Background: an optimization exercise with open tools, aiming at small area. Do not read the settings as production practice. At most, simulation tests tie the RTL to the original design; equivalence was not proved. The series may have gaps, and a smaller design here may also do less where the tests do not look. Only the layout flow was run in runs 3 to 6 and 13; the RTL was not checked for function there. The clock port is modelled as an ideal driver; clocking choices that lean on that would not hold on a real chip.

===== design/flow/design.v =====
module rvdffe_nr #( parameter WIDTH=1 )
   (
     input  logic [WIDTH-1:0] din,
     input  logic             en,
     input  logic             clk,
     output logic [WIDTH-1:0] dout
     );
   always_ff @(posedge clk) begin
      if (en)
        dout[WIDTH-1:0] <= din[WIDTH-1:0];
   end
endmodule
module rvdffs #( parameter WIDTH=1 )
   (
     input  logic [WIDTH-1:0] din,
     input  logic             en,
     input  logic             clk,
     input  logic             rst_l,
     output logic [WIDTH-1:0] dout
     );
   always_ff @(posedge clk or negedge rst_l) begin
      if (rst_l == 0)
        dout[WIDTH-1:0] <= 0;
      else if (en)
        dout[WIDTH-1:0] <= din[WIDTH-1:0];
   end
endmodule
module mul_fa (input logic x, input logic y, input logic z, output logic s, output logic c);
   assign s = x ^ y ^ z;
   assign c = (x & y) | (x & z) | (y & z);
endmodule
module mul_ha (input logic x, input logic y, output logic s, output logic c);
   assign s = x ^ y;
   assign c = x & y;
endmodule
module mul33
  (
   input  logic [32:0] A,
   input  logic [32:0] B,
   output logic [63:0] P
   );
   wire one0;
   wire two0;
   wire neg0;
   wire pp0_0;
   wire pp0_1;
   wire pp0_2;
   wire pp0_3;
   wire pp0_4;
   wire pp0_5;
   wire pp0_6;
   wire pp0_7;
   wire pp0_8;
   wire pp0_9;
   wire pp0_10;
   wire pp0_11;
   wire pp0_12;
   wire pp0_13;
   wire pp0_14;
   wire pp0_15;
   wire pp0_16;
   wire pp0_17;
   wire pp0_18;
   wire pp0_19;
   wire pp0_20;
   wire pp0_21;
   wire pp0_22;
   wire pp0_23;
   wire pp0_24;
   wire pp0_25;
   wire pp0_26;
   wire pp0_27;
   wire pp0_28;
   wire pp0_29;
   wire pp0_30;
   wire pp0_31;
   wire pp0_32;
   wire pp0_33;
   wire one1;
   wire two1;
   wire neg1;
   wire pp1_0;
   wire pp1_1;
   wire pp1_2;
   wire pp1_3;
   wire pp1_4;
   wire pp1_5;
   wire pp1_6;
   wire pp1_7;
   wire pp1_8;
   wire pp1_9;
   wire pp1_10;
   wire pp1_11;
   wire pp1_12;
   wire pp1_13;
   wire pp1_14;
   wire pp1_15;
   wire pp1_16;
   wire pp1_17;
   wire pp1_18;
   wire pp1_19;
   wire pp1_20;
   wire pp1_21;
   wire pp1_22;
   wire pp1_23;
   wire pp1_24;
   wire pp1_25;
   wire pp1_26;
   wire pp1_27;
   wire pp1_28;
   wire pp1_29;
   wire pp1_30;
   wire pp1_31;
   wire pp1_32;
   wire pp1_33;
   wire one2;
   wire two2;
   wire neg2;
   wire pp2_0;
   wire pp2_1;
   wire pp2_2;
   wire pp2_3;
   wire pp2_4;
   wire pp2_5;
   wire pp2_6;
   wire pp2_7;
   wire pp2_8;
   wire pp2_9;
   wire pp2_10;
   wire pp2_11;
   wire pp2_12;
   wire pp2_13;
   wire pp2_14;
   wire pp2_15;
   wire pp2_16;
   wire pp2_17;
   wire pp2_18;
   wire pp2_19;
   wire pp2_20;
   wire pp2_21;
   wire pp2_22;
   wire pp2_23;
   wire pp2_24;
   wire pp2_25;
   wire pp2_26;
   wire pp2_27;
   wire pp2_28;
   wire pp2_29;
   wire pp2_30;
   wire pp2_31;
   wire pp2_32;
   wire pp2_33;
   wire one3;
   wire two3;
   wire neg3;
   wire pp3_0;
   wire pp3_1;
   wire pp3_2;
   wire pp3_3;
   wire pp3_4;
   wire pp3_5;
   wire pp3_6;
   wire pp3_7;
   wire pp3_8;
   wire pp3_9;
   wire pp3_10;
   wire pp3_11;
   wire pp3_12;
   wire pp3_13;
   wire pp3_14;
   wire pp3_15;
   wire pp3_16;
   wire pp3_17;
   wire pp3_18;
   wire pp3_19;
   wire pp3_20;
   wire pp3_21;
   wire pp3_22;
   wire pp3_23;
   wire pp3_24;
   wire pp3_25;
   wire pp3_26;
   wire pp3_27;
   wire pp3_28;
   wire pp3_29;
   wire pp3_30;
   wire pp3_31;
   wire pp3_32;
   wire pp3_33;
   wire one4;
   wire two4;
   wire neg4;
   wire pp4_0;
   wire pp4_1;
   wire pp4_2;
   wire pp4_3;
   wire pp4_4;
   wire pp4_5;
   wire pp4_6;
   wire pp4_7;
   wire pp4_8;
   wire pp4_9;
   wire pp4_10;
   wire pp4_11;
   wire pp4_12;
   wire pp4_13;
   wire pp4_14;
   wire pp4_15;
   wire pp4_16;
   wire pp4_17;
   wire pp4_18;
   wire pp4_19;
   wire pp4_20;
   wire pp4_21;
   wire pp4_22;
   wire pp4_23;
   wire pp4_24;
   wire pp4_25;
   wire pp4_26;
   wire pp4_27;
   wire pp4_28;
   wire pp4_29;
   wire pp4_30;
   wire pp4_31;
   wire pp4_32;
   wire pp4_33;
   wire one5;
   wire two5;
   wire neg5;
   wire pp5_0;
   wire pp5_1;
   wire pp5_2;
   wire pp5_3;
   wire pp5_4;
   wire pp5_5;
   wire pp5_6;
   wire pp5_7;
   wire pp5_8;
   wire pp5_9;
   wire pp5_10;
   wire pp5_11;
   wire pp5_12;
   wire pp5_13;
   wire pp5_14;
   wire pp5_15;
   wire pp5_16;
   wire pp5_17;
   wire pp5_18;
   wire pp5_19;
   wire pp5_20;
   wire pp5_21;
   wire pp5_22;
   wire pp5_23;
   wire pp5_24;
   wire pp5_25;
   wire pp5_26;
   wire pp5_27;
   wire pp5_28;
   wire pp5_29;
   wire pp5_30;
   wire pp5_31;
   wire pp5_32;
   wire pp5_33;
   wire one6;
   wire two6;
   wire neg6;
   wire pp6_0;
   wire pp6_1;
   wire pp6_2;
   wire pp6_3;
   wire pp6_4;
   wire pp6_5;
   wire pp6_6;
   wire pp6_7;
   wire pp6_8;
   wire pp6_9;
   wire pp6_10;
   wire pp6_11;
   wire pp6_12;
   wire pp6_13;
   wire pp6_14;
   wire pp6_15;
   wire pp6_16;
   wire pp6_17;
   wire pp6_18;
   wire pp6_19;
   wire pp6_20;
   wire pp6_21;
   wire pp6_22;
   wire pp6_23;
   wire pp6_24;
   wire pp6_25;
   wire pp6_26;
   wire pp6_27;
   wire pp6_28;
   wire pp6_29;
   wire pp6_30;
   wire pp6_31;
   wire pp6_32;
   wire pp6_33;
   wire one7;
   wire two7;
   wire neg7;
   wire pp7_0;
   wire pp7_1;
   wire pp7_2;
   wire pp7_3;
   wire pp7_4;
   wire pp7_5;
   wire pp7_6;
   wire pp7_7;
   wire pp7_8;
   wire pp7_9;
   wire pp7_10;
   wire pp7_11;
   wire pp7_12;
   wire pp7_13;
   wire pp7_14;
   wire pp7_15;
   wire pp7_16;
   wire pp7_17;
   wire pp7_18;
   wire pp7_19;
   wire pp7_20;
   wire pp7_21;
   wire pp7_22;
   wire pp7_23;
   wire pp7_24;
   wire pp7_25;
   wire pp7_26;
   wire pp7_27;
   wire pp7_28;
   wire pp7_29;
   wire pp7_30;
   wire pp7_31;
   wire pp7_32;
   wire pp7_33;
   wire one8;
   wire two8;
   wire neg8;
   wire pp8_0;
   wire pp8_1;
   wire pp8_2;
   wire pp8_3;
   wire pp8_4;
   wire pp8_5;
   wire pp8_6;
   wire pp8_7;
   wire pp8_8;
   wire pp8_9;
   wire pp8_10;
   wire pp8_11;
   wire pp8_12;
   wire pp8_13;
   wire pp8_14;
   wire pp8_15;
   wire pp8_16;
   wire pp8_17;
   wire pp8_18;
   wire pp8_19;
   wire pp8_20;
   wire pp8_21;
   wire pp8_22;
   wire pp8_23;
   wire pp8_24;
   wire pp8_25;
   wire pp8_26;
   wire pp8_27;
   wire pp8_28;
   wire pp8_29;
   wire pp8_30;
   wire pp8_31;
   wire pp8_32;
   wire pp8_33;
   wire one9;
   wire two9;
   wire neg9;
   wire pp9_0;
   wire pp9_1;
   wire pp9_2;
   wire pp9_3;
   wire pp9_4;
   wire pp9_5;
   wire pp9_6;
   wire pp9_7;
   wire pp9_8;
   wire pp9_9;
   wire pp9_10;
   wire pp9_11;
   wire pp9_12;
   wire pp9_13;
   wire pp9_14;
   wire pp9_15;
   wire pp9_16;
   wire pp9_17;
   wire pp9_18;
   wire pp9_19;
   wire pp9_20;
   wire pp9_21;
   wire pp9_22;
   wire pp9_23;
   wire pp9_24;
   wire pp9_25;
   wire pp9_26;
   wire pp9_27;
   wire pp9_28;
   wire pp9_29;
   wire pp9_30;
   wire pp9_31;
   wire pp9_32;
   wire pp9_33;
   wire one10;
   wire two10;
   wire neg10;
   wire pp10_0;
   wire pp10_1;
   wire pp10_2;
   wire pp10_3;
   wire pp10_4;
   wire pp10_5;
   wire pp10_6;
   wire pp10_7;
   wire pp10_8;
   wire pp10_9;
   wire pp10_10;
   wire pp10_11;
   wire pp10_12;
   wire pp10_13;
   wire pp10_14;
   wire pp10_15;
   wire pp10_16;
   wire pp10_17;
   wire pp10_18;
   wire pp10_19;
   wire pp10_20;
   wire pp10_21;
   wire pp10_22;
   wire pp10_23;
   wire pp10_24;
   wire pp10_25;
   wire pp10_26;
   wire pp10_27;
   wire pp10_28;
   wire pp10_29;
   wire pp10_30;
   wire pp10_31;
   wire pp10_32;
   wire pp10_33;
   wire one11;
   wire two11;
   wire neg11;
   wire pp11_0;
   wire pp11_1;
   wire pp11_2;
   wire pp11_3;
   wire pp11_4;
   wire pp11_5;
   wire pp11_6;
   wire pp11_7;
   wire pp11_8;
   wire pp11_9;
   wire pp11_10;
   wire pp11_11;
   wire pp11_12;
   wire pp11_13;
   wire pp11_14;
   wire pp11_15;
   wire pp11_16;
   wire pp11_17;
   wire pp11_18;
   wire pp11_19;
   wire pp11_20;
   wire pp11_21;
   wire pp11_22;
   wire pp11_23;
   wire pp11_24;
   wire pp11_25;
   wire pp11_26;
   wire pp11_27;
   wire pp11_28;
   wire pp11_29;
   wire pp11_30;
   wire pp11_31;
   wire pp11_32;
   wire pp11_33;
   wire one12;
   wire two12;
   wire neg12;
   wire pp12_0;
   wire pp12_1;
   wire pp12_2;
   wire pp12_3;
   wire pp12_4;
   wire pp12_5;
   wire pp12_6;
   wire pp12_7;
   wire pp12_8;
   wire pp12_9;
   wire pp12_10;
   wire pp12_11;
   wire pp12_12;
   wire pp12_13;
   wire pp12_14;
   wire pp12_15;
   wire pp12_16;
   wire pp12_17;
   wire pp12_18;
   wire pp12_19;
   wire pp12_20;
   wire pp12_21;
   wire pp12_22;
   wire pp12_23;
   wire pp12_24;
   wire pp12_25;
   wire pp12_26;
   wire pp12_27;
   wire pp12_28;
   wire pp12_29;
   wire pp12_30;
   wire pp12_31;
   wire pp12_32;
   wire pp12_33;
   wire one13;
   wire two13;
   wire neg13;
   wire pp13_0;
   wire pp13_1;
   wire pp13_2;
   wire pp13_3;
   wire pp13_4;
   wire pp13_5;
   wire pp13_6;
   wire pp13_7;
   wire pp13_8;
   wire pp13_9;
   wire pp13_10;
   wire pp13_11;
   wire pp13_12;
   wire pp13_13;
   wire pp13_14;
   wire pp13_15;
   wire pp13_16;
   wire pp13_17;
   wire pp13_18;
   wire pp13_19;
   wire pp13_20;
   wire pp13_21;
   wire pp13_22;
   wire pp13_23;
   wire pp13_24;
   wire pp13_25;
   wire pp13_26;
   wire pp13_27;
   wire pp13_28;
   wire pp13_29;
   wire pp13_30;
   wire pp13_31;
   wire pp13_32;
   wire pp13_33;
   wire one14;
   wire two14;
   wire neg14;
   wire pp14_0;
   wire pp14_1;
   wire pp14_2;
   wire pp14_3;
   wire pp14_4;
   wire pp14_5;
   wire pp14_6;
   wire pp14_7;
   wire pp14_8;
   wire pp14_9;
   wire pp14_10;
   wire pp14_11;
   wire pp14_12;
   wire pp14_13;
   wire pp14_14;
   wire pp14_15;
   wire pp14_16;
   wire pp14_17;
   wire pp14_18;
   wire pp14_19;
   wire pp14_20;
   wire pp14_21;
   wire pp14_22;
   wire pp14_23;
   wire pp14_24;
   wire pp14_25;
   wire pp14_26;
   wire pp14_27;
   wire pp14_28;
   wire pp14_29;
   wire pp14_30;
   wire pp14_31;
   wire pp14_32;
   wire pp14_33;
   wire one15;
   wire two15;
   wire neg15;
   wire pp15_0;
   wire pp15_1;
   wire pp15_2;
   wire pp15_3;
   wire pp15_4;
   wire pp15_5;
   wire pp15_6;
   wire pp15_7;
   wire pp15_8;
   wire pp15_9;
   wire pp15_10;
   wire pp15_11;
   wire pp15_12;
   wire pp15_13;
   wire pp15_14;
   wire pp15_15;
   wire pp15_16;
   wire pp15_17;
   wire pp15_18;
   wire pp15_19;
   wire pp15_20;
   wire pp15_21;
   wire pp15_22;
   wire pp15_23;
   wire pp15_24;
   wire pp15_25;
   wire pp15_26;
   wire pp15_27;
   wire pp15_28;
   wire pp15_29;
   wire pp15_30;
   wire pp15_31;
   wire pp15_32;
   wire pp15_33;
   wire one16;
   wire two16;
   wire neg16;
   wire pp16_0;
   wire pp16_1;
   wire pp16_2;
   wire pp16_3;
   wire pp16_4;
   wire pp16_5;
   wire pp16_6;
   wire pp16_7;
   wire pp16_8;
   wire pp16_9;
   wire pp16_10;
   wire pp16_11;
   wire pp16_12;
   wire pp16_13;
   wire pp16_14;
   wire pp16_15;
   wire pp16_16;
   wire pp16_17;
   wire pp16_18;
   wire pp16_19;
   wire pp16_20;
   wire pp16_21;
   wire pp16_22;
   wire pp16_23;
   wire pp16_24;
   wire pp16_25;
   wire pp16_26;
   wire pp16_27;
   wire pp16_28;
   wire pp16_29;
   wire pp16_30;
   wire pp16_31;
   wire pp16_32;
   wire pp16_33;
   wire sp1;
   wire sp2;
   wire s3;
   wire c4;
   wire s5;
   wire c6;
   wire s7;
   wire c8;
   wire s9;
   wire c10;
   wire s11;
   wire c12;
   wire s13;
   wire c14;
   wire s15;
   wire c16;
   wire s17;
   wire c18;
   wire s19;
   wire c20;
   wire s21;
   wire c22;
   wire s23;
   wire c24;
   wire s25;
   wire c26;
   wire s27;
   wire c28;
   wire s29;
   wire c30;
   wire s31;
   wire c32;
   wire s33;
   wire c34;
   wire s35;
   wire c36;
   wire s37;
   wire c38;
   wire s39;
   wire c40;
   wire s41;
   wire c42;
   wire s43;
   wire c44;
   wire s45;
   wire c46;
   wire s47;
   wire c48;
   wire s49;
   wire c50;
   wire s51;
   wire c52;
   wire s53;
   wire c54;
   wire s55;
   wire c56;
   wire s57;
   wire c58;
   wire s59;
   wire c60;
   wire s61;
   wire c62;
   wire s63;
   wire c64;
   wire s65;
   wire c66;
   wire s67;
   wire c68;
   wire s69;
   wire c70;
   wire s71;
   wire c72;
   wire s73;
   wire c74;
   wire s75;
   wire c76;
   wire s77;
   wire c78;
   wire s79;
   wire c80;
   wire s81;
   wire c82;
   wire s83;
   wire c84;
   wire s85;
   wire c86;
   wire s87;
   wire c88;
   wire s89;
   wire c90;
   wire s91;
   wire c92;
   wire s93;
   wire c94;
   wire s95;
   wire c96;
   wire s97;
   wire c98;
   wire s99;
   wire c100;
   wire s101;
   wire c102;
   wire s103;
   wire c104;
   wire s105;
   wire c106;
   wire s107;
   wire c108;
   wire s109;
   wire c110;
   wire s111;
   wire c112;
   wire s113;
   wire c114;
   wire s115;
   wire c116;
   wire s117;
   wire c118;
   wire s119;
   wire c120;
   wire s121;
   wire c122;
   wire s123;
   wire c124;
   wire s125;
   wire c126;
   wire s127;
   wire c128;
   wire s129;
   wire c130;
   wire s131;
   wire c132;
   wire s133;
   wire c134;
   wire s135;
   wire c136;
   wire s137;
   wire c138;
   wire s139;
   wire c140;
   wire s141;
   wire c142;
   wire s143;
   wire c144;
   wire s145;
   wire c146;
   wire s147;
   wire c148;
   wire s149;
   wire c150;
   wire s151;
   wire c152;
   wire s153;
   wire c154;
   wire s155;
   wire c156;
   wire s157;
   wire c158;
   wire s159;
   wire c160;
   wire s161;
   wire c162;
   wire s163;
   wire c164;
   wire s165;
   wire c166;
   wire s167;
   wire c168;
   wire s169;
   wire c170;
   wire s171;
   wire c172;
   wire s173;
   wire c174;
   wire s175;
   wire c176;
   wire s177;
   wire c178;
   wire s179;
   wire c180;
   wire s181;
   wire c182;
   wire s183;
   wire c184;
   wire s185;
   wire c186;
   wire s187;
   wire c188;
   wire s189;
   wire c190;
   wire s191;
   wire c192;
   wire s193;
   wire c194;
   wire s195;
   wire c196;
   wire s197;
   wire c198;
   wire s199;
   wire c200;
   wire s201;
   wire c202;
   wire s203;
   wire c204;
   wire s205;
   wire c206;
   wire s207;
   wire c208;
   wire s209;
   wire c210;
   wire s211;
   wire c212;
   wire s213;
   wire c214;
   wire s215;
   wire c216;
   wire s217;
   wire c218;
   wire s219;
   wire c220;
   wire s221;
   wire c222;
   wire s223;
   wire c224;
   wire s225;
   wire c226;
   wire s227;
   wire c228;
   wire s229;
   wire c230;
   wire s231;
   wire c232;
   wire s233;
   wire c234;
   wire s235;
   wire c236;
   wire s237;
   wire c238;
   wire s239;
   wire c240;
   wire s241;
   wire c242;
   wire s243;
   wire c244;
   wire s245;
   wire c246;
   wire s247;
   wire c248;
   wire s249;
   wire c250;
   wire s251;
   wire c252;
   wire s253;
   wire c254;
   wire s255;
   wire c256;
   wire s257;
   wire c258;
   wire s259;
   wire c260;
   wire s261;
   wire c262;
   wire s263;
   wire c264;
   wire s265;
   wire c266;
   wire s267;
   wire c268;
   wire s269;
   wire c270;
   wire s271;
   wire c272;
   wire s273;
   wire c274;
   wire s275;
   wire c276;
   wire s277;
   wire c278;
   wire s279;
   wire c280;
   wire s281;
   wire c282;
   wire s283;
   wire c284;
   wire s285;
   wire c286;
   wire s287;
   wire c288;
   wire s289;
   wire c290;
   wire s291;
   wire c292;
   wire s293;
   wire c294;
   wire s295;
   wire c296;
   wire s297;
   wire c298;
   wire s299;
   wire c300;
   wire s301;
   wire c302;
   wire s303;
   wire c304;
   wire s305;
   wire c306;
   wire s307;
   wire c308;
   wire s309;
   wire c310;
   wire s311;
   wire c312;
   wire s313;
   wire c314;
   wire s315;
   wire c316;
   wire s317;
   wire c318;
   wire s319;
   wire c320;
   wire s321;
   wire c322;
   wire s323;
   wire c324;
   wire s325;
   wire c326;
   wire s327;
   wire c328;
   wire s329;
   wire c330;
   wire s331;
   wire c332;
   wire s333;
   wire c334;
   wire s335;
   wire c336;
   wire s337;
   wire c338;
   wire s339;
   wire c340;
   wire s341;
   wire c342;
   wire s343;
   wire c344;
   wire s345;
   wire c346;
   wire s347;
   wire c348;
   wire s349;
   wire c350;
   wire s351;
   wire c352;
   wire s353;
   wire c354;
   wire s355;
   wire c356;
   wire s357;
   wire c358;
   wire s359;
   wire c360;
   wire s361;
   wire c362;
   wire s363;
   wire c364;
   wire s365;
   wire c366;
   wire s367;
   wire c368;
   wire s369;
   wire c370;
   wire s371;
   wire c372;
   wire s373;
   wire c374;
   wire s375;
   wire c376;
   wire s377;
   wire c378;
   wire s379;
   wire c380;
   wire s381;
   wire c382;
   wire s383;
   wire c384;
   wire s385;
   wire c386;
   wire s387;
   wire c388;
   wire s389;
   wire c390;
   wire s391;
   wire c392;
   wire s393;
   wire c394;
   wire s395;
   wire c396;
   wire s397;
   wire c398;
   wire s399;
   wire c400;
   wire s401;
   wire c402;
   wire s403;
   wire c404;
   wire s405;
   wire c406;
   wire s407;
   wire c408;
   wire s409;
   wire c410;
   wire s411;
   wire c412;
   wire s413;
   wire c414;
   wire s415;
   wire c416;
   wire s417;
   wire c418;
   wire s419;
   wire c420;
   wire s421;
   wire c422;
   wire s423;
   wire c424;
   wire s425;
   wire c426;
   wire s427;
   wire c428;
   wire s429;
   wire c430;
   wire s431;
   wire c432;
   wire s433;
   wire c434;
   wire s435;
   wire c436;
   wire s437;
   wire c438;
   wire s439;
   wire c440;
   wire s441;
   wire c442;
   wire s443;
   wire c444;
   wire s445;
   wire c446;
   wire s447;
   wire c448;
   wire s449;
   wire c450;
   wire s451;
   wire c452;
   wire s453;
   wire c454;
   wire s455;
   wire c456;
   wire s457;
   wire c458;
   wire s459;
   wire c460;
   wire s461;
   wire c462;
   wire s463;
   wire c464;
   wire s465;
   wire c466;
   wire s467;
   wire c468;
   wire s469;
   wire c470;
   wire s471;
   wire c472;
   wire s473;
   wire c474;
   wire s475;
   wire c476;
   wire s477;
   wire c478;
   wire s479;
   wire c480;
   wire s481;
   wire c482;
   wire s483;
   wire c484;
   wire s485;
   wire c486;
   wire s487;
   wire c488;
   wire s489;
   wire c490;
   wire s491;
   wire c492;
   wire s493;
   wire c494;
   wire s495;
   wire c496;
   wire s497;
   wire c498;
   wire s499;
   wire c500;
   wire s501;
   wire c502;
   wire s503;
   wire c504;
   wire s505;
   wire c506;
   wire s507;
   wire c508;
   wire s509;
   wire c510;
   wire s511;
   wire c512;
   wire s513;
   wire c514;
   wire s515;
   wire c516;
   wire s517;
   wire c518;
   wire s519;
   wire c520;
   wire s521;
   wire c522;
   wire s523;
   wire c524;
   wire s525;
   wire c526;
   wire s527;
   wire c528;
   wire s529;
   wire c530;
   wire s531;
   wire c532;
   wire s533;
   wire c534;
   wire s535;
   wire c536;
   wire s537;
   wire c538;
   wire s539;
   wire c540;
   wire s541;
   wire c542;
   wire s543;
   wire c544;
   wire s545;
   wire c546;
   wire s547;
   wire c548;
   wire s549;
   wire c550;
   wire s551;
   wire c552;
   wire s553;
   wire c554;
   wire s555;
   wire c556;
   wire s557;
   wire c558;
   wire s559;
   wire c560;
   wire s561;
   wire c562;
   wire s563;
   wire c564;
   wire s565;
   wire c566;
   wire s567;
   wire c568;
   wire s569;
   wire c570;
   wire s571;
   wire c572;
   wire s573;
   wire c574;
   wire s575;
   wire c576;
   wire s577;
   wire c578;
   wire s579;
   wire c580;
   wire s581;
   wire c582;
   wire s583;
   wire c584;
   wire s585;
   wire c586;
   wire s587;
   wire c588;
   wire s589;
   wire c590;
   wire s591;
   wire c592;
   wire s593;
   wire c594;
   wire s595;
   wire c596;
   wire s597;
   wire c598;
   wire s599;
   wire c600;
   wire s601;
   wire c602;
   wire s603;
   wire c604;
   wire s605;
   wire c606;
   wire s607;
   wire c608;
   wire s609;
   wire c610;
   wire s611;
   wire c612;
   wire s613;
   wire c614;
   wire s615;
   wire c616;
   wire s617;
   wire c618;
   wire s619;
   wire c620;
   wire s621;
   wire c622;
   wire s623;
   wire c624;
   wire s625;
   wire c626;
   wire s627;
   wire c628;
   wire s629;
   wire c630;
   wire s631;
   wire c632;
   wire s633;
   wire c634;
   wire s635;
   wire c636;
   wire s637;
   wire c638;
   wire s639;
   wire c640;
   wire s641;
   wire c642;
   wire s643;
   wire c644;
   wire s645;
   wire c646;
   wire s647;
   wire c648;
   wire s649;
   wire c650;
   wire s651;
   wire c652;
   wire s653;
   wire c654;
   wire s655;
   wire c656;
   wire s657;
   wire c658;
   wire s659;
   wire c660;
   wire s661;
   wire c662;
   wire s663;
   wire c664;
   wire s665;
   wire c666;
   wire s667;
   wire c668;
   wire s669;
   wire c670;
   wire s671;
   wire c672;
   wire s673;
   wire c674;
   wire s675;
   wire c676;
   wire s677;
   wire c678;
   wire s679;
   wire c680;
   wire s681;
   wire c682;
   wire s683;
   wire c684;
   wire s685;
   wire c686;
   wire s687;
   wire c688;
   wire s689;
   wire c690;
   wire s691;
   wire c692;
   wire s693;
   wire c694;
   wire s695;
   wire c696;
   wire s697;
   wire c698;
   wire s699;
   wire c700;
   wire s701;
   wire c702;
   wire s703;
   wire c704;
   wire s705;
   wire c706;
   wire s707;
   wire c708;
   wire s709;
   wire c710;
   wire s711;
   wire c712;
   wire s713;
   wire c714;
   wire s715;
   wire c716;
   wire s717;
   wire c718;
   wire s719;
   wire c720;
   wire s721;
   wire c722;
   wire s723;
   wire c724;
   wire s725;
   wire c726;
   wire s727;
   wire c728;
   wire s729;
   wire c730;
   wire s731;
   wire c732;
   wire s733;
   wire c734;
   wire s735;
   wire c736;
   wire s737;
   wire c738;
   wire s739;
   wire c740;
   wire s741;
   wire c742;
   wire s743;
   wire c744;
   wire s745;
   wire c746;
   wire s747;
   wire c748;
   wire s749;
   wire c750;
   wire s751;
   wire c752;
   wire s753;
   wire c754;
   wire s755;
   wire c756;
   wire s757;
   wire c758;
   wire s759;
   wire c760;
   wire s761;
   wire c762;
   wire s763;
   wire c764;
   wire s765;
   wire c766;
   wire s767;
   wire c768;
   wire s769;
   wire c770;
   wire s771;
   wire c772;
   wire s773;
   wire c774;
   wire s775;
   wire c776;
   wire s777;
   wire c778;
   wire s779;
   wire c780;
   wire s781;
   wire c782;
   wire s783;
   wire c784;
   wire s785;
   wire c786;
   wire s787;
   wire c788;
   wire s789;
   wire c790;
   wire s791;
   wire c792;
   wire s793;
   wire c794;
   wire s795;
   wire c796;
   wire s797;
   wire c798;
   wire s799;
   wire c800;
   wire s801;
   wire c802;
   wire s803;
   wire c804;
   wire s805;
   wire c806;
   wire s807;
   wire c808;
   wire s809;
   wire c810;
   wire s811;
   wire c812;
   wire s813;
   wire c814;
   wire s815;
   wire c816;
   wire s817;
   wire c818;
   wire s819;
   wire c820;
   wire s821;
   wire c822;
   wire s823;
   wire c824;
   wire s825;
   wire c826;
   wire s827;
   wire c828;
   wire s829;
   wire c830;
   wire s831;
   wire c832;
   wire s833;
   wire c834;
   wire s835;
   wire c836;
   wire s837;
   wire c838;
   wire s839;
   wire c840;
   wire s841;
   wire c842;
   wire s843;
   wire c844;
   wire s845;
   wire c846;
   wire s847;
   wire c848;
   wire s849;
   wire c850;
   wire s851;
   wire c852;
   wire s853;
   wire c854;
   wire s855;
   wire c856;
   wire s857;
   wire c858;
   wire s859;
   wire c860;
   wire s861;
   wire c862;
   wire s863;
   wire c864;
   wire s865;
   wire c866;
   wire s867;
   wire c868;
   wire s869;
   wire c870;
   wire s871;
   wire c872;
   wire s873;
   wire c874;
   wire s875;
   wire c876;
   wire s877;
   wire c878;
   wire s879;
   wire c880;
   wire s881;
   wire c882;
   wire s883;
   wire c884;
   wire s885;
   wire c886;
   wire s887;
   wire c888;
   wire s889;
   wire c890;
   wire s891;
   wire c892;
   wire s893;
   wire c894;
   wire s895;
   wire c896;
   wire s897;
   wire c898;
   wire s899;
   wire c900;
   wire s901;
   wire c902;
   wire s903;
   wire c904;
   wire s905;
   wire c906;
   wire s907;
   wire c908;
   wire s909;
   wire c910;
   wire s911;
   wire c912;
   wire s913;
   wire c914;
   wire s915;
   wire c916;
   wire s917;
   wire c918;
   wire s919;
   wire c920;
   wire s921;
   wire c922;
   wire s923;
   wire c924;
   wire s925;
   wire c926;
   wire s927;
   wire c928;
   wire s929;
   wire c930;
   wire s931;
   wire c932;
   wire s933;
   wire c934;
   wire s935;
   wire c936;
   wire s937;
   wire c938;
   wire s939;
   wire c940;
   wire s941;
   wire c942;
   wire s943;
   wire c944;
   wire s945;
   wire c946;
   wire s947;
   wire c948;
   wire s949;
   wire c950;
   wire s951;
   wire c952;
   wire s953;
   wire c954;
   wire s955;
   wire c956;
   wire s957;
   wire c958;
   wire s959;
   wire c960;
   wire s961;
   wire c962;
   wire s963;
   wire c964;
   wire s965;
   wire c966;
   wire s967;
   wire c968;
   wire s969;
   wire c970;
   wire s971;
   wire c972;
   wire s973;
   wire c974;
   wire s975;
   wire c976;
   wire s977;
   wire c978;
   wire s979;
   wire c980;
   wire s981;
   wire c982;
   wire s983;
   wire c984;
   wire s985;
   wire c986;
   wire s987;
   wire c988;
   wire s989;
   wire c990;
   wire s991;
   wire c992;
   wire s993;
   wire c994;
   wire s995;
   wire c996;
   wire s997;
   wire c998;
   wire s999;
   wire c1000;
   wire s1001;
   wire c1002;
   wire s1003;
   wire c1004;
   wire s1005;
   wire c1006;
   wire s1007;
   wire c1008;
   wire s1009;
   wire c1010;
   wire s1011;
   wire c1012;
   wire s1013;
   wire c1014;
   wire s1015;
   wire c1016;
   wire s1017;
   wire c1018;
   wire s1019;
   wire c1020;
   wire s1021;
   wire c1022;
   wire s1023;
   wire c1024;
   wire s1025;
   wire c1026;
   wire s1027;
   wire c1028;
   wire s1029;
   wire c1030;
   wire s1031;
   wire c1032;
   wire s1033;
   wire c1034;
   wire s1035;
   wire c1036;
   wire s1037;
   wire c1038;
   wire s1039;
   wire c1040;
   wire s1041;
   wire c1042;
   wire s1043;
   wire c1044;
   wire s1045;
   wire c1046;
   wire s1047;
   wire c1048;
   wire s1049;
   wire c1050;
   wire s1051;
   wire c1052;
   wire s1053;
   wire c1054;
   wire s1055;
   wire c1056;
   wire s1057;
   wire G1058;
   wire Pp1059;
   wire G1060;
   wire Pp1061;
   wire G1062;
   wire Pp1063;
   wire G1064;
   wire Pp1065;
   wire G1066;
   wire Pp1067;
   wire G1068;
   wire Pp1069;
   wire G1070;
   wire Pp1071;
   wire G1072;
   wire Pp1073;
   wire G1074;
   wire Pp1075;
   wire G1076;
   wire Pp1077;
   wire G1078;
   wire Pp1079;
   wire G1080;
   wire Pp1081;
   wire G1082;
   wire Pp1083;
   wire G1084;
   wire Pp1085;
   wire G1086;
   wire Pp1087;
   wire G1088;
   wire Pp1089;
   wire G1090;
   wire Pp1091;
   wire G1092;
   wire Pp1093;
   wire G1094;
   wire Pp1095;
   wire G1096;
   wire Pp1097;
   wire G1098;
   wire Pp1099;
   wire G1100;
   wire Pp1101;
   wire G1102;
   wire Pp1103;
   wire G1104;
   wire Pp1105;
   wire G1106;
   wire Pp1107;
   wire G1108;
   wire Pp1109;
   wire G1110;
   wire Pp1111;
   wire G1112;
   wire Pp1113;
   wire G1114;
   wire Pp1115;
   wire G1116;
   wire Pp1117;
   wire G1118;
   wire Pp1119;
   wire G1120;
   wire Pp1121;
   wire G1122;
   wire Pp1123;
   wire G1124;
   wire Pp1125;
   wire G1126;
   wire Pp1127;
   wire G1128;
   wire Pp1129;
   wire G1130;
   wire Pp1131;
   wire G1132;
   wire Pp1133;
   wire G1134;
   wire Pp1135;
   wire G1136;
   wire Pp1137;
   wire G1138;
   wire Pp1139;
   wire G1140;
   wire Pp1141;
   wire G1142;
   wire Pp1143;
   wire G1144;
   wire Pp1145;
   wire G1146;
   wire Pp1147;
   wire G1148;
   wire Pp1149;
   wire G1150;
   wire Pp1151;
   wire G1152;
   wire Pp1153;
   wire G1154;
   wire Pp1155;
   wire G1156;
   wire Pp1157;
   wire G1158;
   wire Pp1159;
   wire G1160;
   wire Pp1161;
   wire G1162;
   wire Pp1163;
   wire G1164;
   wire Pp1165;
   wire G1166;
   wire Pp1167;
   wire G1168;
   wire Pp1169;
   wire G1170;
   wire Pp1171;
   wire G1172;
   wire Pp1173;
   wire G1174;
   wire Pp1175;
   wire G1176;
   wire Pp1177;
   wire G1178;
   wire Pp1179;
   wire G1180;
   wire Pp1181;
   wire G1182;
   wire Pp1183;
   wire G1184;
   wire Pp1185;
   wire G1186;
   wire Pp1187;
   wire G1188;
   wire Pp1189;
   wire G1190;
   wire Pp1191;
   wire G1192;
   wire Pp1193;
   wire G1194;
   wire Pp1195;
   wire G1196;
   wire Pp1197;
   wire G1198;
   wire Pp1199;
   wire G1200;
   wire Pp1201;
   wire G1202;
   wire Pp1203;
   wire G1204;
   wire Pp1205;
   wire G1206;
   wire Pp1207;
   wire G1208;
   wire Pp1209;
   wire G1210;
   wire Pp1211;
   wire G1212;
   wire Pp1213;
   wire G1214;
   wire Pp1215;
   wire G1216;
   wire Pp1217;
   wire G1218;
   wire Pp1219;
   wire G1220;
   wire Pp1221;
   wire G1222;
   wire Pp1223;
   wire G1224;
   wire Pp1225;
   wire G1226;
   wire Pp1227;
   wire G1228;
   wire Pp1229;
   wire G1230;
   wire Pp1231;
   wire G1232;
   wire Pp1233;
   wire G1234;
   wire Pp1235;
   wire G1236;
   wire Pp1237;
   wire G1238;
   wire Pp1239;
   wire G1240;
   wire Pp1241;
   wire G1242;
   wire Pp1243;
   wire G1244;
   wire Pp1245;
   wire G1246;
   wire Pp1247;
   wire G1248;
   wire Pp1249;
   wire G1250;
   wire Pp1251;
   wire G1252;
   wire Pp1253;
   wire G1254;
   wire Pp1255;
   wire G1256;
   wire Pp1257;
   wire G1258;
   wire Pp1259;
   wire G1260;
   wire Pp1261;
   wire G1262;
   wire Pp1263;
   wire G1264;
   wire Pp1265;
   wire G1266;
   wire Pp1267;
   wire G1268;
   wire Pp1269;
   assign one0 = B[0] ^ 1'b0;
   assign two0 = (B[1] & ~B[0] & ~1'b0) | (~B[1] & B[0] & 1'b0);
   assign neg0 = B[1] & ~(B[0] & 1'b0);
   assign pp0_0 = ((one0 & A[0])) ^ neg0;
   assign pp0_1 = ((one0 & A[1]) | (two0 & A[0])) ^ neg0;
   assign pp0_2 = ((one0 & A[2]) | (two0 & A[1])) ^ neg0;
   assign pp0_3 = ((one0 & A[3]) | (two0 & A[2])) ^ neg0;
   assign pp0_4 = ((one0 & A[4]) | (two0 & A[3])) ^ neg0;
   assign pp0_5 = ((one0 & A[5]) | (two0 & A[4])) ^ neg0;
   assign pp0_6 = ((one0 & A[6]) | (two0 & A[5])) ^ neg0;
   assign pp0_7 = ((one0 & A[7]) | (two0 & A[6])) ^ neg0;
   assign pp0_8 = ((one0 & A[8]) | (two0 & A[7])) ^ neg0;
   assign pp0_9 = ((one0 & A[9]) | (two0 & A[8])) ^ neg0;
   assign pp0_10 = ((one0 & A[10]) | (two0 & A[9])) ^ neg0;
   assign pp0_11 = ((one0 & A[11]) | (two0 & A[10])) ^ neg0;
   assign pp0_12 = ((one0 & A[12]) | (two0 & A[11])) ^ neg0;
   assign pp0_13 = ((one0 & A[13]) | (two0 & A[12])) ^ neg0;
   assign pp0_14 = ((one0 & A[14]) | (two0 & A[13])) ^ neg0;
   assign pp0_15 = ((one0 & A[15]) | (two0 & A[14])) ^ neg0;
   assign pp0_16 = ((one0 & A[16]) | (two0 & A[15])) ^ neg0;
   assign pp0_17 = ((one0 & A[17]) | (two0 & A[16])) ^ neg0;
   assign pp0_18 = ((one0 & A[18]) | (two0 & A[17])) ^ neg0;
   assign pp0_19 = ((one0 & A[19]) | (two0 & A[18])) ^ neg0;
   assign pp0_20 = ((one0 & A[20]) | (two0 & A[19])) ^ neg0;
   assign pp0_21 = ((one0 & A[21]) | (two0 & A[20])) ^ neg0;
   assign pp0_22 = ((one0 & A[22]) | (two0 & A[21])) ^ neg0;
   assign pp0_23 = ((one0 & A[23]) | (two0 & A[22])) ^ neg0;
   assign pp0_24 = ((one0 & A[24]) | (two0 & A[23])) ^ neg0;
   assign pp0_25 = ((one0 & A[25]) | (two0 & A[24])) ^ neg0;
   assign pp0_26 = ((one0 & A[26]) | (two0 & A[25])) ^ neg0;
   assign pp0_27 = ((one0 & A[27]) | (two0 & A[26])) ^ neg0;
   assign pp0_28 = ((one0 & A[28]) | (two0 & A[27])) ^ neg0;
   assign pp0_29 = ((one0 & A[29]) | (two0 & A[28])) ^ neg0;
   assign pp0_30 = ((one0 & A[30]) | (two0 & A[29])) ^ neg0;
   assign pp0_31 = ((one0 & A[31]) | (two0 & A[30])) ^ neg0;
   assign pp0_32 = ((one0 & A[32]) | (two0 & A[31])) ^ neg0;
   assign pp0_33 = ~(((one0 & A[32]) | (two0 & A[32])) ^ neg0);
   assign one1 = B[2] ^ B[1];
   assign two1 = (B[3] & ~B[2] & ~B[1]) | (~B[3] & B[2] & B[1]);
   assign neg1 = B[3] & ~(B[2] & B[1]);
   assign pp1_0 = ((one1 & A[0])) ^ neg1;
   assign pp1_1 = ((one1 & A[1]) | (two1 & A[0])) ^ neg1;
   assign pp1_2 = ((one1 & A[2]) | (two1 & A[1])) ^ neg1;
   assign pp1_3 = ((one1 & A[3]) | (two1 & A[2])) ^ neg1;
   assign pp1_4 = ((one1 & A[4]) | (two1 & A[3])) ^ neg1;
   assign pp1_5 = ((one1 & A[5]) | (two1 & A[4])) ^ neg1;
   assign pp1_6 = ((one1 & A[6]) | (two1 & A[5])) ^ neg1;
   assign pp1_7 = ((one1 & A[7]) | (two1 & A[6])) ^ neg1;
   assign pp1_8 = ((one1 & A[8]) | (two1 & A[7])) ^ neg1;
   assign pp1_9 = ((one1 & A[9]) | (two1 & A[8])) ^ neg1;
   assign pp1_10 = ((one1 & A[10]) | (two1 & A[9])) ^ neg1;
   assign pp1_11 = ((one1 & A[11]) | (two1 & A[10])) ^ neg1;
   assign pp1_12 = ((one1 & A[12]) | (two1 & A[11])) ^ neg1;
   assign pp1_13 = ((one1 & A[13]) | (two1 & A[12])) ^ neg1;
   assign pp1_14 = ((one1 & A[14]) | (two1 & A[13])) ^ neg1;
   assign pp1_15 = ((one1 & A[15]) | (two1 & A[14])) ^ neg1;
   assign pp1_16 = ((one1 & A[16]) | (two1 & A[15])) ^ neg1;
   assign pp1_17 = ((one1 & A[17]) | (two1 & A[16])) ^ neg1;
   assign pp1_18 = ((one1 & A[18]) | (two1 & A[17])) ^ neg1;
   assign pp1_19 = ((one1 & A[19]) | (two1 & A[18])) ^ neg1;
   assign pp1_20 = ((one1 & A[20]) | (two1 & A[19])) ^ neg1;
   assign pp1_21 = ((one1 & A[21]) | (two1 & A[20])) ^ neg1;
   assign pp1_22 = ((one1 & A[22]) | (two1 & A[21])) ^ neg1;
   assign pp1_23 = ((one1 & A[23]) | (two1 & A[22])) ^ neg1;
   assign pp1_24 = ((one1 & A[24]) | (two1 & A[23])) ^ neg1;
   assign pp1_25 = ((one1 & A[25]) | (two1 & A[24])) ^ neg1;
   assign pp1_26 = ((one1 & A[26]) | (two1 & A[25])) ^ neg1;
   assign pp1_27 = ((one1 & A[27]) | (two1 & A[26])) ^ neg1;
   assign pp1_28 = ((one1 & A[28]) | (two1 & A[27])) ^ neg1;
   assign pp1_29 = ((one1 & A[29]) | (two1 & A[28])) ^ neg1;
   assign pp1_30 = ((one1 & A[30]) | (two1 & A[29])) ^ neg1;
   assign pp1_31 = ((one1 & A[31]) | (two1 & A[30])) ^ neg1;
   assign pp1_32 = ((one1 & A[32]) | (two1 & A[31])) ^ neg1;
   assign pp1_33 = ~(((one1 & A[32]) | (two1 & A[32])) ^ neg1);
   assign one2 = B[4] ^ B[3];
   assign two2 = (B[5] & ~B[4] & ~B[3]) | (~B[5] & B[4] & B[3]);
   assign neg2 = B[5] & ~(B[4] & B[3]);
   assign pp2_0 = ((one2 & A[0])) ^ neg2;
   assign pp2_1 = ((one2 & A[1]) | (two2 & A[0])) ^ neg2;
   assign pp2_2 = ((one2 & A[2]) | (two2 & A[1])) ^ neg2;
   assign pp2_3 = ((one2 & A[3]) | (two2 & A[2])) ^ neg2;
   assign pp2_4 = ((one2 & A[4]) | (two2 & A[3])) ^ neg2;
   assign pp2_5 = ((one2 & A[5]) | (two2 & A[4])) ^ neg2;
   assign pp2_6 = ((one2 & A[6]) | (two2 & A[5])) ^ neg2;
   assign pp2_7 = ((one2 & A[7]) | (two2 & A[6])) ^ neg2;
   assign pp2_8 = ((one2 & A[8]) | (two2 & A[7])) ^ neg2;
   assign pp2_9 = ((one2 & A[9]) | (two2 & A[8])) ^ neg2;
   assign pp2_10 = ((one2 & A[10]) | (two2 & A[9])) ^ neg2;
   assign pp2_11 = ((one2 & A[11]) | (two2 & A[10])) ^ neg2;
   assign pp2_12 = ((one2 & A[12]) | (two2 & A[11])) ^ neg2;
   assign pp2_13 = ((one2 & A[13]) | (two2 & A[12])) ^ neg2;
   assign pp2_14 = ((one2 & A[14]) | (two2 & A[13])) ^ neg2;
   assign pp2_15 = ((one2 & A[15]) | (two2 & A[14])) ^ neg2;
   assign pp2_16 = ((one2 & A[16]) | (two2 & A[15])) ^ neg2;
   assign pp2_17 = ((one2 & A[17]) | (two2 & A[16])) ^ neg2;
   assign pp2_18 = ((one2 & A[18]) | (two2 & A[17])) ^ neg2;
   assign pp2_19 = ((one2 & A[19]) | (two2 & A[18])) ^ neg2;
   assign pp2_20 = ((one2 & A[20]) | (two2 & A[19])) ^ neg2;
   assign pp2_21 = ((one2 & A[21]) | (two2 & A[20])) ^ neg2;
   assign pp2_22 = ((one2 & A[22]) | (two2 & A[21])) ^ neg2;
   assign pp2_23 = ((one2 & A[23]) | (two2 & A[22])) ^ neg2;
   assign pp2_24 = ((one2 & A[24]) | (two2 & A[23])) ^ neg2;
   assign pp2_25 = ((one2 & A[25]) | (two2 & A[24])) ^ neg2;
   assign pp2_26 = ((one2 & A[26]) | (two2 & A[25])) ^ neg2;
   assign pp2_27 = ((one2 & A[27]) | (two2 & A[26])) ^ neg2;
   assign pp2_28 = ((one2 & A[28]) | (two2 & A[27])) ^ neg2;
   assign pp2_29 = ((one2 & A[29]) | (two2 & A[28])) ^ neg2;
   assign pp2_30 = ((one2 & A[30]) | (two2 & A[29])) ^ neg2;
   assign pp2_31 = ((one2 & A[31]) | (two2 & A[30])) ^ neg2;
   assign pp2_32 = ((one2 & A[32]) | (two2 & A[31])) ^ neg2;
   assign pp2_33 = ~(((one2 & A[32]) | (two2 & A[32])) ^ neg2);
   assign one3 = B[6] ^ B[5];
   assign two3 = (B[7] & ~B[6] & ~B[5]) | (~B[7] & B[6] & B[5]);
   assign neg3 = B[7] & ~(B[6] & B[5]);
   assign pp3_0 = ((one3 & A[0])) ^ neg3;
   assign pp3_1 = ((one3 & A[1]) | (two3 & A[0])) ^ neg3;
   assign pp3_2 = ((one3 & A[2]) | (two3 & A[1])) ^ neg3;
   assign pp3_3 = ((one3 & A[3]) | (two3 & A[2])) ^ neg3;
   assign pp3_4 = ((one3 & A[4]) | (two3 & A[3])) ^ neg3;
   assign pp3_5 = ((one3 & A[5]) | (two3 & A[4])) ^ neg3;
   assign pp3_6 = ((one3 & A[6]) | (two3 & A[5])) ^ neg3;
   assign pp3_7 = ((one3 & A[7]) | (two3 & A[6])) ^ neg3;
   assign pp3_8 = ((one3 & A[8]) | (two3 & A[7])) ^ neg3;
   assign pp3_9 = ((one3 & A[9]) | (two3 & A[8])) ^ neg3;
   assign pp3_10 = ((one3 & A[10]) | (two3 & A[9])) ^ neg3;
   assign pp3_11 = ((one3 & A[11]) | (two3 & A[10])) ^ neg3;
   assign pp3_12 = ((one3 & A[12]) | (two3 & A[11])) ^ neg3;
   assign pp3_13 = ((one3 & A[13]) | (two3 & A[12])) ^ neg3;
   assign pp3_14 = ((one3 & A[14]) | (two3 & A[13])) ^ neg3;
   assign pp3_15 = ((one3 & A[15]) | (two3 & A[14])) ^ neg3;
   assign pp3_16 = ((one3 & A[16]) | (two3 & A[15])) ^ neg3;
   assign pp3_17 = ((one3 & A[17]) | (two3 & A[16])) ^ neg3;
   assign pp3_18 = ((one3 & A[18]) | (two3 & A[17])) ^ neg3;
   assign pp3_19 = ((one3 & A[19]) | (two3 & A[18])) ^ neg3;
   assign pp3_20 = ((one3 & A[20]) | (two3 & A[19])) ^ neg3;
   assign pp3_21 = ((one3 & A[21]) | (two3 & A[20])) ^ neg3;
   assign pp3_22 = ((one3 & A[22]) | (two3 & A[21])) ^ neg3;
   assign pp3_23 = ((one3 & A[23]) | (two3 & A[22])) ^ neg3;
   assign pp3_24 = ((one3 & A[24]) | (two3 & A[23])) ^ neg3;
   assign pp3_25 = ((one3 & A[25]) | (two3 & A[24])) ^ neg3;
   assign pp3_26 = ((one3 & A[26]) | (two3 & A[25])) ^ neg3;
   assign pp3_27 = ((one3 & A[27]) | (two3 & A[26])) ^ neg3;
   assign pp3_28 = ((one3 & A[28]) | (two3 & A[27])) ^ neg3;
   assign pp3_29 = ((one3 & A[29]) | (two3 & A[28])) ^ neg3;
   assign pp3_30 = ((one3 & A[30]) | (two3 & A[29])) ^ neg3;
   assign pp3_31 = ((one3 & A[31]) | (two3 & A[30])) ^ neg3;
   assign pp3_32 = ((one3 & A[32]) | (two3 & A[31])) ^ neg3;
   assign pp3_33 = ~(((one3 & A[32]) | (two3 & A[32])) ^ neg3);
   assign one4 = B[8] ^ B[7];
   assign two4 = (B[9] & ~B[8] & ~B[7]) | (~B[9] & B[8] & B[7]);
   assign neg4 = B[9] & ~(B[8] & B[7]);
   assign pp4_0 = ((one4 & A[0])) ^ neg4;
   assign pp4_1 = ((one4 & A[1]) | (two4 & A[0])) ^ neg4;
   assign pp4_2 = ((one4 & A[2]) | (two4 & A[1])) ^ neg4;
   assign pp4_3 = ((one4 & A[3]) | (two4 & A[2])) ^ neg4;
   assign pp4_4 = ((one4 & A[4]) | (two4 & A[3])) ^ neg4;
   assign pp4_5 = ((one4 & A[5]) | (two4 & A[4])) ^ neg4;
   assign pp4_6 = ((one4 & A[6]) | (two4 & A[5])) ^ neg4;
   assign pp4_7 = ((one4 & A[7]) | (two4 & A[6])) ^ neg4;
   assign pp4_8 = ((one4 & A[8]) | (two4 & A[7])) ^ neg4;
   assign pp4_9 = ((one4 & A[9]) | (two4 & A[8])) ^ neg4;
   assign pp4_10 = ((one4 & A[10]) | (two4 & A[9])) ^ neg4;
   assign pp4_11 = ((one4 & A[11]) | (two4 & A[10])) ^ neg4;
   assign pp4_12 = ((one4 & A[12]) | (two4 & A[11])) ^ neg4;
   assign pp4_13 = ((one4 & A[13]) | (two4 & A[12])) ^ neg4;
   assign pp4_14 = ((one4 & A[14]) | (two4 & A[13])) ^ neg4;
   assign pp4_15 = ((one4 & A[15]) | (two4 & A[14])) ^ neg4;
   assign pp4_16 = ((one4 & A[16]) | (two4 & A[15])) ^ neg4;
   assign pp4_17 = ((one4 & A[17]) | (two4 & A[16])) ^ neg4;
   assign pp4_18 = ((one4 & A[18]) | (two4 & A[17])) ^ neg4;
   assign pp4_19 = ((one4 & A[19]) | (two4 & A[18])) ^ neg4;
   assign pp4_20 = ((one4 & A[20]) | (two4 & A[19])) ^ neg4;
   assign pp4_21 = ((one4 & A[21]) | (two4 & A[20])) ^ neg4;
   assign pp4_22 = ((one4 & A[22]) | (two4 & A[21])) ^ neg4;
   assign pp4_23 = ((one4 & A[23]) | (two4 & A[22])) ^ neg4;
   assign pp4_24 = ((one4 & A[24]) | (two4 & A[23])) ^ neg4;
   assign pp4_25 = ((one4 & A[25]) | (two4 & A[24])) ^ neg4;
   assign pp4_26 = ((one4 & A[26]) | (two4 & A[25])) ^ neg4;
   assign pp4_27 = ((one4 & A[27]) | (two4 & A[26])) ^ neg4;
   assign pp4_28 = ((one4 & A[28]) | (two4 & A[27])) ^ neg4;
   assign pp4_29 = ((one4 & A[29]) | (two4 & A[28])) ^ neg4;
   assign pp4_30 = ((one4 & A[30]) | (two4 & A[29])) ^ neg4;
   assign pp4_31 = ((one4 & A[31]) | (two4 & A[30])) ^ neg4;
   assign pp4_32 = ((one4 & A[32]) | (two4 & A[31])) ^ neg4;
   assign pp4_33 = ~(((one4 & A[32]) | (two4 & A[32])) ^ neg4);
   assign one5 = B[10] ^ B[9];
   assign two5 = (B[11] & ~B[10] & ~B[9]) | (~B[11] & B[10] & B[9]);
   assign neg5 = B[11] & ~(B[10] & B[9]);
   assign pp5_0 = ((one5 & A[0])) ^ neg5;
   assign pp5_1 = ((one5 & A[1]) | (two5 & A[0])) ^ neg5;
   assign pp5_2 = ((one5 & A[2]) | (two5 & A[1])) ^ neg5;
   assign pp5_3 = ((one5 & A[3]) | (two5 & A[2])) ^ neg5;
   assign pp5_4 = ((one5 & A[4]) | (two5 & A[3])) ^ neg5;
   assign pp5_5 = ((one5 & A[5]) | (two5 & A[4])) ^ neg5;
   assign pp5_6 = ((one5 & A[6]) | (two5 & A[5])) ^ neg5;
   assign pp5_7 = ((one5 & A[7]) | (two5 & A[6])) ^ neg5;
   assign pp5_8 = ((one5 & A[8]) | (two5 & A[7])) ^ neg5;
   assign pp5_9 = ((one5 & A[9]) | (two5 & A[8])) ^ neg5;
   assign pp5_10 = ((one5 & A[10]) | (two5 & A[9])) ^ neg5;
   assign pp5_11 = ((one5 & A[11]) | (two5 & A[10])) ^ neg5;
   assign pp5_12 = ((one5 & A[12]) | (two5 & A[11])) ^ neg5;
   assign pp5_13 = ((one5 & A[13]) | (two5 & A[12])) ^ neg5;
   assign pp5_14 = ((one5 & A[14]) | (two5 & A[13])) ^ neg5;
   assign pp5_15 = ((one5 & A[15]) | (two5 & A[14])) ^ neg5;
   assign pp5_16 = ((one5 & A[16]) | (two5 & A[15])) ^ neg5;
   assign pp5_17 = ((one5 & A[17]) | (two5 & A[16])) ^ neg5;
   assign pp5_18 = ((one5 & A[18]) | (two5 & A[17])) ^ neg5;
   assign pp5_19 = ((one5 & A[19]) | (two5 & A[18])) ^ neg5;
   assign pp5_20 = ((one5 & A[20]) | (two5 & A[19])) ^ neg5;
   assign pp5_21 = ((one5 & A[21]) | (two5 & A[20])) ^ neg5;
   assign pp5_22 = ((one5 & A[22]) | (two5 & A[21])) ^ neg5;
   assign pp5_23 = ((one5 & A[23]) | (two5 & A[22])) ^ neg5;
   assign pp5_24 = ((one5 & A[24]) | (two5 & A[23])) ^ neg5;
   assign pp5_25 = ((one5 & A[25]) | (two5 & A[24])) ^ neg5;
   assign pp5_26 = ((one5 & A[26]) | (two5 & A[25])) ^ neg5;
   assign pp5_27 = ((one5 & A[27]) | (two5 & A[26])) ^ neg5;
   assign pp5_28 = ((one5 & A[28]) | (two5 & A[27])) ^ neg5;
   assign pp5_29 = ((one5 & A[29]) | (two5 & A[28])) ^ neg5;
   assign pp5_30 = ((one5 & A[30]) | (two5 & A[29])) ^ neg5;
   assign pp5_31 = ((one5 & A[31]) | (two5 & A[30])) ^ neg5;
   assign pp5_32 = ((one5 & A[32]) | (two5 & A[31])) ^ neg5;
   assign pp5_33 = ~(((one5 & A[32]) | (two5 & A[32])) ^ neg5);
   assign one6 = B[12] ^ B[11];
   assign two6 = (B[13] & ~B[12] & ~B[11]) | (~B[13] & B[12] & B[11]);
   assign neg6 = B[13] & ~(B[12] & B[11]);
   assign pp6_0 = ((one6 & A[0])) ^ neg6;
   assign pp6_1 = ((one6 & A[1]) | (two6 & A[0])) ^ neg6;
   assign pp6_2 = ((one6 & A[2]) | (two6 & A[1])) ^ neg6;
   assign pp6_3 = ((one6 & A[3]) | (two6 & A[2])) ^ neg6;
   assign pp6_4 = ((one6 & A[4]) | (two6 & A[3])) ^ neg6;
   assign pp6_5 = ((one6 & A[5]) | (two6 & A[4])) ^ neg6;
   assign pp6_6 = ((one6 & A[6]) | (two6 & A[5])) ^ neg6;
   assign pp6_7 = ((one6 & A[7]) | (two6 & A[6])) ^ neg6;
   assign pp6_8 = ((one6 & A[8]) | (two6 & A[7])) ^ neg6;
   assign pp6_9 = ((one6 & A[9]) | (two6 & A[8])) ^ neg6;
   assign pp6_10 = ((one6 & A[10]) | (two6 & A[9])) ^ neg6;
   assign pp6_11 = ((one6 & A[11]) | (two6 & A[10])) ^ neg6;
   assign pp6_12 = ((one6 & A[12]) | (two6 & A[11])) ^ neg6;
   assign pp6_13 = ((one6 & A[13]) | (two6 & A[12])) ^ neg6;
   assign pp6_14 = ((one6 & A[14]) | (two6 & A[13])) ^ neg6;
   assign pp6_15 = ((one6 & A[15]) | (two6 & A[14])) ^ neg6;
   assign pp6_16 = ((one6 & A[16]) | (two6 & A[15])) ^ neg6;
   assign pp6_17 = ((one6 & A[17]) | (two6 & A[16])) ^ neg6;
   assign pp6_18 = ((one6 & A[18]) | (two6 & A[17])) ^ neg6;
   assign pp6_19 = ((one6 & A[19]) | (two6 & A[18])) ^ neg6;
   assign pp6_20 = ((one6 & A[20]) | (two6 & A[19])) ^ neg6;
   assign pp6_21 = ((one6 & A[21]) | (two6 & A[20])) ^ neg6;
   assign pp6_22 = ((one6 & A[22]) | (two6 & A[21])) ^ neg6;
   assign pp6_23 = ((one6 & A[23]) | (two6 & A[22])) ^ neg6;
   assign pp6_24 = ((one6 & A[24]) | (two6 & A[23])) ^ neg6;
   assign pp6_25 = ((one6 & A[25]) | (two6 & A[24])) ^ neg6;
   assign pp6_26 = ((one6 & A[26]) | (two6 & A[25])) ^ neg6;
   assign pp6_27 = ((one6 & A[27]) | (two6 & A[26])) ^ neg6;
   assign pp6_28 = ((one6 & A[28]) | (two6 & A[27])) ^ neg6;
   assign pp6_29 = ((one6 & A[29]) | (two6 & A[28])) ^ neg6;
   assign pp6_30 = ((one6 & A[30]) | (two6 & A[29])) ^ neg6;
   assign pp6_31 = ((one6 & A[31]) | (two6 & A[30])) ^ neg6;
   assign pp6_32 = ((one6 & A[32]) | (two6 & A[31])) ^ neg6;
   assign pp6_33 = ~(((one6 & A[32]) | (two6 & A[32])) ^ neg6);
   assign one7 = B[14] ^ B[13];
   assign two7 = (B[15] & ~B[14] & ~B[13]) | (~B[15] & B[14] & B[13]);
   assign neg7 = B[15] & ~(B[14] & B[13]);
   assign pp7_0 = ((one7 & A[0])) ^ neg7;
   assign pp7_1 = ((one7 & A[1]) | (two7 & A[0])) ^ neg7;
   assign pp7_2 = ((one7 & A[2]) | (two7 & A[1])) ^ neg7;
   assign pp7_3 = ((one7 & A[3]) | (two7 & A[2])) ^ neg7;
   assign pp7_4 = ((one7 & A[4]) | (two7 & A[3])) ^ neg7;
   assign pp7_5 = ((one7 & A[5]) | (two7 & A[4])) ^ neg7;
   assign pp7_6 = ((one7 & A[6]) | (two7 & A[5])) ^ neg7;
   assign pp7_7 = ((one7 & A[7]) | (two7 & A[6])) ^ neg7;
   assign pp7_8 = ((one7 & A[8]) | (two7 & A[7])) ^ neg7;
   assign pp7_9 = ((one7 & A[9]) | (two7 & A[8])) ^ neg7;
   assign pp7_10 = ((one7 & A[10]) | (two7 & A[9])) ^ neg7;
   assign pp7_11 = ((one7 & A[11]) | (two7 & A[10])) ^ neg7;
   assign pp7_12 = ((one7 & A[12]) | (two7 & A[11])) ^ neg7;
   assign pp7_13 = ((one7 & A[13]) | (two7 & A[12])) ^ neg7;
   assign pp7_14 = ((one7 & A[14]) | (two7 & A[13])) ^ neg7;
   assign pp7_15 = ((one7 & A[15]) | (two7 & A[14])) ^ neg7;
   assign pp7_16 = ((one7 & A[16]) | (two7 & A[15])) ^ neg7;
   assign pp7_17 = ((one7 & A[17]) | (two7 & A[16])) ^ neg7;
   assign pp7_18 = ((one7 & A[18]) | (two7 & A[17])) ^ neg7;
   assign pp7_19 = ((one7 & A[19]) | (two7 & A[18])) ^ neg7;
   assign pp7_20 = ((one7 & A[20]) | (two7 & A[19])) ^ neg7;
   assign pp7_21 = ((one7 & A[21]) | (two7 & A[20])) ^ neg7;
   assign pp7_22 = ((one7 & A[22]) | (two7 & A[21])) ^ neg7;
   assign pp7_23 = ((one7 & A[23]) | (two7 & A[22])) ^ neg7;
   assign pp7_24 = ((one7 & A[24]) | (two7 & A[23])) ^ neg7;
   assign pp7_25 = ((one7 & A[25]) | (two7 & A[24])) ^ neg7;
   assign pp7_26 = ((one7 & A[26]) | (two7 & A[25])) ^ neg7;
   assign pp7_27 = ((one7 & A[27]) | (two7 & A[26])) ^ neg7;
   assign pp7_28 = ((one7 & A[28]) | (two7 & A[27])) ^ neg7;
   assign pp7_29 = ((one7 & A[29]) | (two7 & A[28])) ^ neg7;
   assign pp7_30 = ((one7 & A[30]) | (two7 & A[29])) ^ neg7;
   assign pp7_31 = ((one7 & A[31]) | (two7 & A[30])) ^ neg7;
   assign pp7_32 = ((one7 & A[32]) | (two7 & A[31])) ^ neg7;
   assign pp7_33 = ~(((one7 & A[32]) | (two7 & A[32])) ^ neg7);
   assign one8 = B[16] ^ B[15];
   assign two8 = (B[17] & ~B[16] & ~B[15]) | (~B[17] & B[16] & B[15]);
   assign neg8 = B[17] & ~(B[16] & B[15]);
   assign pp8_0 = ((one8 & A[0])) ^ neg8;
   assign pp8_1 = ((one8 & A[1]) | (two8 & A[0])) ^ neg8;
   assign pp8_2 = ((one8 & A[2]) | (two8 & A[1])) ^ neg8;
   assign pp8_3 = ((one8 & A[3]) | (two8 & A[2])) ^ neg8;
   assign pp8_4 = ((one8 & A[4]) | (two8 & A[3])) ^ neg8;
   assign pp8_5 = ((one8 & A[5]) | (two8 & A[4])) ^ neg8;
   assign pp8_6 = ((one8 & A[6]) | (two8 & A[5])) ^ neg8;
   assign pp8_7 = ((one8 & A[7]) | (two8 & A[6])) ^ neg8;
   assign pp8_8 = ((one8 & A[8]) | (two8 & A[7])) ^ neg8;
   assign pp8_9 = ((one8 & A[9]) | (two8 & A[8])) ^ neg8;
   assign pp8_10 = ((one8 & A[10]) | (two8 & A[9])) ^ neg8;
   assign pp8_11 = ((one8 & A[11]) | (two8 & A[10])) ^ neg8;
   assign pp8_12 = ((one8 & A[12]) | (two8 & A[11])) ^ neg8;
   assign pp8_13 = ((one8 & A[13]) | (two8 & A[12])) ^ neg8;
   assign pp8_14 = ((one8 & A[14]) | (two8 & A[13])) ^ neg8;
   assign pp8_15 = ((one8 & A[15]) | (two8 & A[14])) ^ neg8;
   assign pp8_16 = ((one8 & A[16]) | (two8 & A[15])) ^ neg8;
   assign pp8_17 = ((one8 & A[17]) | (two8 & A[16])) ^ neg8;
   assign pp8_18 = ((one8 & A[18]) | (two8 & A[17])) ^ neg8;
   assign pp8_19 = ((one8 & A[19]) | (two8 & A[18])) ^ neg8;
   assign pp8_20 = ((one8 & A[20]) | (two8 & A[19])) ^ neg8;
   assign pp8_21 = ((one8 & A[21]) | (two8 & A[20])) ^ neg8;
   assign pp8_22 = ((one8 & A[22]) | (two8 & A[21])) ^ neg8;
   assign pp8_23 = ((one8 & A[23]) | (two8 & A[22])) ^ neg8;
   assign pp8_24 = ((one8 & A[24]) | (two8 & A[23])) ^ neg8;
   assign pp8_25 = ((one8 & A[25]) | (two8 & A[24])) ^ neg8;
   assign pp8_26 = ((one8 & A[26]) | (two8 & A[25])) ^ neg8;
   assign pp8_27 = ((one8 & A[27]) | (two8 & A[26])) ^ neg8;
   assign pp8_28 = ((one8 & A[28]) | (two8 & A[27])) ^ neg8;
   assign pp8_29 = ((one8 & A[29]) | (two8 & A[28])) ^ neg8;
   assign pp8_30 = ((one8 & A[30]) | (two8 & A[29])) ^ neg8;
   assign pp8_31 = ((one8 & A[31]) | (two8 & A[30])) ^ neg8;
   assign pp8_32 = ((one8 & A[32]) | (two8 & A[31])) ^ neg8;
   assign pp8_33 = ~(((one8 & A[32]) | (two8 & A[32])) ^ neg8);
   assign one9 = B[18] ^ B[17];
   assign two9 = (B[19] & ~B[18] & ~B[17]) | (~B[19] & B[18] & B[17]);
   assign neg9 = B[19] & ~(B[18] & B[17]);
   assign pp9_0 = ((one9 & A[0])) ^ neg9;
   assign pp9_1 = ((one9 & A[1]) | (two9 & A[0])) ^ neg9;
   assign pp9_2 = ((one9 & A[2]) | (two9 & A[1])) ^ neg9;
   assign pp9_3 = ((one9 & A[3]) | (two9 & A[2])) ^ neg9;
   assign pp9_4 = ((one9 & A[4]) | (two9 & A[3])) ^ neg9;
   assign pp9_5 = ((one9 & A[5]) | (two9 & A[4])) ^ neg9;
   assign pp9_6 = ((one9 & A[6]) | (two9 & A[5])) ^ neg9;
   assign pp9_7 = ((one9 & A[7]) | (two9 & A[6])) ^ neg9;
   assign pp9_8 = ((one9 & A[8]) | (two9 & A[7])) ^ neg9;
   assign pp9_9 = ((one9 & A[9]) | (two9 & A[8])) ^ neg9;
   assign pp9_10 = ((one9 & A[10]) | (two9 & A[9])) ^ neg9;
   assign pp9_11 = ((one9 & A[11]) | (two9 & A[10])) ^ neg9;
   assign pp9_12 = ((one9 & A[12]) | (two9 & A[11])) ^ neg9;
   assign pp9_13 = ((one9 & A[13]) | (two9 & A[12])) ^ neg9;
   assign pp9_14 = ((one9 & A[14]) | (two9 & A[13])) ^ neg9;
   assign pp9_15 = ((one9 & A[15]) | (two9 & A[14])) ^ neg9;
   assign pp9_16 = ((one9 & A[16]) | (two9 & A[15])) ^ neg9;
   assign pp9_17 = ((one9 & A[17]) | (two9 & A[16])) ^ neg9;
   assign pp9_18 = ((one9 & A[18]) | (two9 & A[17])) ^ neg9;
   assign pp9_19 = ((one9 & A[19]) | (two9 & A[18])) ^ neg9;
   assign pp9_20 = ((one9 & A[20]) | (two9 & A[19])) ^ neg9;
   assign pp9_21 = ((one9 & A[21]) | (two9 & A[20])) ^ neg9;
   assign pp9_22 = ((one9 & A[22]) | (two9 & A[21])) ^ neg9;
   assign pp9_23 = ((one9 & A[23]) | (two9 & A[22])) ^ neg9;
   assign pp9_24 = ((one9 & A[24]) | (two9 & A[23])) ^ neg9;
   assign pp9_25 = ((one9 & A[25]) | (two9 & A[24])) ^ neg9;
   assign pp9_26 = ((one9 & A[26]) | (two9 & A[25])) ^ neg9;
   assign pp9_27 = ((one9 & A[27]) | (two9 & A[26])) ^ neg9;
   assign pp9_28 = ((one9 & A[28]) | (two9 & A[27])) ^ neg9;
   assign pp9_29 = ((one9 & A[29]) | (two9 & A[28])) ^ neg9;
   assign pp9_30 = ((one9 & A[30]) | (two9 & A[29])) ^ neg9;
   assign pp9_31 = ((one9 & A[31]) | (two9 & A[30])) ^ neg9;
   assign pp9_32 = ((one9 & A[32]) | (two9 & A[31])) ^ neg9;
   assign pp9_33 = ~(((one9 & A[32]) | (two9 & A[32])) ^ neg9);
   assign one10 = B[20] ^ B[19];
   assign two10 = (B[21] & ~B[20] & ~B[19]) | (~B[21] & B[20] & B[19]);
   assign neg10 = B[21] & ~(B[20] & B[19]);
   assign pp10_0 = ((one10 & A[0])) ^ neg10;
   assign pp10_1 = ((one10 & A[1]) | (two10 & A[0])) ^ neg10;
   assign pp10_2 = ((one10 & A[2]) | (two10 & A[1])) ^ neg10;
   assign pp10_3 = ((one10 & A[3]) | (two10 & A[2])) ^ neg10;
   assign pp10_4 = ((one10 & A[4]) | (two10 & A[3])) ^ neg10;
   assign pp10_5 = ((one10 & A[5]) | (two10 & A[4])) ^ neg10;
   assign pp10_6 = ((one10 & A[6]) | (two10 & A[5])) ^ neg10;
   assign pp10_7 = ((one10 & A[7]) | (two10 & A[6])) ^ neg10;
   assign pp10_8 = ((one10 & A[8]) | (two10 & A[7])) ^ neg10;
   assign pp10_9 = ((one10 & A[9]) | (two10 & A[8])) ^ neg10;
   assign pp10_10 = ((one10 & A[10]) | (two10 & A[9])) ^ neg10;
   assign pp10_11 = ((one10 & A[11]) | (two10 & A[10])) ^ neg10;
   assign pp10_12 = ((one10 & A[12]) | (two10 & A[11])) ^ neg10;
   assign pp10_13 = ((one10 & A[13]) | (two10 & A[12])) ^ neg10;
   assign pp10_14 = ((one10 & A[14]) | (two10 & A[13])) ^ neg10;
   assign pp10_15 = ((one10 & A[15]) | (two10 & A[14])) ^ neg10;
   assign pp10_16 = ((one10 & A[16]) | (two10 & A[15])) ^ neg10;
   assign pp10_17 = ((one10 & A[17]) | (two10 & A[16])) ^ neg10;
   assign pp10_18 = ((one10 & A[18]) | (two10 & A[17])) ^ neg10;
   assign pp10_19 = ((one10 & A[19]) | (two10 & A[18])) ^ neg10;
   assign pp10_20 = ((one10 & A[20]) | (two10 & A[19])) ^ neg10;
   assign pp10_21 = ((one10 & A[21]) | (two10 & A[20])) ^ neg10;
   assign pp10_22 = ((one10 & A[22]) | (two10 & A[21])) ^ neg10;
   assign pp10_23 = ((one10 & A[23]) | (two10 & A[22])) ^ neg10;
   assign pp10_24 = ((one10 & A[24]) | (two10 & A[23])) ^ neg10;
   assign pp10_25 = ((one10 & A[25]) | (two10 & A[24])) ^ neg10;
   assign pp10_26 = ((one10 & A[26]) | (two10 & A[25])) ^ neg10;
   assign pp10_27 = ((one10 & A[27]) | (two10 & A[26])) ^ neg10;
   assign pp10_28 = ((one10 & A[28]) | (two10 & A[27])) ^ neg10;
   assign pp10_29 = ((one10 & A[29]) | (two10 & A[28])) ^ neg10;
   assign pp10_30 = ((one10 & A[30]) | (two10 & A[29])) ^ neg10;
   assign pp10_31 = ((one10 & A[31]) | (two10 & A[30])) ^ neg10;
   assign pp10_32 = ((one10 & A[32]) | (two10 & A[31])) ^ neg10;
   assign pp10_33 = ~(((one10 & A[32]) | (two10 & A[32])) ^ neg10);
   assign one11 = B[22] ^ B[21];
   assign two11 = (B[23] & ~B[22] & ~B[21]) | (~B[23] & B[22] & B[21]);
   assign neg11 = B[23] & ~(B[22] & B[21]);
   assign pp11_0 = ((one11 & A[0])) ^ neg11;
   assign pp11_1 = ((one11 & A[1]) | (two11 & A[0])) ^ neg11;
   assign pp11_2 = ((one11 & A[2]) | (two11 & A[1])) ^ neg11;
   assign pp11_3 = ((one11 & A[3]) | (two11 & A[2])) ^ neg11;
   assign pp11_4 = ((one11 & A[4]) | (two11 & A[3])) ^ neg11;
   assign pp11_5 = ((one11 & A[5]) | (two11 & A[4])) ^ neg11;
   assign pp11_6 = ((one11 & A[6]) | (two11 & A[5])) ^ neg11;
   assign pp11_7 = ((one11 & A[7]) | (two11 & A[6])) ^ neg11;
   assign pp11_8 = ((one11 & A[8]) | (two11 & A[7])) ^ neg11;
   assign pp11_9 = ((one11 & A[9]) | (two11 & A[8])) ^ neg11;
   assign pp11_10 = ((one11 & A[10]) | (two11 & A[9])) ^ neg11;
   assign pp11_11 = ((one11 & A[11]) | (two11 & A[10])) ^ neg11;
   assign pp11_12 = ((one11 & A[12]) | (two11 & A[11])) ^ neg11;
   assign pp11_13 = ((one11 & A[13]) | (two11 & A[12])) ^ neg11;
   assign pp11_14 = ((one11 & A[14]) | (two11 & A[13])) ^ neg11;
   assign pp11_15 = ((one11 & A[15]) | (two11 & A[14])) ^ neg11;
   assign pp11_16 = ((one11 & A[16]) | (two11 & A[15])) ^ neg11;
   assign pp11_17 = ((one11 & A[17]) | (two11 & A[16])) ^ neg11;
   assign pp11_18 = ((one11 & A[18]) | (two11 & A[17])) ^ neg11;
   assign pp11_19 = ((one11 & A[19]) | (two11 & A[18])) ^ neg11;
   assign pp11_20 = ((one11 & A[20]) | (two11 & A[19])) ^ neg11;
   assign pp11_21 = ((one11 & A[21]) | (two11 & A[20])) ^ neg11;
   assign pp11_22 = ((one11 & A[22]) | (two11 & A[21])) ^ neg11;
   assign pp11_23 = ((one11 & A[23]) | (two11 & A[22])) ^ neg11;
   assign pp11_24 = ((one11 & A[24]) | (two11 & A[23])) ^ neg11;
   assign pp11_25 = ((one11 & A[25]) | (two11 & A[24])) ^ neg11;
   assign pp11_26 = ((one11 & A[26]) | (two11 & A[25])) ^ neg11;
   assign pp11_27 = ((one11 & A[27]) | (two11 & A[26])) ^ neg11;
   assign pp11_28 = ((one11 & A[28]) | (two11 & A[27])) ^ neg11;
   assign pp11_29 = ((one11 & A[29]) | (two11 & A[28])) ^ neg11;
   assign pp11_30 = ((one11 & A[30]) | (two11 & A[29])) ^ neg11;
   assign pp11_31 = ((one11 & A[31]) | (two11 & A[30])) ^ neg11;
   assign pp11_32 = ((one11 & A[32]) | (two11 & A[31])) ^ neg11;
   assign pp11_33 = ~(((one11 & A[32]) | (two11 & A[32])) ^ neg11);
   assign one12 = B[24] ^ B[23];
   assign two12 = (B[25] & ~B[24] & ~B[23]) | (~B[25] & B[24] & B[23]);
   assign neg12 = B[25] & ~(B[24] & B[23]);
   assign pp12_0 = ((one12 & A[0])) ^ neg12;
   assign pp12_1 = ((one12 & A[1]) | (two12 & A[0])) ^ neg12;
   assign pp12_2 = ((one12 & A[2]) | (two12 & A[1])) ^ neg12;
   assign pp12_3 = ((one12 & A[3]) | (two12 & A[2])) ^ neg12;
   assign pp12_4 = ((one12 & A[4]) | (two12 & A[3])) ^ neg12;
   assign pp12_5 = ((one12 & A[5]) | (two12 & A[4])) ^ neg12;
   assign pp12_6 = ((one12 & A[6]) | (two12 & A[5])) ^ neg12;
   assign pp12_7 = ((one12 & A[7]) | (two12 & A[6])) ^ neg12;
   assign pp12_8 = ((one12 & A[8]) | (two12 & A[7])) ^ neg12;
   assign pp12_9 = ((one12 & A[9]) | (two12 & A[8])) ^ neg12;
   assign pp12_10 = ((one12 & A[10]) | (two12 & A[9])) ^ neg12;
   assign pp12_11 = ((one12 & A[11]) | (two12 & A[10])) ^ neg12;
   assign pp12_12 = ((one12 & A[12]) | (two12 & A[11])) ^ neg12;
   assign pp12_13 = ((one12 & A[13]) | (two12 & A[12])) ^ neg12;
   assign pp12_14 = ((one12 & A[14]) | (two12 & A[13])) ^ neg12;
   assign pp12_15 = ((one12 & A[15]) | (two12 & A[14])) ^ neg12;
   assign pp12_16 = ((one12 & A[16]) | (two12 & A[15])) ^ neg12;
   assign pp12_17 = ((one12 & A[17]) | (two12 & A[16])) ^ neg12;
   assign pp12_18 = ((one12 & A[18]) | (two12 & A[17])) ^ neg12;
   assign pp12_19 = ((one12 & A[19]) | (two12 & A[18])) ^ neg12;
   assign pp12_20 = ((one12 & A[20]) | (two12 & A[19])) ^ neg12;
   assign pp12_21 = ((one12 & A[21]) | (two12 & A[20])) ^ neg12;
   assign pp12_22 = ((one12 & A[22]) | (two12 & A[21])) ^ neg12;
   assign pp12_23 = ((one12 & A[23]) | (two12 & A[22])) ^ neg12;
   assign pp12_24 = ((one12 & A[24]) | (two12 & A[23])) ^ neg12;
   assign pp12_25 = ((one12 & A[25]) | (two12 & A[24])) ^ neg12;
   assign pp12_26 = ((one12 & A[26]) | (two12 & A[25])) ^ neg12;
   assign pp12_27 = ((one12 & A[27]) | (two12 & A[26])) ^ neg12;
   assign pp12_28 = ((one12 & A[28]) | (two12 & A[27])) ^ neg12;
   assign pp12_29 = ((one12 & A[29]) | (two12 & A[28])) ^ neg12;
   assign pp12_30 = ((one12 & A[30]) | (two12 & A[29])) ^ neg12;
   assign pp12_31 = ((one12 & A[31]) | (two12 & A[30])) ^ neg12;
   assign pp12_32 = ((one12 & A[32]) | (two12 & A[31])) ^ neg12;
   assign pp12_33 = ~(((one12 & A[32]) | (two12 & A[32])) ^ neg12);
   assign one13 = B[26] ^ B[25];
   assign two13 = (B[27] & ~B[26] & ~B[25]) | (~B[27] & B[26] & B[25]);
   assign neg13 = B[27] & ~(B[26] & B[25]);
   assign pp13_0 = ((one13 & A[0])) ^ neg13;
   assign pp13_1 = ((one13 & A[1]) | (two13 & A[0])) ^ neg13;
   assign pp13_2 = ((one13 & A[2]) | (two13 & A[1])) ^ neg13;
   assign pp13_3 = ((one13 & A[3]) | (two13 & A[2])) ^ neg13;
   assign pp13_4 = ((one13 & A[4]) | (two13 & A[3])) ^ neg13;
   assign pp13_5 = ((one13 & A[5]) | (two13 & A[4])) ^ neg13;
   assign pp13_6 = ((one13 & A[6]) | (two13 & A[5])) ^ neg13;
   assign pp13_7 = ((one13 & A[7]) | (two13 & A[6])) ^ neg13;
   assign pp13_8 = ((one13 & A[8]) | (two13 & A[7])) ^ neg13;
   assign pp13_9 = ((one13 & A[9]) | (two13 & A[8])) ^ neg13;
   assign pp13_10 = ((one13 & A[10]) | (two13 & A[9])) ^ neg13;
   assign pp13_11 = ((one13 & A[11]) | (two13 & A[10])) ^ neg13;
   assign pp13_12 = ((one13 & A[12]) | (two13 & A[11])) ^ neg13;
   assign pp13_13 = ((one13 & A[13]) | (two13 & A[12])) ^ neg13;
   assign pp13_14 = ((one13 & A[14]) | (two13 & A[13])) ^ neg13;
   assign pp13_15 = ((one13 & A[15]) | (two13 & A[14])) ^ neg13;
   assign pp13_16 = ((one13 & A[16]) | (two13 & A[15])) ^ neg13;
   assign pp13_17 = ((one13 & A[17]) | (two13 & A[16])) ^ neg13;
   assign pp13_18 = ((one13 & A[18]) | (two13 & A[17])) ^ neg13;
   assign pp13_19 = ((one13 & A[19]) | (two13 & A[18])) ^ neg13;
   assign pp13_20 = ((one13 & A[20]) | (two13 & A[19])) ^ neg13;
   assign pp13_21 = ((one13 & A[21]) | (two13 & A[20])) ^ neg13;
   assign pp13_22 = ((one13 & A[22]) | (two13 & A[21])) ^ neg13;
   assign pp13_23 = ((one13 & A[23]) | (two13 & A[22])) ^ neg13;
   assign pp13_24 = ((one13 & A[24]) | (two13 & A[23])) ^ neg13;
   assign pp13_25 = ((one13 & A[25]) | (two13 & A[24])) ^ neg13;
   assign pp13_26 = ((one13 & A[26]) | (two13 & A[25])) ^ neg13;
   assign pp13_27 = ((one13 & A[27]) | (two13 & A[26])) ^ neg13;
   assign pp13_28 = ((one13 & A[28]) | (two13 & A[27])) ^ neg13;
   assign pp13_29 = ((one13 & A[29]) | (two13 & A[28])) ^ neg13;
   assign pp13_30 = ((one13 & A[30]) | (two13 & A[29])) ^ neg13;
   assign pp13_31 = ((one13 & A[31]) | (two13 & A[30])) ^ neg13;
   assign pp13_32 = ((one13 & A[32]) | (two13 & A[31])) ^ neg13;
   assign pp13_33 = ~(((one13 & A[32]) | (two13 & A[32])) ^ neg13);
   assign one14 = B[28] ^ B[27];
   assign two14 = (B[29] & ~B[28] & ~B[27]) | (~B[29] & B[28] & B[27]);
   assign neg14 = B[29] & ~(B[28] & B[27]);
   assign pp14_0 = ((one14 & A[0])) ^ neg14;
   assign pp14_1 = ((one14 & A[1]) | (two14 & A[0])) ^ neg14;
   assign pp14_2 = ((one14 & A[2]) | (two14 & A[1])) ^ neg14;
   assign pp14_3 = ((one14 & A[3]) | (two14 & A[2])) ^ neg14;
   assign pp14_4 = ((one14 & A[4]) | (two14 & A[3])) ^ neg14;
   assign pp14_5 = ((one14 & A[5]) | (two14 & A[4])) ^ neg14;
   assign pp14_6 = ((one14 & A[6]) | (two14 & A[5])) ^ neg14;
   assign pp14_7 = ((one14 & A[7]) | (two14 & A[6])) ^ neg14;
   assign pp14_8 = ((one14 & A[8]) | (two14 & A[7])) ^ neg14;
   assign pp14_9 = ((one14 & A[9]) | (two14 & A[8])) ^ neg14;
   assign pp14_10 = ((one14 & A[10]) | (two14 & A[9])) ^ neg14;
   assign pp14_11 = ((one14 & A[11]) | (two14 & A[10])) ^ neg14;
   assign pp14_12 = ((one14 & A[12]) | (two14 & A[11])) ^ neg14;
   assign pp14_13 = ((one14 & A[13]) | (two14 & A[12])) ^ neg14;
   assign pp14_14 = ((one14 & A[14]) | (two14 & A[13])) ^ neg14;
   assign pp14_15 = ((one14 & A[15]) | (two14 & A[14])) ^ neg14;
   assign pp14_16 = ((one14 & A[16]) | (two14 & A[15])) ^ neg14;
   assign pp14_17 = ((one14 & A[17]) | (two14 & A[16])) ^ neg14;
   assign pp14_18 = ((one14 & A[18]) | (two14 & A[17])) ^ neg14;
   assign pp14_19 = ((one14 & A[19]) | (two14 & A[18])) ^ neg14;
   assign pp14_20 = ((one14 & A[20]) | (two14 & A[19])) ^ neg14;
   assign pp14_21 = ((one14 & A[21]) | (two14 & A[20])) ^ neg14;
   assign pp14_22 = ((one14 & A[22]) | (two14 & A[21])) ^ neg14;
   assign pp14_23 = ((one14 & A[23]) | (two14 & A[22])) ^ neg14;
   assign pp14_24 = ((one14 & A[24]) | (two14 & A[23])) ^ neg14;
   assign pp14_25 = ((one14 & A[25]) | (two14 & A[24])) ^ neg14;
   assign pp14_26 = ((one14 & A[26]) | (two14 & A[25])) ^ neg14;
   assign pp14_27 = ((one14 & A[27]) | (two14 & A[26])) ^ neg14;
   assign pp14_28 = ((one14 & A[28]) | (two14 & A[27])) ^ neg14;
   assign pp14_29 = ((one14 & A[29]) | (two14 & A[28])) ^ neg14;
   assign pp14_30 = ((one14 & A[30]) | (two14 & A[29])) ^ neg14;
   assign pp14_31 = ((one14 & A[31]) | (two14 & A[30])) ^ neg14;
   assign pp14_32 = ((one14 & A[32]) | (two14 & A[31])) ^ neg14;
   assign pp14_33 = ~(((one14 & A[32]) | (two14 & A[32])) ^ neg14);
   assign one15 = B[30] ^ B[29];
   assign two15 = (B[31] & ~B[30] & ~B[29]) | (~B[31] & B[30] & B[29]);
   assign neg15 = B[31] & ~(B[30] & B[29]);
   assign pp15_0 = ((one15 & A[0])) ^ neg15;
   assign pp15_1 = ((one15 & A[1]) | (two15 & A[0])) ^ neg15;
   assign pp15_2 = ((one15 & A[2]) | (two15 & A[1])) ^ neg15;
   assign pp15_3 = ((one15 & A[3]) | (two15 & A[2])) ^ neg15;
   assign pp15_4 = ((one15 & A[4]) | (two15 & A[3])) ^ neg15;
   assign pp15_5 = ((one15 & A[5]) | (two15 & A[4])) ^ neg15;
   assign pp15_6 = ((one15 & A[6]) | (two15 & A[5])) ^ neg15;
   assign pp15_7 = ((one15 & A[7]) | (two15 & A[6])) ^ neg15;
   assign pp15_8 = ((one15 & A[8]) | (two15 & A[7])) ^ neg15;
   assign pp15_9 = ((one15 & A[9]) | (two15 & A[8])) ^ neg15;
   assign pp15_10 = ((one15 & A[10]) | (two15 & A[9])) ^ neg15;
   assign pp15_11 = ((one15 & A[11]) | (two15 & A[10])) ^ neg15;
   assign pp15_12 = ((one15 & A[12]) | (two15 & A[11])) ^ neg15;
   assign pp15_13 = ((one15 & A[13]) | (two15 & A[12])) ^ neg15;
   assign pp15_14 = ((one15 & A[14]) | (two15 & A[13])) ^ neg15;
   assign pp15_15 = ((one15 & A[15]) | (two15 & A[14])) ^ neg15;
   assign pp15_16 = ((one15 & A[16]) | (two15 & A[15])) ^ neg15;
   assign pp15_17 = ((one15 & A[17]) | (two15 & A[16])) ^ neg15;
   assign pp15_18 = ((one15 & A[18]) | (two15 & A[17])) ^ neg15;
   assign pp15_19 = ((one15 & A[19]) | (two15 & A[18])) ^ neg15;
   assign pp15_20 = ((one15 & A[20]) | (two15 & A[19])) ^ neg15;
   assign pp15_21 = ((one15 & A[21]) | (two15 & A[20])) ^ neg15;
   assign pp15_22 = ((one15 & A[22]) | (two15 & A[21])) ^ neg15;
   assign pp15_23 = ((one15 & A[23]) | (two15 & A[22])) ^ neg15;
   assign pp15_24 = ((one15 & A[24]) | (two15 & A[23])) ^ neg15;
   assign pp15_25 = ((one15 & A[25]) | (two15 & A[24])) ^ neg15;
   assign pp15_26 = ((one15 & A[26]) | (two15 & A[25])) ^ neg15;
   assign pp15_27 = ((one15 & A[27]) | (two15 & A[26])) ^ neg15;
   assign pp15_28 = ((one15 & A[28]) | (two15 & A[27])) ^ neg15;
   assign pp15_29 = ((one15 & A[29]) | (two15 & A[28])) ^ neg15;
   assign pp15_30 = ((one15 & A[30]) | (two15 & A[29])) ^ neg15;
   assign pp15_31 = ((one15 & A[31]) | (two15 & A[30])) ^ neg15;
   assign pp15_32 = ((one15 & A[32]) | (two15 & A[31])) ^ neg15;
   assign pp15_33 = ~(((one15 & A[32]) | (two15 & A[32])) ^ neg15);
   assign one16 = B[32] ^ B[31];
   assign two16 = (B[32] & ~B[32] & ~B[31]) | (~B[32] & B[32] & B[31]);
   assign neg16 = B[32] & ~(B[32] & B[31]);
   assign pp16_0 = ((one16 & A[0])) ^ neg16;
   assign pp16_1 = ((one16 & A[1]) | (two16 & A[0])) ^ neg16;
   assign pp16_2 = ((one16 & A[2]) | (two16 & A[1])) ^ neg16;
   assign pp16_3 = ((one16 & A[3]) | (two16 & A[2])) ^ neg16;
   assign pp16_4 = ((one16 & A[4]) | (two16 & A[3])) ^ neg16;
   assign pp16_5 = ((one16 & A[5]) | (two16 & A[4])) ^ neg16;
   assign pp16_6 = ((one16 & A[6]) | (two16 & A[5])) ^ neg16;
   assign pp16_7 = ((one16 & A[7]) | (two16 & A[6])) ^ neg16;
   assign pp16_8 = ((one16 & A[8]) | (two16 & A[7])) ^ neg16;
   assign pp16_9 = ((one16 & A[9]) | (two16 & A[8])) ^ neg16;
   assign pp16_10 = ((one16 & A[10]) | (two16 & A[9])) ^ neg16;
   assign pp16_11 = ((one16 & A[11]) | (two16 & A[10])) ^ neg16;
   assign pp16_12 = ((one16 & A[12]) | (two16 & A[11])) ^ neg16;
   assign pp16_13 = ((one16 & A[13]) | (two16 & A[12])) ^ neg16;
   assign pp16_14 = ((one16 & A[14]) | (two16 & A[13])) ^ neg16;
   assign pp16_15 = ((one16 & A[15]) | (two16 & A[14])) ^ neg16;
   assign pp16_16 = ((one16 & A[16]) | (two16 & A[15])) ^ neg16;
   assign pp16_17 = ((one16 & A[17]) | (two16 & A[16])) ^ neg16;
   assign pp16_18 = ((one16 & A[18]) | (two16 & A[17])) ^ neg16;
   assign pp16_19 = ((one16 & A[19]) | (two16 & A[18])) ^ neg16;
   assign pp16_20 = ((one16 & A[20]) | (two16 & A[19])) ^ neg16;
   assign pp16_21 = ((one16 & A[21]) | (two16 & A[20])) ^ neg16;
   assign pp16_22 = ((one16 & A[22]) | (two16 & A[21])) ^ neg16;
   assign pp16_23 = ((one16 & A[23]) | (two16 & A[22])) ^ neg16;
   assign pp16_24 = ((one16 & A[24]) | (two16 & A[23])) ^ neg16;
   assign pp16_25 = ((one16 & A[25]) | (two16 & A[24])) ^ neg16;
   assign pp16_26 = ((one16 & A[26]) | (two16 & A[25])) ^ neg16;
   assign pp16_27 = ((one16 & A[27]) | (two16 & A[26])) ^ neg16;
   assign pp16_28 = ((one16 & A[28]) | (two16 & A[27])) ^ neg16;
   assign pp16_29 = ((one16 & A[29]) | (two16 & A[28])) ^ neg16;
   assign pp16_30 = ((one16 & A[30]) | (two16 & A[29])) ^ neg16;
   assign pp16_31 = ((one16 & A[31]) | (two16 & A[30])) ^ neg16;
   assign pp16_32 = ((one16 & A[32]) | (two16 & A[31])) ^ neg16;
   assign pp16_33 = ~(((one16 & A[32]) | (two16 & A[32])) ^ neg16);
   assign sp1 = ~pp0_33;
   assign sp2 = ~pp0_33;
   mul_fa fa4 (.x(neg1), .y(pp0_2), .z(pp1_0), .s(s3), .c(c4));
   mul_fa fa6 (.x(pp0_3), .y(pp1_1), .z(c4), .s(s5), .c(c6));
   mul_ha ha8 (.x(neg2), .y(pp0_4), .s(s7), .c(c8));
   mul_fa fa10 (.x(pp1_2), .y(pp2_0), .z(s7), .s(s9), .c(c10));
   mul_ha ha12 (.x(pp0_5), .y(pp1_3), .s(s11), .c(c12));
   mul_fa fa14 (.x(pp2_1), .y(c8), .z(s11), .s(s13), .c(c14));
   mul_ha ha16 (.x(neg3), .y(pp0_6), .s(s15), .c(c16));
   mul_fa fa18 (.x(pp1_4), .y(pp2_2), .z(pp3_0), .s(s17), .c(c18));
   mul_fa fa20 (.x(c12), .y(s15), .z(s17), .s(s19), .c(c20));
   mul_ha ha22 (.x(pp0_7), .y(pp1_5), .s(s21), .c(c22));
   mul_fa fa24 (.x(pp2_3), .y(pp3_1), .z(c16), .s(s23), .c(c24));
   mul_fa fa26 (.x(s21), .y(c18), .z(s23), .s(s25), .c(c26));
   mul_ha ha28 (.x(neg4), .y(pp0_8), .s(s27), .c(c28));
   mul_fa fa30 (.x(pp1_6), .y(pp2_4), .z(pp3_2), .s(s29), .c(c30));
   mul_fa fa32 (.x(pp4_0), .y(c22), .z(s27), .s(s31), .c(c32));
   mul_fa fa34 (.x(s29), .y(c24), .z(s31), .s(s33), .c(c34));
   mul_ha ha36 (.x(pp0_9), .y(pp1_7), .s(s35), .c(c36));
   mul_fa fa38 (.x(pp2_5), .y(pp3_3), .z(pp4_1), .s(s37), .c(c38));
   mul_fa fa40 (.x(c28), .y(s35), .z(c30), .s(s39), .c(c40));
   mul_fa fa42 (.x(s37), .y(c32), .z(s39), .s(s41), .c(c42));
   mul_ha ha44 (.x(neg5), .y(pp0_10), .s(s43), .c(c44));
   mul_fa fa46 (.x(pp1_8), .y(pp2_6), .z(pp3_4), .s(s45), .c(c46));
   mul_fa fa48 (.x(pp4_2), .y(pp5_0), .z(c36), .s(s47), .c(c48));
   mul_fa fa50 (.x(s43), .y(c38), .z(s45), .s(s49), .c(c50));
   mul_fa fa52 (.x(s47), .y(c40), .z(s49), .s(s51), .c(c52));
   mul_ha ha54 (.x(pp0_11), .y(pp1_9), .s(s53), .c(c54));
   mul_fa fa56 (.x(pp2_7), .y(pp3_5), .z(pp4_3), .s(s55), .c(c56));
   mul_fa fa58 (.x(pp5_1), .y(c44), .z(s53), .s(s57), .c(c58));
   mul_fa fa60 (.x(c46), .y(s55), .z(c48), .s(s59), .c(c60));
   mul_fa fa62 (.x(s57), .y(c50), .z(s59), .s(s61), .c(c62));
   mul_ha ha64 (.x(neg6), .y(pp0_12), .s(s63), .c(c64));
   mul_fa fa66 (.x(pp1_10), .y(pp2_8), .z(pp3_6), .s(s65), .c(c66));
   mul_fa fa68 (.x(pp4_4), .y(pp5_2), .z(pp6_0), .s(s67), .c(c68));
   mul_fa fa70 (.x(c54), .y(s63), .z(c56), .s(s69), .c(c70));
   mul_fa fa72 (.x(s65), .y(s67), .z(c58), .s(s71), .c(c72));
   mul_fa fa74 (.x(s69), .y(c60), .z(s71), .s(s73), .c(c74));
   mul_ha ha76 (.x(pp0_13), .y(pp1_11), .s(s75), .c(c76));
   mul_fa fa78 (.x(pp2_9), .y(pp3_7), .z(pp4_5), .s(s77), .c(c78));
   mul_fa fa80 (.x(pp5_3), .y(pp6_1), .z(c64), .s(s79), .c(c80));
   mul_fa fa82 (.x(s75), .y(c66), .z(c68), .s(s81), .c(c82));
   mul_fa fa84 (.x(s77), .y(s79), .z(c70), .s(s83), .c(c84));
   mul_fa fa86 (.x(s81), .y(c72), .z(s83), .s(s85), .c(c86));
   mul_ha ha88 (.x(neg7), .y(pp0_14), .s(s87), .c(c88));
   mul_fa fa90 (.x(pp1_12), .y(pp2_10), .z(pp3_8), .s(s89), .c(c90));
   mul_fa fa92 (.x(pp4_6), .y(pp5_4), .z(pp6_2), .s(s91), .c(c92));
   mul_fa fa94 (.x(pp7_0), .y(c76), .z(s87), .s(s93), .c(c94));
   mul_fa fa96 (.x(c78), .y(s89), .z(s91), .s(s95), .c(c96));
   mul_fa fa98 (.x(c80), .y(s93), .z(c82), .s(s97), .c(c98));
   mul_fa fa100 (.x(s95), .y(c84), .z(s97), .s(s99), .c(c100));
   mul_ha ha102 (.x(pp0_15), .y(pp1_13), .s(s101), .c(c102));
   mul_fa fa104 (.x(pp2_11), .y(pp3_9), .z(pp4_7), .s(s103), .c(c104));
   mul_fa fa106 (.x(pp5_5), .y(pp6_3), .z(pp7_1), .s(s105), .c(c106));
   mul_fa fa108 (.x(c88), .y(s101), .z(c90), .s(s107), .c(c108));
   mul_fa fa110 (.x(c92), .y(s103), .z(s105), .s(s109), .c(c110));
   mul_fa fa112 (.x(c94), .y(c96), .z(s107), .s(s111), .c(c112));
   mul_fa fa114 (.x(s109), .y(c98), .z(s111), .s(s113), .c(c114));
   mul_ha ha116 (.x(neg8), .y(pp0_16), .s(s115), .c(c116));
   mul_fa fa118 (.x(pp1_14), .y(pp2_12), .z(pp3_10), .s(s117), .c(c118));
   mul_fa fa120 (.x(pp4_8), .y(pp5_6), .z(pp6_4), .s(s119), .c(c120));
   mul_fa fa122 (.x(pp7_2), .y(pp8_0), .z(c102), .s(s121), .c(c122));
   mul_fa fa124 (.x(s115), .y(c104), .z(c106), .s(s123), .c(c124));
   mul_fa fa126 (.x(s117), .y(s119), .z(s121), .s(s125), .c(c126));
   mul_fa fa128 (.x(c108), .y(c110), .z(s123), .s(s127), .c(c128));
   mul_fa fa130 (.x(s125), .y(c112), .z(s127), .s(s129), .c(c130));
   mul_ha ha132 (.x(pp0_17), .y(pp1_15), .s(s131), .c(c132));
   mul_fa fa134 (.x(pp2_13), .y(pp3_11), .z(pp4_9), .s(s133), .c(c134));
   mul_fa fa136 (.x(pp5_7), .y(pp6_5), .z(pp7_3), .s(s135), .c(c136));
   mul_fa fa138 (.x(pp8_1), .y(c116), .z(s131), .s(s137), .c(c138));
   mul_fa fa140 (.x(c118), .y(c120), .z(s133), .s(s139), .c(c140));
   mul_fa fa142 (.x(s135), .y(c122), .z(s137), .s(s141), .c(c142));
   mul_fa fa144 (.x(c124), .y(s139), .z(c126), .s(s143), .c(c144));
   mul_fa fa146 (.x(s141), .y(c128), .z(s143), .s(s145), .c(c146));
   mul_ha ha148 (.x(neg9), .y(pp0_18), .s(s147), .c(c148));
   mul_fa fa150 (.x(pp1_16), .y(pp2_14), .z(pp3_12), .s(s149), .c(c150));
   mul_fa fa152 (.x(pp4_10), .y(pp5_8), .z(pp6_6), .s(s151), .c(c152));
   mul_fa fa154 (.x(pp7_4), .y(pp8_2), .z(pp9_0), .s(s153), .c(c154));
   mul_fa fa156 (.x(c132), .y(s147), .z(c134), .s(s155), .c(c156));
   mul_fa fa158 (.x(c136), .y(s149), .z(s151), .s(s157), .c(c158));
   mul_fa fa160 (.x(s153), .y(c138), .z(c140), .s(s159), .c(c160));
   mul_fa fa162 (.x(s155), .y(s157), .z(c142), .s(s161), .c(c162));
   mul_fa fa164 (.x(s159), .y(c144), .z(s161), .s(s163), .c(c164));
   mul_ha ha166 (.x(pp0_19), .y(pp1_17), .s(s165), .c(c166));
   mul_fa fa168 (.x(pp2_15), .y(pp3_13), .z(pp4_11), .s(s167), .c(c168));
   mul_fa fa170 (.x(pp5_9), .y(pp6_7), .z(pp7_5), .s(s169), .c(c170));
   mul_fa fa172 (.x(pp8_3), .y(pp9_1), .z(c148), .s(s171), .c(c172));
   mul_fa fa174 (.x(s165), .y(c150), .z(c152), .s(s173), .c(c174));
   mul_fa fa176 (.x(c154), .y(s167), .z(s169), .s(s175), .c(c176));
   mul_fa fa178 (.x(s171), .y(c156), .z(c158), .s(s177), .c(c178));
   mul_fa fa180 (.x(s173), .y(s175), .z(c160), .s(s179), .c(c180));
   mul_fa fa182 (.x(s177), .y(c162), .z(s179), .s(s181), .c(c182));
   mul_ha ha184 (.x(neg10), .y(pp0_20), .s(s183), .c(c184));
   mul_fa fa186 (.x(pp10_0), .y(pp1_18), .z(pp2_16), .s(s185), .c(c186));
   mul_fa fa188 (.x(pp3_14), .y(pp4_12), .z(pp5_10), .s(s187), .c(c188));
   mul_fa fa190 (.x(pp6_8), .y(pp7_6), .z(pp8_4), .s(s189), .c(c190));
   mul_fa fa192 (.x(pp9_2), .y(c166), .z(s183), .s(s191), .c(c192));
   mul_fa fa194 (.x(c168), .y(c170), .z(s185), .s(s193), .c(c194));
   mul_fa fa196 (.x(s187), .y(s189), .z(c172), .s(s195), .c(c196));
   mul_fa fa198 (.x(s191), .y(c174), .z(c176), .s(s197), .c(c198));
   mul_fa fa200 (.x(s193), .y(s195), .z(c178), .s(s199), .c(c200));
   mul_fa fa202 (.x(s197), .y(c180), .z(s199), .s(s201), .c(c202));
   mul_ha ha204 (.x(pp0_21), .y(pp10_1), .s(s203), .c(c204));
   mul_fa fa206 (.x(pp1_19), .y(pp2_17), .z(pp3_15), .s(s205), .c(c206));
   mul_fa fa208 (.x(pp4_13), .y(pp5_11), .z(pp6_9), .s(s207), .c(c208));
   mul_fa fa210 (.x(pp7_7), .y(pp8_5), .z(pp9_3), .s(s209), .c(c210));
   mul_fa fa212 (.x(c184), .y(s203), .z(c186), .s(s211), .c(c212));
   mul_fa fa214 (.x(c188), .y(c190), .z(s205), .s(s213), .c(c214));
   mul_fa fa216 (.x(s207), .y(s209), .z(c192), .s(s215), .c(c216));
   mul_fa fa218 (.x(c194), .y(s211), .z(s213), .s(s217), .c(c218));
   mul_fa fa220 (.x(c196), .y(s215), .z(c198), .s(s219), .c(c220));
   mul_fa fa222 (.x(s217), .y(c200), .z(s219), .s(s221), .c(c222));
   mul_ha ha224 (.x(neg11), .y(pp0_22), .s(s223), .c(c224));
   mul_fa fa226 (.x(pp10_2), .y(pp11_0), .z(pp1_20), .s(s225), .c(c226));
   mul_fa fa228 (.x(pp2_18), .y(pp3_16), .z(pp4_14), .s(s227), .c(c228));
   mul_fa fa230 (.x(pp5_12), .y(pp6_10), .z(pp7_8), .s(s229), .c(c230));
   mul_fa fa232 (.x(pp8_6), .y(pp9_4), .z(c204), .s(s231), .c(c232));
   mul_fa fa234 (.x(s223), .y(c206), .z(c208), .s(s233), .c(c234));
   mul_fa fa236 (.x(c210), .y(s225), .z(s227), .s(s235), .c(c236));
   mul_fa fa238 (.x(s229), .y(s231), .z(c212), .s(s237), .c(c238));
   mul_fa fa240 (.x(c214), .y(s233), .z(s235), .s(s239), .c(c240));
   mul_fa fa242 (.x(c216), .y(s237), .z(c218), .s(s241), .c(c242));
   mul_fa fa244 (.x(s239), .y(c220), .z(s241), .s(s243), .c(c244));
   mul_ha ha246 (.x(pp0_23), .y(pp10_3), .s(s245), .c(c246));
   mul_fa fa248 (.x(pp11_1), .y(pp1_21), .z(pp2_19), .s(s247), .c(c248));
   mul_fa fa250 (.x(pp3_17), .y(pp4_15), .z(pp5_13), .s(s249), .c(c250));
   mul_fa fa252 (.x(pp6_11), .y(pp7_9), .z(pp8_7), .s(s251), .c(c252));
   mul_fa fa254 (.x(pp9_5), .y(c224), .z(s245), .s(s253), .c(c254));
   mul_fa fa256 (.x(c226), .y(c228), .z(c230), .s(s255), .c(c256));
   mul_fa fa258 (.x(s247), .y(s249), .z(s251), .s(s257), .c(c258));
   mul_fa fa260 (.x(c232), .y(s253), .z(c234), .s(s259), .c(c260));
   mul_fa fa262 (.x(c236), .y(s255), .z(s257), .s(s261), .c(c262));
   mul_fa fa264 (.x(c238), .y(s259), .z(c240), .s(s263), .c(c264));
   mul_fa fa266 (.x(s261), .y(c242), .z(s263), .s(s265), .c(c266));
   mul_ha ha268 (.x(neg12), .y(pp0_24), .s(s267), .c(c268));
   mul_fa fa270 (.x(pp10_4), .y(pp11_2), .z(pp12_0), .s(s269), .c(c270));
   mul_fa fa272 (.x(pp1_22), .y(pp2_20), .z(pp3_18), .s(s271), .c(c272));
   mul_fa fa274 (.x(pp4_16), .y(pp5_14), .z(pp6_12), .s(s273), .c(c274));
   mul_fa fa276 (.x(pp7_10), .y(pp8_8), .z(pp9_6), .s(s275), .c(c276));
   mul_fa fa278 (.x(c246), .y(s267), .z(c248), .s(s277), .c(c278));
   mul_fa fa280 (.x(c250), .y(c252), .z(s269), .s(s279), .c(c280));
   mul_fa fa282 (.x(s271), .y(s273), .z(s275), .s(s281), .c(c282));
   mul_fa fa284 (.x(c254), .y(c256), .z(c258), .s(s283), .c(c284));
   mul_fa fa286 (.x(s277), .y(s279), .z(s281), .s(s285), .c(c286));
   mul_fa fa288 (.x(c260), .y(c262), .z(s283), .s(s287), .c(c288));
   mul_fa fa290 (.x(s285), .y(c264), .z(s287), .s(s289), .c(c290));
   mul_ha ha292 (.x(pp0_25), .y(pp10_5), .s(s291), .c(c292));
   mul_fa fa294 (.x(pp11_3), .y(pp12_1), .z(pp1_23), .s(s293), .c(c294));
   mul_fa fa296 (.x(pp2_21), .y(pp3_19), .z(pp4_17), .s(s295), .c(c296));
   mul_fa fa298 (.x(pp5_15), .y(pp6_13), .z(pp7_11), .s(s297), .c(c298));
   mul_fa fa300 (.x(pp8_9), .y(pp9_7), .z(c268), .s(s299), .c(c300));
   mul_fa fa302 (.x(s291), .y(c270), .z(c272), .s(s301), .c(c302));
   mul_fa fa304 (.x(c274), .y(c276), .z(s293), .s(s303), .c(c304));
   mul_fa fa306 (.x(s295), .y(s297), .z(s299), .s(s305), .c(c306));
   mul_fa fa308 (.x(c278), .y(c280), .z(c282), .s(s307), .c(c308));
   mul_fa fa310 (.x(s301), .y(s303), .z(s305), .s(s309), .c(c310));
   mul_fa fa312 (.x(c284), .y(c286), .z(s307), .s(s311), .c(c312));
   mul_fa fa314 (.x(s309), .y(c288), .z(s311), .s(s313), .c(c314));
   mul_ha ha316 (.x(neg13), .y(pp0_26), .s(s315), .c(c316));
   mul_fa fa318 (.x(pp10_6), .y(pp11_4), .z(pp12_2), .s(s317), .c(c318));
   mul_fa fa320 (.x(pp13_0), .y(pp1_24), .z(pp2_22), .s(s319), .c(c320));
   mul_fa fa322 (.x(pp3_20), .y(pp4_18), .z(pp5_16), .s(s321), .c(c322));
   mul_fa fa324 (.x(pp6_14), .y(pp7_12), .z(pp8_10), .s(s323), .c(c324));
   mul_fa fa326 (.x(pp9_8), .y(c292), .z(s315), .s(s325), .c(c326));
   mul_fa fa328 (.x(c294), .y(c296), .z(c298), .s(s327), .c(c328));
   mul_fa fa330 (.x(s317), .y(s319), .z(s321), .s(s329), .c(c330));
   mul_fa fa332 (.x(s323), .y(c300), .z(s325), .s(s331), .c(c332));
   mul_fa fa334 (.x(c302), .y(c304), .z(s327), .s(s333), .c(c334));
   mul_fa fa336 (.x(s329), .y(c306), .z(s331), .s(s335), .c(c336));
   mul_fa fa338 (.x(c308), .y(s333), .z(c310), .s(s337), .c(c338));
   mul_fa fa340 (.x(s335), .y(c312), .z(s337), .s(s339), .c(c340));
   mul_ha ha342 (.x(pp0_27), .y(pp10_7), .s(s341), .c(c342));
   mul_fa fa344 (.x(pp11_5), .y(pp12_3), .z(pp13_1), .s(s343), .c(c344));
   mul_fa fa346 (.x(pp1_25), .y(pp2_23), .z(pp3_21), .s(s345), .c(c346));
   mul_fa fa348 (.x(pp4_19), .y(pp5_17), .z(pp6_15), .s(s347), .c(c348));
   mul_fa fa350 (.x(pp7_13), .y(pp8_11), .z(pp9_9), .s(s349), .c(c350));
   mul_fa fa352 (.x(c316), .y(s341), .z(c318), .s(s351), .c(c352));
   mul_fa fa354 (.x(c320), .y(c322), .z(c324), .s(s353), .c(c354));
   mul_fa fa356 (.x(s343), .y(s345), .z(s347), .s(s355), .c(c356));
   mul_fa fa358 (.x(s349), .y(c326), .z(c328), .s(s357), .c(c358));
   mul_fa fa360 (.x(c330), .y(s351), .z(s353), .s(s359), .c(c360));
   mul_fa fa362 (.x(s355), .y(c332), .z(c334), .s(s361), .c(c362));
   mul_fa fa364 (.x(s357), .y(s359), .z(c336), .s(s363), .c(c364));
   mul_fa fa366 (.x(s361), .y(c338), .z(s363), .s(s365), .c(c366));
   mul_ha ha368 (.x(neg14), .y(pp0_28), .s(s367), .c(c368));
   mul_fa fa370 (.x(pp10_8), .y(pp11_6), .z(pp12_4), .s(s369), .c(c370));
   mul_fa fa372 (.x(pp13_2), .y(pp14_0), .z(pp1_26), .s(s371), .c(c372));
   mul_fa fa374 (.x(pp2_24), .y(pp3_22), .z(pp4_20), .s(s373), .c(c374));
   mul_fa fa376 (.x(pp5_18), .y(pp6_16), .z(pp7_14), .s(s375), .c(c376));
   mul_fa fa378 (.x(pp8_12), .y(pp9_10), .z(c342), .s(s377), .c(c378));
   mul_fa fa380 (.x(s367), .y(c344), .z(c346), .s(s379), .c(c380));
   mul_fa fa382 (.x(c348), .y(c350), .z(s369), .s(s381), .c(c382));
   mul_fa fa384 (.x(s371), .y(s373), .z(s375), .s(s383), .c(c384));
   mul_fa fa386 (.x(s377), .y(c352), .z(c354), .s(s385), .c(c386));
   mul_fa fa388 (.x(c356), .y(s379), .z(s381), .s(s387), .c(c388));
   mul_fa fa390 (.x(s383), .y(c358), .z(c360), .s(s389), .c(c390));
   mul_fa fa392 (.x(s385), .y(s387), .z(c362), .s(s391), .c(c392));
   mul_fa fa394 (.x(s389), .y(c364), .z(s391), .s(s393), .c(c394));
   mul_ha ha396 (.x(pp0_29), .y(pp10_9), .s(s395), .c(c396));
   mul_fa fa398 (.x(pp11_7), .y(pp12_5), .z(pp13_3), .s(s397), .c(c398));
   mul_fa fa400 (.x(pp14_1), .y(pp1_27), .z(pp2_25), .s(s399), .c(c400));
   mul_fa fa402 (.x(pp3_23), .y(pp4_21), .z(pp5_19), .s(s401), .c(c402));
   mul_fa fa404 (.x(pp6_17), .y(pp7_15), .z(pp8_13), .s(s403), .c(c404));
   mul_fa fa406 (.x(pp9_11), .y(c368), .z(s395), .s(s405), .c(c406));
   mul_fa fa408 (.x(c370), .y(c372), .z(c374), .s(s407), .c(c408));
   mul_fa fa410 (.x(c376), .y(s397), .z(s399), .s(s409), .c(c410));
   mul_fa fa412 (.x(s401), .y(s403), .z(c378), .s(s411), .c(c412));
   mul_fa fa414 (.x(s405), .y(c380), .z(c382), .s(s413), .c(c414));
   mul_fa fa416 (.x(c384), .y(s407), .z(s409), .s(s415), .c(c416));
   mul_fa fa418 (.x(s411), .y(c386), .z(c388), .s(s417), .c(c418));
   mul_fa fa420 (.x(s413), .y(s415), .z(c390), .s(s419), .c(c420));
   mul_fa fa422 (.x(s417), .y(c392), .z(s419), .s(s421), .c(c422));
   mul_ha ha424 (.x(neg15), .y(pp0_30), .s(s423), .c(c424));
   mul_fa fa426 (.x(pp10_10), .y(pp11_8), .z(pp12_6), .s(s425), .c(c426));
   mul_fa fa428 (.x(pp13_4), .y(pp14_2), .z(pp15_0), .s(s427), .c(c428));
   mul_fa fa430 (.x(pp1_28), .y(pp2_26), .z(pp3_24), .s(s429), .c(c430));
   mul_fa fa432 (.x(pp4_22), .y(pp5_20), .z(pp6_18), .s(s431), .c(c432));
   mul_fa fa434 (.x(pp7_16), .y(pp8_14), .z(pp9_12), .s(s433), .c(c434));
   mul_fa fa436 (.x(c396), .y(s423), .z(c398), .s(s435), .c(c436));
   mul_fa fa438 (.x(c400), .y(c402), .z(c404), .s(s437), .c(c438));
   mul_fa fa440 (.x(s425), .y(s427), .z(s429), .s(s439), .c(c440));
   mul_fa fa442 (.x(s431), .y(s433), .z(c406), .s(s441), .c(c442));
   mul_fa fa444 (.x(c408), .y(c410), .z(s435), .s(s443), .c(c444));
   mul_fa fa446 (.x(s437), .y(s439), .z(c412), .s(s445), .c(c446));
   mul_fa fa448 (.x(s441), .y(c414), .z(c416), .s(s447), .c(c448));
   mul_fa fa450 (.x(s443), .y(s445), .z(c418), .s(s449), .c(c450));
   mul_fa fa452 (.x(s447), .y(c420), .z(s449), .s(s451), .c(c452));
   mul_ha ha454 (.x(pp0_31), .y(pp10_11), .s(s453), .c(c454));
   mul_fa fa456 (.x(pp11_9), .y(pp12_7), .z(pp13_5), .s(s455), .c(c456));
   mul_fa fa458 (.x(pp14_3), .y(pp15_1), .z(pp1_29), .s(s457), .c(c458));
   mul_fa fa460 (.x(pp2_27), .y(pp3_25), .z(pp4_23), .s(s459), .c(c460));
   mul_fa fa462 (.x(pp5_21), .y(pp6_19), .z(pp7_17), .s(s461), .c(c462));
   mul_fa fa464 (.x(pp8_15), .y(pp9_13), .z(c424), .s(s463), .c(c464));
   mul_fa fa466 (.x(s453), .y(c426), .z(c428), .s(s465), .c(c466));
   mul_fa fa468 (.x(c430), .y(c432), .z(c434), .s(s467), .c(c468));
   mul_fa fa470 (.x(s455), .y(s457), .z(s459), .s(s469), .c(c470));
   mul_fa fa472 (.x(s461), .y(s463), .z(c436), .s(s471), .c(c472));
   mul_fa fa474 (.x(c438), .y(c440), .z(s465), .s(s473), .c(c474));
   mul_fa fa476 (.x(s467), .y(s469), .z(c442), .s(s475), .c(c476));
   mul_fa fa478 (.x(c444), .y(s471), .z(s473), .s(s477), .c(c478));
   mul_fa fa480 (.x(c446), .y(s475), .z(c448), .s(s479), .c(c480));
   mul_fa fa482 (.x(s477), .y(c450), .z(s479), .s(s481), .c(c482));
   mul_ha ha484 (.x(neg16), .y(pp0_32), .s(s483), .c(c484));
   mul_fa fa486 (.x(pp10_12), .y(pp11_10), .z(pp12_8), .s(s485), .c(c486));
   mul_fa fa488 (.x(pp13_6), .y(pp14_4), .z(pp15_2), .s(s487), .c(c488));
   mul_fa fa490 (.x(pp16_0), .y(pp1_30), .z(pp2_28), .s(s489), .c(c490));
   mul_fa fa492 (.x(pp3_26), .y(pp4_24), .z(pp5_22), .s(s491), .c(c492));
   mul_fa fa494 (.x(pp6_20), .y(pp7_18), .z(pp8_16), .s(s493), .c(c494));
   mul_fa fa496 (.x(pp9_14), .y(c454), .z(s483), .s(s495), .c(c496));
   mul_fa fa498 (.x(c456), .y(c458), .z(c460), .s(s497), .c(c498));
   mul_fa fa500 (.x(c462), .y(s485), .z(s487), .s(s499), .c(c500));
   mul_fa fa502 (.x(s489), .y(s491), .z(s493), .s(s501), .c(c502));
   mul_fa fa504 (.x(c464), .y(s495), .z(c466), .s(s503), .c(c504));
   mul_fa fa506 (.x(c468), .y(c470), .z(s497), .s(s505), .c(c506));
   mul_fa fa508 (.x(s499), .y(s501), .z(c472), .s(s507), .c(c508));
   mul_fa fa510 (.x(c474), .y(s503), .z(s505), .s(s509), .c(c510));
   mul_fa fa512 (.x(c476), .y(s507), .z(c478), .s(s511), .c(c512));
   mul_fa fa514 (.x(s509), .y(c480), .z(s511), .s(s513), .c(c514));
   mul_ha ha516 (.x(pp10_13), .y(pp11_11), .s(s515), .c(c516));
   mul_fa fa518 (.x(pp12_9), .y(pp13_7), .z(pp14_5), .s(s517), .c(c518));
   mul_fa fa520 (.x(pp15_3), .y(pp16_1), .z(pp1_31), .s(s519), .c(c520));
   mul_fa fa522 (.x(pp2_29), .y(pp3_27), .z(pp4_25), .s(s521), .c(c522));
   mul_fa fa524 (.x(pp5_23), .y(pp6_21), .z(pp7_19), .s(s523), .c(c524));
   mul_fa fa526 (.x(pp8_17), .y(pp9_15), .z(sp1), .s(s525), .c(c526));
   mul_fa fa528 (.x(c484), .y(s515), .z(c486), .s(s527), .c(c528));
   mul_fa fa530 (.x(c488), .y(c490), .z(c492), .s(s529), .c(c530));
   mul_fa fa532 (.x(c494), .y(s517), .z(s519), .s(s531), .c(c532));
   mul_fa fa534 (.x(s521), .y(s523), .z(s525), .s(s533), .c(c534));
   mul_fa fa536 (.x(c496), .y(c498), .z(c500), .s(s535), .c(c536));
   mul_fa fa538 (.x(c502), .y(s527), .z(s529), .s(s537), .c(c538));
   mul_fa fa540 (.x(s531), .y(s533), .z(c504), .s(s539), .c(c540));
   mul_fa fa542 (.x(c506), .y(s535), .z(s537), .s(s541), .c(c542));
   mul_fa fa544 (.x(c508), .y(s539), .z(c510), .s(s543), .c(c544));
   mul_fa fa546 (.x(s541), .y(c512), .z(s543), .s(s545), .c(c546));
   mul_ha ha548 (.x(pp10_14), .y(pp11_12), .s(s547), .c(c548));
   mul_fa fa550 (.x(pp12_10), .y(pp13_8), .z(pp14_6), .s(s549), .c(c550));
   mul_fa fa552 (.x(pp15_4), .y(pp16_2), .z(pp1_32), .s(s551), .c(c552));
   mul_fa fa554 (.x(pp2_30), .y(pp3_28), .z(pp4_26), .s(s553), .c(c554));
   mul_fa fa556 (.x(pp5_24), .y(pp6_22), .z(pp7_20), .s(s555), .c(c556));
   mul_fa fa558 (.x(pp8_18), .y(pp9_16), .z(sp2), .s(s557), .c(c558));
   mul_fa fa560 (.x(c516), .y(s547), .z(c518), .s(s559), .c(c560));
   mul_fa fa562 (.x(c520), .y(c522), .z(c524), .s(s561), .c(c562));
   mul_fa fa564 (.x(s549), .y(s551), .z(s553), .s(s563), .c(c564));
   mul_fa fa566 (.x(s555), .y(c526), .z(s557), .s(s565), .c(c566));
   mul_fa fa568 (.x(c528), .y(c530), .z(c532), .s(s567), .c(c568));
   mul_fa fa570 (.x(s559), .y(s561), .z(s563), .s(s569), .c(c570));
   mul_fa fa572 (.x(c534), .y(s565), .z(c536), .s(s571), .c(c572));
   mul_fa fa574 (.x(c538), .y(s567), .z(s569), .s(s573), .c(c574));
   mul_fa fa576 (.x(c540), .y(c542), .z(s571), .s(s575), .c(c576));
   mul_fa fa578 (.x(s573), .y(c544), .z(s575), .s(s577), .c(c578));
   mul_ha ha580 (.x(pp0_33), .y(pp10_15), .s(s579), .c(c580));
   mul_fa fa582 (.x(pp11_13), .y(pp12_11), .z(pp13_9), .s(s581), .c(c582));
   mul_fa fa584 (.x(pp14_7), .y(pp15_5), .z(pp16_3), .s(s583), .c(c584));
   mul_fa fa586 (.x(pp1_33), .y(pp2_31), .z(pp3_29), .s(s585), .c(c586));
   mul_fa fa588 (.x(pp4_27), .y(pp5_25), .z(pp6_23), .s(s587), .c(c588));
   mul_fa fa590 (.x(pp7_21), .y(pp8_19), .z(pp9_17), .s(s589), .c(c590));
   mul_fa fa592 (.x(c548), .y(s579), .z(c550), .s(s591), .c(c592));
   mul_fa fa594 (.x(c552), .y(c554), .z(c556), .s(s593), .c(c594));
   mul_fa fa596 (.x(s581), .y(s583), .z(s585), .s(s595), .c(c596));
   mul_fa fa598 (.x(s587), .y(s589), .z(c558), .s(s597), .c(c598));
   mul_fa fa600 (.x(c560), .y(c562), .z(c564), .s(s599), .c(c600));
   mul_fa fa602 (.x(s591), .y(s593), .z(s595), .s(s601), .c(c602));
   mul_fa fa604 (.x(c566), .y(s597), .z(c568), .s(s603), .c(c604));
   mul_fa fa606 (.x(c570), .y(s599), .z(s601), .s(s605), .c(c606));
   mul_fa fa608 (.x(c572), .y(s603), .z(c574), .s(s607), .c(c608));
   mul_fa fa610 (.x(s605), .y(c576), .z(s607), .s(s609), .c(c610));
   mul_fa fa612 (.x(1'b1), .y(pp10_16), .z(pp11_14), .s(s611), .c(c612));
   mul_fa fa614 (.x(pp12_12), .y(pp13_10), .z(pp14_8), .s(s613), .c(c614));
   mul_fa fa616 (.x(pp15_6), .y(pp16_4), .z(pp2_32), .s(s615), .c(c616));
   mul_fa fa618 (.x(pp3_30), .y(pp4_28), .z(pp5_26), .s(s617), .c(c618));
   mul_fa fa620 (.x(pp6_24), .y(pp7_22), .z(pp8_20), .s(s619), .c(c620));
   mul_fa fa622 (.x(pp9_18), .y(c580), .z(c582), .s(s621), .c(c622));
   mul_fa fa624 (.x(c584), .y(c586), .z(c588), .s(s623), .c(c624));
   mul_fa fa626 (.x(c590), .y(s611), .z(s613), .s(s625), .c(c626));
   mul_fa fa628 (.x(s615), .y(s617), .z(s619), .s(s627), .c(c628));
   mul_fa fa630 (.x(c592), .y(c594), .z(c596), .s(s629), .c(c630));
   mul_fa fa632 (.x(s621), .y(s623), .z(s625), .s(s631), .c(c632));
   mul_fa fa634 (.x(s627), .y(c598), .z(c600), .s(s633), .c(c634));
   mul_fa fa636 (.x(c602), .y(s629), .z(s631), .s(s635), .c(c636));
   mul_fa fa638 (.x(c604), .y(s633), .z(c606), .s(s637), .c(c638));
   mul_fa fa640 (.x(s635), .y(c608), .z(s637), .s(s639), .c(c640));
   mul_fa fa642 (.x(pp10_17), .y(pp11_15), .z(pp12_13), .s(s641), .c(c642));
   mul_fa fa644 (.x(pp13_11), .y(pp14_9), .z(pp15_7), .s(s643), .c(c644));
   mul_fa fa646 (.x(pp16_5), .y(pp2_33), .z(pp3_31), .s(s645), .c(c646));
   mul_fa fa648 (.x(pp4_29), .y(pp5_27), .z(pp6_25), .s(s647), .c(c648));
   mul_fa fa650 (.x(pp7_23), .y(pp8_21), .z(pp9_19), .s(s649), .c(c650));
   mul_fa fa652 (.x(c612), .y(c614), .z(c616), .s(s651), .c(c652));
   mul_fa fa654 (.x(c618), .y(c620), .z(s641), .s(s653), .c(c654));
   mul_fa fa656 (.x(s643), .y(s645), .z(s647), .s(s655), .c(c656));
   mul_fa fa658 (.x(s649), .y(c622), .z(c624), .s(s657), .c(c658));
   mul_fa fa660 (.x(c626), .y(c628), .z(s651), .s(s659), .c(c660));
   mul_fa fa662 (.x(s653), .y(s655), .z(c630), .s(s661), .c(c662));
   mul_fa fa664 (.x(s657), .y(c632), .z(s659), .s(s663), .c(c664));
   mul_fa fa666 (.x(c634), .y(s661), .z(c636), .s(s665), .c(c666));
   mul_fa fa668 (.x(s663), .y(c638), .z(s665), .s(s667), .c(c668));
   mul_ha ha670 (.x(1'b1), .y(pp10_18), .s(s669), .c(c670));
   mul_fa fa672 (.x(pp11_16), .y(pp12_14), .z(pp13_12), .s(s671), .c(c672));
   mul_fa fa674 (.x(pp14_10), .y(pp15_8), .z(pp16_6), .s(s673), .c(c674));
   mul_fa fa676 (.x(pp3_32), .y(pp4_30), .z(pp5_28), .s(s675), .c(c676));
   mul_fa fa678 (.x(pp6_26), .y(pp7_24), .z(pp8_22), .s(s677), .c(c678));
   mul_fa fa680 (.x(pp9_20), .y(s669), .z(c642), .s(s679), .c(c680));
   mul_fa fa682 (.x(c644), .y(c646), .z(c648), .s(s681), .c(c682));
   mul_fa fa684 (.x(c650), .y(s671), .z(s673), .s(s683), .c(c684));
   mul_fa fa686 (.x(s675), .y(s677), .z(c652), .s(s685), .c(c686));
   mul_fa fa688 (.x(c654), .y(c656), .z(s679), .s(s687), .c(c688));
   mul_fa fa690 (.x(s681), .y(s683), .z(c658), .s(s689), .c(c690));
   mul_fa fa692 (.x(c660), .y(s685), .z(s687), .s(s691), .c(c692));
   mul_fa fa694 (.x(c662), .y(s689), .z(c664), .s(s693), .c(c694));
   mul_fa fa696 (.x(s691), .y(c666), .z(s693), .s(s695), .c(c696));
   mul_fa fa698 (.x(pp10_19), .y(pp11_17), .z(pp12_15), .s(s697), .c(c698));
   mul_fa fa700 (.x(pp13_13), .y(pp14_11), .z(pp15_9), .s(s699), .c(c700));
   mul_fa fa702 (.x(pp16_7), .y(pp3_33), .z(pp4_31), .s(s701), .c(c702));
   mul_fa fa704 (.x(pp5_29), .y(pp6_27), .z(pp7_25), .s(s703), .c(c704));
   mul_fa fa706 (.x(pp8_23), .y(pp9_21), .z(c670), .s(s705), .c(c706));
   mul_fa fa708 (.x(c672), .y(c674), .z(c676), .s(s707), .c(c708));
   mul_fa fa710 (.x(c678), .y(s697), .z(s699), .s(s709), .c(c710));
   mul_fa fa712 (.x(s701), .y(s703), .z(s705), .s(s711), .c(c712));
   mul_fa fa714 (.x(c680), .y(c682), .z(c684), .s(s713), .c(c714));
   mul_fa fa716 (.x(s707), .y(s709), .z(s711), .s(s715), .c(c716));
   mul_fa fa718 (.x(c686), .y(c688), .z(s713), .s(s717), .c(c718));
   mul_fa fa720 (.x(s715), .y(c690), .z(c692), .s(s719), .c(c720));
   mul_fa fa722 (.x(s717), .y(c694), .z(s719), .s(s721), .c(c722));
   mul_ha ha724 (.x(1'b1), .y(pp10_20), .s(s723), .c(c724));
   mul_fa fa726 (.x(pp11_18), .y(pp12_16), .z(pp13_14), .s(s725), .c(c726));
   mul_fa fa728 (.x(pp14_12), .y(pp15_10), .z(pp16_8), .s(s727), .c(c728));
   mul_fa fa730 (.x(pp4_32), .y(pp5_30), .z(pp6_28), .s(s729), .c(c730));
   mul_fa fa732 (.x(pp7_26), .y(pp8_24), .z(pp9_22), .s(s731), .c(c732));
   mul_fa fa734 (.x(s723), .y(c698), .z(c700), .s(s733), .c(c734));
   mul_fa fa736 (.x(c702), .y(c704), .z(s725), .s(s735), .c(c736));
   mul_fa fa738 (.x(s727), .y(s729), .z(s731), .s(s737), .c(c738));
   mul_fa fa740 (.x(c706), .y(c708), .z(c710), .s(s739), .c(c740));
   mul_fa fa742 (.x(s733), .y(s735), .z(s737), .s(s741), .c(c742));
   mul_fa fa744 (.x(c712), .y(c714), .z(s739), .s(s743), .c(c744));
   mul_fa fa746 (.x(s741), .y(c716), .z(c718), .s(s745), .c(c746));
   mul_fa fa748 (.x(s743), .y(c720), .z(s745), .s(s747), .c(c748));
   mul_fa fa750 (.x(pp10_21), .y(pp11_19), .z(pp12_17), .s(s749), .c(c750));
   mul_fa fa752 (.x(pp13_15), .y(pp14_13), .z(pp15_11), .s(s751), .c(c752));
   mul_fa fa754 (.x(pp16_9), .y(pp4_33), .z(pp5_31), .s(s753), .c(c754));
   mul_fa fa756 (.x(pp6_29), .y(pp7_27), .z(pp8_25), .s(s755), .c(c756));
   mul_fa fa758 (.x(pp9_23), .y(c724), .z(c726), .s(s757), .c(c758));
   mul_fa fa760 (.x(c728), .y(c730), .z(c732), .s(s759), .c(c760));
   mul_fa fa762 (.x(s749), .y(s751), .z(s753), .s(s761), .c(c762));
   mul_fa fa764 (.x(s755), .y(c734), .z(c736), .s(s763), .c(c764));
   mul_fa fa766 (.x(c738), .y(s757), .z(s759), .s(s765), .c(c766));
   mul_fa fa768 (.x(s761), .y(c740), .z(c742), .s(s767), .c(c768));
   mul_fa fa770 (.x(s763), .y(s765), .z(c744), .s(s769), .c(c770));
   mul_fa fa772 (.x(s767), .y(c746), .z(s769), .s(s771), .c(c772));
   mul_ha ha774 (.x(1'b1), .y(pp10_22), .s(s773), .c(c774));
   mul_fa fa776 (.x(pp11_20), .y(pp12_18), .z(pp13_16), .s(s775), .c(c776));
   mul_fa fa778 (.x(pp14_14), .y(pp15_12), .z(pp16_10), .s(s777), .c(c778));
   mul_fa fa780 (.x(pp5_32), .y(pp6_30), .z(pp7_28), .s(s779), .c(c780));
   mul_fa fa782 (.x(pp8_26), .y(pp9_24), .z(s773), .s(s781), .c(c782));
   mul_fa fa784 (.x(c750), .y(c752), .z(c754), .s(s783), .c(c784));
   mul_fa fa786 (.x(c756), .y(s775), .z(s777), .s(s785), .c(c786));
   mul_fa fa788 (.x(s779), .y(s781), .z(c758), .s(s787), .c(c788));
   mul_fa fa790 (.x(c760), .y(c762), .z(s783), .s(s789), .c(c790));
   mul_fa fa792 (.x(s785), .y(c764), .z(c766), .s(s791), .c(c792));
   mul_fa fa794 (.x(s787), .y(s789), .z(c768), .s(s793), .c(c794));
   mul_fa fa796 (.x(s791), .y(c770), .z(s793), .s(s795), .c(c796));
   mul_fa fa798 (.x(pp10_23), .y(pp11_21), .z(pp12_19), .s(s797), .c(c798));
   mul_fa fa800 (.x(pp13_17), .y(pp14_15), .z(pp15_13), .s(s799), .c(c800));
   mul_fa fa802 (.x(pp16_11), .y(pp5_33), .z(pp6_31), .s(s801), .c(c802));
   mul_fa fa804 (.x(pp7_29), .y(pp8_27), .z(pp9_25), .s(s803), .c(c804));
   mul_fa fa806 (.x(c774), .y(c776), .z(c778), .s(s805), .c(c806));
   mul_fa fa808 (.x(c780), .y(s797), .z(s799), .s(s807), .c(c808));
   mul_fa fa810 (.x(s801), .y(s803), .z(c782), .s(s809), .c(c810));
   mul_fa fa812 (.x(c784), .y(c786), .z(s805), .s(s811), .c(c812));
   mul_fa fa814 (.x(s807), .y(s809), .z(c788), .s(s813), .c(c814));
   mul_fa fa816 (.x(c790), .y(s811), .z(c792), .s(s815), .c(c816));
   mul_fa fa818 (.x(s813), .y(c794), .z(s815), .s(s817), .c(c818));
   mul_ha ha820 (.x(1'b1), .y(pp10_24), .s(s819), .c(c820));
   mul_fa fa822 (.x(pp11_22), .y(pp12_20), .z(pp13_18), .s(s821), .c(c822));
   mul_fa fa824 (.x(pp14_16), .y(pp15_14), .z(pp16_12), .s(s823), .c(c824));
   mul_fa fa826 (.x(pp6_32), .y(pp7_30), .z(pp8_28), .s(s825), .c(c826));
   mul_fa fa828 (.x(pp9_26), .y(s819), .z(c798), .s(s827), .c(c828));
   mul_fa fa830 (.x(c800), .y(c802), .z(c804), .s(s829), .c(c830));
   mul_fa fa832 (.x(s821), .y(s823), .z(s825), .s(s831), .c(c832));
   mul_fa fa834 (.x(c806), .y(c808), .z(s827), .s(s833), .c(c834));
   mul_fa fa836 (.x(s829), .y(s831), .z(c810), .s(s835), .c(c836));
   mul_fa fa838 (.x(c812), .y(s833), .z(s835), .s(s837), .c(c838));
   mul_fa fa840 (.x(c814), .y(s837), .z(c816), .s(s839), .c(c840));
   mul_fa fa842 (.x(pp10_25), .y(pp11_23), .z(pp12_21), .s(s841), .c(c842));
   mul_fa fa844 (.x(pp13_19), .y(pp14_17), .z(pp15_15), .s(s843), .c(c844));
   mul_fa fa846 (.x(pp16_13), .y(pp6_33), .z(pp7_31), .s(s845), .c(c846));
   mul_fa fa848 (.x(pp8_29), .y(pp9_27), .z(c820), .s(s847), .c(c848));
   mul_fa fa850 (.x(c822), .y(c824), .z(c826), .s(s849), .c(c850));
   mul_fa fa852 (.x(s841), .y(s843), .z(s845), .s(s851), .c(c852));
   mul_fa fa854 (.x(s847), .y(c828), .z(c830), .s(s853), .c(c854));
   mul_fa fa856 (.x(c832), .y(s849), .z(s851), .s(s855), .c(c856));
   mul_fa fa858 (.x(c834), .y(s853), .z(s855), .s(s857), .c(c858));
   mul_fa fa860 (.x(c836), .y(s857), .z(c838), .s(s859), .c(c860));
   mul_ha ha862 (.x(1'b1), .y(pp10_26), .s(s861), .c(c862));
   mul_fa fa864 (.x(pp11_24), .y(pp12_22), .z(pp13_20), .s(s863), .c(c864));
   mul_fa fa866 (.x(pp14_18), .y(pp15_16), .z(pp16_14), .s(s865), .c(c866));
   mul_fa fa868 (.x(pp7_32), .y(pp8_30), .z(pp9_28), .s(s867), .c(c868));
   mul_fa fa870 (.x(s861), .y(c842), .z(c844), .s(s869), .c(c870));
   mul_fa fa872 (.x(c846), .y(s863), .z(s865), .s(s871), .c(c872));
   mul_fa fa874 (.x(s867), .y(c848), .z(c850), .s(s873), .c(c874));
   mul_fa fa876 (.x(c852), .y(s869), .z(s871), .s(s875), .c(c876));
   mul_fa fa878 (.x(c854), .y(s873), .z(c856), .s(s877), .c(c878));
   mul_fa fa880 (.x(s875), .y(c858), .z(s877), .s(s879), .c(c880));
   mul_fa fa882 (.x(pp10_27), .y(pp11_25), .z(pp12_23), .s(s881), .c(c882));
   mul_fa fa884 (.x(pp13_21), .y(pp14_19), .z(pp15_17), .s(s883), .c(c884));
   mul_fa fa886 (.x(pp16_15), .y(pp7_33), .z(pp8_31), .s(s885), .c(c886));
   mul_fa fa888 (.x(pp9_29), .y(c862), .z(c864), .s(s887), .c(c888));
   mul_fa fa890 (.x(c866), .y(c868), .z(s881), .s(s889), .c(c890));
   mul_fa fa892 (.x(s883), .y(s885), .z(c870), .s(s891), .c(c892));
   mul_fa fa894 (.x(c872), .y(s887), .z(s889), .s(s893), .c(c894));
   mul_fa fa896 (.x(c874), .y(s891), .z(c876), .s(s895), .c(c896));
   mul_fa fa898 (.x(s893), .y(c878), .z(s895), .s(s897), .c(c898));
   mul_ha ha900 (.x(1'b1), .y(pp10_28), .s(s899), .c(c900));
   mul_fa fa902 (.x(pp11_26), .y(pp12_24), .z(pp13_22), .s(s901), .c(c902));
   mul_fa fa904 (.x(pp14_20), .y(pp15_18), .z(pp16_16), .s(s903), .c(c904));
   mul_fa fa906 (.x(pp8_32), .y(pp9_30), .z(s899), .s(s905), .c(c906));
   mul_fa fa908 (.x(c882), .y(c884), .z(c886), .s(s907), .c(c908));
   mul_fa fa910 (.x(s901), .y(s903), .z(s905), .s(s909), .c(c910));
   mul_fa fa912 (.x(c888), .y(c890), .z(s907), .s(s911), .c(c912));
   mul_fa fa914 (.x(s909), .y(c892), .z(c894), .s(s913), .c(c914));
   mul_fa fa916 (.x(s911), .y(c896), .z(s913), .s(s915), .c(c916));
   mul_fa fa918 (.x(pp10_29), .y(pp11_27), .z(pp12_25), .s(s917), .c(c918));
   mul_fa fa920 (.x(pp13_23), .y(pp14_21), .z(pp15_19), .s(s919), .c(c920));
   mul_fa fa922 (.x(pp16_17), .y(pp8_33), .z(pp9_31), .s(s921), .c(c922));
   mul_fa fa924 (.x(c900), .y(c902), .z(c904), .s(s923), .c(c924));
   mul_fa fa926 (.x(s917), .y(s919), .z(s921), .s(s925), .c(c926));
   mul_fa fa928 (.x(c906), .y(c908), .z(s923), .s(s927), .c(c928));
   mul_fa fa930 (.x(s925), .y(c910), .z(c912), .s(s929), .c(c930));
   mul_fa fa932 (.x(s927), .y(c914), .z(s929), .s(s931), .c(c932));
   mul_ha ha934 (.x(1'b1), .y(pp10_30), .s(s933), .c(c934));
   mul_fa fa936 (.x(pp11_28), .y(pp12_26), .z(pp13_24), .s(s935), .c(c936));
   mul_fa fa938 (.x(pp14_22), .y(pp15_20), .z(pp16_18), .s(s937), .c(c938));
   mul_fa fa940 (.x(pp9_32), .y(s933), .z(c918), .s(s939), .c(c940));
   mul_fa fa942 (.x(c920), .y(c922), .z(s935), .s(s941), .c(c942));
   mul_fa fa944 (.x(s937), .y(c924), .z(c926), .s(s943), .c(c944));
   mul_fa fa946 (.x(s939), .y(s941), .z(c928), .s(s945), .c(c946));
   mul_fa fa948 (.x(s943), .y(c930), .z(s945), .s(s947), .c(c948));
   mul_fa fa950 (.x(pp10_31), .y(pp11_29), .z(pp12_27), .s(s949), .c(c950));
   mul_fa fa952 (.x(pp13_25), .y(pp14_23), .z(pp15_21), .s(s951), .c(c952));
   mul_fa fa954 (.x(pp16_19), .y(pp9_33), .z(c934), .s(s953), .c(c954));
   mul_fa fa956 (.x(c936), .y(c938), .z(s949), .s(s955), .c(c956));
   mul_fa fa958 (.x(s951), .y(s953), .z(c940), .s(s957), .c(c958));
   mul_fa fa960 (.x(c942), .y(s955), .z(c944), .s(s959), .c(c960));
   mul_fa fa962 (.x(s957), .y(c946), .z(s959), .s(s961), .c(c962));
   mul_ha ha964 (.x(1'b1), .y(pp10_32), .s(s963), .c(c964));
   mul_fa fa966 (.x(pp11_30), .y(pp12_28), .z(pp13_26), .s(s965), .c(c966));
   mul_fa fa968 (.x(pp14_24), .y(pp15_22), .z(pp16_20), .s(s967), .c(c968));
   mul_fa fa970 (.x(s963), .y(c950), .z(c952), .s(s969), .c(c970));
   mul_fa fa972 (.x(s965), .y(s967), .z(c954), .s(s971), .c(c972));
   mul_fa fa974 (.x(c956), .y(s969), .z(s971), .s(s973), .c(c974));
   mul_fa fa976 (.x(c958), .y(s973), .z(c960), .s(s975), .c(c976));
   mul_fa fa978 (.x(pp10_33), .y(pp11_31), .z(pp12_29), .s(s977), .c(c978));
   mul_fa fa980 (.x(pp13_27), .y(pp14_25), .z(pp15_23), .s(s979), .c(c980));
   mul_fa fa982 (.x(pp16_21), .y(c964), .z(c966), .s(s981), .c(c982));
   mul_fa fa984 (.x(c968), .y(s977), .z(s979), .s(s983), .c(c984));
   mul_fa fa986 (.x(c970), .y(s981), .z(s983), .s(s985), .c(c986));
   mul_fa fa988 (.x(c972), .y(s985), .z(c974), .s(s987), .c(c988));
   mul_ha ha990 (.x(1'b1), .y(pp11_32), .s(s989), .c(c990));
   mul_fa fa992 (.x(pp12_30), .y(pp13_28), .z(pp14_26), .s(s991), .c(c992));
   mul_fa fa994 (.x(pp15_24), .y(pp16_22), .z(s989), .s(s993), .c(c994));
   mul_fa fa996 (.x(c978), .y(c980), .z(s991), .s(s995), .c(c996));
   mul_fa fa998 (.x(s993), .y(c982), .z(c984), .s(s997), .c(c998));
   mul_fa fa1000 (.x(s995), .y(c986), .z(s997), .s(s999), .c(c1000));
   mul_fa fa1002 (.x(pp11_33), .y(pp12_31), .z(pp13_29), .s(s1001), .c(c1002));
   mul_fa fa1004 (.x(pp14_27), .y(pp15_25), .z(pp16_23), .s(s1003), .c(c1004));
   mul_fa fa1006 (.x(c990), .y(c992), .z(s1001), .s(s1005), .c(c1006));
   mul_fa fa1008 (.x(s1003), .y(c994), .z(c996), .s(s1007), .c(c1008));
   mul_fa fa1010 (.x(s1005), .y(c998), .z(s1007), .s(s1009), .c(c1010));
   mul_ha ha1012 (.x(1'b1), .y(pp12_32), .s(s1011), .c(c1012));
   mul_fa fa1014 (.x(pp13_30), .y(pp14_28), .z(pp15_26), .s(s1013), .c(c1014));
   mul_fa fa1016 (.x(pp16_24), .y(s1011), .z(c1002), .s(s1015), .c(c1016));
   mul_fa fa1018 (.x(c1004), .y(s1013), .z(c1006), .s(s1017), .c(c1018));
   mul_fa fa1020 (.x(s1015), .y(c1008), .z(s1017), .s(s1019), .c(c1020));
   mul_fa fa1022 (.x(pp12_33), .y(pp13_31), .z(pp14_29), .s(s1021), .c(c1022));
   mul_fa fa1024 (.x(pp15_27), .y(pp16_25), .z(c1012), .s(s1023), .c(c1024));
   mul_fa fa1026 (.x(c1014), .y(s1021), .z(s1023), .s(s1025), .c(c1026));
   mul_fa fa1028 (.x(c1016), .y(s1025), .z(c1018), .s(s1027), .c(c1028));
   mul_ha ha1030 (.x(1'b1), .y(pp13_32), .s(s1029), .c(c1030));
   mul_fa fa1032 (.x(pp14_30), .y(pp15_28), .z(pp16_26), .s(s1031), .c(c1032));
   mul_fa fa1034 (.x(s1029), .y(c1022), .z(s1031), .s(s1033), .c(c1034));
   mul_fa fa1036 (.x(c1024), .y(s1033), .z(c1026), .s(s1035), .c(c1036));
   mul_fa fa1038 (.x(pp13_33), .y(pp14_31), .z(pp15_29), .s(s1037), .c(c1038));
   mul_fa fa1040 (.x(pp16_27), .y(c1030), .z(c1032), .s(s1039), .c(c1040));
   mul_fa fa1042 (.x(s1037), .y(c1034), .z(s1039), .s(s1041), .c(c1042));
   mul_ha ha1044 (.x(1'b1), .y(pp14_32), .s(s1043), .c(c1044));
   mul_fa fa1046 (.x(pp15_30), .y(pp16_28), .z(s1043), .s(s1045), .c(c1046));
   mul_fa fa1048 (.x(c1038), .y(s1045), .z(c1040), .s(s1047), .c(c1048));
   mul_fa fa1050 (.x(pp14_33), .y(pp15_31), .z(pp16_29), .s(s1049), .c(c1050));
   mul_fa fa1052 (.x(c1044), .y(s1049), .z(c1046), .s(s1051), .c(c1052));
   mul_ha ha1054 (.x(1'b1), .y(pp15_32), .s(s1053), .c(c1054));
   mul_fa fa1056 (.x(pp16_30), .y(s1053), .z(c1050), .s(s1055), .c(c1056));
   assign s1057 = pp15_33 ^ pp16_31 ^ c1054;
   wire [63:0] fx = {s1057, s1055, s1051, c1042, s1041, s1035, c1020, c1010, c1000, s999, s987, c962, c948, c932, c916, c898, c880, s879, s859, c818, c796, c772, c748, c722, c696, c668, c640, c610, c578, c546, c514, c482, c452, c422, c394, c366, c340, c314, c290, c266, c244, c222, c202, c182, c164, c146, c130, c114, c100, c86, c74, c62, c52, c42, c34, c26, c20, c14, c10, s9, s5, s3, pp0_1, neg0};
   wire [63:0] fy = {c1056, c1052, c1048, s1047, c1036, c1028, s1027, s1019, s1009, c988, c976, s975, s961, s947, s931, s915, s897, c860, c840, s839, s817, s795, s771, s747, s721, s695, s667, s639, s609, s577, s545, s513, s481, s451, s421, s393, s365, s339, s313, s289, s265, s243, s221, s201, s181, s163, s145, s129, s113, s99, s85, s73, s61, s51, s41, s33, s25, s19, s13, c6, 1'b0, 1'b0, 1'b0, pp0_0};
   wire [64:0] rc;
   assign rc[0] = 1'b0;
   mul_fa rfa0 (.x(fx[0]), .y(fy[0]), .z(rc[0]), .s(P[0]), .c(rc[1]));
   mul_fa rfa1 (.x(fx[1]), .y(fy[1]), .z(rc[1]), .s(P[1]), .c(rc[2]));
   mul_fa rfa2 (.x(fx[2]), .y(fy[2]), .z(rc[2]), .s(P[2]), .c(rc[3]));
   mul_fa rfa3 (.x(fx[3]), .y(fy[3]), .z(rc[3]), .s(P[3]), .c(rc[4]));
   mul_fa rfa4 (.x(fx[4]), .y(fy[4]), .z(rc[4]), .s(P[4]), .c(rc[5]));
   mul_fa rfa5 (.x(fx[5]), .y(fy[5]), .z(rc[5]), .s(P[5]), .c(rc[6]));
   wire [63:0] pg = fx & fy;
   wire [63:0] pp = fx ^ fy;
   assign G1058 = pg[7] | (pp[7] & pg[6]);
   assign Pp1059 = pp[7] & pp[6];
   assign G1060 = pg[9] | (pp[9] & pg[8]);
   assign Pp1061 = pp[9] & pp[8];
   assign G1062 = pg[11] | (pp[11] & pg[10]);
   assign Pp1063 = pp[11] & pp[10];
   assign G1064 = pg[13] | (pp[13] & pg[12]);
   assign Pp1065 = pp[13] & pp[12];
   assign G1066 = pg[15] | (pp[15] & pg[14]);
   assign Pp1067 = pp[15] & pp[14];
   assign G1068 = pg[17] | (pp[17] & pg[16]);
   assign Pp1069 = pp[17] & pp[16];
   assign G1070 = pg[19] | (pp[19] & pg[18]);
   assign Pp1071 = pp[19] & pp[18];
   assign G1072 = pg[21] | (pp[21] & pg[20]);
   assign Pp1073 = pp[21] & pp[20];
   assign G1074 = pg[23] | (pp[23] & pg[22]);
   assign Pp1075 = pp[23] & pp[22];
   assign G1076 = pg[25] | (pp[25] & pg[24]);
   assign Pp1077 = pp[25] & pp[24];
   assign G1078 = pg[27] | (pp[27] & pg[26]);
   assign Pp1079 = pp[27] & pp[26];
   assign G1080 = pg[29] | (pp[29] & pg[28]);
   assign Pp1081 = pp[29] & pp[28];
   assign G1082 = pg[31] | (pp[31] & pg[30]);
   assign Pp1083 = pp[31] & pp[30];
   assign G1084 = pg[33] | (pp[33] & pg[32]);
   assign Pp1085 = pp[33] & pp[32];
   assign G1086 = pg[35] | (pp[35] & pg[34]);
   assign Pp1087 = pp[35] & pp[34];
   assign G1088 = pg[37] | (pp[37] & pg[36]);
   assign Pp1089 = pp[37] & pp[36];
   assign G1090 = pg[39] | (pp[39] & pg[38]);
   assign Pp1091 = pp[39] & pp[38];
   assign G1092 = pg[41] | (pp[41] & pg[40]);
   assign Pp1093 = pp[41] & pp[40];
   assign G1094 = pg[43] | (pp[43] & pg[42]);
   assign Pp1095 = pp[43] & pp[42];
   assign G1096 = pg[45] | (pp[45] & pg[44]);
   assign Pp1097 = pp[45] & pp[44];
   assign G1098 = pg[47] | (pp[47] & pg[46]);
   assign Pp1099 = pp[47] & pp[46];
   assign G1100 = pg[49] | (pp[49] & pg[48]);
   assign Pp1101 = pp[49] & pp[48];
   assign G1102 = pg[51] | (pp[51] & pg[50]);
   assign Pp1103 = pp[51] & pp[50];
   assign G1104 = pg[53] | (pp[53] & pg[52]);
   assign Pp1105 = pp[53] & pp[52];
   assign G1106 = pg[55] | (pp[55] & pg[54]);
   assign Pp1107 = pp[55] & pp[54];
   assign G1108 = pg[57] | (pp[57] & pg[56]);
   assign Pp1109 = pp[57] & pp[56];
   assign G1110 = pg[59] | (pp[59] & pg[58]);
   assign Pp1111 = pp[59] & pp[58];
   assign G1112 = pg[61] | (pp[61] & pg[60]);
   assign Pp1113 = pp[61] & pp[60];
   assign G1114 = pg[63] | (pp[63] & pg[62]);
   assign Pp1115 = pp[63] & pp[62];
   assign G1116 = G1060 | (Pp1061 & G1058);
   assign Pp1117 = Pp1061 & Pp1059;
   assign G1118 = G1064 | (Pp1065 & G1062);
   assign Pp1119 = Pp1065 & Pp1063;
   assign G1120 = G1068 | (Pp1069 & G1066);
   assign Pp1121 = Pp1069 & Pp1067;
   assign G1122 = G1072 | (Pp1073 & G1070);
   assign Pp1123 = Pp1073 & Pp1071;
   assign G1124 = G1076 | (Pp1077 & G1074);
   assign Pp1125 = Pp1077 & Pp1075;
   assign G1126 = G1080 | (Pp1081 & G1078);
   assign Pp1127 = Pp1081 & Pp1079;
   assign G1128 = G1084 | (Pp1085 & G1082);
   assign Pp1129 = Pp1085 & Pp1083;
   assign G1130 = G1088 | (Pp1089 & G1086);
   assign Pp1131 = Pp1089 & Pp1087;
   assign G1132 = G1092 | (Pp1093 & G1090);
   assign Pp1133 = Pp1093 & Pp1091;
   assign G1134 = G1096 | (Pp1097 & G1094);
   assign Pp1135 = Pp1097 & Pp1095;
   assign G1136 = G1100 | (Pp1101 & G1098);
   assign Pp1137 = Pp1101 & Pp1099;
   assign G1138 = G1104 | (Pp1105 & G1102);
   assign Pp1139 = Pp1105 & Pp1103;
   assign G1140 = G1108 | (Pp1109 & G1106);
   assign Pp1141 = Pp1109 & Pp1107;
   assign G1142 = G1112 | (Pp1113 & G1110);
   assign Pp1143 = Pp1113 & Pp1111;
   assign G1144 = G1118 | (Pp1119 & G1116);
   assign Pp1145 = Pp1119 & Pp1117;
   assign G1146 = G1122 | (Pp1123 & G1120);
   assign Pp1147 = Pp1123 & Pp1121;
   assign G1148 = G1126 | (Pp1127 & G1124);
   assign Pp1149 = Pp1127 & Pp1125;
   assign G1150 = G1130 | (Pp1131 & G1128);
   assign Pp1151 = Pp1131 & Pp1129;
   assign G1152 = G1134 | (Pp1135 & G1132);
   assign Pp1153 = Pp1135 & Pp1133;
   assign G1154 = G1138 | (Pp1139 & G1136);
   assign Pp1155 = Pp1139 & Pp1137;
   assign G1156 = G1142 | (Pp1143 & G1140);
   assign Pp1157 = Pp1143 & Pp1141;
   assign G1158 = G1146 | (Pp1147 & G1144);
   assign Pp1159 = Pp1147 & Pp1145;
   assign G1160 = G1150 | (Pp1151 & G1148);
   assign Pp1161 = Pp1151 & Pp1149;
   assign G1162 = G1154 | (Pp1155 & G1152);
   assign Pp1163 = Pp1155 & Pp1153;
   assign G1164 = G1160 | (Pp1161 & G1158);
   assign Pp1165 = Pp1161 & Pp1159;
   assign G1166 = G1162 | (Pp1163 & G1164);
   assign Pp1167 = Pp1163 & Pp1165;
   assign G1168 = G1148 | (Pp1149 & G1158);
   assign Pp1169 = Pp1149 & Pp1159;
   assign G1170 = G1152 | (Pp1153 & G1164);
   assign Pp1171 = Pp1153 & Pp1165;
   assign G1172 = G1156 | (Pp1157 & G1166);
   assign Pp1173 = Pp1157 & Pp1167;
   assign G1174 = G1120 | (Pp1121 & G1144);
   assign Pp1175 = Pp1121 & Pp1145;
   assign G1176 = G1124 | (Pp1125 & G1158);
   assign Pp1177 = Pp1125 & Pp1159;
   assign G1178 = G1128 | (Pp1129 & G1168);
   assign Pp1179 = Pp1129 & Pp1169;
   assign G1180 = G1132 | (Pp1133 & G1164);
   assign Pp1181 = Pp1133 & Pp1165;
   assign G1182 = G1136 | (Pp1137 & G1170);
   assign Pp1183 = Pp1137 & Pp1171;
   assign G1184 = G1140 | (Pp1141 & G1166);
   assign Pp1185 = Pp1141 & Pp1167;
   assign G1186 = G1062 | (Pp1063 & G1116);
   assign Pp1187 = Pp1063 & Pp1117;
   assign G1188 = G1066 | (Pp1067 & G1144);
   assign Pp1189 = Pp1067 & Pp1145;
   assign G1190 = G1070 | (Pp1071 & G1174);
   assign Pp1191 = Pp1071 & Pp1175;
   assign G1192 = G1074 | (Pp1075 & G1158);
   assign Pp1193 = Pp1075 & Pp1159;
   assign G1194 = G1078 | (Pp1079 & G1176);
   assign Pp1195 = Pp1079 & Pp1177;
   assign G1196 = G1082 | (Pp1083 & G1168);
   assign Pp1197 = Pp1083 & Pp1169;
   assign G1198 = G1086 | (Pp1087 & G1178);
   assign Pp1199 = Pp1087 & Pp1179;
   assign G1200 = G1090 | (Pp1091 & G1164);
   assign Pp1201 = Pp1091 & Pp1165;
   assign G1202 = G1094 | (Pp1095 & G1180);
   assign Pp1203 = Pp1095 & Pp1181;
   assign G1204 = G1098 | (Pp1099 & G1170);
   assign Pp1205 = Pp1099 & Pp1171;
   assign G1206 = G1102 | (Pp1103 & G1182);
   assign Pp1207 = Pp1103 & Pp1183;
   assign G1208 = G1106 | (Pp1107 & G1166);
   assign Pp1209 = Pp1107 & Pp1167;
   assign G1210 = G1110 | (Pp1111 & G1184);
   assign Pp1211 = Pp1111 & Pp1185;
   assign G1212 = G1114 | (Pp1115 & G1172);
   assign Pp1213 = Pp1115 & Pp1173;
   assign G1214 = pg[8] | (pp[8] & G1058);
   assign Pp1215 = pp[8] & Pp1059;
   assign G1216 = pg[10] | (pp[10] & G1116);
   assign Pp1217 = pp[10] & Pp1117;
   assign G1218 = pg[12] | (pp[12] & G1186);
   assign Pp1219 = pp[12] & Pp1187;
   assign G1220 = pg[14] | (pp[14] & G1144);
   assign Pp1221 = pp[14] & Pp1145;
   assign G1222 = pg[16] | (pp[16] & G1188);
   assign Pp1223 = pp[16] & Pp1189;
   assign G1224 = pg[18] | (pp[18] & G1174);
   assign Pp1225 = pp[18] & Pp1175;
   assign G1226 = pg[20] | (pp[20] & G1190);
   assign Pp1227 = pp[20] & Pp1191;
   assign G1228 = pg[22] | (pp[22] & G1158);
   assign Pp1229 = pp[22] & Pp1159;
   assign G1230 = pg[24] | (pp[24] & G1192);
   assign Pp1231 = pp[24] & Pp1193;
   assign G1232 = pg[26] | (pp[26] & G1176);
   assign Pp1233 = pp[26] & Pp1177;
   assign G1234 = pg[28] | (pp[28] & G1194);
   assign Pp1235 = pp[28] & Pp1195;
   assign G1236 = pg[30] | (pp[30] & G1168);
   assign Pp1237 = pp[30] & Pp1169;
   assign G1238 = pg[32] | (pp[32] & G1196);
   assign Pp1239 = pp[32] & Pp1197;
   assign G1240 = pg[34] | (pp[34] & G1178);
   assign Pp1241 = pp[34] & Pp1179;
   assign G1242 = pg[36] | (pp[36] & G1198);
   assign Pp1243 = pp[36] & Pp1199;
   assign G1244 = pg[38] | (pp[38] & G1164);
   assign Pp1245 = pp[38] & Pp1165;
   assign G1246 = pg[40] | (pp[40] & G1200);
   assign Pp1247 = pp[40] & Pp1201;
   assign G1248 = pg[42] | (pp[42] & G1180);
   assign Pp1249 = pp[42] & Pp1181;
   assign G1250 = pg[44] | (pp[44] & G1202);
   assign Pp1251 = pp[44] & Pp1203;
   assign G1252 = pg[46] | (pp[46] & G1170);
   assign Pp1253 = pp[46] & Pp1171;
   assign G1254 = pg[48] | (pp[48] & G1204);
   assign Pp1255 = pp[48] & Pp1205;
   assign G1256 = pg[50] | (pp[50] & G1182);
   assign Pp1257 = pp[50] & Pp1183;
   assign G1258 = pg[52] | (pp[52] & G1206);
   assign Pp1259 = pp[52] & Pp1207;
   assign G1260 = pg[54] | (pp[54] & G1166);
   assign Pp1261 = pp[54] & Pp1167;
   assign G1262 = pg[56] | (pp[56] & G1208);
   assign Pp1263 = pp[56] & Pp1209;
   assign G1264 = pg[58] | (pp[58] & G1184);
   assign Pp1265 = pp[58] & Pp1185;
   assign G1266 = pg[60] | (pp[60] & G1210);
   assign Pp1267 = pp[60] & Pp1211;
   assign G1268 = pg[62] | (pp[62] & G1172);
   assign Pp1269 = pp[62] & Pp1173;
   assign rc[7] = pg[6] | (pp[6] & rc[6]);
   assign P[6] = pp[6] ^ rc[6];
   assign rc[8] = G1058 | (Pp1059 & rc[6]);
   assign P[7] = pp[7] ^ rc[7];
   assign rc[9] = G1214 | (Pp1215 & rc[6]);
   assign P[8] = pp[8] ^ rc[8];
   assign rc[10] = G1116 | (Pp1117 & rc[6]);
   assign P[9] = pp[9] ^ rc[9];
   assign rc[11] = G1216 | (Pp1217 & rc[6]);
   assign P[10] = pp[10] ^ rc[10];
   assign rc[12] = G1186 | (Pp1187 & rc[6]);
   assign P[11] = pp[11] ^ rc[11];
   assign rc[13] = G1218 | (Pp1219 & rc[6]);
   assign P[12] = pp[12] ^ rc[12];
   assign rc[14] = G1144 | (Pp1145 & rc[6]);
   assign P[13] = pp[13] ^ rc[13];
   assign rc[15] = G1220 | (Pp1221 & rc[6]);
   assign P[14] = pp[14] ^ rc[14];
   assign rc[16] = G1188 | (Pp1189 & rc[6]);
   assign P[15] = pp[15] ^ rc[15];
   assign rc[17] = G1222 | (Pp1223 & rc[6]);
   assign P[16] = pp[16] ^ rc[16];
   assign rc[18] = G1174 | (Pp1175 & rc[6]);
   assign P[17] = pp[17] ^ rc[17];
   assign rc[19] = G1224 | (Pp1225 & rc[6]);
   assign P[18] = pp[18] ^ rc[18];
   assign rc[20] = G1190 | (Pp1191 & rc[6]);
   assign P[19] = pp[19] ^ rc[19];
   assign rc[21] = G1226 | (Pp1227 & rc[6]);
   assign P[20] = pp[20] ^ rc[20];
   assign rc[22] = G1158 | (Pp1159 & rc[6]);
   assign P[21] = pp[21] ^ rc[21];
   assign rc[23] = G1228 | (Pp1229 & rc[6]);
   assign P[22] = pp[22] ^ rc[22];
   assign rc[24] = G1192 | (Pp1193 & rc[6]);
   assign P[23] = pp[23] ^ rc[23];
   assign rc[25] = G1230 | (Pp1231 & rc[6]);
   assign P[24] = pp[24] ^ rc[24];
   assign rc[26] = G1176 | (Pp1177 & rc[6]);
   assign P[25] = pp[25] ^ rc[25];
   assign rc[27] = G1232 | (Pp1233 & rc[6]);
   assign P[26] = pp[26] ^ rc[26];
   assign rc[28] = G1194 | (Pp1195 & rc[6]);
   assign P[27] = pp[27] ^ rc[27];
   assign rc[29] = G1234 | (Pp1235 & rc[6]);
   assign P[28] = pp[28] ^ rc[28];
   assign rc[30] = G1168 | (Pp1169 & rc[6]);
   assign P[29] = pp[29] ^ rc[29];
   assign rc[31] = G1236 | (Pp1237 & rc[6]);
   assign P[30] = pp[30] ^ rc[30];
   assign rc[32] = G1196 | (Pp1197 & rc[6]);
   assign P[31] = pp[31] ^ rc[31];
   assign rc[33] = G1238 | (Pp1239 & rc[6]);
   assign P[32] = pp[32] ^ rc[32];
   assign rc[34] = G1178 | (Pp1179 & rc[6]);
   assign P[33] = pp[33] ^ rc[33];
   assign rc[35] = G1240 | (Pp1241 & rc[6]);
   assign P[34] = pp[34] ^ rc[34];
   assign rc[36] = G1198 | (Pp1199 & rc[6]);
   assign P[35] = pp[35] ^ rc[35];
   assign rc[37] = G1242 | (Pp1243 & rc[6]);
   assign P[36] = pp[36] ^ rc[36];
   assign rc[38] = G1164 | (Pp1165 & rc[6]);
   assign P[37] = pp[37] ^ rc[37];
   assign rc[39] = G1244 | (Pp1245 & rc[6]);
   assign P[38] = pp[38] ^ rc[38];
   assign rc[40] = G1200 | (Pp1201 & rc[6]);
   assign P[39] = pp[39] ^ rc[39];
   assign rc[41] = G1246 | (Pp1247 & rc[6]);
   assign P[40] = pp[40] ^ rc[40];
   assign rc[42] = G1180 | (Pp1181 & rc[6]);
   assign P[41] = pp[41] ^ rc[41];
   assign rc[43] = G1248 | (Pp1249 & rc[6]);
   assign P[42] = pp[42] ^ rc[42];
   assign rc[44] = G1202 | (Pp1203 & rc[6]);
   assign P[43] = pp[43] ^ rc[43];
   assign rc[45] = G1250 | (Pp1251 & rc[6]);
   assign P[44] = pp[44] ^ rc[44];
   assign rc[46] = G1170 | (Pp1171 & rc[6]);
   assign P[45] = pp[45] ^ rc[45];
   assign rc[47] = G1252 | (Pp1253 & rc[6]);
   assign P[46] = pp[46] ^ rc[46];
   assign rc[48] = G1204 | (Pp1205 & rc[6]);
   assign P[47] = pp[47] ^ rc[47];
   assign rc[49] = G1254 | (Pp1255 & rc[6]);
   assign P[48] = pp[48] ^ rc[48];
   assign rc[50] = G1182 | (Pp1183 & rc[6]);
   assign P[49] = pp[49] ^ rc[49];
   assign rc[51] = G1256 | (Pp1257 & rc[6]);
   assign P[50] = pp[50] ^ rc[50];
   assign rc[52] = G1206 | (Pp1207 & rc[6]);
   assign P[51] = pp[51] ^ rc[51];
   assign rc[53] = G1258 | (Pp1259 & rc[6]);
   assign P[52] = pp[52] ^ rc[52];
   assign rc[54] = G1166 | (Pp1167 & rc[6]);
   assign P[53] = pp[53] ^ rc[53];
   assign rc[55] = G1260 | (Pp1261 & rc[6]);
   assign P[54] = pp[54] ^ rc[54];
   assign rc[56] = G1208 | (Pp1209 & rc[6]);
   assign P[55] = pp[55] ^ rc[55];
   assign rc[57] = G1262 | (Pp1263 & rc[6]);
   assign P[56] = pp[56] ^ rc[56];
   assign rc[58] = G1184 | (Pp1185 & rc[6]);
   assign P[57] = pp[57] ^ rc[57];
   assign rc[59] = G1264 | (Pp1265 & rc[6]);
   assign P[58] = pp[58] ^ rc[58];
   assign rc[60] = G1210 | (Pp1211 & rc[6]);
   assign P[59] = pp[59] ^ rc[59];
   assign rc[61] = G1266 | (Pp1267 & rc[6]);
   assign P[60] = pp[60] ^ rc[60];
   assign rc[62] = G1172 | (Pp1173 & rc[6]);
   assign P[61] = pp[61] ^ rc[61];
   assign rc[63] = G1268 | (Pp1269 & rc[6]);
   assign P[62] = pp[62] ^ rc[62];
   assign rc[64] = G1212 | (Pp1213 & rc[6]);
   assign P[63] = pp[63] ^ rc[63];
endmodule
module exu_mul_ctl
  (
   input  logic        clk,
   input  logic        rst_l,
   input  logic [31:0] a,
   input  logic [31:0] b,
   input  logic        freeze,
   input  logic        mp_valid,
   input  logic        mp_rs1_sign,
   input  logic        mp_rs2_sign,
   input  logic        mp_low,
   output logic [31:0] out
   );
   logic               valid_e1, valid_e2;
   logic        [32:0] a_e1, b_e1;
   logic               low_e1;
   logic        [63:0] prod_e1;
   logic        [31:0] res_e2;
   rvdffs    #(1)  valid_e1_ff (.din(mp_valid), .en(~freeze), .clk(clk), .rst_l(rst_l), .dout(valid_e1));
   rvdffs    #(1)  valid_e2_ff (.din(valid_e1), .en(~freeze), .clk(clk), .rst_l(rst_l), .dout(valid_e2));
   rvdffe_nr #(67) op_e1_ff    (.din({mp_low, mp_rs1_sign & a[31], a[31:0], mp_rs2_sign & b[31], b[31:0]}),
                                .en(mp_valid & ~freeze), .clk(clk), .dout({low_e1, a_e1, b_e1}));
   mul33 mul (.A(a_e1), .B(b_e1), .P(prod_e1));
   rvdffe_nr #(32) res_e2_ff   (.din(low_e1 ? prod_e1[31:0] : prod_e1[63:32]),
                                .en(valid_e1 & ~freeze), .clk(clk), .dout(res_e2));
   rvdffe_nr #(32) res_e3_ff   (.din(res_e2), .en(valid_e2 & ~freeze), .clk(clk), .dout(out));
endmodule
module swerv_mul
  (
   input  logic        clk,
   input  logic        rst_l,        
   input  logic        valid,        
   input  logic        rs1_sign,     
   input  logic        rs2_sign,     
   input  logic        low,          
   input  logic [31:0] a,
   input  logic [31:0] b,
   input  logic        freeze,       
   output logic [31:0] out
   );
   exu_mul_ctl mul_e1 (
      .clk                       (clk),
      .rst_l                     (rst_l),
      .a                         (a),
      .b                         (b),
      .freeze                    (freeze),
      .mp_valid                  (valid),
      .mp_rs1_sign               (rs1_sign),
      .mp_rs2_sign               (rs2_sign),
      .mp_low                    (low),
      .out                       (out));
endmodule

===== design/flow/run.sh =====
#!/bin/bash
# synth_recipe.tcl (not shown) runs the flow's synth.tcl, then flattens the netlist and writes it again
# the make line also repeats each setting of config.mk as NAME=value (left out here)
make -C /OpenROAD-flow-scripts/flow DESIGN_CONFIG=/design/flow/config.mk WORK_HOME=/design/flow/orfs CLKGATE_MAP_FILE= SYNTH_SCRIPT=/design/flow/synth_recipe.tcl finish

===== design/flow/config.mk =====
export PLATFORM = sky130hd
export DESIGN_NAME = swerv_mul
export DESIGN_NICKNAME = swerv_mul
export VERILOG_FILES = /design/flow/design.v
export SDC_FILE = /design/flow/constraint.sdc
export NUM_CORES = 4
export LEC_CHECK = 0
export CAP_MARGIN = 20
export CORE_MARGIN = 2
export CORE_UTILIZATION = 40
export SLEW_MARGIN = 20
export SYNTH_HIERARCHICAL = 1
export SYNTH_MINIMUM_KEEP_SIZE = 0

===== design/flow/constraint.sdc =====
create_clock -name core_clock -period 8.0 [get_ports {clk}]
set_input_delay 1.6000 -clock core_clock [delete_from_list [all_inputs] [get_ports {clk}]]
set_output_delay 1.6000 -clock core_clock [all_outputs]
set_load 0.01 [all_outputs]

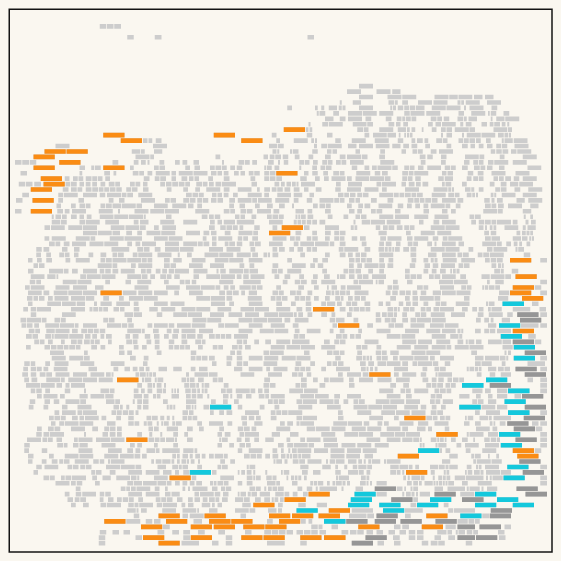
(run_1/flops_by_reg.png)
(2 px per um) Other sequential cells in the stronger grey, the rest of the logic in the fainter grey.
- cyan: mul_e1.res_e2_ff.dout (flops 32; where bottom right)
- orange: mul_e1.op_e1_ff.dout (flops 67; where all over the die)
Sequential Area: 3980 um2
Seq area share: 12.5%
Final Util: 45.5%

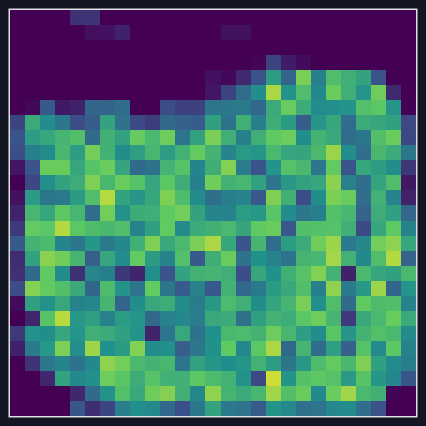
(run_1/cell_density.png)
(1.5 px per um) The die is cut into 27 by 27 equal tiles; dark purple is low, yellow is high, 0 to 100% covered.
- nearly empty tiles: 20%
- tiles over 75% full: 11%
- emptiest ninth of the die: top left
Initial Utilization: 40.5%
Core ar.: 70300 um2

==> results_dict.tcl, run 1 <==
set metrics [dict create \
    layout_common_cells "xnor2_1 (592), fa_1 (489), a22oi_1 (480)" \
    period_needed_ps 7830 \
    nonClkBufAreaFrac_pct 8.63 \
    startpoint "mul_e1.op_e1_ff.dout[5]" \
    yosysMostFrequentCell "xnor2_1" \
    wl_met1_mm 40.0 \
    grtUsageTotal_pct 29.9 \
    r2r-end "mul_e1.res_e2_ff.dout[18]" \
    clockRootBuffer "clkbuf_16" \
    post-place-ws_ps 289 \
    fin_crit_sh_pct 97.8 \
    path_class "reg2reg" \
    tightestPinTransition_ps 1120 \
    final-clk-cell-share_pct 1.97 \
    setup_slack_ps 175 \
    max_freq_mhz 128 \
    drive_above_1_share_pct 11.9 \
    synth-seq-area-share_pct 14.0 \
    path_common_cell "fa_1" \
    synth_ff_type "edfxtp_1" \
    cts_inserted_buffers 17 \
    syn-instance-count 2632 \
    hold_viol 0 \
    cap_violations 0 \
    clk_pin_slew_worst_paths_ps 70 \
    taps 940 \
    hold_end "mul_e1.res_e3_ff.dout[7]" \
    yosysTopAreaCell "fa_1" \
    synthMuxAreaShare_pct 1.80 \
    fin_skew_ps 13.8 \
    hp-start "mul_e1.res_e2_ff.dout[7]" \
    hold_depth 0 \
    syn_to_final_growth_pct 12.3 \
    path_delay_family "adder cells" \
    antenna_found_initial 2 \
    buffers_excl_clock 305 \
    synth_adder_area_share_pct 39.6 \
    synthArstFlopShare_pct 1.50 \
    inverters 57 \
    status "no timing/DRC/antenna violations" \
    multi_input_area_share_pct 72.6 \
    fp.dieH_um 271 \
    h-tree-depth 4 \
    cts.sinks 133 \
    gp_congestion 1.03 \
    crit_slowest_cell "o21ai_2" \
    r2r_slack_ps 170 \
    n_fill_cell 6525 \
    synthesis.area_um2 28400 \
    fin_setup_tns_ps 0 \
    die_w_um 271 \
    path_depth 21 \
    postCtsHoldBufs 0 \
    multi_input_area_um2 23200 \
    reg_top3 "mul_e1.op_e1_ff.dout: 67 flops, mul_e1.res_e2_ff.dout: 32 flops, mul_e1.res_e3_ff.dout: 32 flops" \
    cp-endpoint "mul_e1.res_e2_ff.dout[18]" \
    grt_first_pass_wirelength_mm 160 \
    antenna_cells 1 \
    cts_setup_buffers 0 \
    cts_buffer_depth 2 \
    relSlewSlack_pct 24.7 \
    synth_top_family_by_area "adder cells" \
    largest_cell_class "multi-input gates" \
    setup_viol 0 \
    ys_types 57 \
    grt_pass1_vias 23500 \
    met2_length_mm 49.3 \
    design.seq.count 133 \
    crit_chain "o21ai_2 -> buf_4 -> a22oi_1 -> xnor2_1 -> fa_1 -> fa_1 -> fa_1 -> fa_1 -> fa_1 -> ha_1 -> nand4_1 -> nor4_1 -> a21o_1 -> o211ai_2 -> nand2_2 -> o211ai_1 -> nand2_1 -> a31oi_1 -> buf_4 -> xnor2_1 -> mux2_4" \
    drt-initial-drc-count 2818 \
    antenna_left 0 \
    hold_path.class "reg2reg" \
    cts_tree "done" \
    cpPeakStageDelay_ps 690 \
    first_pass_iters 7 \
    overflow 0 \
    finalNetCount 3344 \
    start_kind "flip-flop" \
    wl_mm 109 \
    cp_max_fo 14 \
]
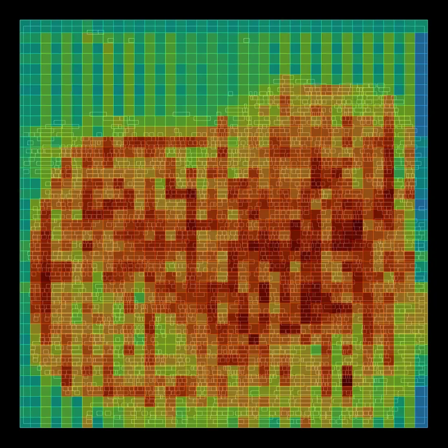
(run_1/congestion.png)
met2 Track Usage GR: 46.6%
busiest grt layer: met2
Avg WL per Cell: 30.1 um

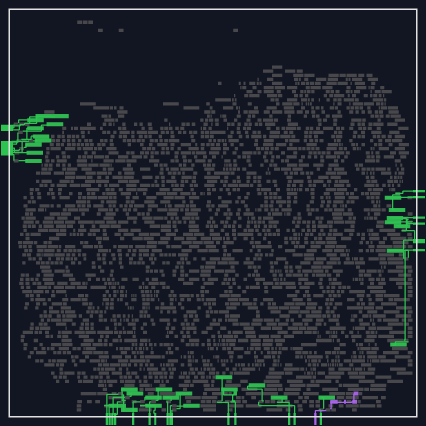
(run_1/io_fan.png)
(1.5 px per um)
- purple: freeze (bits 1; direction input; end cells 4; buffers 1; wire 37.6 um)
- green: a (bits 32; direction input; end cells 33; buffers 32; wire 806 um)
number of I/O port buffers: 102
I/O pin total: 103

-- run 1: metrics by stage --
stage	instance area, um2	util (%)	instances	hold slack (ps)
6_report	31900	45.5	3620	413
5_1_grt	31900	45.5	3619	426
4_1_cts	31900	45.4	3619	414
3_5_place_dp	31300	44.5	3587	406
3_3_place_gp	31300	44.5	3587	401
2_1_floorplan	28500	-	2648	400
-- run 1: per-module statistics from Yosys, one instance, submodules excluded, excerpt --
module       flops+latches  cell area [um2]  copies in the design  cells inside
mul33                    0            13500                     1          1922
mul_fa                   0             20.0                   488             1
mul_ha                   0             12.5                    45             1
exu_mul_ctl              0              579                     1            42
-- run 1: layer usage --
| layer | vias to the layer above | GRT usage (%) |
|---|---|---|
| li1 | 9133 | - |
| met1 | 11400 | 37.5 |
| met2 | 1479 | 46.6 |
| met3 | 347 | 8.16 |
| met4 | 0 | 17.4 |
| met5 | - | 0 |
==> inputs of run 2 (changes only) <==
==> design/flow/flow/run.sh (new file) <==
#!/bin/bash
# Standard ORFS layout, except that the port buffers are the smallest buffer
# cell instead of the default delay buffer.
set -euo pipefail
bash standard.sh "BUFFER_PORTS_ARGS=-buffer_cell sky130_fd_sc_hd__buf_1" finish > standard_flow.log 2>&1
==> design/flow/standard.sh (new file) <==
#!/bin/bash
# synth_recipe.tcl (not shown) runs the flow's synth.tcl, then flattens the netlist and writes it again
# the make line also repeats each setting of config.mk as NAME=value (left out here)
make -C /OpenROAD-flow-scripts/flow DESIGN_CONFIG=/design/flow/config.mk WORK_HOME=/design/flow/orfs CLKGATE_MAP_FILE= SYNTH_SCRIPT=/design/flow/synth_recipe.tcl "${@:-finish}"
removed: design/flow/run.sh
==> results_dict.tcl, run 2 <==
set metrics [dict create \
    met2_length_mm 49.8 \
    layout_common_cells "xnor2_1 (593), fa_1 (489), a22oi_1 (480)" \
    synthesis.area_um2 28400 \
    syn_to_final_growth_pct 10.2 \
    hold_viol 0 \
    hp-start "mul_e1.res_e2_ff.dout[23]" \
    syn-instance-count 2632 \
    cts_setup_buffers 0 \
    first_pass_iters 6 \
    numPortBuffers 102 \
    r2r_slack_ps 170 \
    synth_xor_area_share_pct 19.1 \
    grt_pass1_vias 23500 \
    core_area_um2 70300 \
    path_delay_family "adder cells" \
    h-tree-depth 4 \
    setup_viol 0 \
    die_w_um 271 \
    drive_above_1_share_pct 11.7 \
    instances_no_fill 3618 \
    overflow 0 \
    ys_types 57 \
    hold_slack_ps 413 \
    start_util_pct 40.5 \
    wl_mm 110 \
    clk_pin_slew_worst_paths_ps 70 \
    status "no timing/DRC/antenna violations" \
    synthMuxAreaShare_pct 1.80 \
    n_fill_cell 6624 \
    synth-compound-area-share_pct 16.6 \
    antenna_found_initial 5 \
    clockRootBuffer "clkbuf_16" \
    drt-initial-drc-count 2837 \
    synth-seq-area-share_pct 14.0 \
    cpPeakStageDelay_ps 880 \
    hold_depth 0 \
    synth_top_area_share_pct 34.4 \
    fin_crit_sh_pct 97.8 \
    wl_met1_mm 40.7 \
    period_needed_ps 7830 \
    top_usage_layer "met2" \
    relSlewSlack_pct 25.8 \
    yosysTopAreaCell "fa_1" \
    dp_cells 3581 \
    r2r-end "mul_e1.res_e2_ff.dout[13]" \
    cp-endpoint "mul_e1.res_e2_ff.dout[13]" \
    io_pins 103 \
    start_kind "flip-flop" \
    fin_setup_tns_ps 0 \
    startpoint "mul_e1.op_e1_ff.dout[5]" \
    fp.dieH_um 271 \
    path_common_cell "fa_1" \
    cts_buffer_depth 2 \
    gp_congestion 1.05 \
    max_freq_mhz 128 \
    rsz0062_at_grt "false" \
    tightestPinTransition_ps 1110 \
    synth_ff_type "edfxtp_1" \
    grt_use_met1_pct 38.2 \
    yosysMostFrequentCell "xnor2_1" \
    hold_path.class "reg2reg" \
    grt_first_pass_wirelength_mm 161 \
    crit_chain "o21ai_2 -> a22oi_1 -> xnor2_1 -> fa_1 -> fa_1 -> fa_1 -> fa_1 -> fa_1 -> fa_1 -> ha_1 -> a21o_1 -> a21o_1 -> a21oi_1 -> o21ai_1 -> o21ai_2 -> a21boi_2 -> o21a_1 -> or4b_1 -> nand3_1 -> mux2_4" \
    reg_top3 "mul_e1.op_e1_ff.dout: 67 flops, mul_e1.res_e2_ff.dout: 32 flops, mul_e1.res_e3_ff.dout: 32 flops" \
    synth_adder_area_share_pct 39.6 \
    largest_reg_flops 67 \
    seqCellArea_um2 3980 \
    cts_tree "done" \
    synth_top_family_by_area "adder cells" \
    crit_slowest_cell "o21ai_2" \
    multi_input_area_um2 23200 \
    cts.sinks 133 \
    path_class "reg2reg" \
    synthArstFlopShare_pct 1.50 \
    path_depth 20 \
]
-- run 2: kinds of logic after synthesis --
kind of cell | after synthesis
compound gates | 664
simple gates | 208
buf+inv | 363
other cells | 2
xor+xnor | 620
mux | 35
flops | 133
fa+ha+maj | 607
-- run 2: per-module statistics from Yosys, one instance, submodules excluded, excerpt --
module	times used	cells inside
exu_mul_ctl	1	42
mul_ha	45	1
mul33	1	1922
mul_fa	488	1
-- run 2: timing repair --
| action | 4_1_cts | 5_1_grt |
|---|---|---|
| hold buffers | 0 | 0 |
| setup endpoints to repair | 0 | 8 |
| resized for setup | 0 | 5 |
| hold endpoints to repair | 0 | 0 |
-- run 2: area by class of cell --
type | count | area share (%)
inverters | 57 | 0.683
repair buffers | 300 | 6.80
well taps | 940 | 3.75
clock buffers | 17 | 1.36
diodes | 4 | 0.0319
flip-flops and latches | 133 | 12.7
multi-input cells | 2152 | 74.0
clock inverters | 15 | 0.659
-- run 2: stage by stage --
| stage | setup slack, ps | area, um2 |
|---|---|---|
| floorplan | 1110 | 28500 |
| global placement | 411 | 30600 |
| detailed placement | 279 | 30600 |
| CTS | 251 | 31300 |
| global route | 29.0 | 31300 |
| finish | 173 | 31300 |
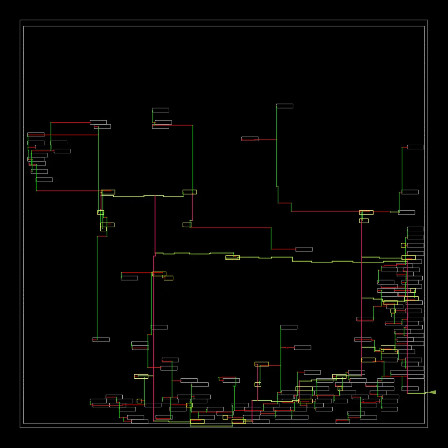
(run_2/clocks.png)
FFs & Latches: 133
TritonCTS Buffers: 17
clk_skew: 31.4 ps
Skew-Pair Late Insertion Delay: 510 ps

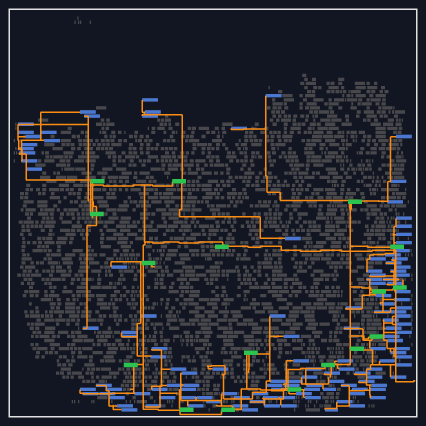
(run_2/clk_routes.png)
(1.5 px per um)
- blue: flip-flops (count 133)
- green: clock drivers (count 17)
- orange: clock wires (length 2960 um)
- routed clock nets: 18
- flops lie: all over the die

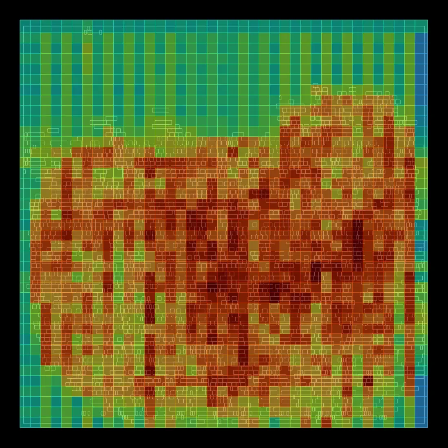
(run_2/congestion.png)
GRT Overall Usage: 30.1%
Avg WL per Cell: 30.5 um
GR Util met3: 8.64%
Final Util: 44.6%
met2 Track Usage GR: 46.5%

## Run 3: files that changed since run 2, shown whole
removed: design/flow/flow/run.sh
removed: design/flow/standard.sh
==> design/flow/design.v <==
module rvdff #( parameter WIDTH=1 )
   ( 
     input logic [WIDTH-1:0] din,
     input logic    	   clk,
     input logic	           rst_l,
     output logic [WIDTH-1:0] dout
     );
   always_ff @(posedge clk or negedge rst_l) begin
      if (rst_l == 0)
	dout[WIDTH-1:0] <= 0;
      else
	dout[WIDTH-1:0] <= din[WIDTH-1:0];
   end
endmodule 
module rvdffs #( parameter WIDTH=1 )
   ( 
     input logic [WIDTH-1:0] din,
     input logic             en,
     input logic    	   clk,
     input logic	           rst_l,
     output logic [WIDTH-1:0] dout
     );
   rvdff #(WIDTH) dffs (.din((en) ? din[WIDTH-1:0] : dout[WIDTH-1:0]), .*);
endmodule 
module rvdffe #( parameter WIDTH=1 )
   ( 
     input  logic [WIDTH-1:0] din,
     input  logic 	    en,
     input  logic 	    clk, 
     input  logic 	    rst_l,
     input  logic             scan_mode,
     output logic [WIDTH-1:0] dout
     );
   rvdffs #(WIDTH) dff (.din(din), .en(en), .clk(clk), .rst_l(rst_l), .dout(dout));
endmodule  
module rvtwoscomp #( parameter WIDTH=32 )
   ( 
     input logic [WIDTH-1:0] din,
     output logic [WIDTH-1:0] dout
     );
   logic [WIDTH-1:1] 	      dout_temp;    
   genvar 		      i;
   for ( i = 1; i < WIDTH; i++ )  begin : flip_after_first_one
      assign dout_temp[i] = (|din[i-1:0]) ? ~din[i] : din[i];
   end : flip_after_first_one
   assign dout[WIDTH-1:0]  = { dout_temp[WIDTH-1:1], din[0] };
endmodule   
module exu_mul_ctl
  (
   input logic         clk,               
   input logic         active_clk,        
   input logic         clk_override,      
   input logic         rst_l,             
   input logic         scan_mode,         
   input logic [31:0]  a,                 
   input logic [31:0]  b,                 
   input logic [31:0]  lsu_result_dc3,    
   input logic         freeze,            
   input logic         mp_valid,                    
   input logic         mp_rs1_sign,                 
   input logic         mp_rs2_sign,                 
   input logic         mp_low,                      
   input logic         mp_load_mul_rs1_bypass_e1,   
   input logic         mp_load_mul_rs2_bypass_e1,   
   output logic [31:0] out                
   );
   logic                valid_e1, valid_e2;
   logic                mul_c1_e1_clken,   mul_c1_e2_clken,   mul_c1_e3_clken;
   logic                exu_mul_c1_e1_clk, exu_mul_c1_e2_clk, exu_mul_c1_e3_clk;
   logic        [31:0]  a_ff_e1, a_e1;
   logic        [31:0]  b_ff_e1, b_e1;
   logic                load_mul_rs1_bypass_e1, load_mul_rs2_bypass_e1;
   logic                rs1_sign_e1, rs1_neg_e1;
   logic                rs2_sign_e1, rs2_neg_e1;
   logic signed [32:0]  a_ff_e2, b_ff_e2;
   logic        [63:0]  prod_e3;
   logic                low_e1, low_e2, low_e3;
   assign mul_c1_e1_clken        = (mp_valid | clk_override) & ~freeze;
   assign mul_c1_e2_clken        = (valid_e1 | clk_override) & ~freeze;
   assign mul_c1_e3_clken        = (valid_e2 | clk_override) & ~freeze;
   rvdffs #(1)  valid_e1_ff      (.*, .din(mp_valid),                  .dout(valid_e1),               .clk(active_clk),        .en(~freeze));
   rvdffs #(1)  rs1_sign_e1_ff   (.*, .din(mp_rs1_sign),               .dout(rs1_sign_e1),            .clk(active_clk),        .en(mul_c1_e1_clken));
   rvdffs #(1)  rs2_sign_e1_ff   (.*, .din(mp_rs2_sign),               .dout(rs2_sign_e1),            .clk(active_clk),        .en(mul_c1_e1_clken));
   rvdffs #(1)  low_e1_ff        (.*, .din(mp_low),                    .dout(low_e1),                 .clk(active_clk),        .en(mul_c1_e1_clken));
   rvdffs #(1)  ld_rs1_byp_e1_ff (.*, .din(mp_load_mul_rs1_bypass_e1), .dout(load_mul_rs1_bypass_e1), .clk(active_clk),        .en(mul_c1_e1_clken));
   rvdffs #(1)  ld_rs2_byp_e1_ff (.*, .din(mp_load_mul_rs2_bypass_e1), .dout(load_mul_rs2_bypass_e1), .clk(active_clk),        .en(mul_c1_e1_clken));
   rvdffs #(32) a_e1_ff          (.*, .din(a[31:0]),                   .dout(a_ff_e1[31:0]),          .clk(active_clk),        .en(mul_c1_e1_clken));
   rvdffs #(32) b_e1_ff          (.*, .din(b[31:0]),                   .dout(b_ff_e1[31:0]),          .clk(active_clk),        .en(mul_c1_e1_clken));
   assign a_e1[31:0]             = (load_mul_rs1_bypass_e1)  ?  lsu_result_dc3[31:0]  :  a_ff_e1[31:0];
   assign b_e1[31:0]             = (load_mul_rs2_bypass_e1)  ?  lsu_result_dc3[31:0]  :  b_ff_e1[31:0];
   assign rs1_neg_e1             =  rs1_sign_e1 & a_e1[31];
   assign rs2_neg_e1             =  rs2_sign_e1 & b_e1[31];
   rvdffs #(1)  valid_e2_ff      (.*, .din(valid_e1),                  .dout(valid_e2),               .clk(active_clk),        .en(~freeze));
   rvdffs #(1)  low_e2_ff        (.*, .din(low_e1),                    .dout(low_e2),                 .clk(active_clk),        .en(mul_c1_e2_clken));
   rvdffs #(33) a_e2_ff          (.*, .din({rs1_neg_e1, a_e1[31:0]}),  .dout(a_ff_e2[32:0]),          .clk(active_clk),        .en(mul_c1_e2_clken));
   rvdffs #(33) b_e2_ff          (.*, .din({rs2_neg_e1, b_e1[31:0]}),  .dout(b_ff_e2[32:0]),          .clk(active_clk),        .en(mul_c1_e2_clken));
   logic signed [65:0]  prod_e2;
   assign prod_e2[65:0]          =  a_ff_e2  *  b_ff_e2;
   rvdffs #(1)  low_e3_ff        (.*, .din(low_e2),                    .dout(low_e3),                 .clk(active_clk),        .en(mul_c1_e3_clken));
   rvdffs #(64) prod_e3_ff       (.*, .din(prod_e2[63:0]),             .dout(prod_e3[63:0]),          .clk(active_clk),        .en(mul_c1_e3_clken));
   assign out[31:0]            = low_e3  ?  prod_e3[31:0]  :  prod_e3[63:32];
endmodule  
module swerv_mul
  (
   input  logic        clk,
   input  logic        rst_l,        
   input  logic        valid,        
   input  logic        rs1_sign,     
   input  logic        rs2_sign,     
   input  logic        low,          
   input  logic [31:0] a,
   input  logic [31:0] b,
   input  logic        freeze,       
   output logic [31:0] out
   );
   exu_mul_ctl mul_e1 (
      .clk                       (clk),
      .active_clk                (clk),
      .clk_override              (1'b0),
      .rst_l                     (rst_l),
      .scan_mode                 (1'b0),
      .a                         (a),
      .b                         (b),
      .lsu_result_dc3            (32'd0),
      .freeze                    (freeze),
      .mp_valid                  (valid),
      .mp_rs1_sign               (rs1_sign),
      .mp_rs2_sign               (rs2_sign),
      .mp_low                    (low),
      .mp_load_mul_rs1_bypass_e1 (1'b0),
      .mp_load_mul_rs2_bypass_e1 (1'b0),
      .out                       (out));
endmodule
==> design/flow/run.sh <==
#!/bin/bash
# synth_recipe.tcl (not shown) runs the flow's synth.tcl, then flattens the netlist and writes it again
# the make line also repeats each setting of config.mk as NAME=value (left out here)
make -C /OpenROAD-flow-scripts/flow DESIGN_CONFIG=/design/flow/config.mk WORK_HOME=/design/flow/orfs CLKGATE_MAP_FILE= SYNTH_SCRIPT=/design/flow/synth_recipe.tcl finish
==> design/flow/config.mk <==
export PLATFORM = sky130hd
export DESIGN_NAME = swerv_mul
export DESIGN_NICKNAME = swerv_mul
export VERILOG_FILES = /design/flow/design.v
export SDC_FILE = /design/flow/constraint.sdc
export NUM_CORES = 4
export LEC_CHECK = 0
export CAP_MARGIN = 20
export CORE_MARGIN = 2
export CORE_UTILIZATION = 40
export SLEW_MARGIN = 20
==> results_dict.tcl, run 3 <==
set metrics [dict create \
    status "no timing/DRC/antenna violations" \
    ys_types 60 \
    antenna_cells 0 \
    synth_adder_area_share_pct 55.2 \
    hold_viol 0 \
    synth_xor_area_share_pct 1.48 \
    fin_setup_tns_ps 0 \
    synthArstFlopShare_pct 100 \
    start_util_pct 40.5 \
    die_w_um 342 \
    placed_area_um2 49600 \
    synth-compound-area-share_pct 3.37 \
    cts.sinks 201 \
    path_depth 29 \
    gp_congestion 0.895 \
    start_kind "flip-flop" \
    hold_path.class "reg2reg" \
    cp_max_fo 25 \
    hold_depth 2 \
    dp_cells 6190 \
    post-place-ws_ps 33.2 \
    top_usage_layer "met2" \
    synth-seq-area-share_pct 11.0 \
    yosysMostFrequentCell "fa_1" \
    fin_skew_ps 32.0 \
    cpPeakStageDelay_ps 530 \
    n_fill_cell 10600 \
    period_needed_ps 7740 \
    h-tree-depth 1 \
    synth_top_area_share_pct 49.3 \
    relSlewSlack_pct 27.8 \
    clk_pin_slew_worst_paths_ps 70 \
    tightestPinTransition_ps 1080 \
    ctsResizeCount 2 \
    hold_slack_ps 474 \
    synthesis.area_um2 45600 \
    cts_buffer_depth 3 \
    cap_violations 0 \
    drt-initial-drc-count 1804 \
    cts_inserted_buffers 24 \
    instances_no_fill 6247 \
    wl_met1_mm 49.6 \
    largest_reg_flops 64 \
    synth_ff_type "dfrtp_1" \
    reg_top3 "mul_e1.prod_e3_ff.dffs.dout: 64 flops, mul_e1.a_e2_ff.dffs.dout: 33 flops, mul_e1.b_e2_ff.dffs.dout: 33 flops" \
]
## run 3: cell types whose count changed in the layout (fill, tap and decap cells not counted), sizes merged, moves of 199 or more
cell,delta
xnor2,-537
nand2,+588
dfrtp,+199
inv,+1017
fa,+636
and2,+552
a22oi,-480
## run 3: area by class of cell
cell class / instances / area [um2] / share of cell area [%]
multi-input combinational: 3117 / 35800 / 70.6
sequential: 201 / 5050 / 9.94
inverter: 1079 / 4050 / 7.98
clock inverter: 13 / 149 / 0.293
timing repair buffer: 306 / 3140 / 6.18
tap: 1500 / 1880 / 3.70
clock buffer: 31 / 657 / 1.29
## run 3: logic make-up after synthesis
kind of cell | count (synthesis)
compound gates | 250
xor+xnor | 77
fa+ha+maj | 1337
buf+inv | 1323
flops | 201
mux | 165
simple gates | 1288
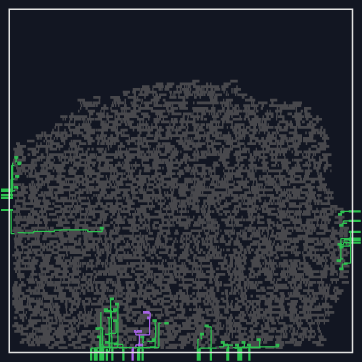
(run_3/io_fan.png)
(1 px per um)
- purple: freeze (bits 1; direction input; end cells 6; buffers 1; wire 68.4 um)
- green: a (bits 32; direction input; end cells 32; buffers 32; wire 1100 um)

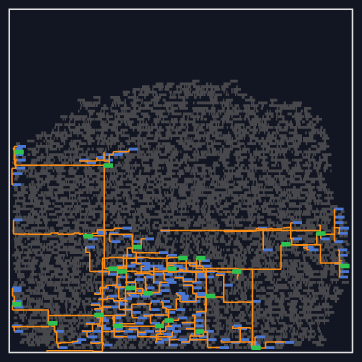
(run_3/clk_routes.png)
(1 px per um)
- blue: flip-flops (count 201)
- green: clock drivers (count 24)
- orange: clock wires (length 3750 um)
- routed clock nets: 25
Skew-Pair Late Insertion Delay: 590 ps

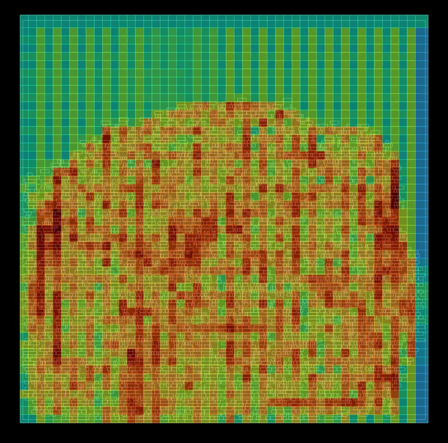
(run_3/congestion.png)
GRT Overall Usage: 22.1%
GR Util met3: 2.73%
met2 Track Usage GR: 38.0%
routing usage on met1: 28.7%
Final Util: 45.0%

==> run 4: too many edits to list; what changed since run 3 <==
design/flow/design.v: 133 -> 4086 lines; modules unchanged: 0
  rvdffe_nr: new, 12 lines
  rvdffs: edited, 10 -> 15 lines
  mul_fa: new, 4 lines
  mul_ha: new, 4 lines
  mul33: new, 3999 lines
  exu_mul_ctl: edited, 55 -> 27 lines
  swerv_mul: edited, 31 -> 25 lines
  removed: rvdff, rvdffe, rvtwoscomp
==> module mul_fa as of run 4 <==
module mul_fa (input logic x, input logic y, input logic z, output logic s, output logic c);
   assign s = x ^ y ^ z;
   assign c = (x & y) | (x & z) | (y & z);
endmodule
==> module exu_mul_ctl as of run 4 <==
module exu_mul_ctl
  (
   input  logic        clk,
   input  logic        rst_l,
   input  logic [31:0] a,
   input  logic [31:0] b,
   input  logic        freeze,
   input  logic        mp_valid,
   input  logic        mp_rs1_sign,
   input  logic        mp_rs2_sign,
   input  logic        mp_low,
   output logic [31:0] out
   );
   logic               valid_e1, valid_e2;
   logic        [32:0] a_e1, b_e1;
   logic               low_e1;
   logic        [63:0] prod_e1;
   logic        [31:0] res_e2;
   rvdffs    #(1)  valid_e1_ff (.din(mp_valid), .en(~freeze), .clk(clk), .rst_l(rst_l), .dout(valid_e1));
   rvdffs    #(1)  valid_e2_ff (.din(valid_e1), .en(~freeze), .clk(clk), .rst_l(rst_l), .dout(valid_e2));
   rvdffe_nr #(67) op_e1_ff    (.din({mp_low, mp_rs1_sign & a[31], a[31:0], mp_rs2_sign & b[31], b[31:0]}),
                                .en(mp_valid & ~freeze), .clk(clk), .dout({low_e1, a_e1, b_e1}));
   mul33 mul (.A(a_e1), .B(b_e1), .P(prod_e1));
   rvdffe_nr #(32) res_e2_ff   (.din(low_e1 ? prod_e1[31:0] : prod_e1[63:32]),
                                .en(valid_e1 & ~freeze), .clk(clk), .dout(res_e2));
   rvdffe_nr #(32) res_e3_ff   (.din(res_e2), .en(valid_e2 & ~freeze), .clk(clk), .dout(out));
endmodule
==> module rvdffs as of run 4 <==
module rvdffs #( parameter WIDTH=1 )
   (
     input  logic [WIDTH-1:0] din,
     input  logic             en,
     input  logic             clk,
     input  logic             rst_l,
     output logic [WIDTH-1:0] dout
     );
   always_ff @(posedge clk or negedge rst_l) begin
      if (rst_l == 0)
        dout[WIDTH-1:0] <= 0;
      else if (en)
        dout[WIDTH-1:0] <= din[WIDTH-1:0];
   end
endmodule
==> module mul_ha as of run 4 <==
module mul_ha (input logic x, input logic y, output logic s, output logic c);
   assign s = x ^ y;
   assign c = x & y;
endmodule
==> module rvdffe_nr as of run 4 <==
module rvdffe_nr #( parameter WIDTH=1 )
   (
     input  logic [WIDTH-1:0] din,
     input  logic             en,
     input  logic             clk,
     output logic [WIDTH-1:0] dout
     );
   always_ff @(posedge clk) begin
      if (en)
        dout[WIDTH-1:0] <= din[WIDTH-1:0];
   end
endmodule
==> module swerv_mul as of run 4 <==
module swerv_mul
  (
   input  logic        clk,
   input  logic        rst_l,        
   input  logic        valid,        
   input  logic        rs1_sign,     
   input  logic        rs2_sign,     
   input  logic        low,          
   input  logic [31:0] a,
   input  logic [31:0] b,
   input  logic        freeze,       
   output logic [31:0] out
   );
   exu_mul_ctl mul_e1 (
      .clk                       (clk),
      .rst_l                     (rst_l),
      .a                         (a),
      .b                         (b),
      .freeze                    (freeze),
      .mp_valid                  (valid),
      .mp_rs1_sign               (rs1_sign),
      .mp_rs2_sign               (rs2_sign),
      .mp_low                    (low),
      .out                       (out));
endmodule
--- a/design/flow/config.mk
+++ b/design/flow/config.mk
@@ -10,2 +10,4 @@
 export CORE_UTILIZATION = 40
 export SLEW_MARGIN = 20
+export SYNTH_HIERARCHICAL = 1
+export SYNTH_MINIMUM_KEEP_SIZE = 0
==> results_dict.tcl, run 4 <==
set metrics [dict create \
    period_needed_ps 7810 \
    syn_to_final_growth_pct 12.2 \
    overflow 0 \
    wl_met3_mm 10.1 \
    grt_pass1_vias 23100 \
    die_w_um 266 \
    wl_mm 101 \
    path_class "reg2reg" \
    yosysMostFrequentCell "xnor2_1" \
    fin_setup_tns_ps 0 \
    met2_length_mm 45.8 \
    post-place-ws_ps 59.7 \
    synth-seq-area-share_pct 14.6 \
    cpPeakStageDelay_ps 610 \
    top_usage_layer "met2" \
    drt-initial-drc-count 2394 \
    gp_congestion 0.974 \
    cts_setup_buffers 0 \
    utilization_pct 45.6 \
    antenna_left 0 \
    crit_chain "ha_1 -> nor2b_4 -> buf_4 -> xnor2_1 -> o21ai_0 -> fa_1 -> fa_1 -> fa_1 -> fa_1 -> fa_1 -> fa_1 -> ha_1 -> nand4_1 -> or3_1 -> a2111o_1 -> a21boi_0 -> buf_4 -> o21ai_0 -> nand2b_1 -> a21oi_1 -> xnor2_1 -> mux2_4" \
    hold_path.class "reg2reg" \
    ctsResizeCount 0 \
    first_pass_iters 6 \
    path_common_cell "fa_1" \
    clockRootBuffer "clkbuf_16" \
    dp_cells 3398 \
    grtUsageTotal_pct 29.1 \
    core_area_um2 67400 \
    ys_types 62 \
    h-tree-depth 4 \
    wl_met1_mm 39.6 \
    insertion_delay_ps 490 \
    numPortBuffers 102 \
    drive_above_1_share_pct 10.2 \
    met3_usage_pct 7.10 \
    synthArstFlopShare_pct 1.50 \
    setup_viol 0 \
    cts_tree "done" \
    crit_slowest_cell "fa_1" \
    synth_seq_cells 133 \
    fp.dieH_um 266 \
    synth.area.top_cells "fa_1 (36%), xnor2_1 (18%), edfxtp_1 (14%)" \
    setup_slack_ps 185 \
    yosysTopAreaCell "fa_1" \
    antenna_found_initial 1 \
    postCtsHoldBufs 0 \
    worstPathArrival_ps 8050 \
    hold_slack_ps 418 \
    status "no timing/DRC/antenna violations" \
    relSlewSlack_pct 26.7 \
    synthesis.area_um2 27400 \
    fin_crit_sh_pct 97.7 \
    cp_max_fo 16 \
    instances_no_fill 3431 \
    syn-instance-count 2504 \
    grt_first_pass_wirelength_mm 150 \
    cap_violations 0 \
    finalNetCount 3222 \
    start_util_pct 40.6 \
    placed_area_um2 30100 \
    cts_inserted_buffers 17 \
    fin_area_um2 30700 \
    rsz0062_at_grt "false" \
    path_delay_family "adder cells" \
    clk_pin_slew_worst_paths_ps 70 \
    io_pins 103 \
    layout_common_cells "xnor2_1 (548), fa_1 (489), o22ai_1 (465)" \
    tightestPinTransition_ps 1100 \
]
-- run 4: cell type report --
type	instances	area (um2)
Fill cell	6188	36700
Multi-Input combinational cell	2108	22500
Sequential cell	133	3980
Timing Repair Buffer	242	2340
Tap cell	873	1090
Clock buffer	18	429
Inverter	42	158
Clock inverter	14	150
Antenna cell	1	2.50
-- run 4: logic make-up after synthesis --
logic type	Yosys count	share of synthesized area, %
xor gates and xnor gates	576	18.4
AOI/OAI and AO/OA	653	15.3
buffers and inverters	279	4.03
and+or+nand+nor	187	3.40
other	2	0.0274
DFF	133	14.6
adders and majority gates	607	41.2
muxes	67	3.05
-- run 4: worst paths after layout --
kind	slack, ps	end	cells past startpoint	from
setup / recovery	190	mul_e1.res_e2_ff.dout[24]	22	mul_e1.op_e1_ff.dout[1]
hold / removal	420	mul_e1.res_e3_ff.dout[17]	0	mul_e1.res_e2_ff.dout[17]
setup reg to reg	190	mul_e1.res_e2_ff.dout[24]	22	mul_e1.op_e1_ff.dout[1]
hold reg to reg	420	mul_e1.res_e3_ff.dout[17]	0	mul_e1.res_e2_ff.dout[17]
max in group asynchronous	6600	mul_e1.valid_e2_ff.dout	1	rst_l
min in group asynchronous	1280	mul_e1.valid_e1_ff.dout	1	rst_l
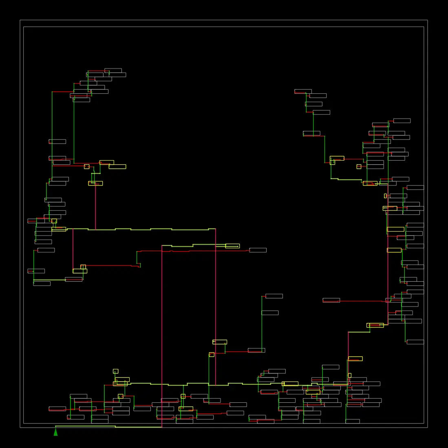
(run_4/clocks.png)
clk_skew: 19.4 ps
clkbuf count: 18

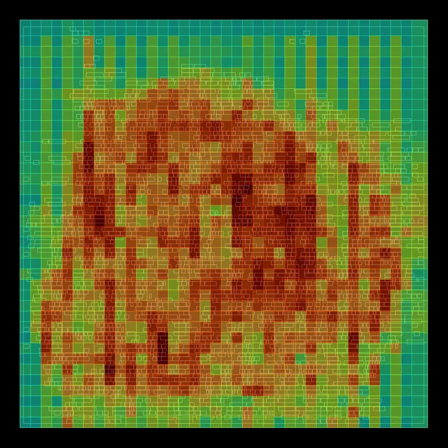
(run_4/congestion.png)
Avg WL per Cell: 29.3 um
routing usage on met1: 37.3%
met2 Track Usage GR: 46.2%

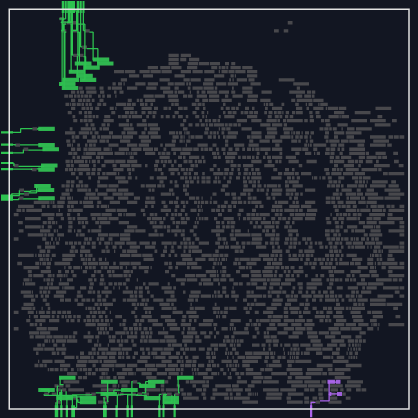
(run_4/io_fan.png)
(1.5 px per um)
- green: a (bits 32; direction input; end cells 33; buffers 32; wire 948 um)
- purple: freeze (bits 1; direction input; end cells 4; buffers 1; wire 37.8 um)

--- run 5: outline of the changes from run 4 ---
design/flow/design.v: 4086 -> 4710 lines; modules unchanged: 5
  mul_bx: new, 3 lines
  mul_bs: new, 3 lines
  mul33: edited, 3999 -> 4611 lines
  mul_hsel: new, 3 lines
  exu_mul_ctl: edited, 27 -> 30 lines
==> module mul_hsel as of run 5 <==
module mul_hsel (input logic low, input logic lo, input logic hi, output logic y);
   assign y = low ? lo : hi;
endmodule
==> module mul_bx as of run 5 <==
module mul_bx (input logic a, input logic neg, output logic zn);
   assign zn = ~(a ^ neg);
endmodule
==> module mul_bs as of run 5 <==
module mul_bs (input logic onen, input logic z0n, input logic twon, input logic z1n, output logic pp);
   assign pp = ~((onen | z0n) & (twon | z1n));
endmodule
==> module exu_mul_ctl as of run 5 <==
module exu_mul_ctl
  (
   input  logic        clk,
   input  logic        rst_l,
   input  logic [31:0] a,
   input  logic [31:0] b,
   input  logic        freeze,
   input  logic        mp_valid,
   input  logic        mp_rs1_sign,
   input  logic        mp_rs2_sign,
   input  logic        mp_low,
   output logic [31:0] out
   );
   logic               valid_e1, valid_e2;
   logic        [32:0] a_e1, b_e1;
   logic               low_e1;
   logic        [63:0] prod_e1;
   logic        [31:0] half_e1;
   logic        [31:0] res_e2;
   rvdffs    #(1)  valid_e1_ff (.din(mp_valid), .en(~freeze), .clk(clk), .rst_l(rst_l), .dout(valid_e1));
   rvdffs    #(1)  valid_e2_ff (.din(valid_e1), .en(~freeze), .clk(clk), .rst_l(rst_l), .dout(valid_e2));
   rvdffe_nr #(67) op_e1_ff    (.din({mp_low, mp_rs1_sign & a[31], a[31:0], mp_rs2_sign & b[31], b[31:0]}),
                                .en(mp_valid & ~freeze), .clk(clk), .dout({low_e1, a_e1, b_e1}));
   mul33 mul (.A(a_e1), .B(b_e1), .P(prod_e1));
   for (genvar i = 0; i < 32; i++) begin : hsel
      mul_hsel sel (.low(low_e1), .lo(prod_e1[i]), .hi(prod_e1[i+32]), .y(half_e1[i]));
   end
   rvdffe_nr #(32) res_e2_ff   (.din(half_e1), .en(valid_e1 & ~freeze), .clk(clk), .dout(res_e2));
   rvdffe_nr #(32) res_e3_ff   (.din(res_e2), .en(valid_e2 & ~freeze), .clk(clk), .dout(out));
endmodule
==> design/flow/flow/run.sh (new file) <==
#!/bin/bash
# Standard ORFS layout, except that the port buffers are the smallest buffer
# cell instead of the default delay buffer.
set -euo pipefail
bash standard.sh "BUFFER_PORTS_ARGS=-buffer_cell sky130_fd_sc_hd__buf_1" finish > standard_flow.log 2>&1
==> design/flow/standard.sh (new file) <==
#!/bin/bash
# synth_recipe.tcl (not shown) runs the flow's synth.tcl, then flattens the netlist and writes it again
# the make line also repeats each setting of config.mk as NAME=value (left out here)
make -C /OpenROAD-flow-scripts/flow DESIGN_CONFIG=/design/flow/config.mk WORK_HOME=/design/flow/orfs CLKGATE_MAP_FILE= SYNTH_SCRIPT=/design/flow/synth_recipe.tcl "${@:-finish}"
removed: design/flow/run.sh
==> results_dict.tcl, run 5 <==
set metrics [dict create \
    startpoint "mul_e1.op_e1_ff.dout[1]" \
    wl_met3_mm 9.47 \
    taps 864 \
    setup_slack_ps 269 \
    fp.dieH_um 260 \
    fin_setup_tns_ps 0 \
    finalNetCount 3220 \
    die_w_um 260 \
    inverters 44 \
    cap_violations 0 \
    cts_buffer_depth 2 \
    instances_no_fill 3419 \
    nonClkBufAreaFrac_pct 5.32 \
    clockRootBuffer "clkbuf_16" \
    path_depth 24 \
    synthesis.area_um2 26300 \
    first_pass_iters 7 \
    gp_congestion 1.01 \
    status "no timing/DRC/antenna violations" \
    syn-instance-count 2256 \
    relSlewSlack_pct 33.0 \
    cts_tree "done" \
    setup_viol 0 \
    drive_above_1_share_pct 11.9 \
    period_needed_ps 7730 \
    post-place-ws_ps 163 \
    hold_viol 0 \
    r2r_slack_ps 270 \
    overflow 0 \
    cp_max_fo 8 \
    final-clk-cell-share_pct 2.13 \
    synth_ff_type "edfxtp_1" \
    core_area_um2 65400 \
    design.seq.count 133 \
    io_pins 103 \
    buffers_excl_clock 254 \
    insertion_delay_ps 500 \
    hp-start "mul_e1.res_e2_ff.dout[2]" \
    crit_slowest_cell "edfxtp_1" \
    met3_usage_pct 6.96 \
    grt_use_met2_pct 45.6 \
    r2r_cells 24 \
    hold_slack_ps 409 \
    clk_pin_slew_worst_paths_ps 80 \
    path_class "reg2reg" \
    ys_types 51 \
    max_freq_mhz 129 \
    hold_path.class "reg2reg" \
    final.clkbuf_count 17 \
    seqCellArea_um2 3980 \
    synth.area.top_cells "fa_1 (37%), xnor2_1 (20%), edfxtp_1 (15%)" \
    synth_seq_cells 133 \
    synth_top_area_share_pct 37.2 \
]
run 5: cell types whose count changed after synthesis, sizes merged, moves of 14 or more:
cell | before | now
nand2b | 3 | 19
xnor2 | 548 | 597
a22o | 31 | 0
a21o | 9 | 23
mux2i | 32 | 0
buf | 78 | 0
o22ai | 466 | 528
xor2 | 28 | 13
o21ai | 43 | 15
nand2 | 33 | 14
clkbuf | 159 | 3
o2bb2ai | 14 | 0
nor2b | 36 | 20
run 5: timing repair:
| item | CTS | global route |
|---|---|---|
| endpoints found under the setup margin | 0 | 20 |
| resized for setup | 0 | 4 |
| setup buffers | 0 | 0 |
run 5: logic make-up after synthesis:
group / synth area share, %
flops: 15.1
mux: 1.94
fa+ha+maj: 42.8
other cells: 0.0286
compound gates: 15.8
simple gates: 3.32
buf+inv: 0.671
xor+xnor: 20.3
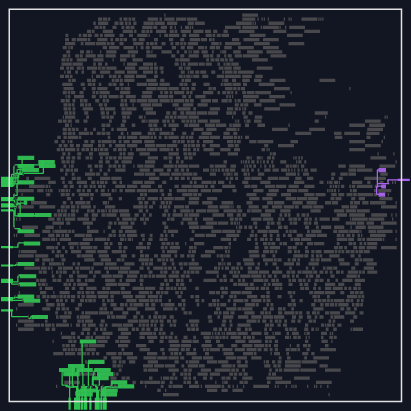
(run_5/io_fan.png)
(1.5 px per um)
- green: a (bits 32; direction input; end cells 33; buffers 32; wire 600 um)
- purple: freeze (bits 1; direction input; end cells 4; buffers 1; wire 43.9 um)

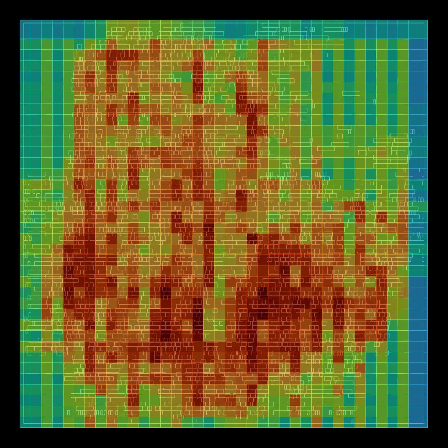
(run_5/congestion.png)
Avg WL per Cell: 28.1 um
routing usage on met1: 36.7%
GRT Overall Usage: 28.9%

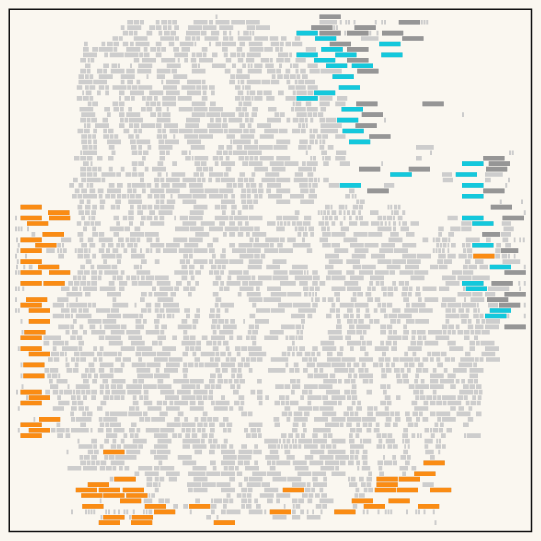
(run_5/flops_by_reg.png)
(2 px per um) Other sequential cells in the stronger grey, the rest of the logic in the fainter grey.
Seq area share: 13.2%
Final Util: 46.0%

==> inputs of run 6 (changes only) <==
--- a/design/flow/config.mk
+++ b/design/flow/config.mk
@@ -7,7 +7,7 @@
 export LEC_CHECK = 0
 export CAP_MARGIN = 20
 export CORE_MARGIN = 2
-export CORE_UTILIZATION = 40
+export CORE_UTILIZATION = 60
 export SLEW_MARGIN = 20
 export SYNTH_HIERARCHICAL = 1
 export SYNTH_MINIMUM_KEEP_SIZE = 0
==> results_dict.tcl, run 6 <==
set metrics [dict create \
    synth.area.top_cells "fa_1 (37%), xnor2_1 (20%), edfxtp_1 (15%)" \
    hp-start "mul_e1.res_e2_ff.dout[15]" \
    postCtsHoldBufs 0 \
    hold_slack_ps 420 \
    clk_pin_slew_worst_paths_ps 70 \
    hold_depth 0 \
    antenna_found_initial 0 \
    slew_violations 0 \
    worstReg2RegStart "mul_e1.op_e1_ff.dout[5]" \
    fp.dieH_um 213 \
    cpPeakStageDelay_ps 590 \
    synthesis.area_um2 26300 \
    insertion_delay_ps 500 \
    grt_max_degree 59 \
    h-tree-depth 4 \
    drt-initial-drc-count 2577 \
    fin_crit_sh_pct 96.0 \
    synth_top_area_share_pct 37.2 \
    crit_chain "ha_1 -> nand2b_1 -> clkinv_1 -> buf_6 -> xnor2_1 -> o22ai_1 -> fa_1 -> fa_2 -> fa_1 -> fa_2 -> fa_1 -> fa_1 -> ha_4 -> nand2_1 -> nor2_1 -> a21oi_1 -> o221ai_1 -> or2b_4 -> nand3b_4 -> a21oi_4 -> o21bai_1 -> a21oi_1 -> xnor2_1 -> mux2_4" \
    cap_violations 0 \
    ctsResizeCount 0 \
    fin_skew_ps 31.3 \
    grt_first_pass_wirelength_mm 138 \
    cp-endpoint "mul_e1.res_e2_ff.dout[16]" \
    end_kind "flip-flop" \
    numPortBuffers 102 \
    max_freq_mhz 130 \
    path_common_cell "fa_1" \
    hold_path.class "reg2reg" \
    cp_max_fo 34 \
    cts_setup_buffers 0 \
    worstPathArrival_ps 7900 \
    antenna_cells 0 \
    first_pass_iters 6 \
    cts_inserted_buffers 17 \
    die_w_um 213 \
    hold_viol 0 \
    grt_use_met1_pct 57.2 \
    r2r_slack_ps 320 \
    layout_common_cells "xnor2_1 (586), o22ai_1 (525), fa_1 (467)" \
    dr.max_layer_used "met4" \
    path_delay_family "adder cells" \
    finalNetCount 3214 \
    startpoint "mul_e1.op_e1_ff.dout[5]" \
    path_class "reg2reg" \
    start_kind "flip-flop" \
    ys_types 51 \
    syn_to_final_growth_pct 12.8 \
    fin_setup_tns_ps 0 \
    wl_met3_mm 13.3 \
    crit_slowest_cell "fa_1" \
    io_pins 103 \
    yosysTopAreaCell "fa_1" \
    rsz0062_at_grt "false" \
    hold_end "mul_e1.res_e3_ff.dout[15]" \
    n_fill_cell 3303 \
    path_depth 24 \
    largest_reg_flops 67 \
    r2r_cells 24 \
    cts_buffer_depth 2 \
    seqCellArea_um2 3980 \
    tightestPinTransition_ps 1120 \
    period_needed_ps 7680 \
    multi_input_area_um2 22600 \
    grt_use_met2_pct 60.5 \
    overflow 0 \
    wl_met1_mm 36.0 \
    gp_congestion 1.06 \
    synthArstFlopShare_pct 1.50 \
    status "no timing/DRC/antenna violations" \
    relSlewSlack_pct 25.6 \
    synth_ff_type "edfxtp_1" \
    grt_pass1_vias 22000 \
    clockRootBuffer "clkbuf_16" \
    dp_cells 3097 \
    cts_tree "done" \
    instances_no_fill 3134 \
    grtUsageTotal_pct 42.2 \
    synth_seq_cells 133 \
    reg_top3 "mul_e1.op_e1_ff.dout: 67 flops, mul_e1.res_e2_ff.dout: 32 flops, mul_e1.res_e3_ff.dout: 32 flops" \
    setup_viol 0 \
    yosysMostFrequentCell "xnor2_1" \
    syn-instance-count 2256 \
    synth-seq-area-share_pct 15.1 \
    met2_length_mm 39.1 \
    met3_usage_pct 15.8 \
    drive_above_1_share_pct 11.8 \
]
run 6: cell counts after synthesis:
No cell type changed its count.
run 6: area by class of cell:
class	instances	area share, %
multi-input combinational	2092	76.1
sequential	133	13.4
timing repair buffer	248	5.29
tap	585	2.47
clock buffer	17	1.43
inverter	44	0.645
clock inverter	15	0.611
run 6: cells by family (layout without fill, tap and decap cells):
kind of cell / Yosys count / count (layout) / share of synthesized area (%)
AO/OA/AOI/OAI: 655 / 655 / 15.8
buffers and inverters: 47 / 324 / 0.671
AND/OR/NAND/NOR: 168 / 168 / 3.32
multiplexers: 34 / 34 / 1.94
other: 2 / 18 / 0.0286
XOR/XNOR: 610 / 610 / 20.3
flip-flops: 133 / 133 / 15.1
adder cells (fa/ha/maj): 607 / 607 / 42.8
run 6: stage by stage:
stage	setup WS, ps	instance area (um2)
2_1_floorplan	-111	26700
4_1_cts	19.6	29600
6_report	323	29700
5_1_grt	19.1	29700
3_5_place_dp	128	29000
3_3_place_gp	243	29000
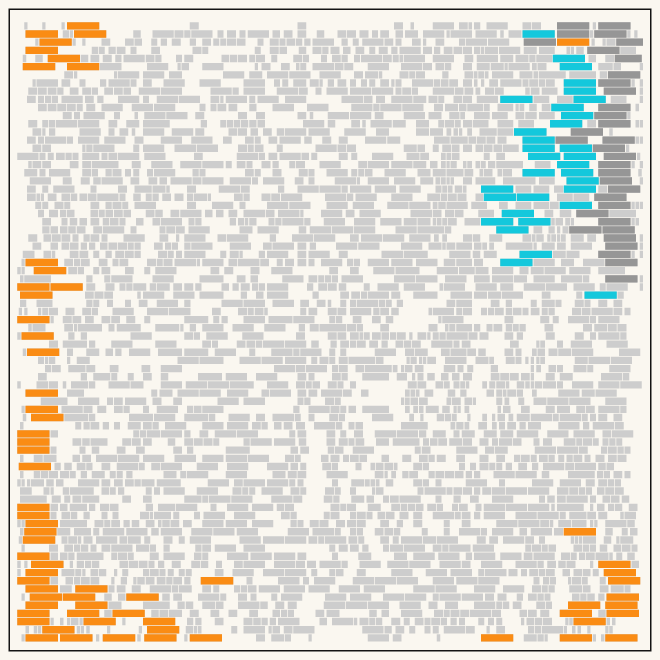
(run_6/flops_by_reg.png)
(3 px per um) Other sequential cells in the stronger grey, the rest of the logic in the fainter grey.
- orange: mul_e1.op_e1_ff.dout (flops 67; where all over the die)
- cyan: mul_e1.res_e2_ff.dout (flops 32; where top right)
- not coloured: 34
Final Util: 68.7%
Seq area share: 13.4%

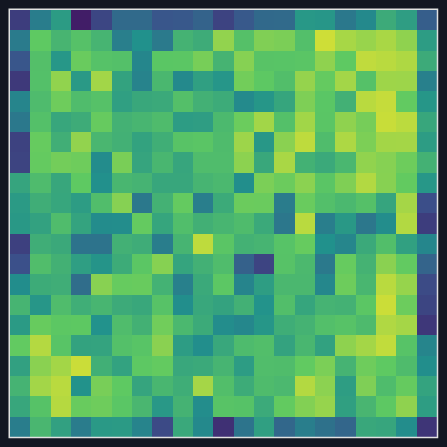
(run_6/cell_density.png)
(2 px per um) The die is cut into 21 by 21 equal tiles; dark purple is low, yellow is high, 0 to 100% covered.
- densest ninth of the die: top right
- mean over tiles: 64%
- fullest tile: 93%
- tiles over 75% full: 27%
Initial Utilization: 60.9%
Core ar.: 43200 um2

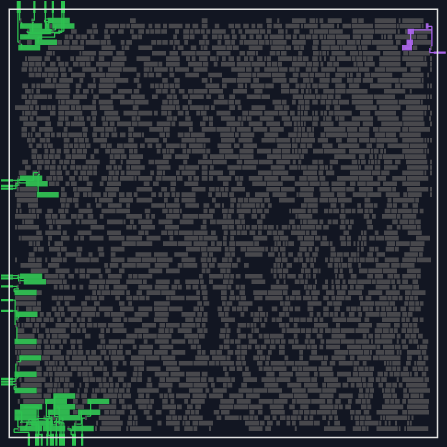
(run_6/io_fan.png)
(2 px per um)
- purple: freeze (bits 1; direction input; end cells 4; buffers 1; wire 43.0 um)
- green: a (bits 32; direction input; end cells 33; buffers 32; wire 532 um)

==> inputs of run 7 (changes only) <==
--- a/design/flow/design.v
+++ b/design/flow/design.v
@@ -4314,9 +4314,9 @@
    wire [64:0] rc;
    assign rc[0] = 1'b0;
    mul_fa rfa0 (.x(fx[0]), .y(fy[0]), .z(rc[0]), .s(P[0]), .c(rc[1]));
-   mul_fa rfa1 (.x(fx[1]), .y(fy[1]), .z(rc[1]), .s(P[1]), .c(rc[2]));
-   mul_fa rfa2 (.x(fx[2]), .y(fy[2]), .z(rc[2]), .s(P[2]), .c(rc[3]));
-   mul_fa rfa3 (.x(fx[3]), .y(fy[3]), .z(rc[3]), .s(P[3]), .c(rc[4]));
+   mul_ha rha1 (.x(fx[1]), .y(rc[1]), .s(P[1]), .c(rc[2]));
+   mul_ha rha2 (.x(fx[2]), .y(rc[2]), .s(P[2]), .c(rc[3]));
+   mul_ha rha3 (.x(fx[3]), .y(rc[3]), .s(P[3]), .c(rc[4]));
    mul_fa rfa4 (.x(fx[4]), .y(fy[4]), .z(rc[4]), .s(P[4]), .c(rc[5]));
    mul_fa rfa5 (.x(fx[5]), .y(fy[5]), .z(rc[5]), .s(P[5]), .c(rc[6]));
    wire [63:0] pg = fx & fy;
--- a/design/flow/config.mk
+++ b/design/flow/config.mk
@@ -8,6 +8,7 @@
 export CAP_MARGIN = 20
 export CORE_MARGIN = 2
 export CORE_UTILIZATION = 60
+export CTS_BUF_LIST = sky130_fd_sc_hd__clkbuf_8
 export SLEW_MARGIN = 20
 export SYNTH_HIERARCHICAL = 1
 export SYNTH_MINIMUM_KEEP_SIZE = 0
==> results_dict.tcl, run 7 <==
set metrics [dict create \
    status "no timing/DRC/antenna violations" \
    syn_to_final_growth_pct 12.4 \
    relSlewSlack_pct 28.8 \
    ys_types 51 \
    slew_violations 0 \
    crit_slowest_cell "fa_1" \
    hold_depth 0 \
    syn-instance-count 2256 \
    path_class "reg2reg" \
    routedWlPerCell_um 29.6 \
    met3_usage_pct 15.9 \
    cp-endpoint "mul_e1.res_e2_ff.dout[17]" \
    setup_viol 0 \
    worstReg2RegStart "mul_e1.op_e1_ff.dout[5]" \
    synth-seq-area-share_pct 15.2 \
    h-tree-depth 4 \
    drive_above_1_share_pct 12.4 \
    grt_pass1_vias 22000 \
    hp-start "mul_e1.res_e2_ff.dout[9]" \
    yosysTopAreaCell "fa_1" \
    clk_pin_slew_worst_paths_ps 110 \
    cpPeakStageDelay_ps 560 \
    clockRootBuffer "clkbuf_8" \
    hold_viol 0 \
    antenna_cells 0 \
    fin_skew_ps 36.3 \
    cts.sinks 133 \
    grt_use_met1_pct 58.5 \
    antenna_found_initial 0 \
    worstPathArrival_ps 8080 \
    synth_ff_type "edfxtp_1" \
    grt_first_pass_wirelength_mm 138 \
    crit_chain "ha_1 -> nand2b_1 -> clkinvlp_4 -> buf_4 -> xnor2_1 -> o22ai_1 -> fa_1 -> fa_1 -> fa_1 -> fa_1 -> fa_1 -> fa_1 -> ha_1 -> a21oi_1 -> o21ai_1 -> a21oi_1 -> o221ai_1 -> or2b_4 -> nand3b_4 -> a21oi_4 -> nor2_1 -> a211oi_1 -> xnor2_1 -> mux2_4" \
    die_w_um 213 \
    fp.dieH_um 213 \
    max_freq_mhz 128 \
    ctsResizeCount 0 \
    startpoint "mul_e1.op_e1_ff.dout[5]" \
    synth.area.top_cells "fa_1 (37%), xnor2_1 (20%), edfxtp_1 (15%)" \
    dp_cells 3108 \
    r2r-end "mul_e1.res_e2_ff.dout[17]" \
    yosysMostFrequentCell "xnor2_1" \
    cts_inserted_buffers 17 \
    tightestPinTransition_ps 1070 \
    drt-initial-drc-count 2886 \
    insertion_delay_ps 550 \
    dr.max_layer_used "met4" \
    path_common_cell "fa_1" \
    grt_max_degree 56 \
    wl_met1_mm 36.5 \
    io_pins 103 \
    synth_seq_cells 133 \
    cts_buffer_depth 2 \
]
run 7: cell types whose count changed after synthesis, sizes merged:
cell,delta
ha,+3
fa,-3
run 7: metrics by stage:
stage | setup TNS, ps | setup slack (ps) | utilization [%] | cell area, um2
after detailed placement | 0 | 72.6 | 67.2 | 29000
final | 0 | 211 | 68.4 | 29500
after global placement | 0 | 151 | 67.2 | 29000
after global routing | 0 | 1.41 | 68.4 | 29500
after floorplan | -812 | -111 | - | 26600
after CTS | 0 | 34.5 | 68.2 | 29400
run 7: kinds of logic after synthesis:
logic type,synth area share [%]
muxes,1.94
adders and majority gates,42.8
and+or+nand+nor,3.32
DFF,15.2
buffers and inverters,0.671
other,0.0286
xor gates and xnor gates,20.3
AOI/OAI and AO/OA,15.8
run 7: area by class of cell:
cell class | count | area (um2)
Timing Repair inverter | 1 | 7.51
Fill cell | 3369 | 13600
Clock inverter | 15 | 200
Timing Repair Buffer | 263 | 1620
Tap cell | 585 | 732
Inverter | 44 | 191
Multi-Input combinational cell | 2089 | 22600
Clock buffer | 17 | 234
Sequential cell | 133 | 3980
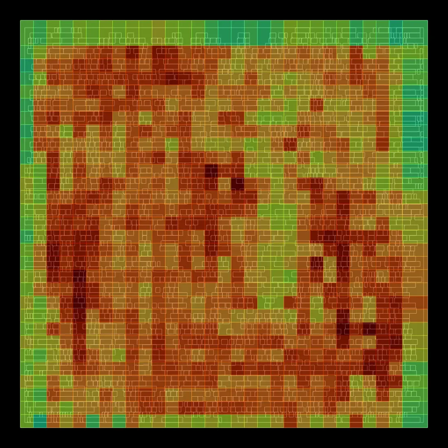
(run_7/congestion.png)
met2 Track Usage GR: 61.0%
Final Util: 68.4%

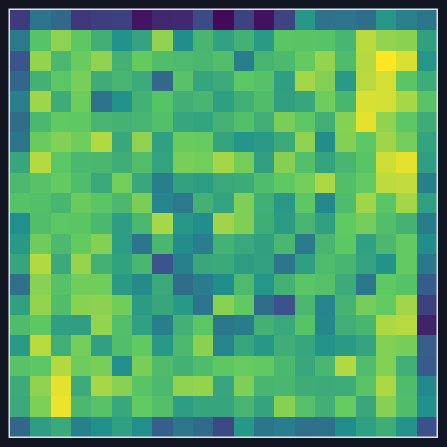
(run_7/cell_density.png)
(2 px per um) The die is cut into 21 by 21 equal tiles; dark purple is low, yellow is high, 0 to 100% covered.
- tiles over 75% full: 27%
- fullest tile: 100%
- mean over tiles: 63%
Initial Utilization: 60.9%

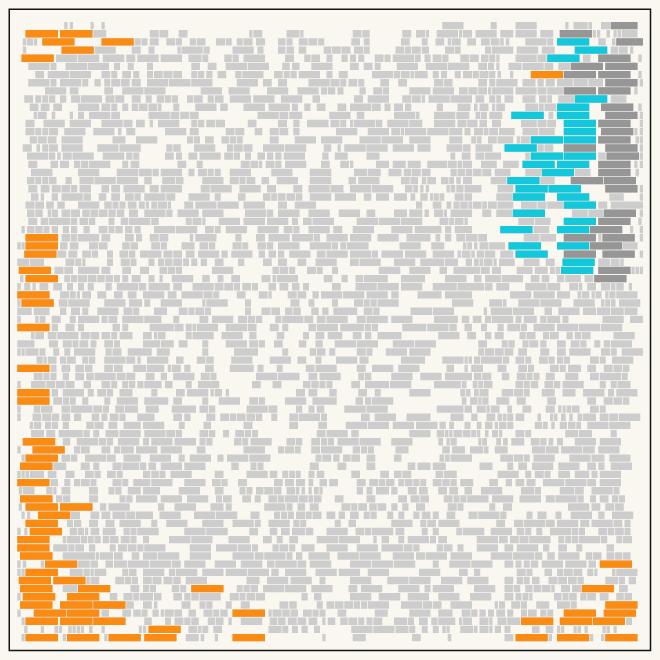
(run_7/flops_by_reg.png)
(3 px per um) Other sequential cells in the stronger grey, the rest of the logic in the fainter grey.
- orange: mul_e1.op_e1_ff.dout (flops 67; where all over the die)
- cyan: mul_e1.res_e2_ff.dout (flops 32; where top right)
Seq area share: 13.5%

==> inputs of run 8 (changes only) <==
--- a/design/flow/config.mk
+++ b/design/flow/config.mk
@@ -8,7 +8,6 @@
 export CAP_MARGIN = 20
 export CORE_MARGIN = 2
 export CORE_UTILIZATION = 60
-export CTS_BUF_LIST = sky130_fd_sc_hd__clkbuf_8
 export SLEW_MARGIN = 20
 export SYNTH_HIERARCHICAL = 1
 export SYNTH_MINIMUM_KEEP_SIZE = 0
==> results_dict.tcl, run 8 <==
set metrics [dict create \
    hold_slack_ps 412 \
    yosysMostFrequentCell "xnor2_1" \
    hold_end "mul_e1.res_e3_ff.dout[6]" \
    reg_top3 "mul_e1.op_e1_ff.dout: 67 flops, mul_e1.res_e2_ff.dout: 32 flops, mul_e1.res_e3_ff.dout: 32 flops" \
    fin_area_um2 29700 \
    grtUsageTotal_pct 42.7 \
    clk_pin_slew_worst_paths_ps 70 \
    r2r_cells 23 \
    routedWlPerCell_um 29.8 \
    synth_seq_cells 133 \
    first_pass_iters 6 \
    largest_reg_flops 67 \
    placed_area_um2 29000 \
    synth-seq-area-share_pct 15.2 \
    fin_crit_sh_pct 96.8 \
    instances_no_fill 3145 \
    clockRootBuffer "clkbuf_16" \
    cp_max_fo 10 \
    syn_to_final_growth_pct 13.0 \
    post-place-ws_ps 72.6 \
    worstPathArrival_ps 7960 \
    grt_max_degree 56 \
    period_needed_ps 7750 \
    synth_top_area_share_pct 37.0 \
    synthArstFlopShare_pct 1.50 \
    status "no timing/DRC/antenna violations" \
    grt_pass1_vias 22100 \
    cts_buffer_depth 2 \
    cp-endpoint "mul_e1.res_e2_ff.dout[17]" \
    yosysTopAreaCell "fa_1" \
    synthMuxAreaShare_pct 1.94 \
    relSlewSlack_pct 28.9 \
    setup_slack_ps 253 \
    cap_violations 0 \
    tightestPinTransition_ps 1070 \
    synth-compound-area-share_pct 15.8 \
    postCtsHoldBufs 0 \
    cts.sinks 133 \
    io_pins 103 \
    max_freq_mhz 129 \
]
## run 8: cell counts after synthesis
Identical to the previous run, type by type.
## run 8: critical path: stages (launching register included)
cell and delay [ps]:
edfxtp_1 460, ha_1 180, nand2b_1 350, clkinvlp_4 450
xnor2_1 390, o22ai_1 170, fa_1 640, fa_1 460
fa_1 450, fa_1 530, fa_1 480, fa_1 600
ha_4 230, a21oi_1 150, o21ai_1 100, a21oi_1 240
o221ai_1 210, or2b_4 290, nand3b_4 110, a21oi_4 250
nor2_1 80, a211oi_1 260, xnor2_1 150, mux2_4 280
## run 8: final cells by class
cell class | count | area, um2
well taps | 585 | 732
clock inverters | 15 | 200
repair inverters | 1 | 7.51
fillers | 3335 | 13500
multi-input cells | 2089 | 22600
inverters | 44 | 191
flip-flops and latches | 133 | 3980
diodes | 1 | 2.50
clock buffers | 17 | 425
repair buffers | 260 | 1600
## run 8: timing repair
item | in CTS | in global routing
setup endpoints to repair | 0 | 25
setup buffers | 0 | 3
resized for setup | 0 | 10
## run 8: routing by layer
layer	part of all wire, %	global-route usage (%)	up-vias
met5	0.012	0	-
li1	-	-	8959
met1	39	58.4	10800
met4	4.3	16.6	2
met2	42	61.7	1654
met3	15	16.0	269
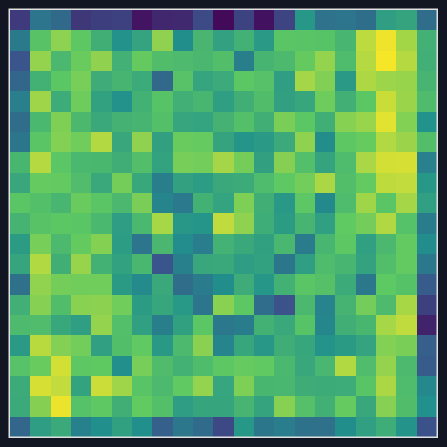
(run_8/cell_density.png)
(2 px per um) The die is cut into 21 by 21 equal tiles; dark purple is low, yellow is high, 0 to 100% covered.
Final Util: 68.8%

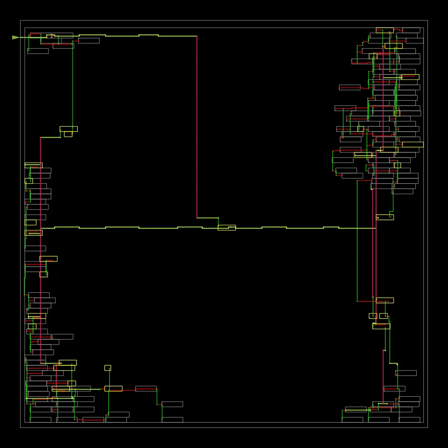
(run_8/clocks.png)
Skew-Pair Late Insertion Delay: 480 ps

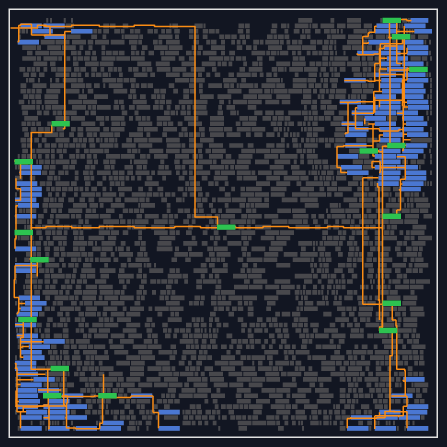
(run_8/clk_routes.png)
(2 px per um)
- green: clock drivers (count 17)
- orange: clock wires (length 2260 um)
- blue: flip-flops (count 133)
- flops lie: all over the die
clk_skew: 23.4 ps

==> inputs of run 9 (changes only) <==
--- a/design/flow/config.mk
+++ b/design/flow/config.mk
@@ -5,9 +5,10 @@
 export SDC_FILE = /design/flow/constraint.sdc
 export NUM_CORES = 4
 export LEC_CHECK = 0
-export CAP_MARGIN = 20
+export CAP_MARGIN = 0
 export CORE_MARGIN = 2
 export CORE_UTILIZATION = 60
-export SLEW_MARGIN = 20
+export CTS_BUF_LIST = sky130_fd_sc_hd__clkbuf_8
+export SLEW_MARGIN = 0
 export SYNTH_HIERARCHICAL = 1
 export SYNTH_MINIMUM_KEEP_SIZE = 0
==> results_dict.tcl, run 9 <==
set metrics [dict create \
    io_pins 103 \
    layout_common_cells "xnor2_1 (586), o22ai_1 (525), fa_1 (464)" \
    first_pass_iters 6 \
    clk_pin_slew_worst_paths_ps 110 \
    crit_slowest_cell "fa_1" \
    finalNetCount 3227 \
    core_area_um2 43200 \
    wl_mm 93.2 \
    design.seq.count 133 \
    routedWlPerCell_um 29.6 \
    grt_use_met2_pct 61.0 \
    end_kind "flip-flop" \
    taps 585 \
    slew_violations 0 \
    seqCellArea_um2 3980 \
    cap_violations 0 \
    ys_types 51 \
    die_w_um 213 \
    cts_tree "done" \
    largest_reg_flops 67 \
    synth_ff_type "edfxtp_1" \
    start_util_pct 60.9 \
    synth_top_area_share_pct 37.0 \
    sh_seq_area_pct 13.5 \
    tightestPinTransition_ps 1070 \
    fin_crit_sh_pct 97.4 \
    synth-seq-area-share_pct 15.2 \
    cts_setup_buffers 0 \
    ctsResizeCount 0 \
    instances_no_fill 3147 \
    start_kind "flip-flop" \
    status "no timing/DRC/antenna violations" \
    syn_to_final_growth_pct 12.4 \
    cts_inserted_buffers 17 \
    grtUsageTotal_pct 42.5 \
    yosysMostFrequentCell "xnor2_1" \
    antenna_left 0 \
    largest_cell_class "multi-input gates" \
    antenna_cells 0 \
    wl_met1_mm 36.5 \
    clockRootBuffer "clkbuf_8" \
    fp.dieH_um 213 \
    setup_viol 0 \
    antenna_found_initial 0 \
    overflow 0 \
    synth.area.top_cells "fa_1 (37%), xnor2_1 (20%), edfxtp_1 (15%)" \
    cpPeakStageDelay_ps 560 \
    yosysTopAreaCell "fa_1" \
    multi_input_area_um2 22600 \
    nonClkBufAreaFrac_pct 5.50 \
    cts_buffer_depth 2 \
    synthesis.area_um2 26300 \
    grt_pass1_vias 22000 \
    hold_slack_ps 418 \
    grt_max_degree 56 \
    period_needed_ps 7790 \
]
run 9: logic make-up after synthesis:
family / share of synthesized area (%)
buffers and inverters: 0.671
AOI/OAI and AO/OA: 15.8
DFF: 15.2
adders and majority gates: 42.8
and+or+nand+nor: 3.32
xor gates and xnor gates: 20.3
muxes: 1.94
other: 0.0286
run 9: worst paths after layout:
| kind | from | to | slack (ps) | cells after the start |
|---|---|---|---|---|
| worst max register to register | mul_e1.op_e1_ff.dout[5] | mul_e1.res_e2_ff.dout[17] | 210 | 24 |
| worst min register to register | mul_e1.res_e2_ff.dout[9] | mul_e1.res_e3_ff.dout[9] | 420 | 0 |
| max in group asynchronous | rst_l | mul_e1.valid_e1_ff.dout | 7060 | 1 |
| min in group asynchronous | rst_l | mul_e1.valid_e2_ff.dout | 820 | 1 |
| worst max-delay path | mul_e1.op_e1_ff.dout[5] | mul_e1.res_e2_ff.dout[17] | 210 | 24 |
| worst min-delay path | mul_e1.res_e2_ff.dout[9] | mul_e1.res_e3_ff.dout[9] | 420 | 0 |
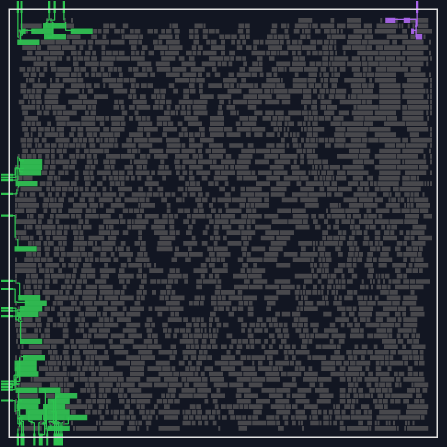
(run_9/io_fan.png)
(2 px per um)
- green: a (bits 32; direction input; end cells 33; buffers 32; wire 502 um)
- purple: freeze (bits 1; direction input; end cells 4; buffers 1; wire 35.3 um)

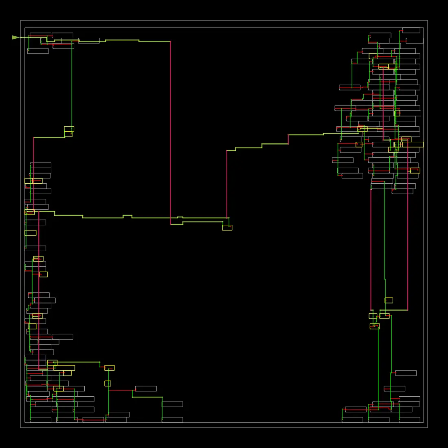
(run_9/clocks.png)
# clock sinks: 133
Skew-Pair Late Insertion Delay: 550 ps
clkbuf count: 17

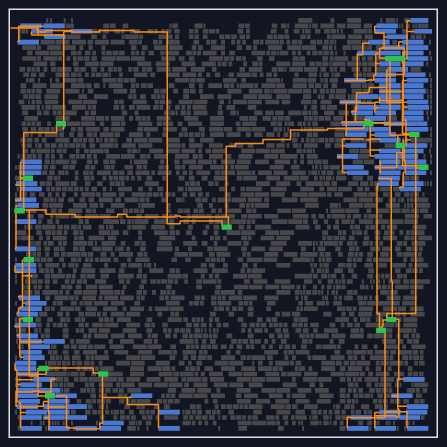
(run_9/clk_routes.png)
(2 px per um)
clk_skew: 36.3 ps

==> inputs of run 10 (changes only) <==
==> design/flow/config.mk (replaced) <==
export PLATFORM = sky130hd
export DESIGN_NAME = swerv_mul
export DESIGN_NICKNAME = swerv_mul
export VERILOG_FILES = /design/flow/design.v
export SDC_FILE = /design/flow/constraint.sdc
export NUM_CORES = 4
export LEC_CHECK = 0
export CAP_MARGIN = 20
export CORE_MARGIN = 2
export CORE_UTILIZATION = 70
export CTS_BUF_LIST = sky130_fd_sc_hd__clkbuf_8
export CTS_CLUSTER_DIAMETER = 100
export CTS_CLUSTER_SIZE = 30
export SLEW_MARGIN = 20
export SYNTH_HIERARCHICAL = 1
export SYNTH_MINIMUM_KEEP_SIZE = 0
==> results_dict.tcl, run 10 <==
set metrics [dict create \
    drt-initial-drc-count 3459 \
    worstReg2RegStart "mul_e1.op_e1_ff.dout[7]" \
    crit_buf_inv 2 \
    fp.dieH_um 198 \
    multi_input_cells 2089 \
    synth.area.top_cells "fa_1 (37%), xnor2_1 (20%), edfxtp_1 (15%)" \
    clockRootBuffer "clkbuf_8" \
    fin_area_um2 29200 \
    wl_mm 94.9 \
    grtUsageTotal_pct 49.9 \
    finalNetCount 3199 \
    relSlewSlack_pct 15.5 \
    design.seq.count 133 \
    placed_area_um2 28800 \
    fin_setup_tns_ps 0 \
    worstPathArrival_ps 8100 \
    start_kind "flip-flop" \
    insertion_delay_ps 520 \
    yosysMostFrequentCell "xnor2_1" \
    path_delay_family "adder cells" \
    final.clkbuf_count 18 \
    setup_viol 0 \
    hold_depth 0 \
    max_freq_mhz 128 \
    overflow 0 \
    postCtsHoldBufs 0 \
    fin_crit_sh_pct 97.9 \
    slew_violations 0 \
    hold_viol 0 \
    multi_input_area_um2 22600 \
    reg_top3 "mul_e1.op_e1_ff.dout: 67 flops, mul_e1.res_e2_ff.dout: 32 flops, mul_e1.res_e3_ff.dout: 32 flops" \
    n_fill_cell 2317 \
    grt_pass1_vias 23200 \
    synthArstFlopShare_pct 1.50 \
    cts.sinks 133 \
    nonClkBufAreaFrac_pct 5.06 \
    cp-endpoint "mul_e1.res_e2_ff.dout[30]" \
    r2r_cells 24 \
    syn-instance-count 2256 \
    dp_cells 2970 \
    ys_types 51 \
    cts_tree "done" \
    gp_congestion 1.09 \
    cpPeakStageDelay_ps 540 \
    startpoint "mul_e1.op_e1_ff.dout[7]" \
    antenna_cells 0 \
    final-clk-cell-share_pct 1.33 \
    grt_max_degree 61 \
    status "no timing/DRC/antenna violations" \
    hold_path.class "reg2reg" \
    synth_seq_cells 133 \
    cts_setup_buffers 0 \
    path_class "reg2reg" \
    cts_buffer_depth 2 \
    seqCellArea_um2 3980 \
    antenna_left 0 \
    end_kind "flip-flop" \
    crit_chain "ha_1 -> nand2b_1 -> inv_1 -> buf_4 -> xnor2_1 -> o22ai_1 -> fa_1 -> fa_1 -> fa_1 -> fa_1 -> fa_1 -> fa_1 -> ha_1 -> nand4_1 -> nor3_1 -> a221oi_2 -> o21ai_2 -> a221o_1 -> a21o_1 -> o2111ai_2 -> nand3b_2 -> a21oi_2 -> xnor2_1 -> mux2_4" \
    drive_above_1_share_pct 11.2 \
    setup_slack_ps 165 \
    path_common_cell "fa_1" \
    cap_violations 0 \
    rsz0062_at_grt "false" \
    die_w_um 198 \
    hp-start "mul_e1.res_e2_ff.dout[9]" \
    largest_reg_flops 67 \
    syn_to_final_growth_pct 11.0 \
    h-tree-depth 4 \
    period_needed_ps 7840 \
    fin_skew_ps 34.0 \
]
-- run 10: logic make-up (layout without fill, tap and decap cells) --
kind of cell	after synthesis	after routing	synth area share (%)
compound gates	655	655	15.8
xor+xnor	610	610	20.3
fa+ha+maj	607	607	42.8
buf+inv	47	312	0.671
flops	133	133	15.2
mux	34	34	1.94
other cells	2	15	0.0286
simple gates	168	168	3.32
-- run 10: what timing repair did --
action,CTS,global route
resized for setup,1,3
setup endpoints to repair,15,14
cloned,0,0
endpoints found under the hold margin,0,0
-- run 10: Yosys stat by module (local to each module, per instance), excerpt --
module,times used,flip-flops and latches,cells
exu_mul_ctl,1,0,6
mul33,1,0,462
mul_bs,528,0,1
mul_bx,560,0,1
mul_fa,485,0,1
mul_ha,48,0,1
mul_hsel,32,0,1
-- run 10: metal layers --
layer | vias to the layer above | global-route usage, % | part of all wire (%)
met5 | - | 1.02 | 0.021
met4 | 2 | 27.4 | 7.0
met3 | 562 | 23.3 | 17
met2 | 2208 | 71.0 | 41
met1 | 10900 | 63.2 | 35
li1 | 8881 | - | -
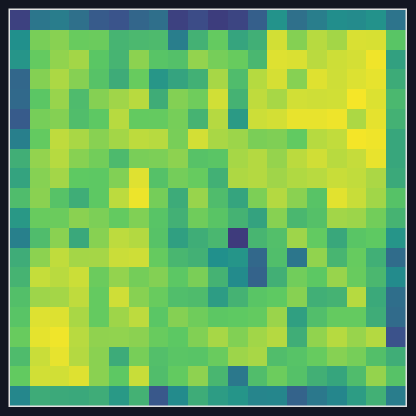
(run_10/cell_density.png)
(2 px per um) The die is cut into 20 by 20 equal tiles; dark purple is low, yellow is high, 0 to 100% covered.
Initial Utilization: 71.4%
Final Util: 79.3%
Core ar.: 36800 um2

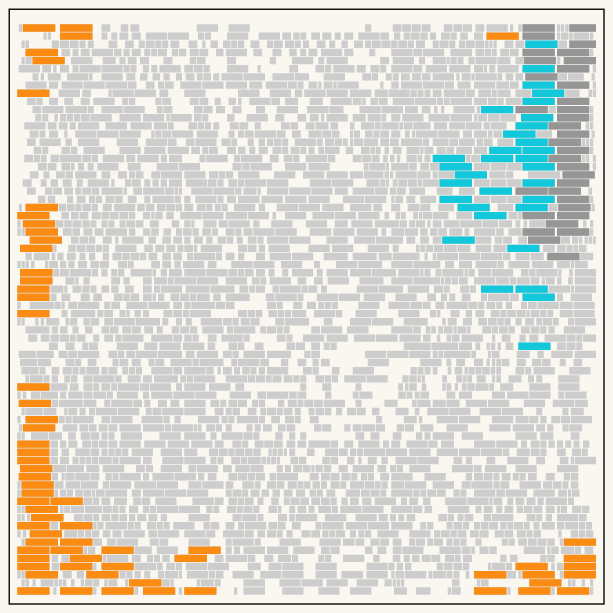
(run_10/flops_by_reg.png)
(3 px per um) Other sequential cells in the stronger grey, the rest of the logic in the fainter grey.
- orange: mul_e1.op_e1_ff.dout (flops 67; where all over the die)
- cyan: mul_e1.res_e2_ff.dout (flops 32)
Seq area share: 13.7%

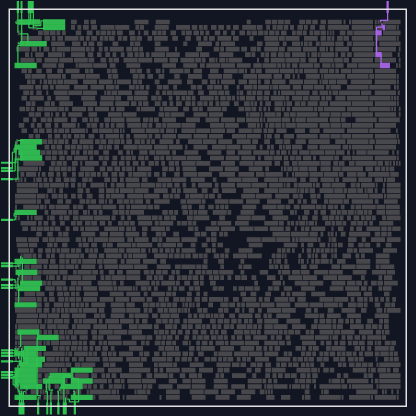
(run_10/io_fan.png)
(2 px per um)
- green: a (bits 32; direction input; end cells 33; buffers 32; wire 517 um)
- purple: freeze (bits 1; direction input; end cells 4; buffers 1; wire 36.1 um)

==> inputs of run 11 (changes only) <==
==> design/flow/flow/run.sh (replaced) <==
#!/bin/bash
# Standard ORFS layout with three changes: the port buffers are the smallest
# buffer cell, CTS uses clkbuf_8 and no dummy loads, and after CTS the
# resizer's power recovery downsizes cells that have setup slack to spare.
set -euo pipefail
here=$(pwd)
bash standard.sh \
  "BUFFER_PORTS_ARGS=-buffer_cell sky130_fd_sc_hd__buf_1" \
  "CTS_ARGS=-sink_clustering_enable -repair_clock_nets -buf_list sky130_fd_sc_hd__clkbuf_8 -dont_use_dummy_load" \
  "POST_CTS_TCL=$here/flow/post_cts.tcl" \
  finish > standard_flow.log 2>&1
==> design/flow/flow/post_cts.tcl (new file) <==
# Downsize cells on paths with setup slack to spare, then re-legalize.
estimate_parasitics -placement
repair_timing -recover_power 100 -setup_margin 0.1 -verbose
detailed_placement
check_placement -verbose
==> design/flow/config.mk (replaced) <==
export PLATFORM = sky130hd
export DESIGN_NAME = swerv_mul
export DESIGN_NICKNAME = swerv_mul
export VERILOG_FILES = /design/flow/design.v
export SDC_FILE = /design/flow/constraint.sdc
export NUM_CORES = 4
export LEC_CHECK = 0
export CAP_MARGIN = 20
export CORE_MARGIN = 2
export CORE_UTILIZATION = 60
export SLEW_MARGIN = 20
export SYNTH_HIERARCHICAL = 1
export SYNTH_MINIMUM_KEEP_SIZE = 0
==> results_dict.tcl, run 11 <==
set metrics [dict create \
    status "no timing/DRC/antenna violations" \
    synthesis.area_um2 26300 \
    reg_top3 "mul_e1.op_e1_ff.dout: 67 flops, mul_e1.res_e2_ff.dout: 32 flops, mul_e1.res_e3_ff.dout: 32 flops" \
    startpoint "mul_e1.op_e1_ff.dout[3]" \
    antenna_left 0 \
    path_delay_family "adder cells" \
    post-place-ws_ps 72.6 \
    hold_path.class "reg2reg" \
    r2r_cells 24 \
    cpPeakStageDelay_ps 560 \
    setup_slack_ps 201 \
    relSlewSlack_pct 28.7 \
    clk_pin_slew_worst_paths_ps 100 \
    io_pins 103 \
    max_freq_mhz 128 \
    synth_top_area_share_pct 37.0 \
    first_pass_iters 6 \
    path_class "reg2reg" \
    r2r-end "mul_e1.res_e2_ff.dout[17]" \
    setup_viol 0 \
    finalNetCount 3233 \
    r2r_slack_ps 200 \
    placed_area_um2 29000 \
    grt_first_pass_wirelength_mm 138 \
    period_needed_ps 7800 \
    synthArstFlopShare_pct 1.50 \
    dp_cells 3108 \
    grtUsageTotal_pct 42.4 \
    antenna_found_initial 2 \
    syn_to_final_growth_pct 11.6 \
    slew_violations 0 \
    fin_crit_sh_pct 97.5 \
    instances_no_fill 3140 \
    cp_max_fo 34 \
    fp.dieH_um 213 \
    crit_buf_inv 2 \
    cts_tree "done" \
    start_util_pct 60.9 \
    end_kind "flip-flop" \
    path_depth 24 \
    yosysTopAreaCell "fa_1" \
    crit_chain "ha_1 -> nand2b_1 -> clkinv_1 -> buf_6 -> xnor2_1 -> o22ai_1 -> fa_1 -> fa_1 -> fa_1 -> fa_1 -> fa_1 -> fa_1 -> ha_1 -> a21oi_1 -> o21ai_1 -> a21oi_1 -> o221ai_1 -> or2b_4 -> nand3b_4 -> a21oi_4 -> nor2_1 -> a211oi_1 -> xnor2_1 -> mux2_1" \
    routedWlPerCell_um 29.7 \
    tightestPinTransition_ps 1070 \
    grt_max_degree 56 \
    worstReg2RegStart "mul_e1.op_e1_ff.dout[3]" \
    synth_ff_type "edfxtp_1" \
    fin_setup_tns_ps 0 \
    drt-initial-drc-count 2940 \
    synth-seq-area-share_pct 15.2 \
    fin_area_um2 29300 \
    utilization_pct 67.9 \
    cp-endpoint "mul_e1.res_e2_ff.dout[17]" \
    hp-start "mul_e1.res_e2_ff.dout[23]" \
    drive_above_1_share_pct 11.2 \
    grt_pass1_vias 22000 \
    crit_slowest_cell "edfxtp_1" \
    cts.sinks 133 \
    path_common_cell "fa_1" \
    wl_mm 93.3 \
]
## run 11: cell counts after synthesis
Identical to the previous run, type by type.
## run 11: metal layers
layer / track usage [%] / vias to the layer above / part of all wire, %
met5: 0 / - / 0.013
met4: 15.9 / 2 / 3.9
li1: - / 8967 / -
met2: 61.4 / 1566 / 42
met3: 15.1 / 254 / 15
met1: 58.8 / 10900 / 39
## run 11: final cells by class
type	instances	area [um2]
fill	3444	13900
antenna	2	5.00
tap	585	732
timing repair inverter	1	7.51
multi-input combinational	2089	22500
timing repair buffer	269	1700
inverter	44	195
clock buffer	17	234
sequential	133	3980
## run 11: kinds of logic after synthesis
| kind of cell | Yosys count | share of synthesized area [%] |
|---|---|---|
| compound gates | 655 | 15.8 |
| xor+xnor | 610 | 20.3 |
| fa+ha+maj | 607 | 42.8 |
| simple gates | 168 | 3.32 |
| flops | 133 | 15.2 |
| buf+inv | 47 | 0.671 |
| mux | 34 | 1.94 |
| other cells | 2 | 0.0286 |
## run 11: metrics by stage
stage	hold WS, ps
floorplan	400
detailed placement	405
global route	423
finish	412
global placement	405
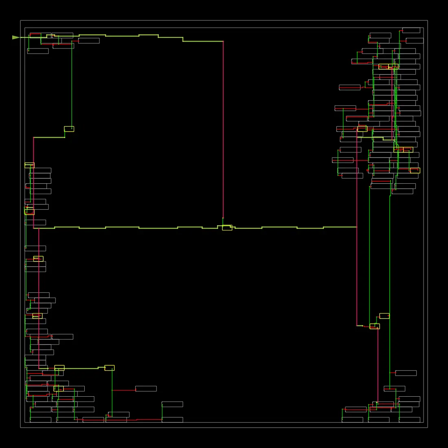
(run_11/clocks.png)
clk_skew: 53.6 ps
Skew-Pair Late Insertion Delay: 530 ps

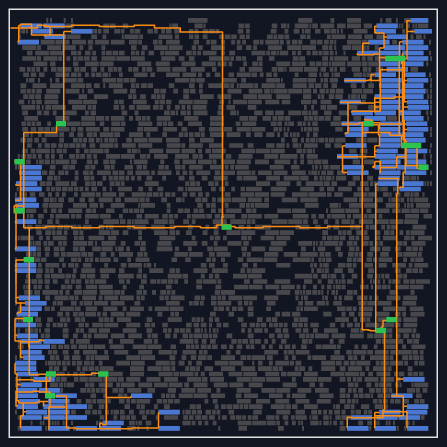
(run_11/clk_routes.png)
(2 px per um)

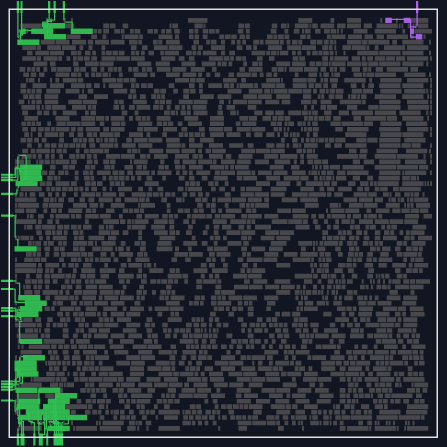
(run_11/io_fan.png)
(2 px per um)

==> inputs of run 12 (changes only) <==
--- a/design/flow/config.mk
+++ b/design/flow/config.mk
@@ -7,7 +7,8 @@
 export LEC_CHECK = 0
 export CAP_MARGIN = 20
 export CORE_MARGIN = 2
-export CORE_UTILIZATION = 60
+export CORE_UTILIZATION = 70
+export PLACE_DENSITY = 0.85
 export SLEW_MARGIN = 20
 export SYNTH_HIERARCHICAL = 1
 export SYNTH_MINIMUM_KEEP_SIZE = 0
==> results_dict.tcl, run 12 <==
set metrics [dict create \
    vias 22500 \
    synthesis.area_um2 26300 \
    grt_first_pass_wirelength_mm 140 \
    cp_max_fo 39 \
    startpoint "mul_e1.op_e1_ff.dout[1]" \
    antenna_left 0 \
    r2r-end "mul_e1.res_e2_ff.dout[31]" \
    path_depth 23 \
    synth.area.top_cells "fa_1 (37%), xnor2_1 (20%), edfxtp_1 (15%)" \
    hold_slack_ps 391 \
    cts_tree "done" \
    wl_mm 93.3 \
    synth_edf_count 131 \
    relSlewSlack_pct 20.7 \
    synth_adder_area_share_pct 42.8 \
    synthArstFlopShare_pct 1.50 \
    io_pins 103 \
    overflow 0 \
    syn-instance-count 2256 \
    tightestPinTransition_ps 1190 \
    path_class "reg2reg" \
    syn_to_final_growth_pct 10.3 \
    yosys.area_share.simple_pct 3.32 \
    core_area_um2 36800 \
    end_kind "flip-flop" \
    synth_xor_area_share_pct 20.3 \
    drt-initial-drc-count 3463 \
    cap_violations 0 \
    reg_top3 "mul_e1.op_e1_ff.dout: 67 flops, mul_e1.res_e2_ff.dout: 32 flops, mul_e1.res_e3_ff.dout: 32 flops" \
    period_needed_ps 7770 \
    antenna_cells 0 \
    synthMuxAreaShare_pct 1.94 \
    hold_depth 0 \
    n_fill_cell 2408 \
    status "no timing/DRC/antenna violations" \
    slew_violations 0 \
    finalNetCount 3206 \
    hp-start "mul_e1.res_e2_ff.dout[23]" \
    cts.sinks 133 \
    antenna_found_initial 1 \
    placed_area_um2 28700 \
    first_pass_iters 14 \
    worstPathArrival_ps 8050 \
    cp-endpoint "mul_e1.res_e2_ff.dout[31]" \
    grt_pass1_vias 23400 \
    hold_path.class "reg2reg" \
    clk_pin_slew_worst_paths_ps 90 \
    synth_top_family_by_area "adder cells" \
    r2r_slack_ps 230 \
    synth-seq-area-share_pct 15.2 \
    cpPeakStageDelay_ps 660 \
    fin_crit_sh_pct 97.2 \
    rsz0062_at_grt "false" \
    grt_max_degree 64 \
    yosysTopAreaCell "fa_1" \
    largest_reg_flops 67 \
    layout_common_cells "xnor2_1 (586), o22ai_1 (525), fa_1 (464)" \
    synth-compound-area-share_pct 15.8 \
    crit_buf_inv 2 \
    grtUsageTotal_pct 49.4 \
    hold_viol 0 \
    yosysMostFrequentCell "xnor2_1" \
    max_freq_mhz 129 \
    worstReg2RegStart "mul_e1.op_e1_ff.dout[1]" \
    synth_top_area_share_pct 37.0 \
    fp.dieH_um 198 \
    path_common_cell "fa_1" \
    fin_area_um2 29000 \
    start_util_pct 71.4 \
    r2r_cells 23 \
    seqCellArea_um2 3980 \
    synth_seq_cells 133 \
    hold_end "mul_e1.res_e3_ff.dout[23]" \
    gp_congestion 1.07 \
    numPortBuffers 102 \
    die_w_um 198 \
    synth_ff_type "edfxtp_1" \
    multi_input_area_um2 22400 \
    ys_types 51 \
    crit_slowest_cell "buf_4" \
    path_delay_family "adder cells" \
    setup_viol 0 \
    start_kind "flip-flop" \
]
run 12: cell type report:
cell class                      instances  share of cell area, %
Multi-Input combinational cell       2089                   77.4
Sequential cell                       133                   13.7
Timing Repair Buffer                  243                   5.43
Tap cell                              468                   2.02
Clock buffer                           17                  0.807
Inverter                               44                  0.609
run 12: per-module statistics from Yosys, one instance, submodules excluded, excerpt:
module	flip-flops and latches	copies in the design
exu_mul_ctl	0	1
mul_ha	0	48
mul_fa	0	485
mul_bx	0	560
mul_bs	0	528
mul33	0	1
mul_hsel	0	32
run 12: metrics by stage:
step                      setup TNS, ps  setup WS (ps)  cells
after floorplan                    -812           -111   2269
after global placement                0            386   2969
after detailed placement              0            183   2969
after global routing                  0           9.81   2994
final                                 0            225   2994
run 12: per-layer routing:
| metal | wire, um | GRT usage, % |
|---|---|---|
| met4 | 6940 | 29.2 |
| met3 | 16000 | 21.5 |
| met2 | 39000 | 71.7 |
| met1 | 31200 | 61.6 |
| met5 | 149 | 0 |
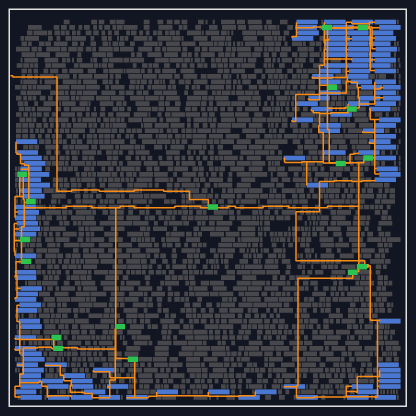
(run_12/clk_routes.png)
(2 px per um)
- orange: clock wires (length 2060 um)
- green: clock drivers (count 17)
- blue: flip-flops (count 133)
- routed clock nets: 18
Skew-Pair Late Insertion Delay: 520 ps
clk_skew: 46.1 ps

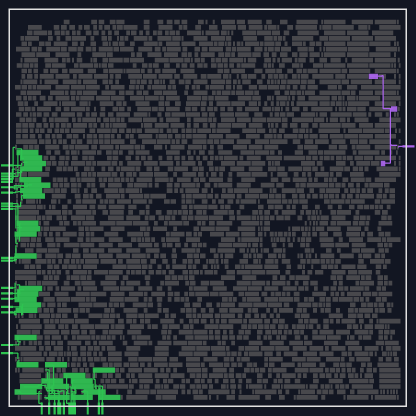
(run_12/io_fan.png)
(2 px per um)
- green: a (bits 32; direction input; end cells 33; buffers 32; wire 501 um)
- purple: freeze (bits 1; direction input; end cells 4; buffers 1; wire 65.5 um)

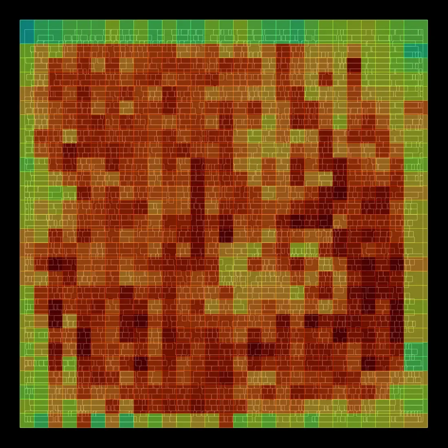
(run_12/congestion.png)
Final Util: 78.8%
Avg WL per Cell: 31.2 um

==> run 13: too many edits to list; what changed since run 12 <==
design/flow/design.v: 4710 -> 4678 lines; modules unchanged: 9
  mul_fa1: new, 4 lines
  mul33: edited, 4611 -> 4575 lines
==> module mul_fa1 as of run 13 <==
module mul_fa1 (input logic x, input logic y, output logic s, output logic c);
   assign s = ~(x ^ y);
   assign c = x | y;
endmodule
--- a/design/flow/config.mk
+++ b/design/flow/config.mk
@@ -10,4 +10,5 @@
 export CORE_UTILIZATION = 70
 export PLACE_DENSITY = 0.85
+export SETUP_SLACK_MARGIN = 0.05
 export SLEW_MARGIN = 20
 export SYNTH_HIERARCHICAL = 1
==> results_dict.tcl, run 13 <==
set metrics [dict create \
    synth_seq_cells 133 \
    synth_ff_type "edfxtp_1" \
    finalNetCount 3204 \
    core_area_um2 37300 \
    drive_above_1_share_pct 9.23 \
    hold_viol 0 \
    status "no timing/DRC/antenna violations" \
    cts.sinks 133 \
    antenna_left 0 \
    end_kind "flip-flop" \
    start_kind "flip-flop" \
    inverters 45 \
    syn-instance-count 2261 \
    numPortBuffers 102 \
    worstPathArrival_ps 8070 \
    wl_met1_mm 33.5 \
    seqCellArea_um2 3980 \
    grt_first_pass_wirelength_mm 144 \
    startpoint "mul_e1.op_e1_ff.dout[16]" \
    grt_use_met2_pct 75.0 \
    cap_violations 0 \
    gp_congestion 1.13 \
    instances_no_fill 3000 \
    syn_to_final_growth_pct 9.40 \
    synthesis.area_um2 26300 \
    multi_input_area_um2 22300 \
    dr.max_layer_used "met5" \
    hold_end "mul_e1.res_e3_ff.dout[22]" \
    antenna_cells 2 \
    design.seq.count 133 \
    fin_crit_sh_pct 97.0 \
    nonClkBufAreaFrac_pct 5.13 \
    met2_length_mm 41.5 \
    placed_area_um2 28500 \
    cp_max_fo 34 \
    largest_reg_flops 67 \
    top_usage_layer "met2" \
    reg_top3 "mul_e1.op_e1_ff.dout: 67 flops, mul_e1.res_e2_ff.dout: 32 flops, mul_e1.res_e3_ff.dout: 32 flops" \
    worstReg2RegStart "mul_e1.op_e1_ff.dout[16]" \
    vias 22700 \
    path_class "reg2reg" \
    wl_met3_mm 16.4 \
    synth.area.top_cells "fa_1 (37%), xnor2_1 (20%), edfxtp_1 (15%)" \
    synthArstFlopShare_pct 1.50 \
    final.clkbuf_count 17 \
    multi_input_area_share_pct 77.5 \
    relSlewSlack_pct 19.1 \
    routedWlPerCell_um 32.8 \
    hold_depth 0 \
    post-place-ws_ps 317 \
    met3_usage_pct 23.4 \
    n_fill_cell 2363 \
    die_w_um 198 \
    cts_tree "done" \
    buffers_excl_clock 236 \
    dp_cells 2973 \
    ys_types 47 \
    hold_slack_ps 418 \
    start_util_pct 70.5 \
    hold_path.class "reg2reg" \
    synth_common_cells "xnor2_1 (590), o22ai_1 (529), fa_1 (490), edfxtp_1 (131), ha_1 (117)" \
    r2r_cells 22 \
    grt_pass1_vias 23200 \
    r2r-end "mul_e1.res_e2_ff.dout[12]" \
    drt-initial-drc-count 3188 \
    fp.dieH_um 198 \
    yosysMostFrequentCell "xnor2_1" \
    setup_viol 0 \
    sh_seq_area_pct 13.8 \
    final-clk-cell-share_pct 0.813 \
    synth_edf_count 131 \
    max_freq_mhz 129 \
    synth_top_area_share_pct 37.3 \
    wl_mm 98.4 \
    multi_input_cells 2093 \
    taps 474 \
    antenna_found_initial 6 \
    first_pass_iters 6 \
    slew_violations 0 \
    rsz0062_at_grt "false" \
    overflow 0 \
    clk_pin_slew_worst_paths_ps 110 \
    r2r_slack_ps 240 \
]
## run 13: cell count changes in the layout (fill, tap and decap cells not counted), moves of 7 or more
cell	delta
fa_1	+19
fa_2	-15
mux2_1	-12
mux2_4	+12
nand2_1	+8
nand4_1	-7
nor2_1	+8
## run 13: cells by family (layout without fill, tap and decap cells)
| kind of cell | after synthesis | after routing | share of synthesized area [%] |
|---|---|---|---|
| simple gates | 170 | 170 | 3.27 |
| fa+ha+maj | 607 | 607 | 42.9 |
| flops | 133 | 133 | 15.1 |
| mux | 34 | 34 | 1.94 |
| buf+inv | 48 | 298 | 0.685 |
| compound gates | 662 | 662 | 15.9 |
| xor+xnor | 605 | 605 | 20.1 |
| other cells | 2 | 17 | 0.0286 |
## run 13: worst max-delay path, cell delays in order (launching register included)
cell and delay, ps:
edfxtp_1 530, ha_1 250, nand2b_1 290, inv_1 170, buf_12 290, xnor2_1 210, o22ai_1 170, fa_1 530
fa_1 520, fa_1 440, fa_1 430, fa_1 510, fa_1 560, ha_1 400, nand2_1 70, nor2_1 250
nand2_1 160, nor2_1 300, o211ai_2 160, nand2b_1 220, a31oi_1 160, xnor2_1 400, mux2_1 450
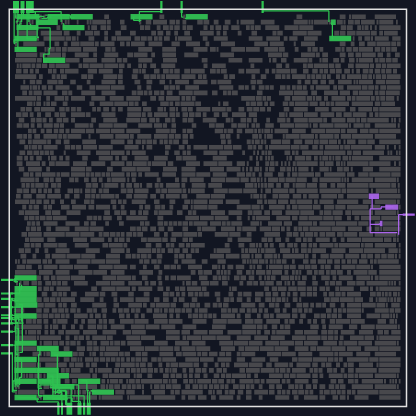
(run_13/io_fan.png)
(2 px per um)
- purple: freeze (bits 1; direction input; end cells 4; buffers 1; wire 62.8 um)
- green: a (bits 32; direction input; end cells 33; buffers 32; wire 824 um)

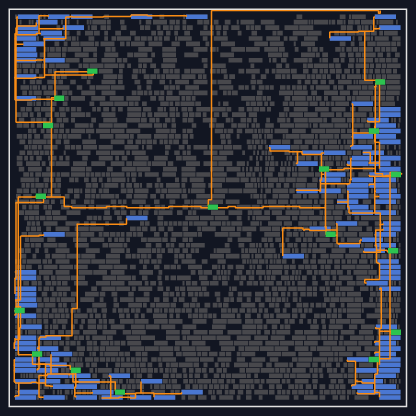
(run_13/clk_routes.png)
(2 px per um)
- green: clock drivers (count 17)
- blue: flip-flops (count 133)
- orange: clock wires (length 2270 um)
- routed clock nets: 18
Skew-Pair Late Insertion Delay: 560 ps

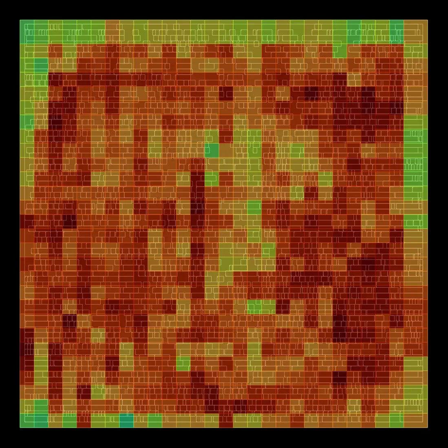
(run_13/congestion.png)
GRT Overall Usage: 51.5%
routing usage on met1: 63.7%
Final Util: 77.1%


## Gallery

Routing congestion map.
image #1
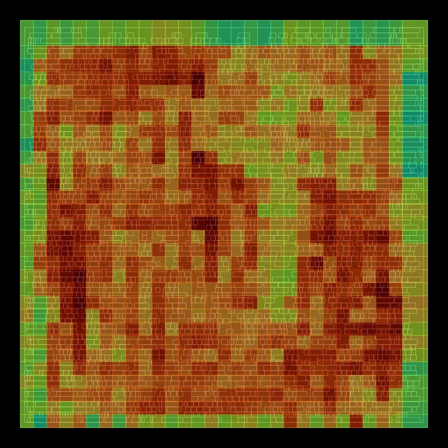
image #2
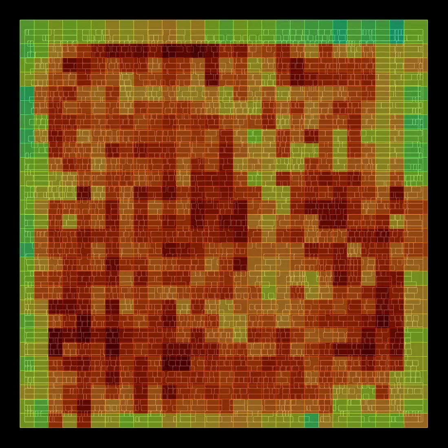
run 10 -> image #2
run 8 -> image #1
The one with the highest utilization is image #2.
The one with the highest track usage is image #2.


==> notes/layouts.md <==
Pictures saved along the way, in no particular order.

Clock network drawn from the DEF.
shot_01.png
(2 px per um)
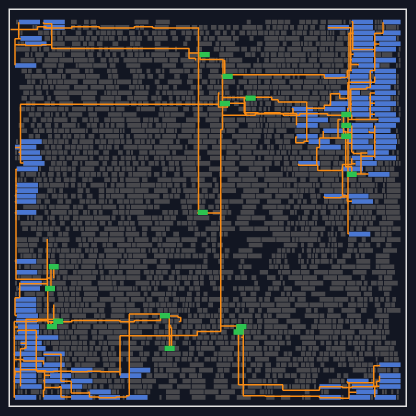
shot_02.png
(1.5 px per um)
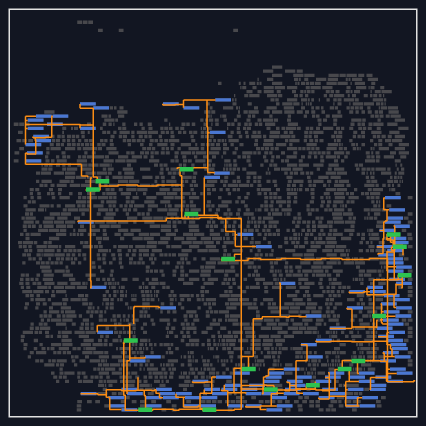
shot_03.png
(1.5 px per um)
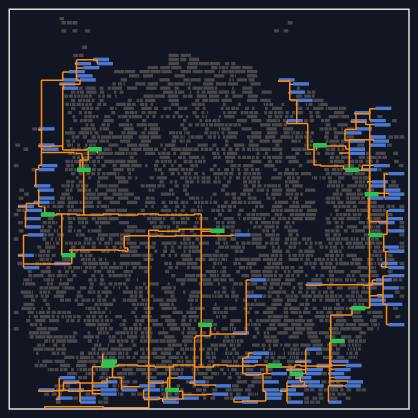
shot_04.png
(1.5 px per um)
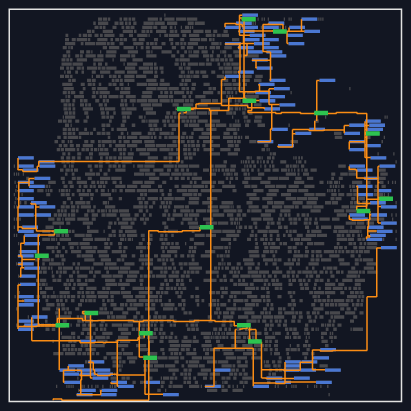
run 10: shot_01.png
run 5: shot_04.png
run 4: shot_03.png
run 1: shot_02.png
Of these, smallest die: shot_01.png

Key to shot_03.png:
- blue: flip-flops (count 133)
- orange: clock wires (length 2730 um)
- green: clock drivers (count 17)
- routed clock nets: 18
- flops lie: all over the die

what the ideal ports hide:
The results above use ideal ports. As a check the final layouts listed here were re-extracted and re-timed, cells and wires unchanged.
Step 1, drivers: a clkbuf_16 drives clk and a buf_2 each remaining input, both assumed.
Step 2, shift: input delay + t, output delay - t, t = (earliest + latest rising clock arrival at the registers) / 2. This alone moves slack from input paths to output paths.
Three values: ideal, step 1, step 2; two values: the first two.
run | t (ns) | setup slack, ns | worst data-port slew with drivers (ns)
run 1 | 0.538 | 0.175 / 0.175 / 0.175 | 0.06
run 2 | 0.564 | 0.173 / 0.173 / 0.173 | 0.07
run 3 | 0.632 | 0.264 / 0.264 / 0.264 | 0.08
run 4 | 0.543 | 0.185 / 0.185 / 0.185 | 0.08
run 5 | 0.548 | 0.269 / 0.269 / 0.269 | 0.04
run 6 | 0.544 | 0.323 / 0.323 / 0.323 | 0.05
run 7 | 0.592 | 0.211 / 0.211 / 0.211 | 0.05
run 8 | 0.526 | 0.253 / 0.253 / 0.253 | 0.05
run 9 | 0.592 | 0.211 / 0.211 / 0.211 | 0.05
run 10 | 0.556 | 0.165 / 0.165 / 0.165 | 0.06
run 11 | 0.563 | 0.201 / 0.201 / 0.201 | 0.06
run 12 | 0.549 | 0.225 / 0.225 / 0.225 | 0.07
run 13 | 0.587 | 0.238 / 0.238 / 0.238 | 0.09
After both steps every run listed still meets setup and hold.
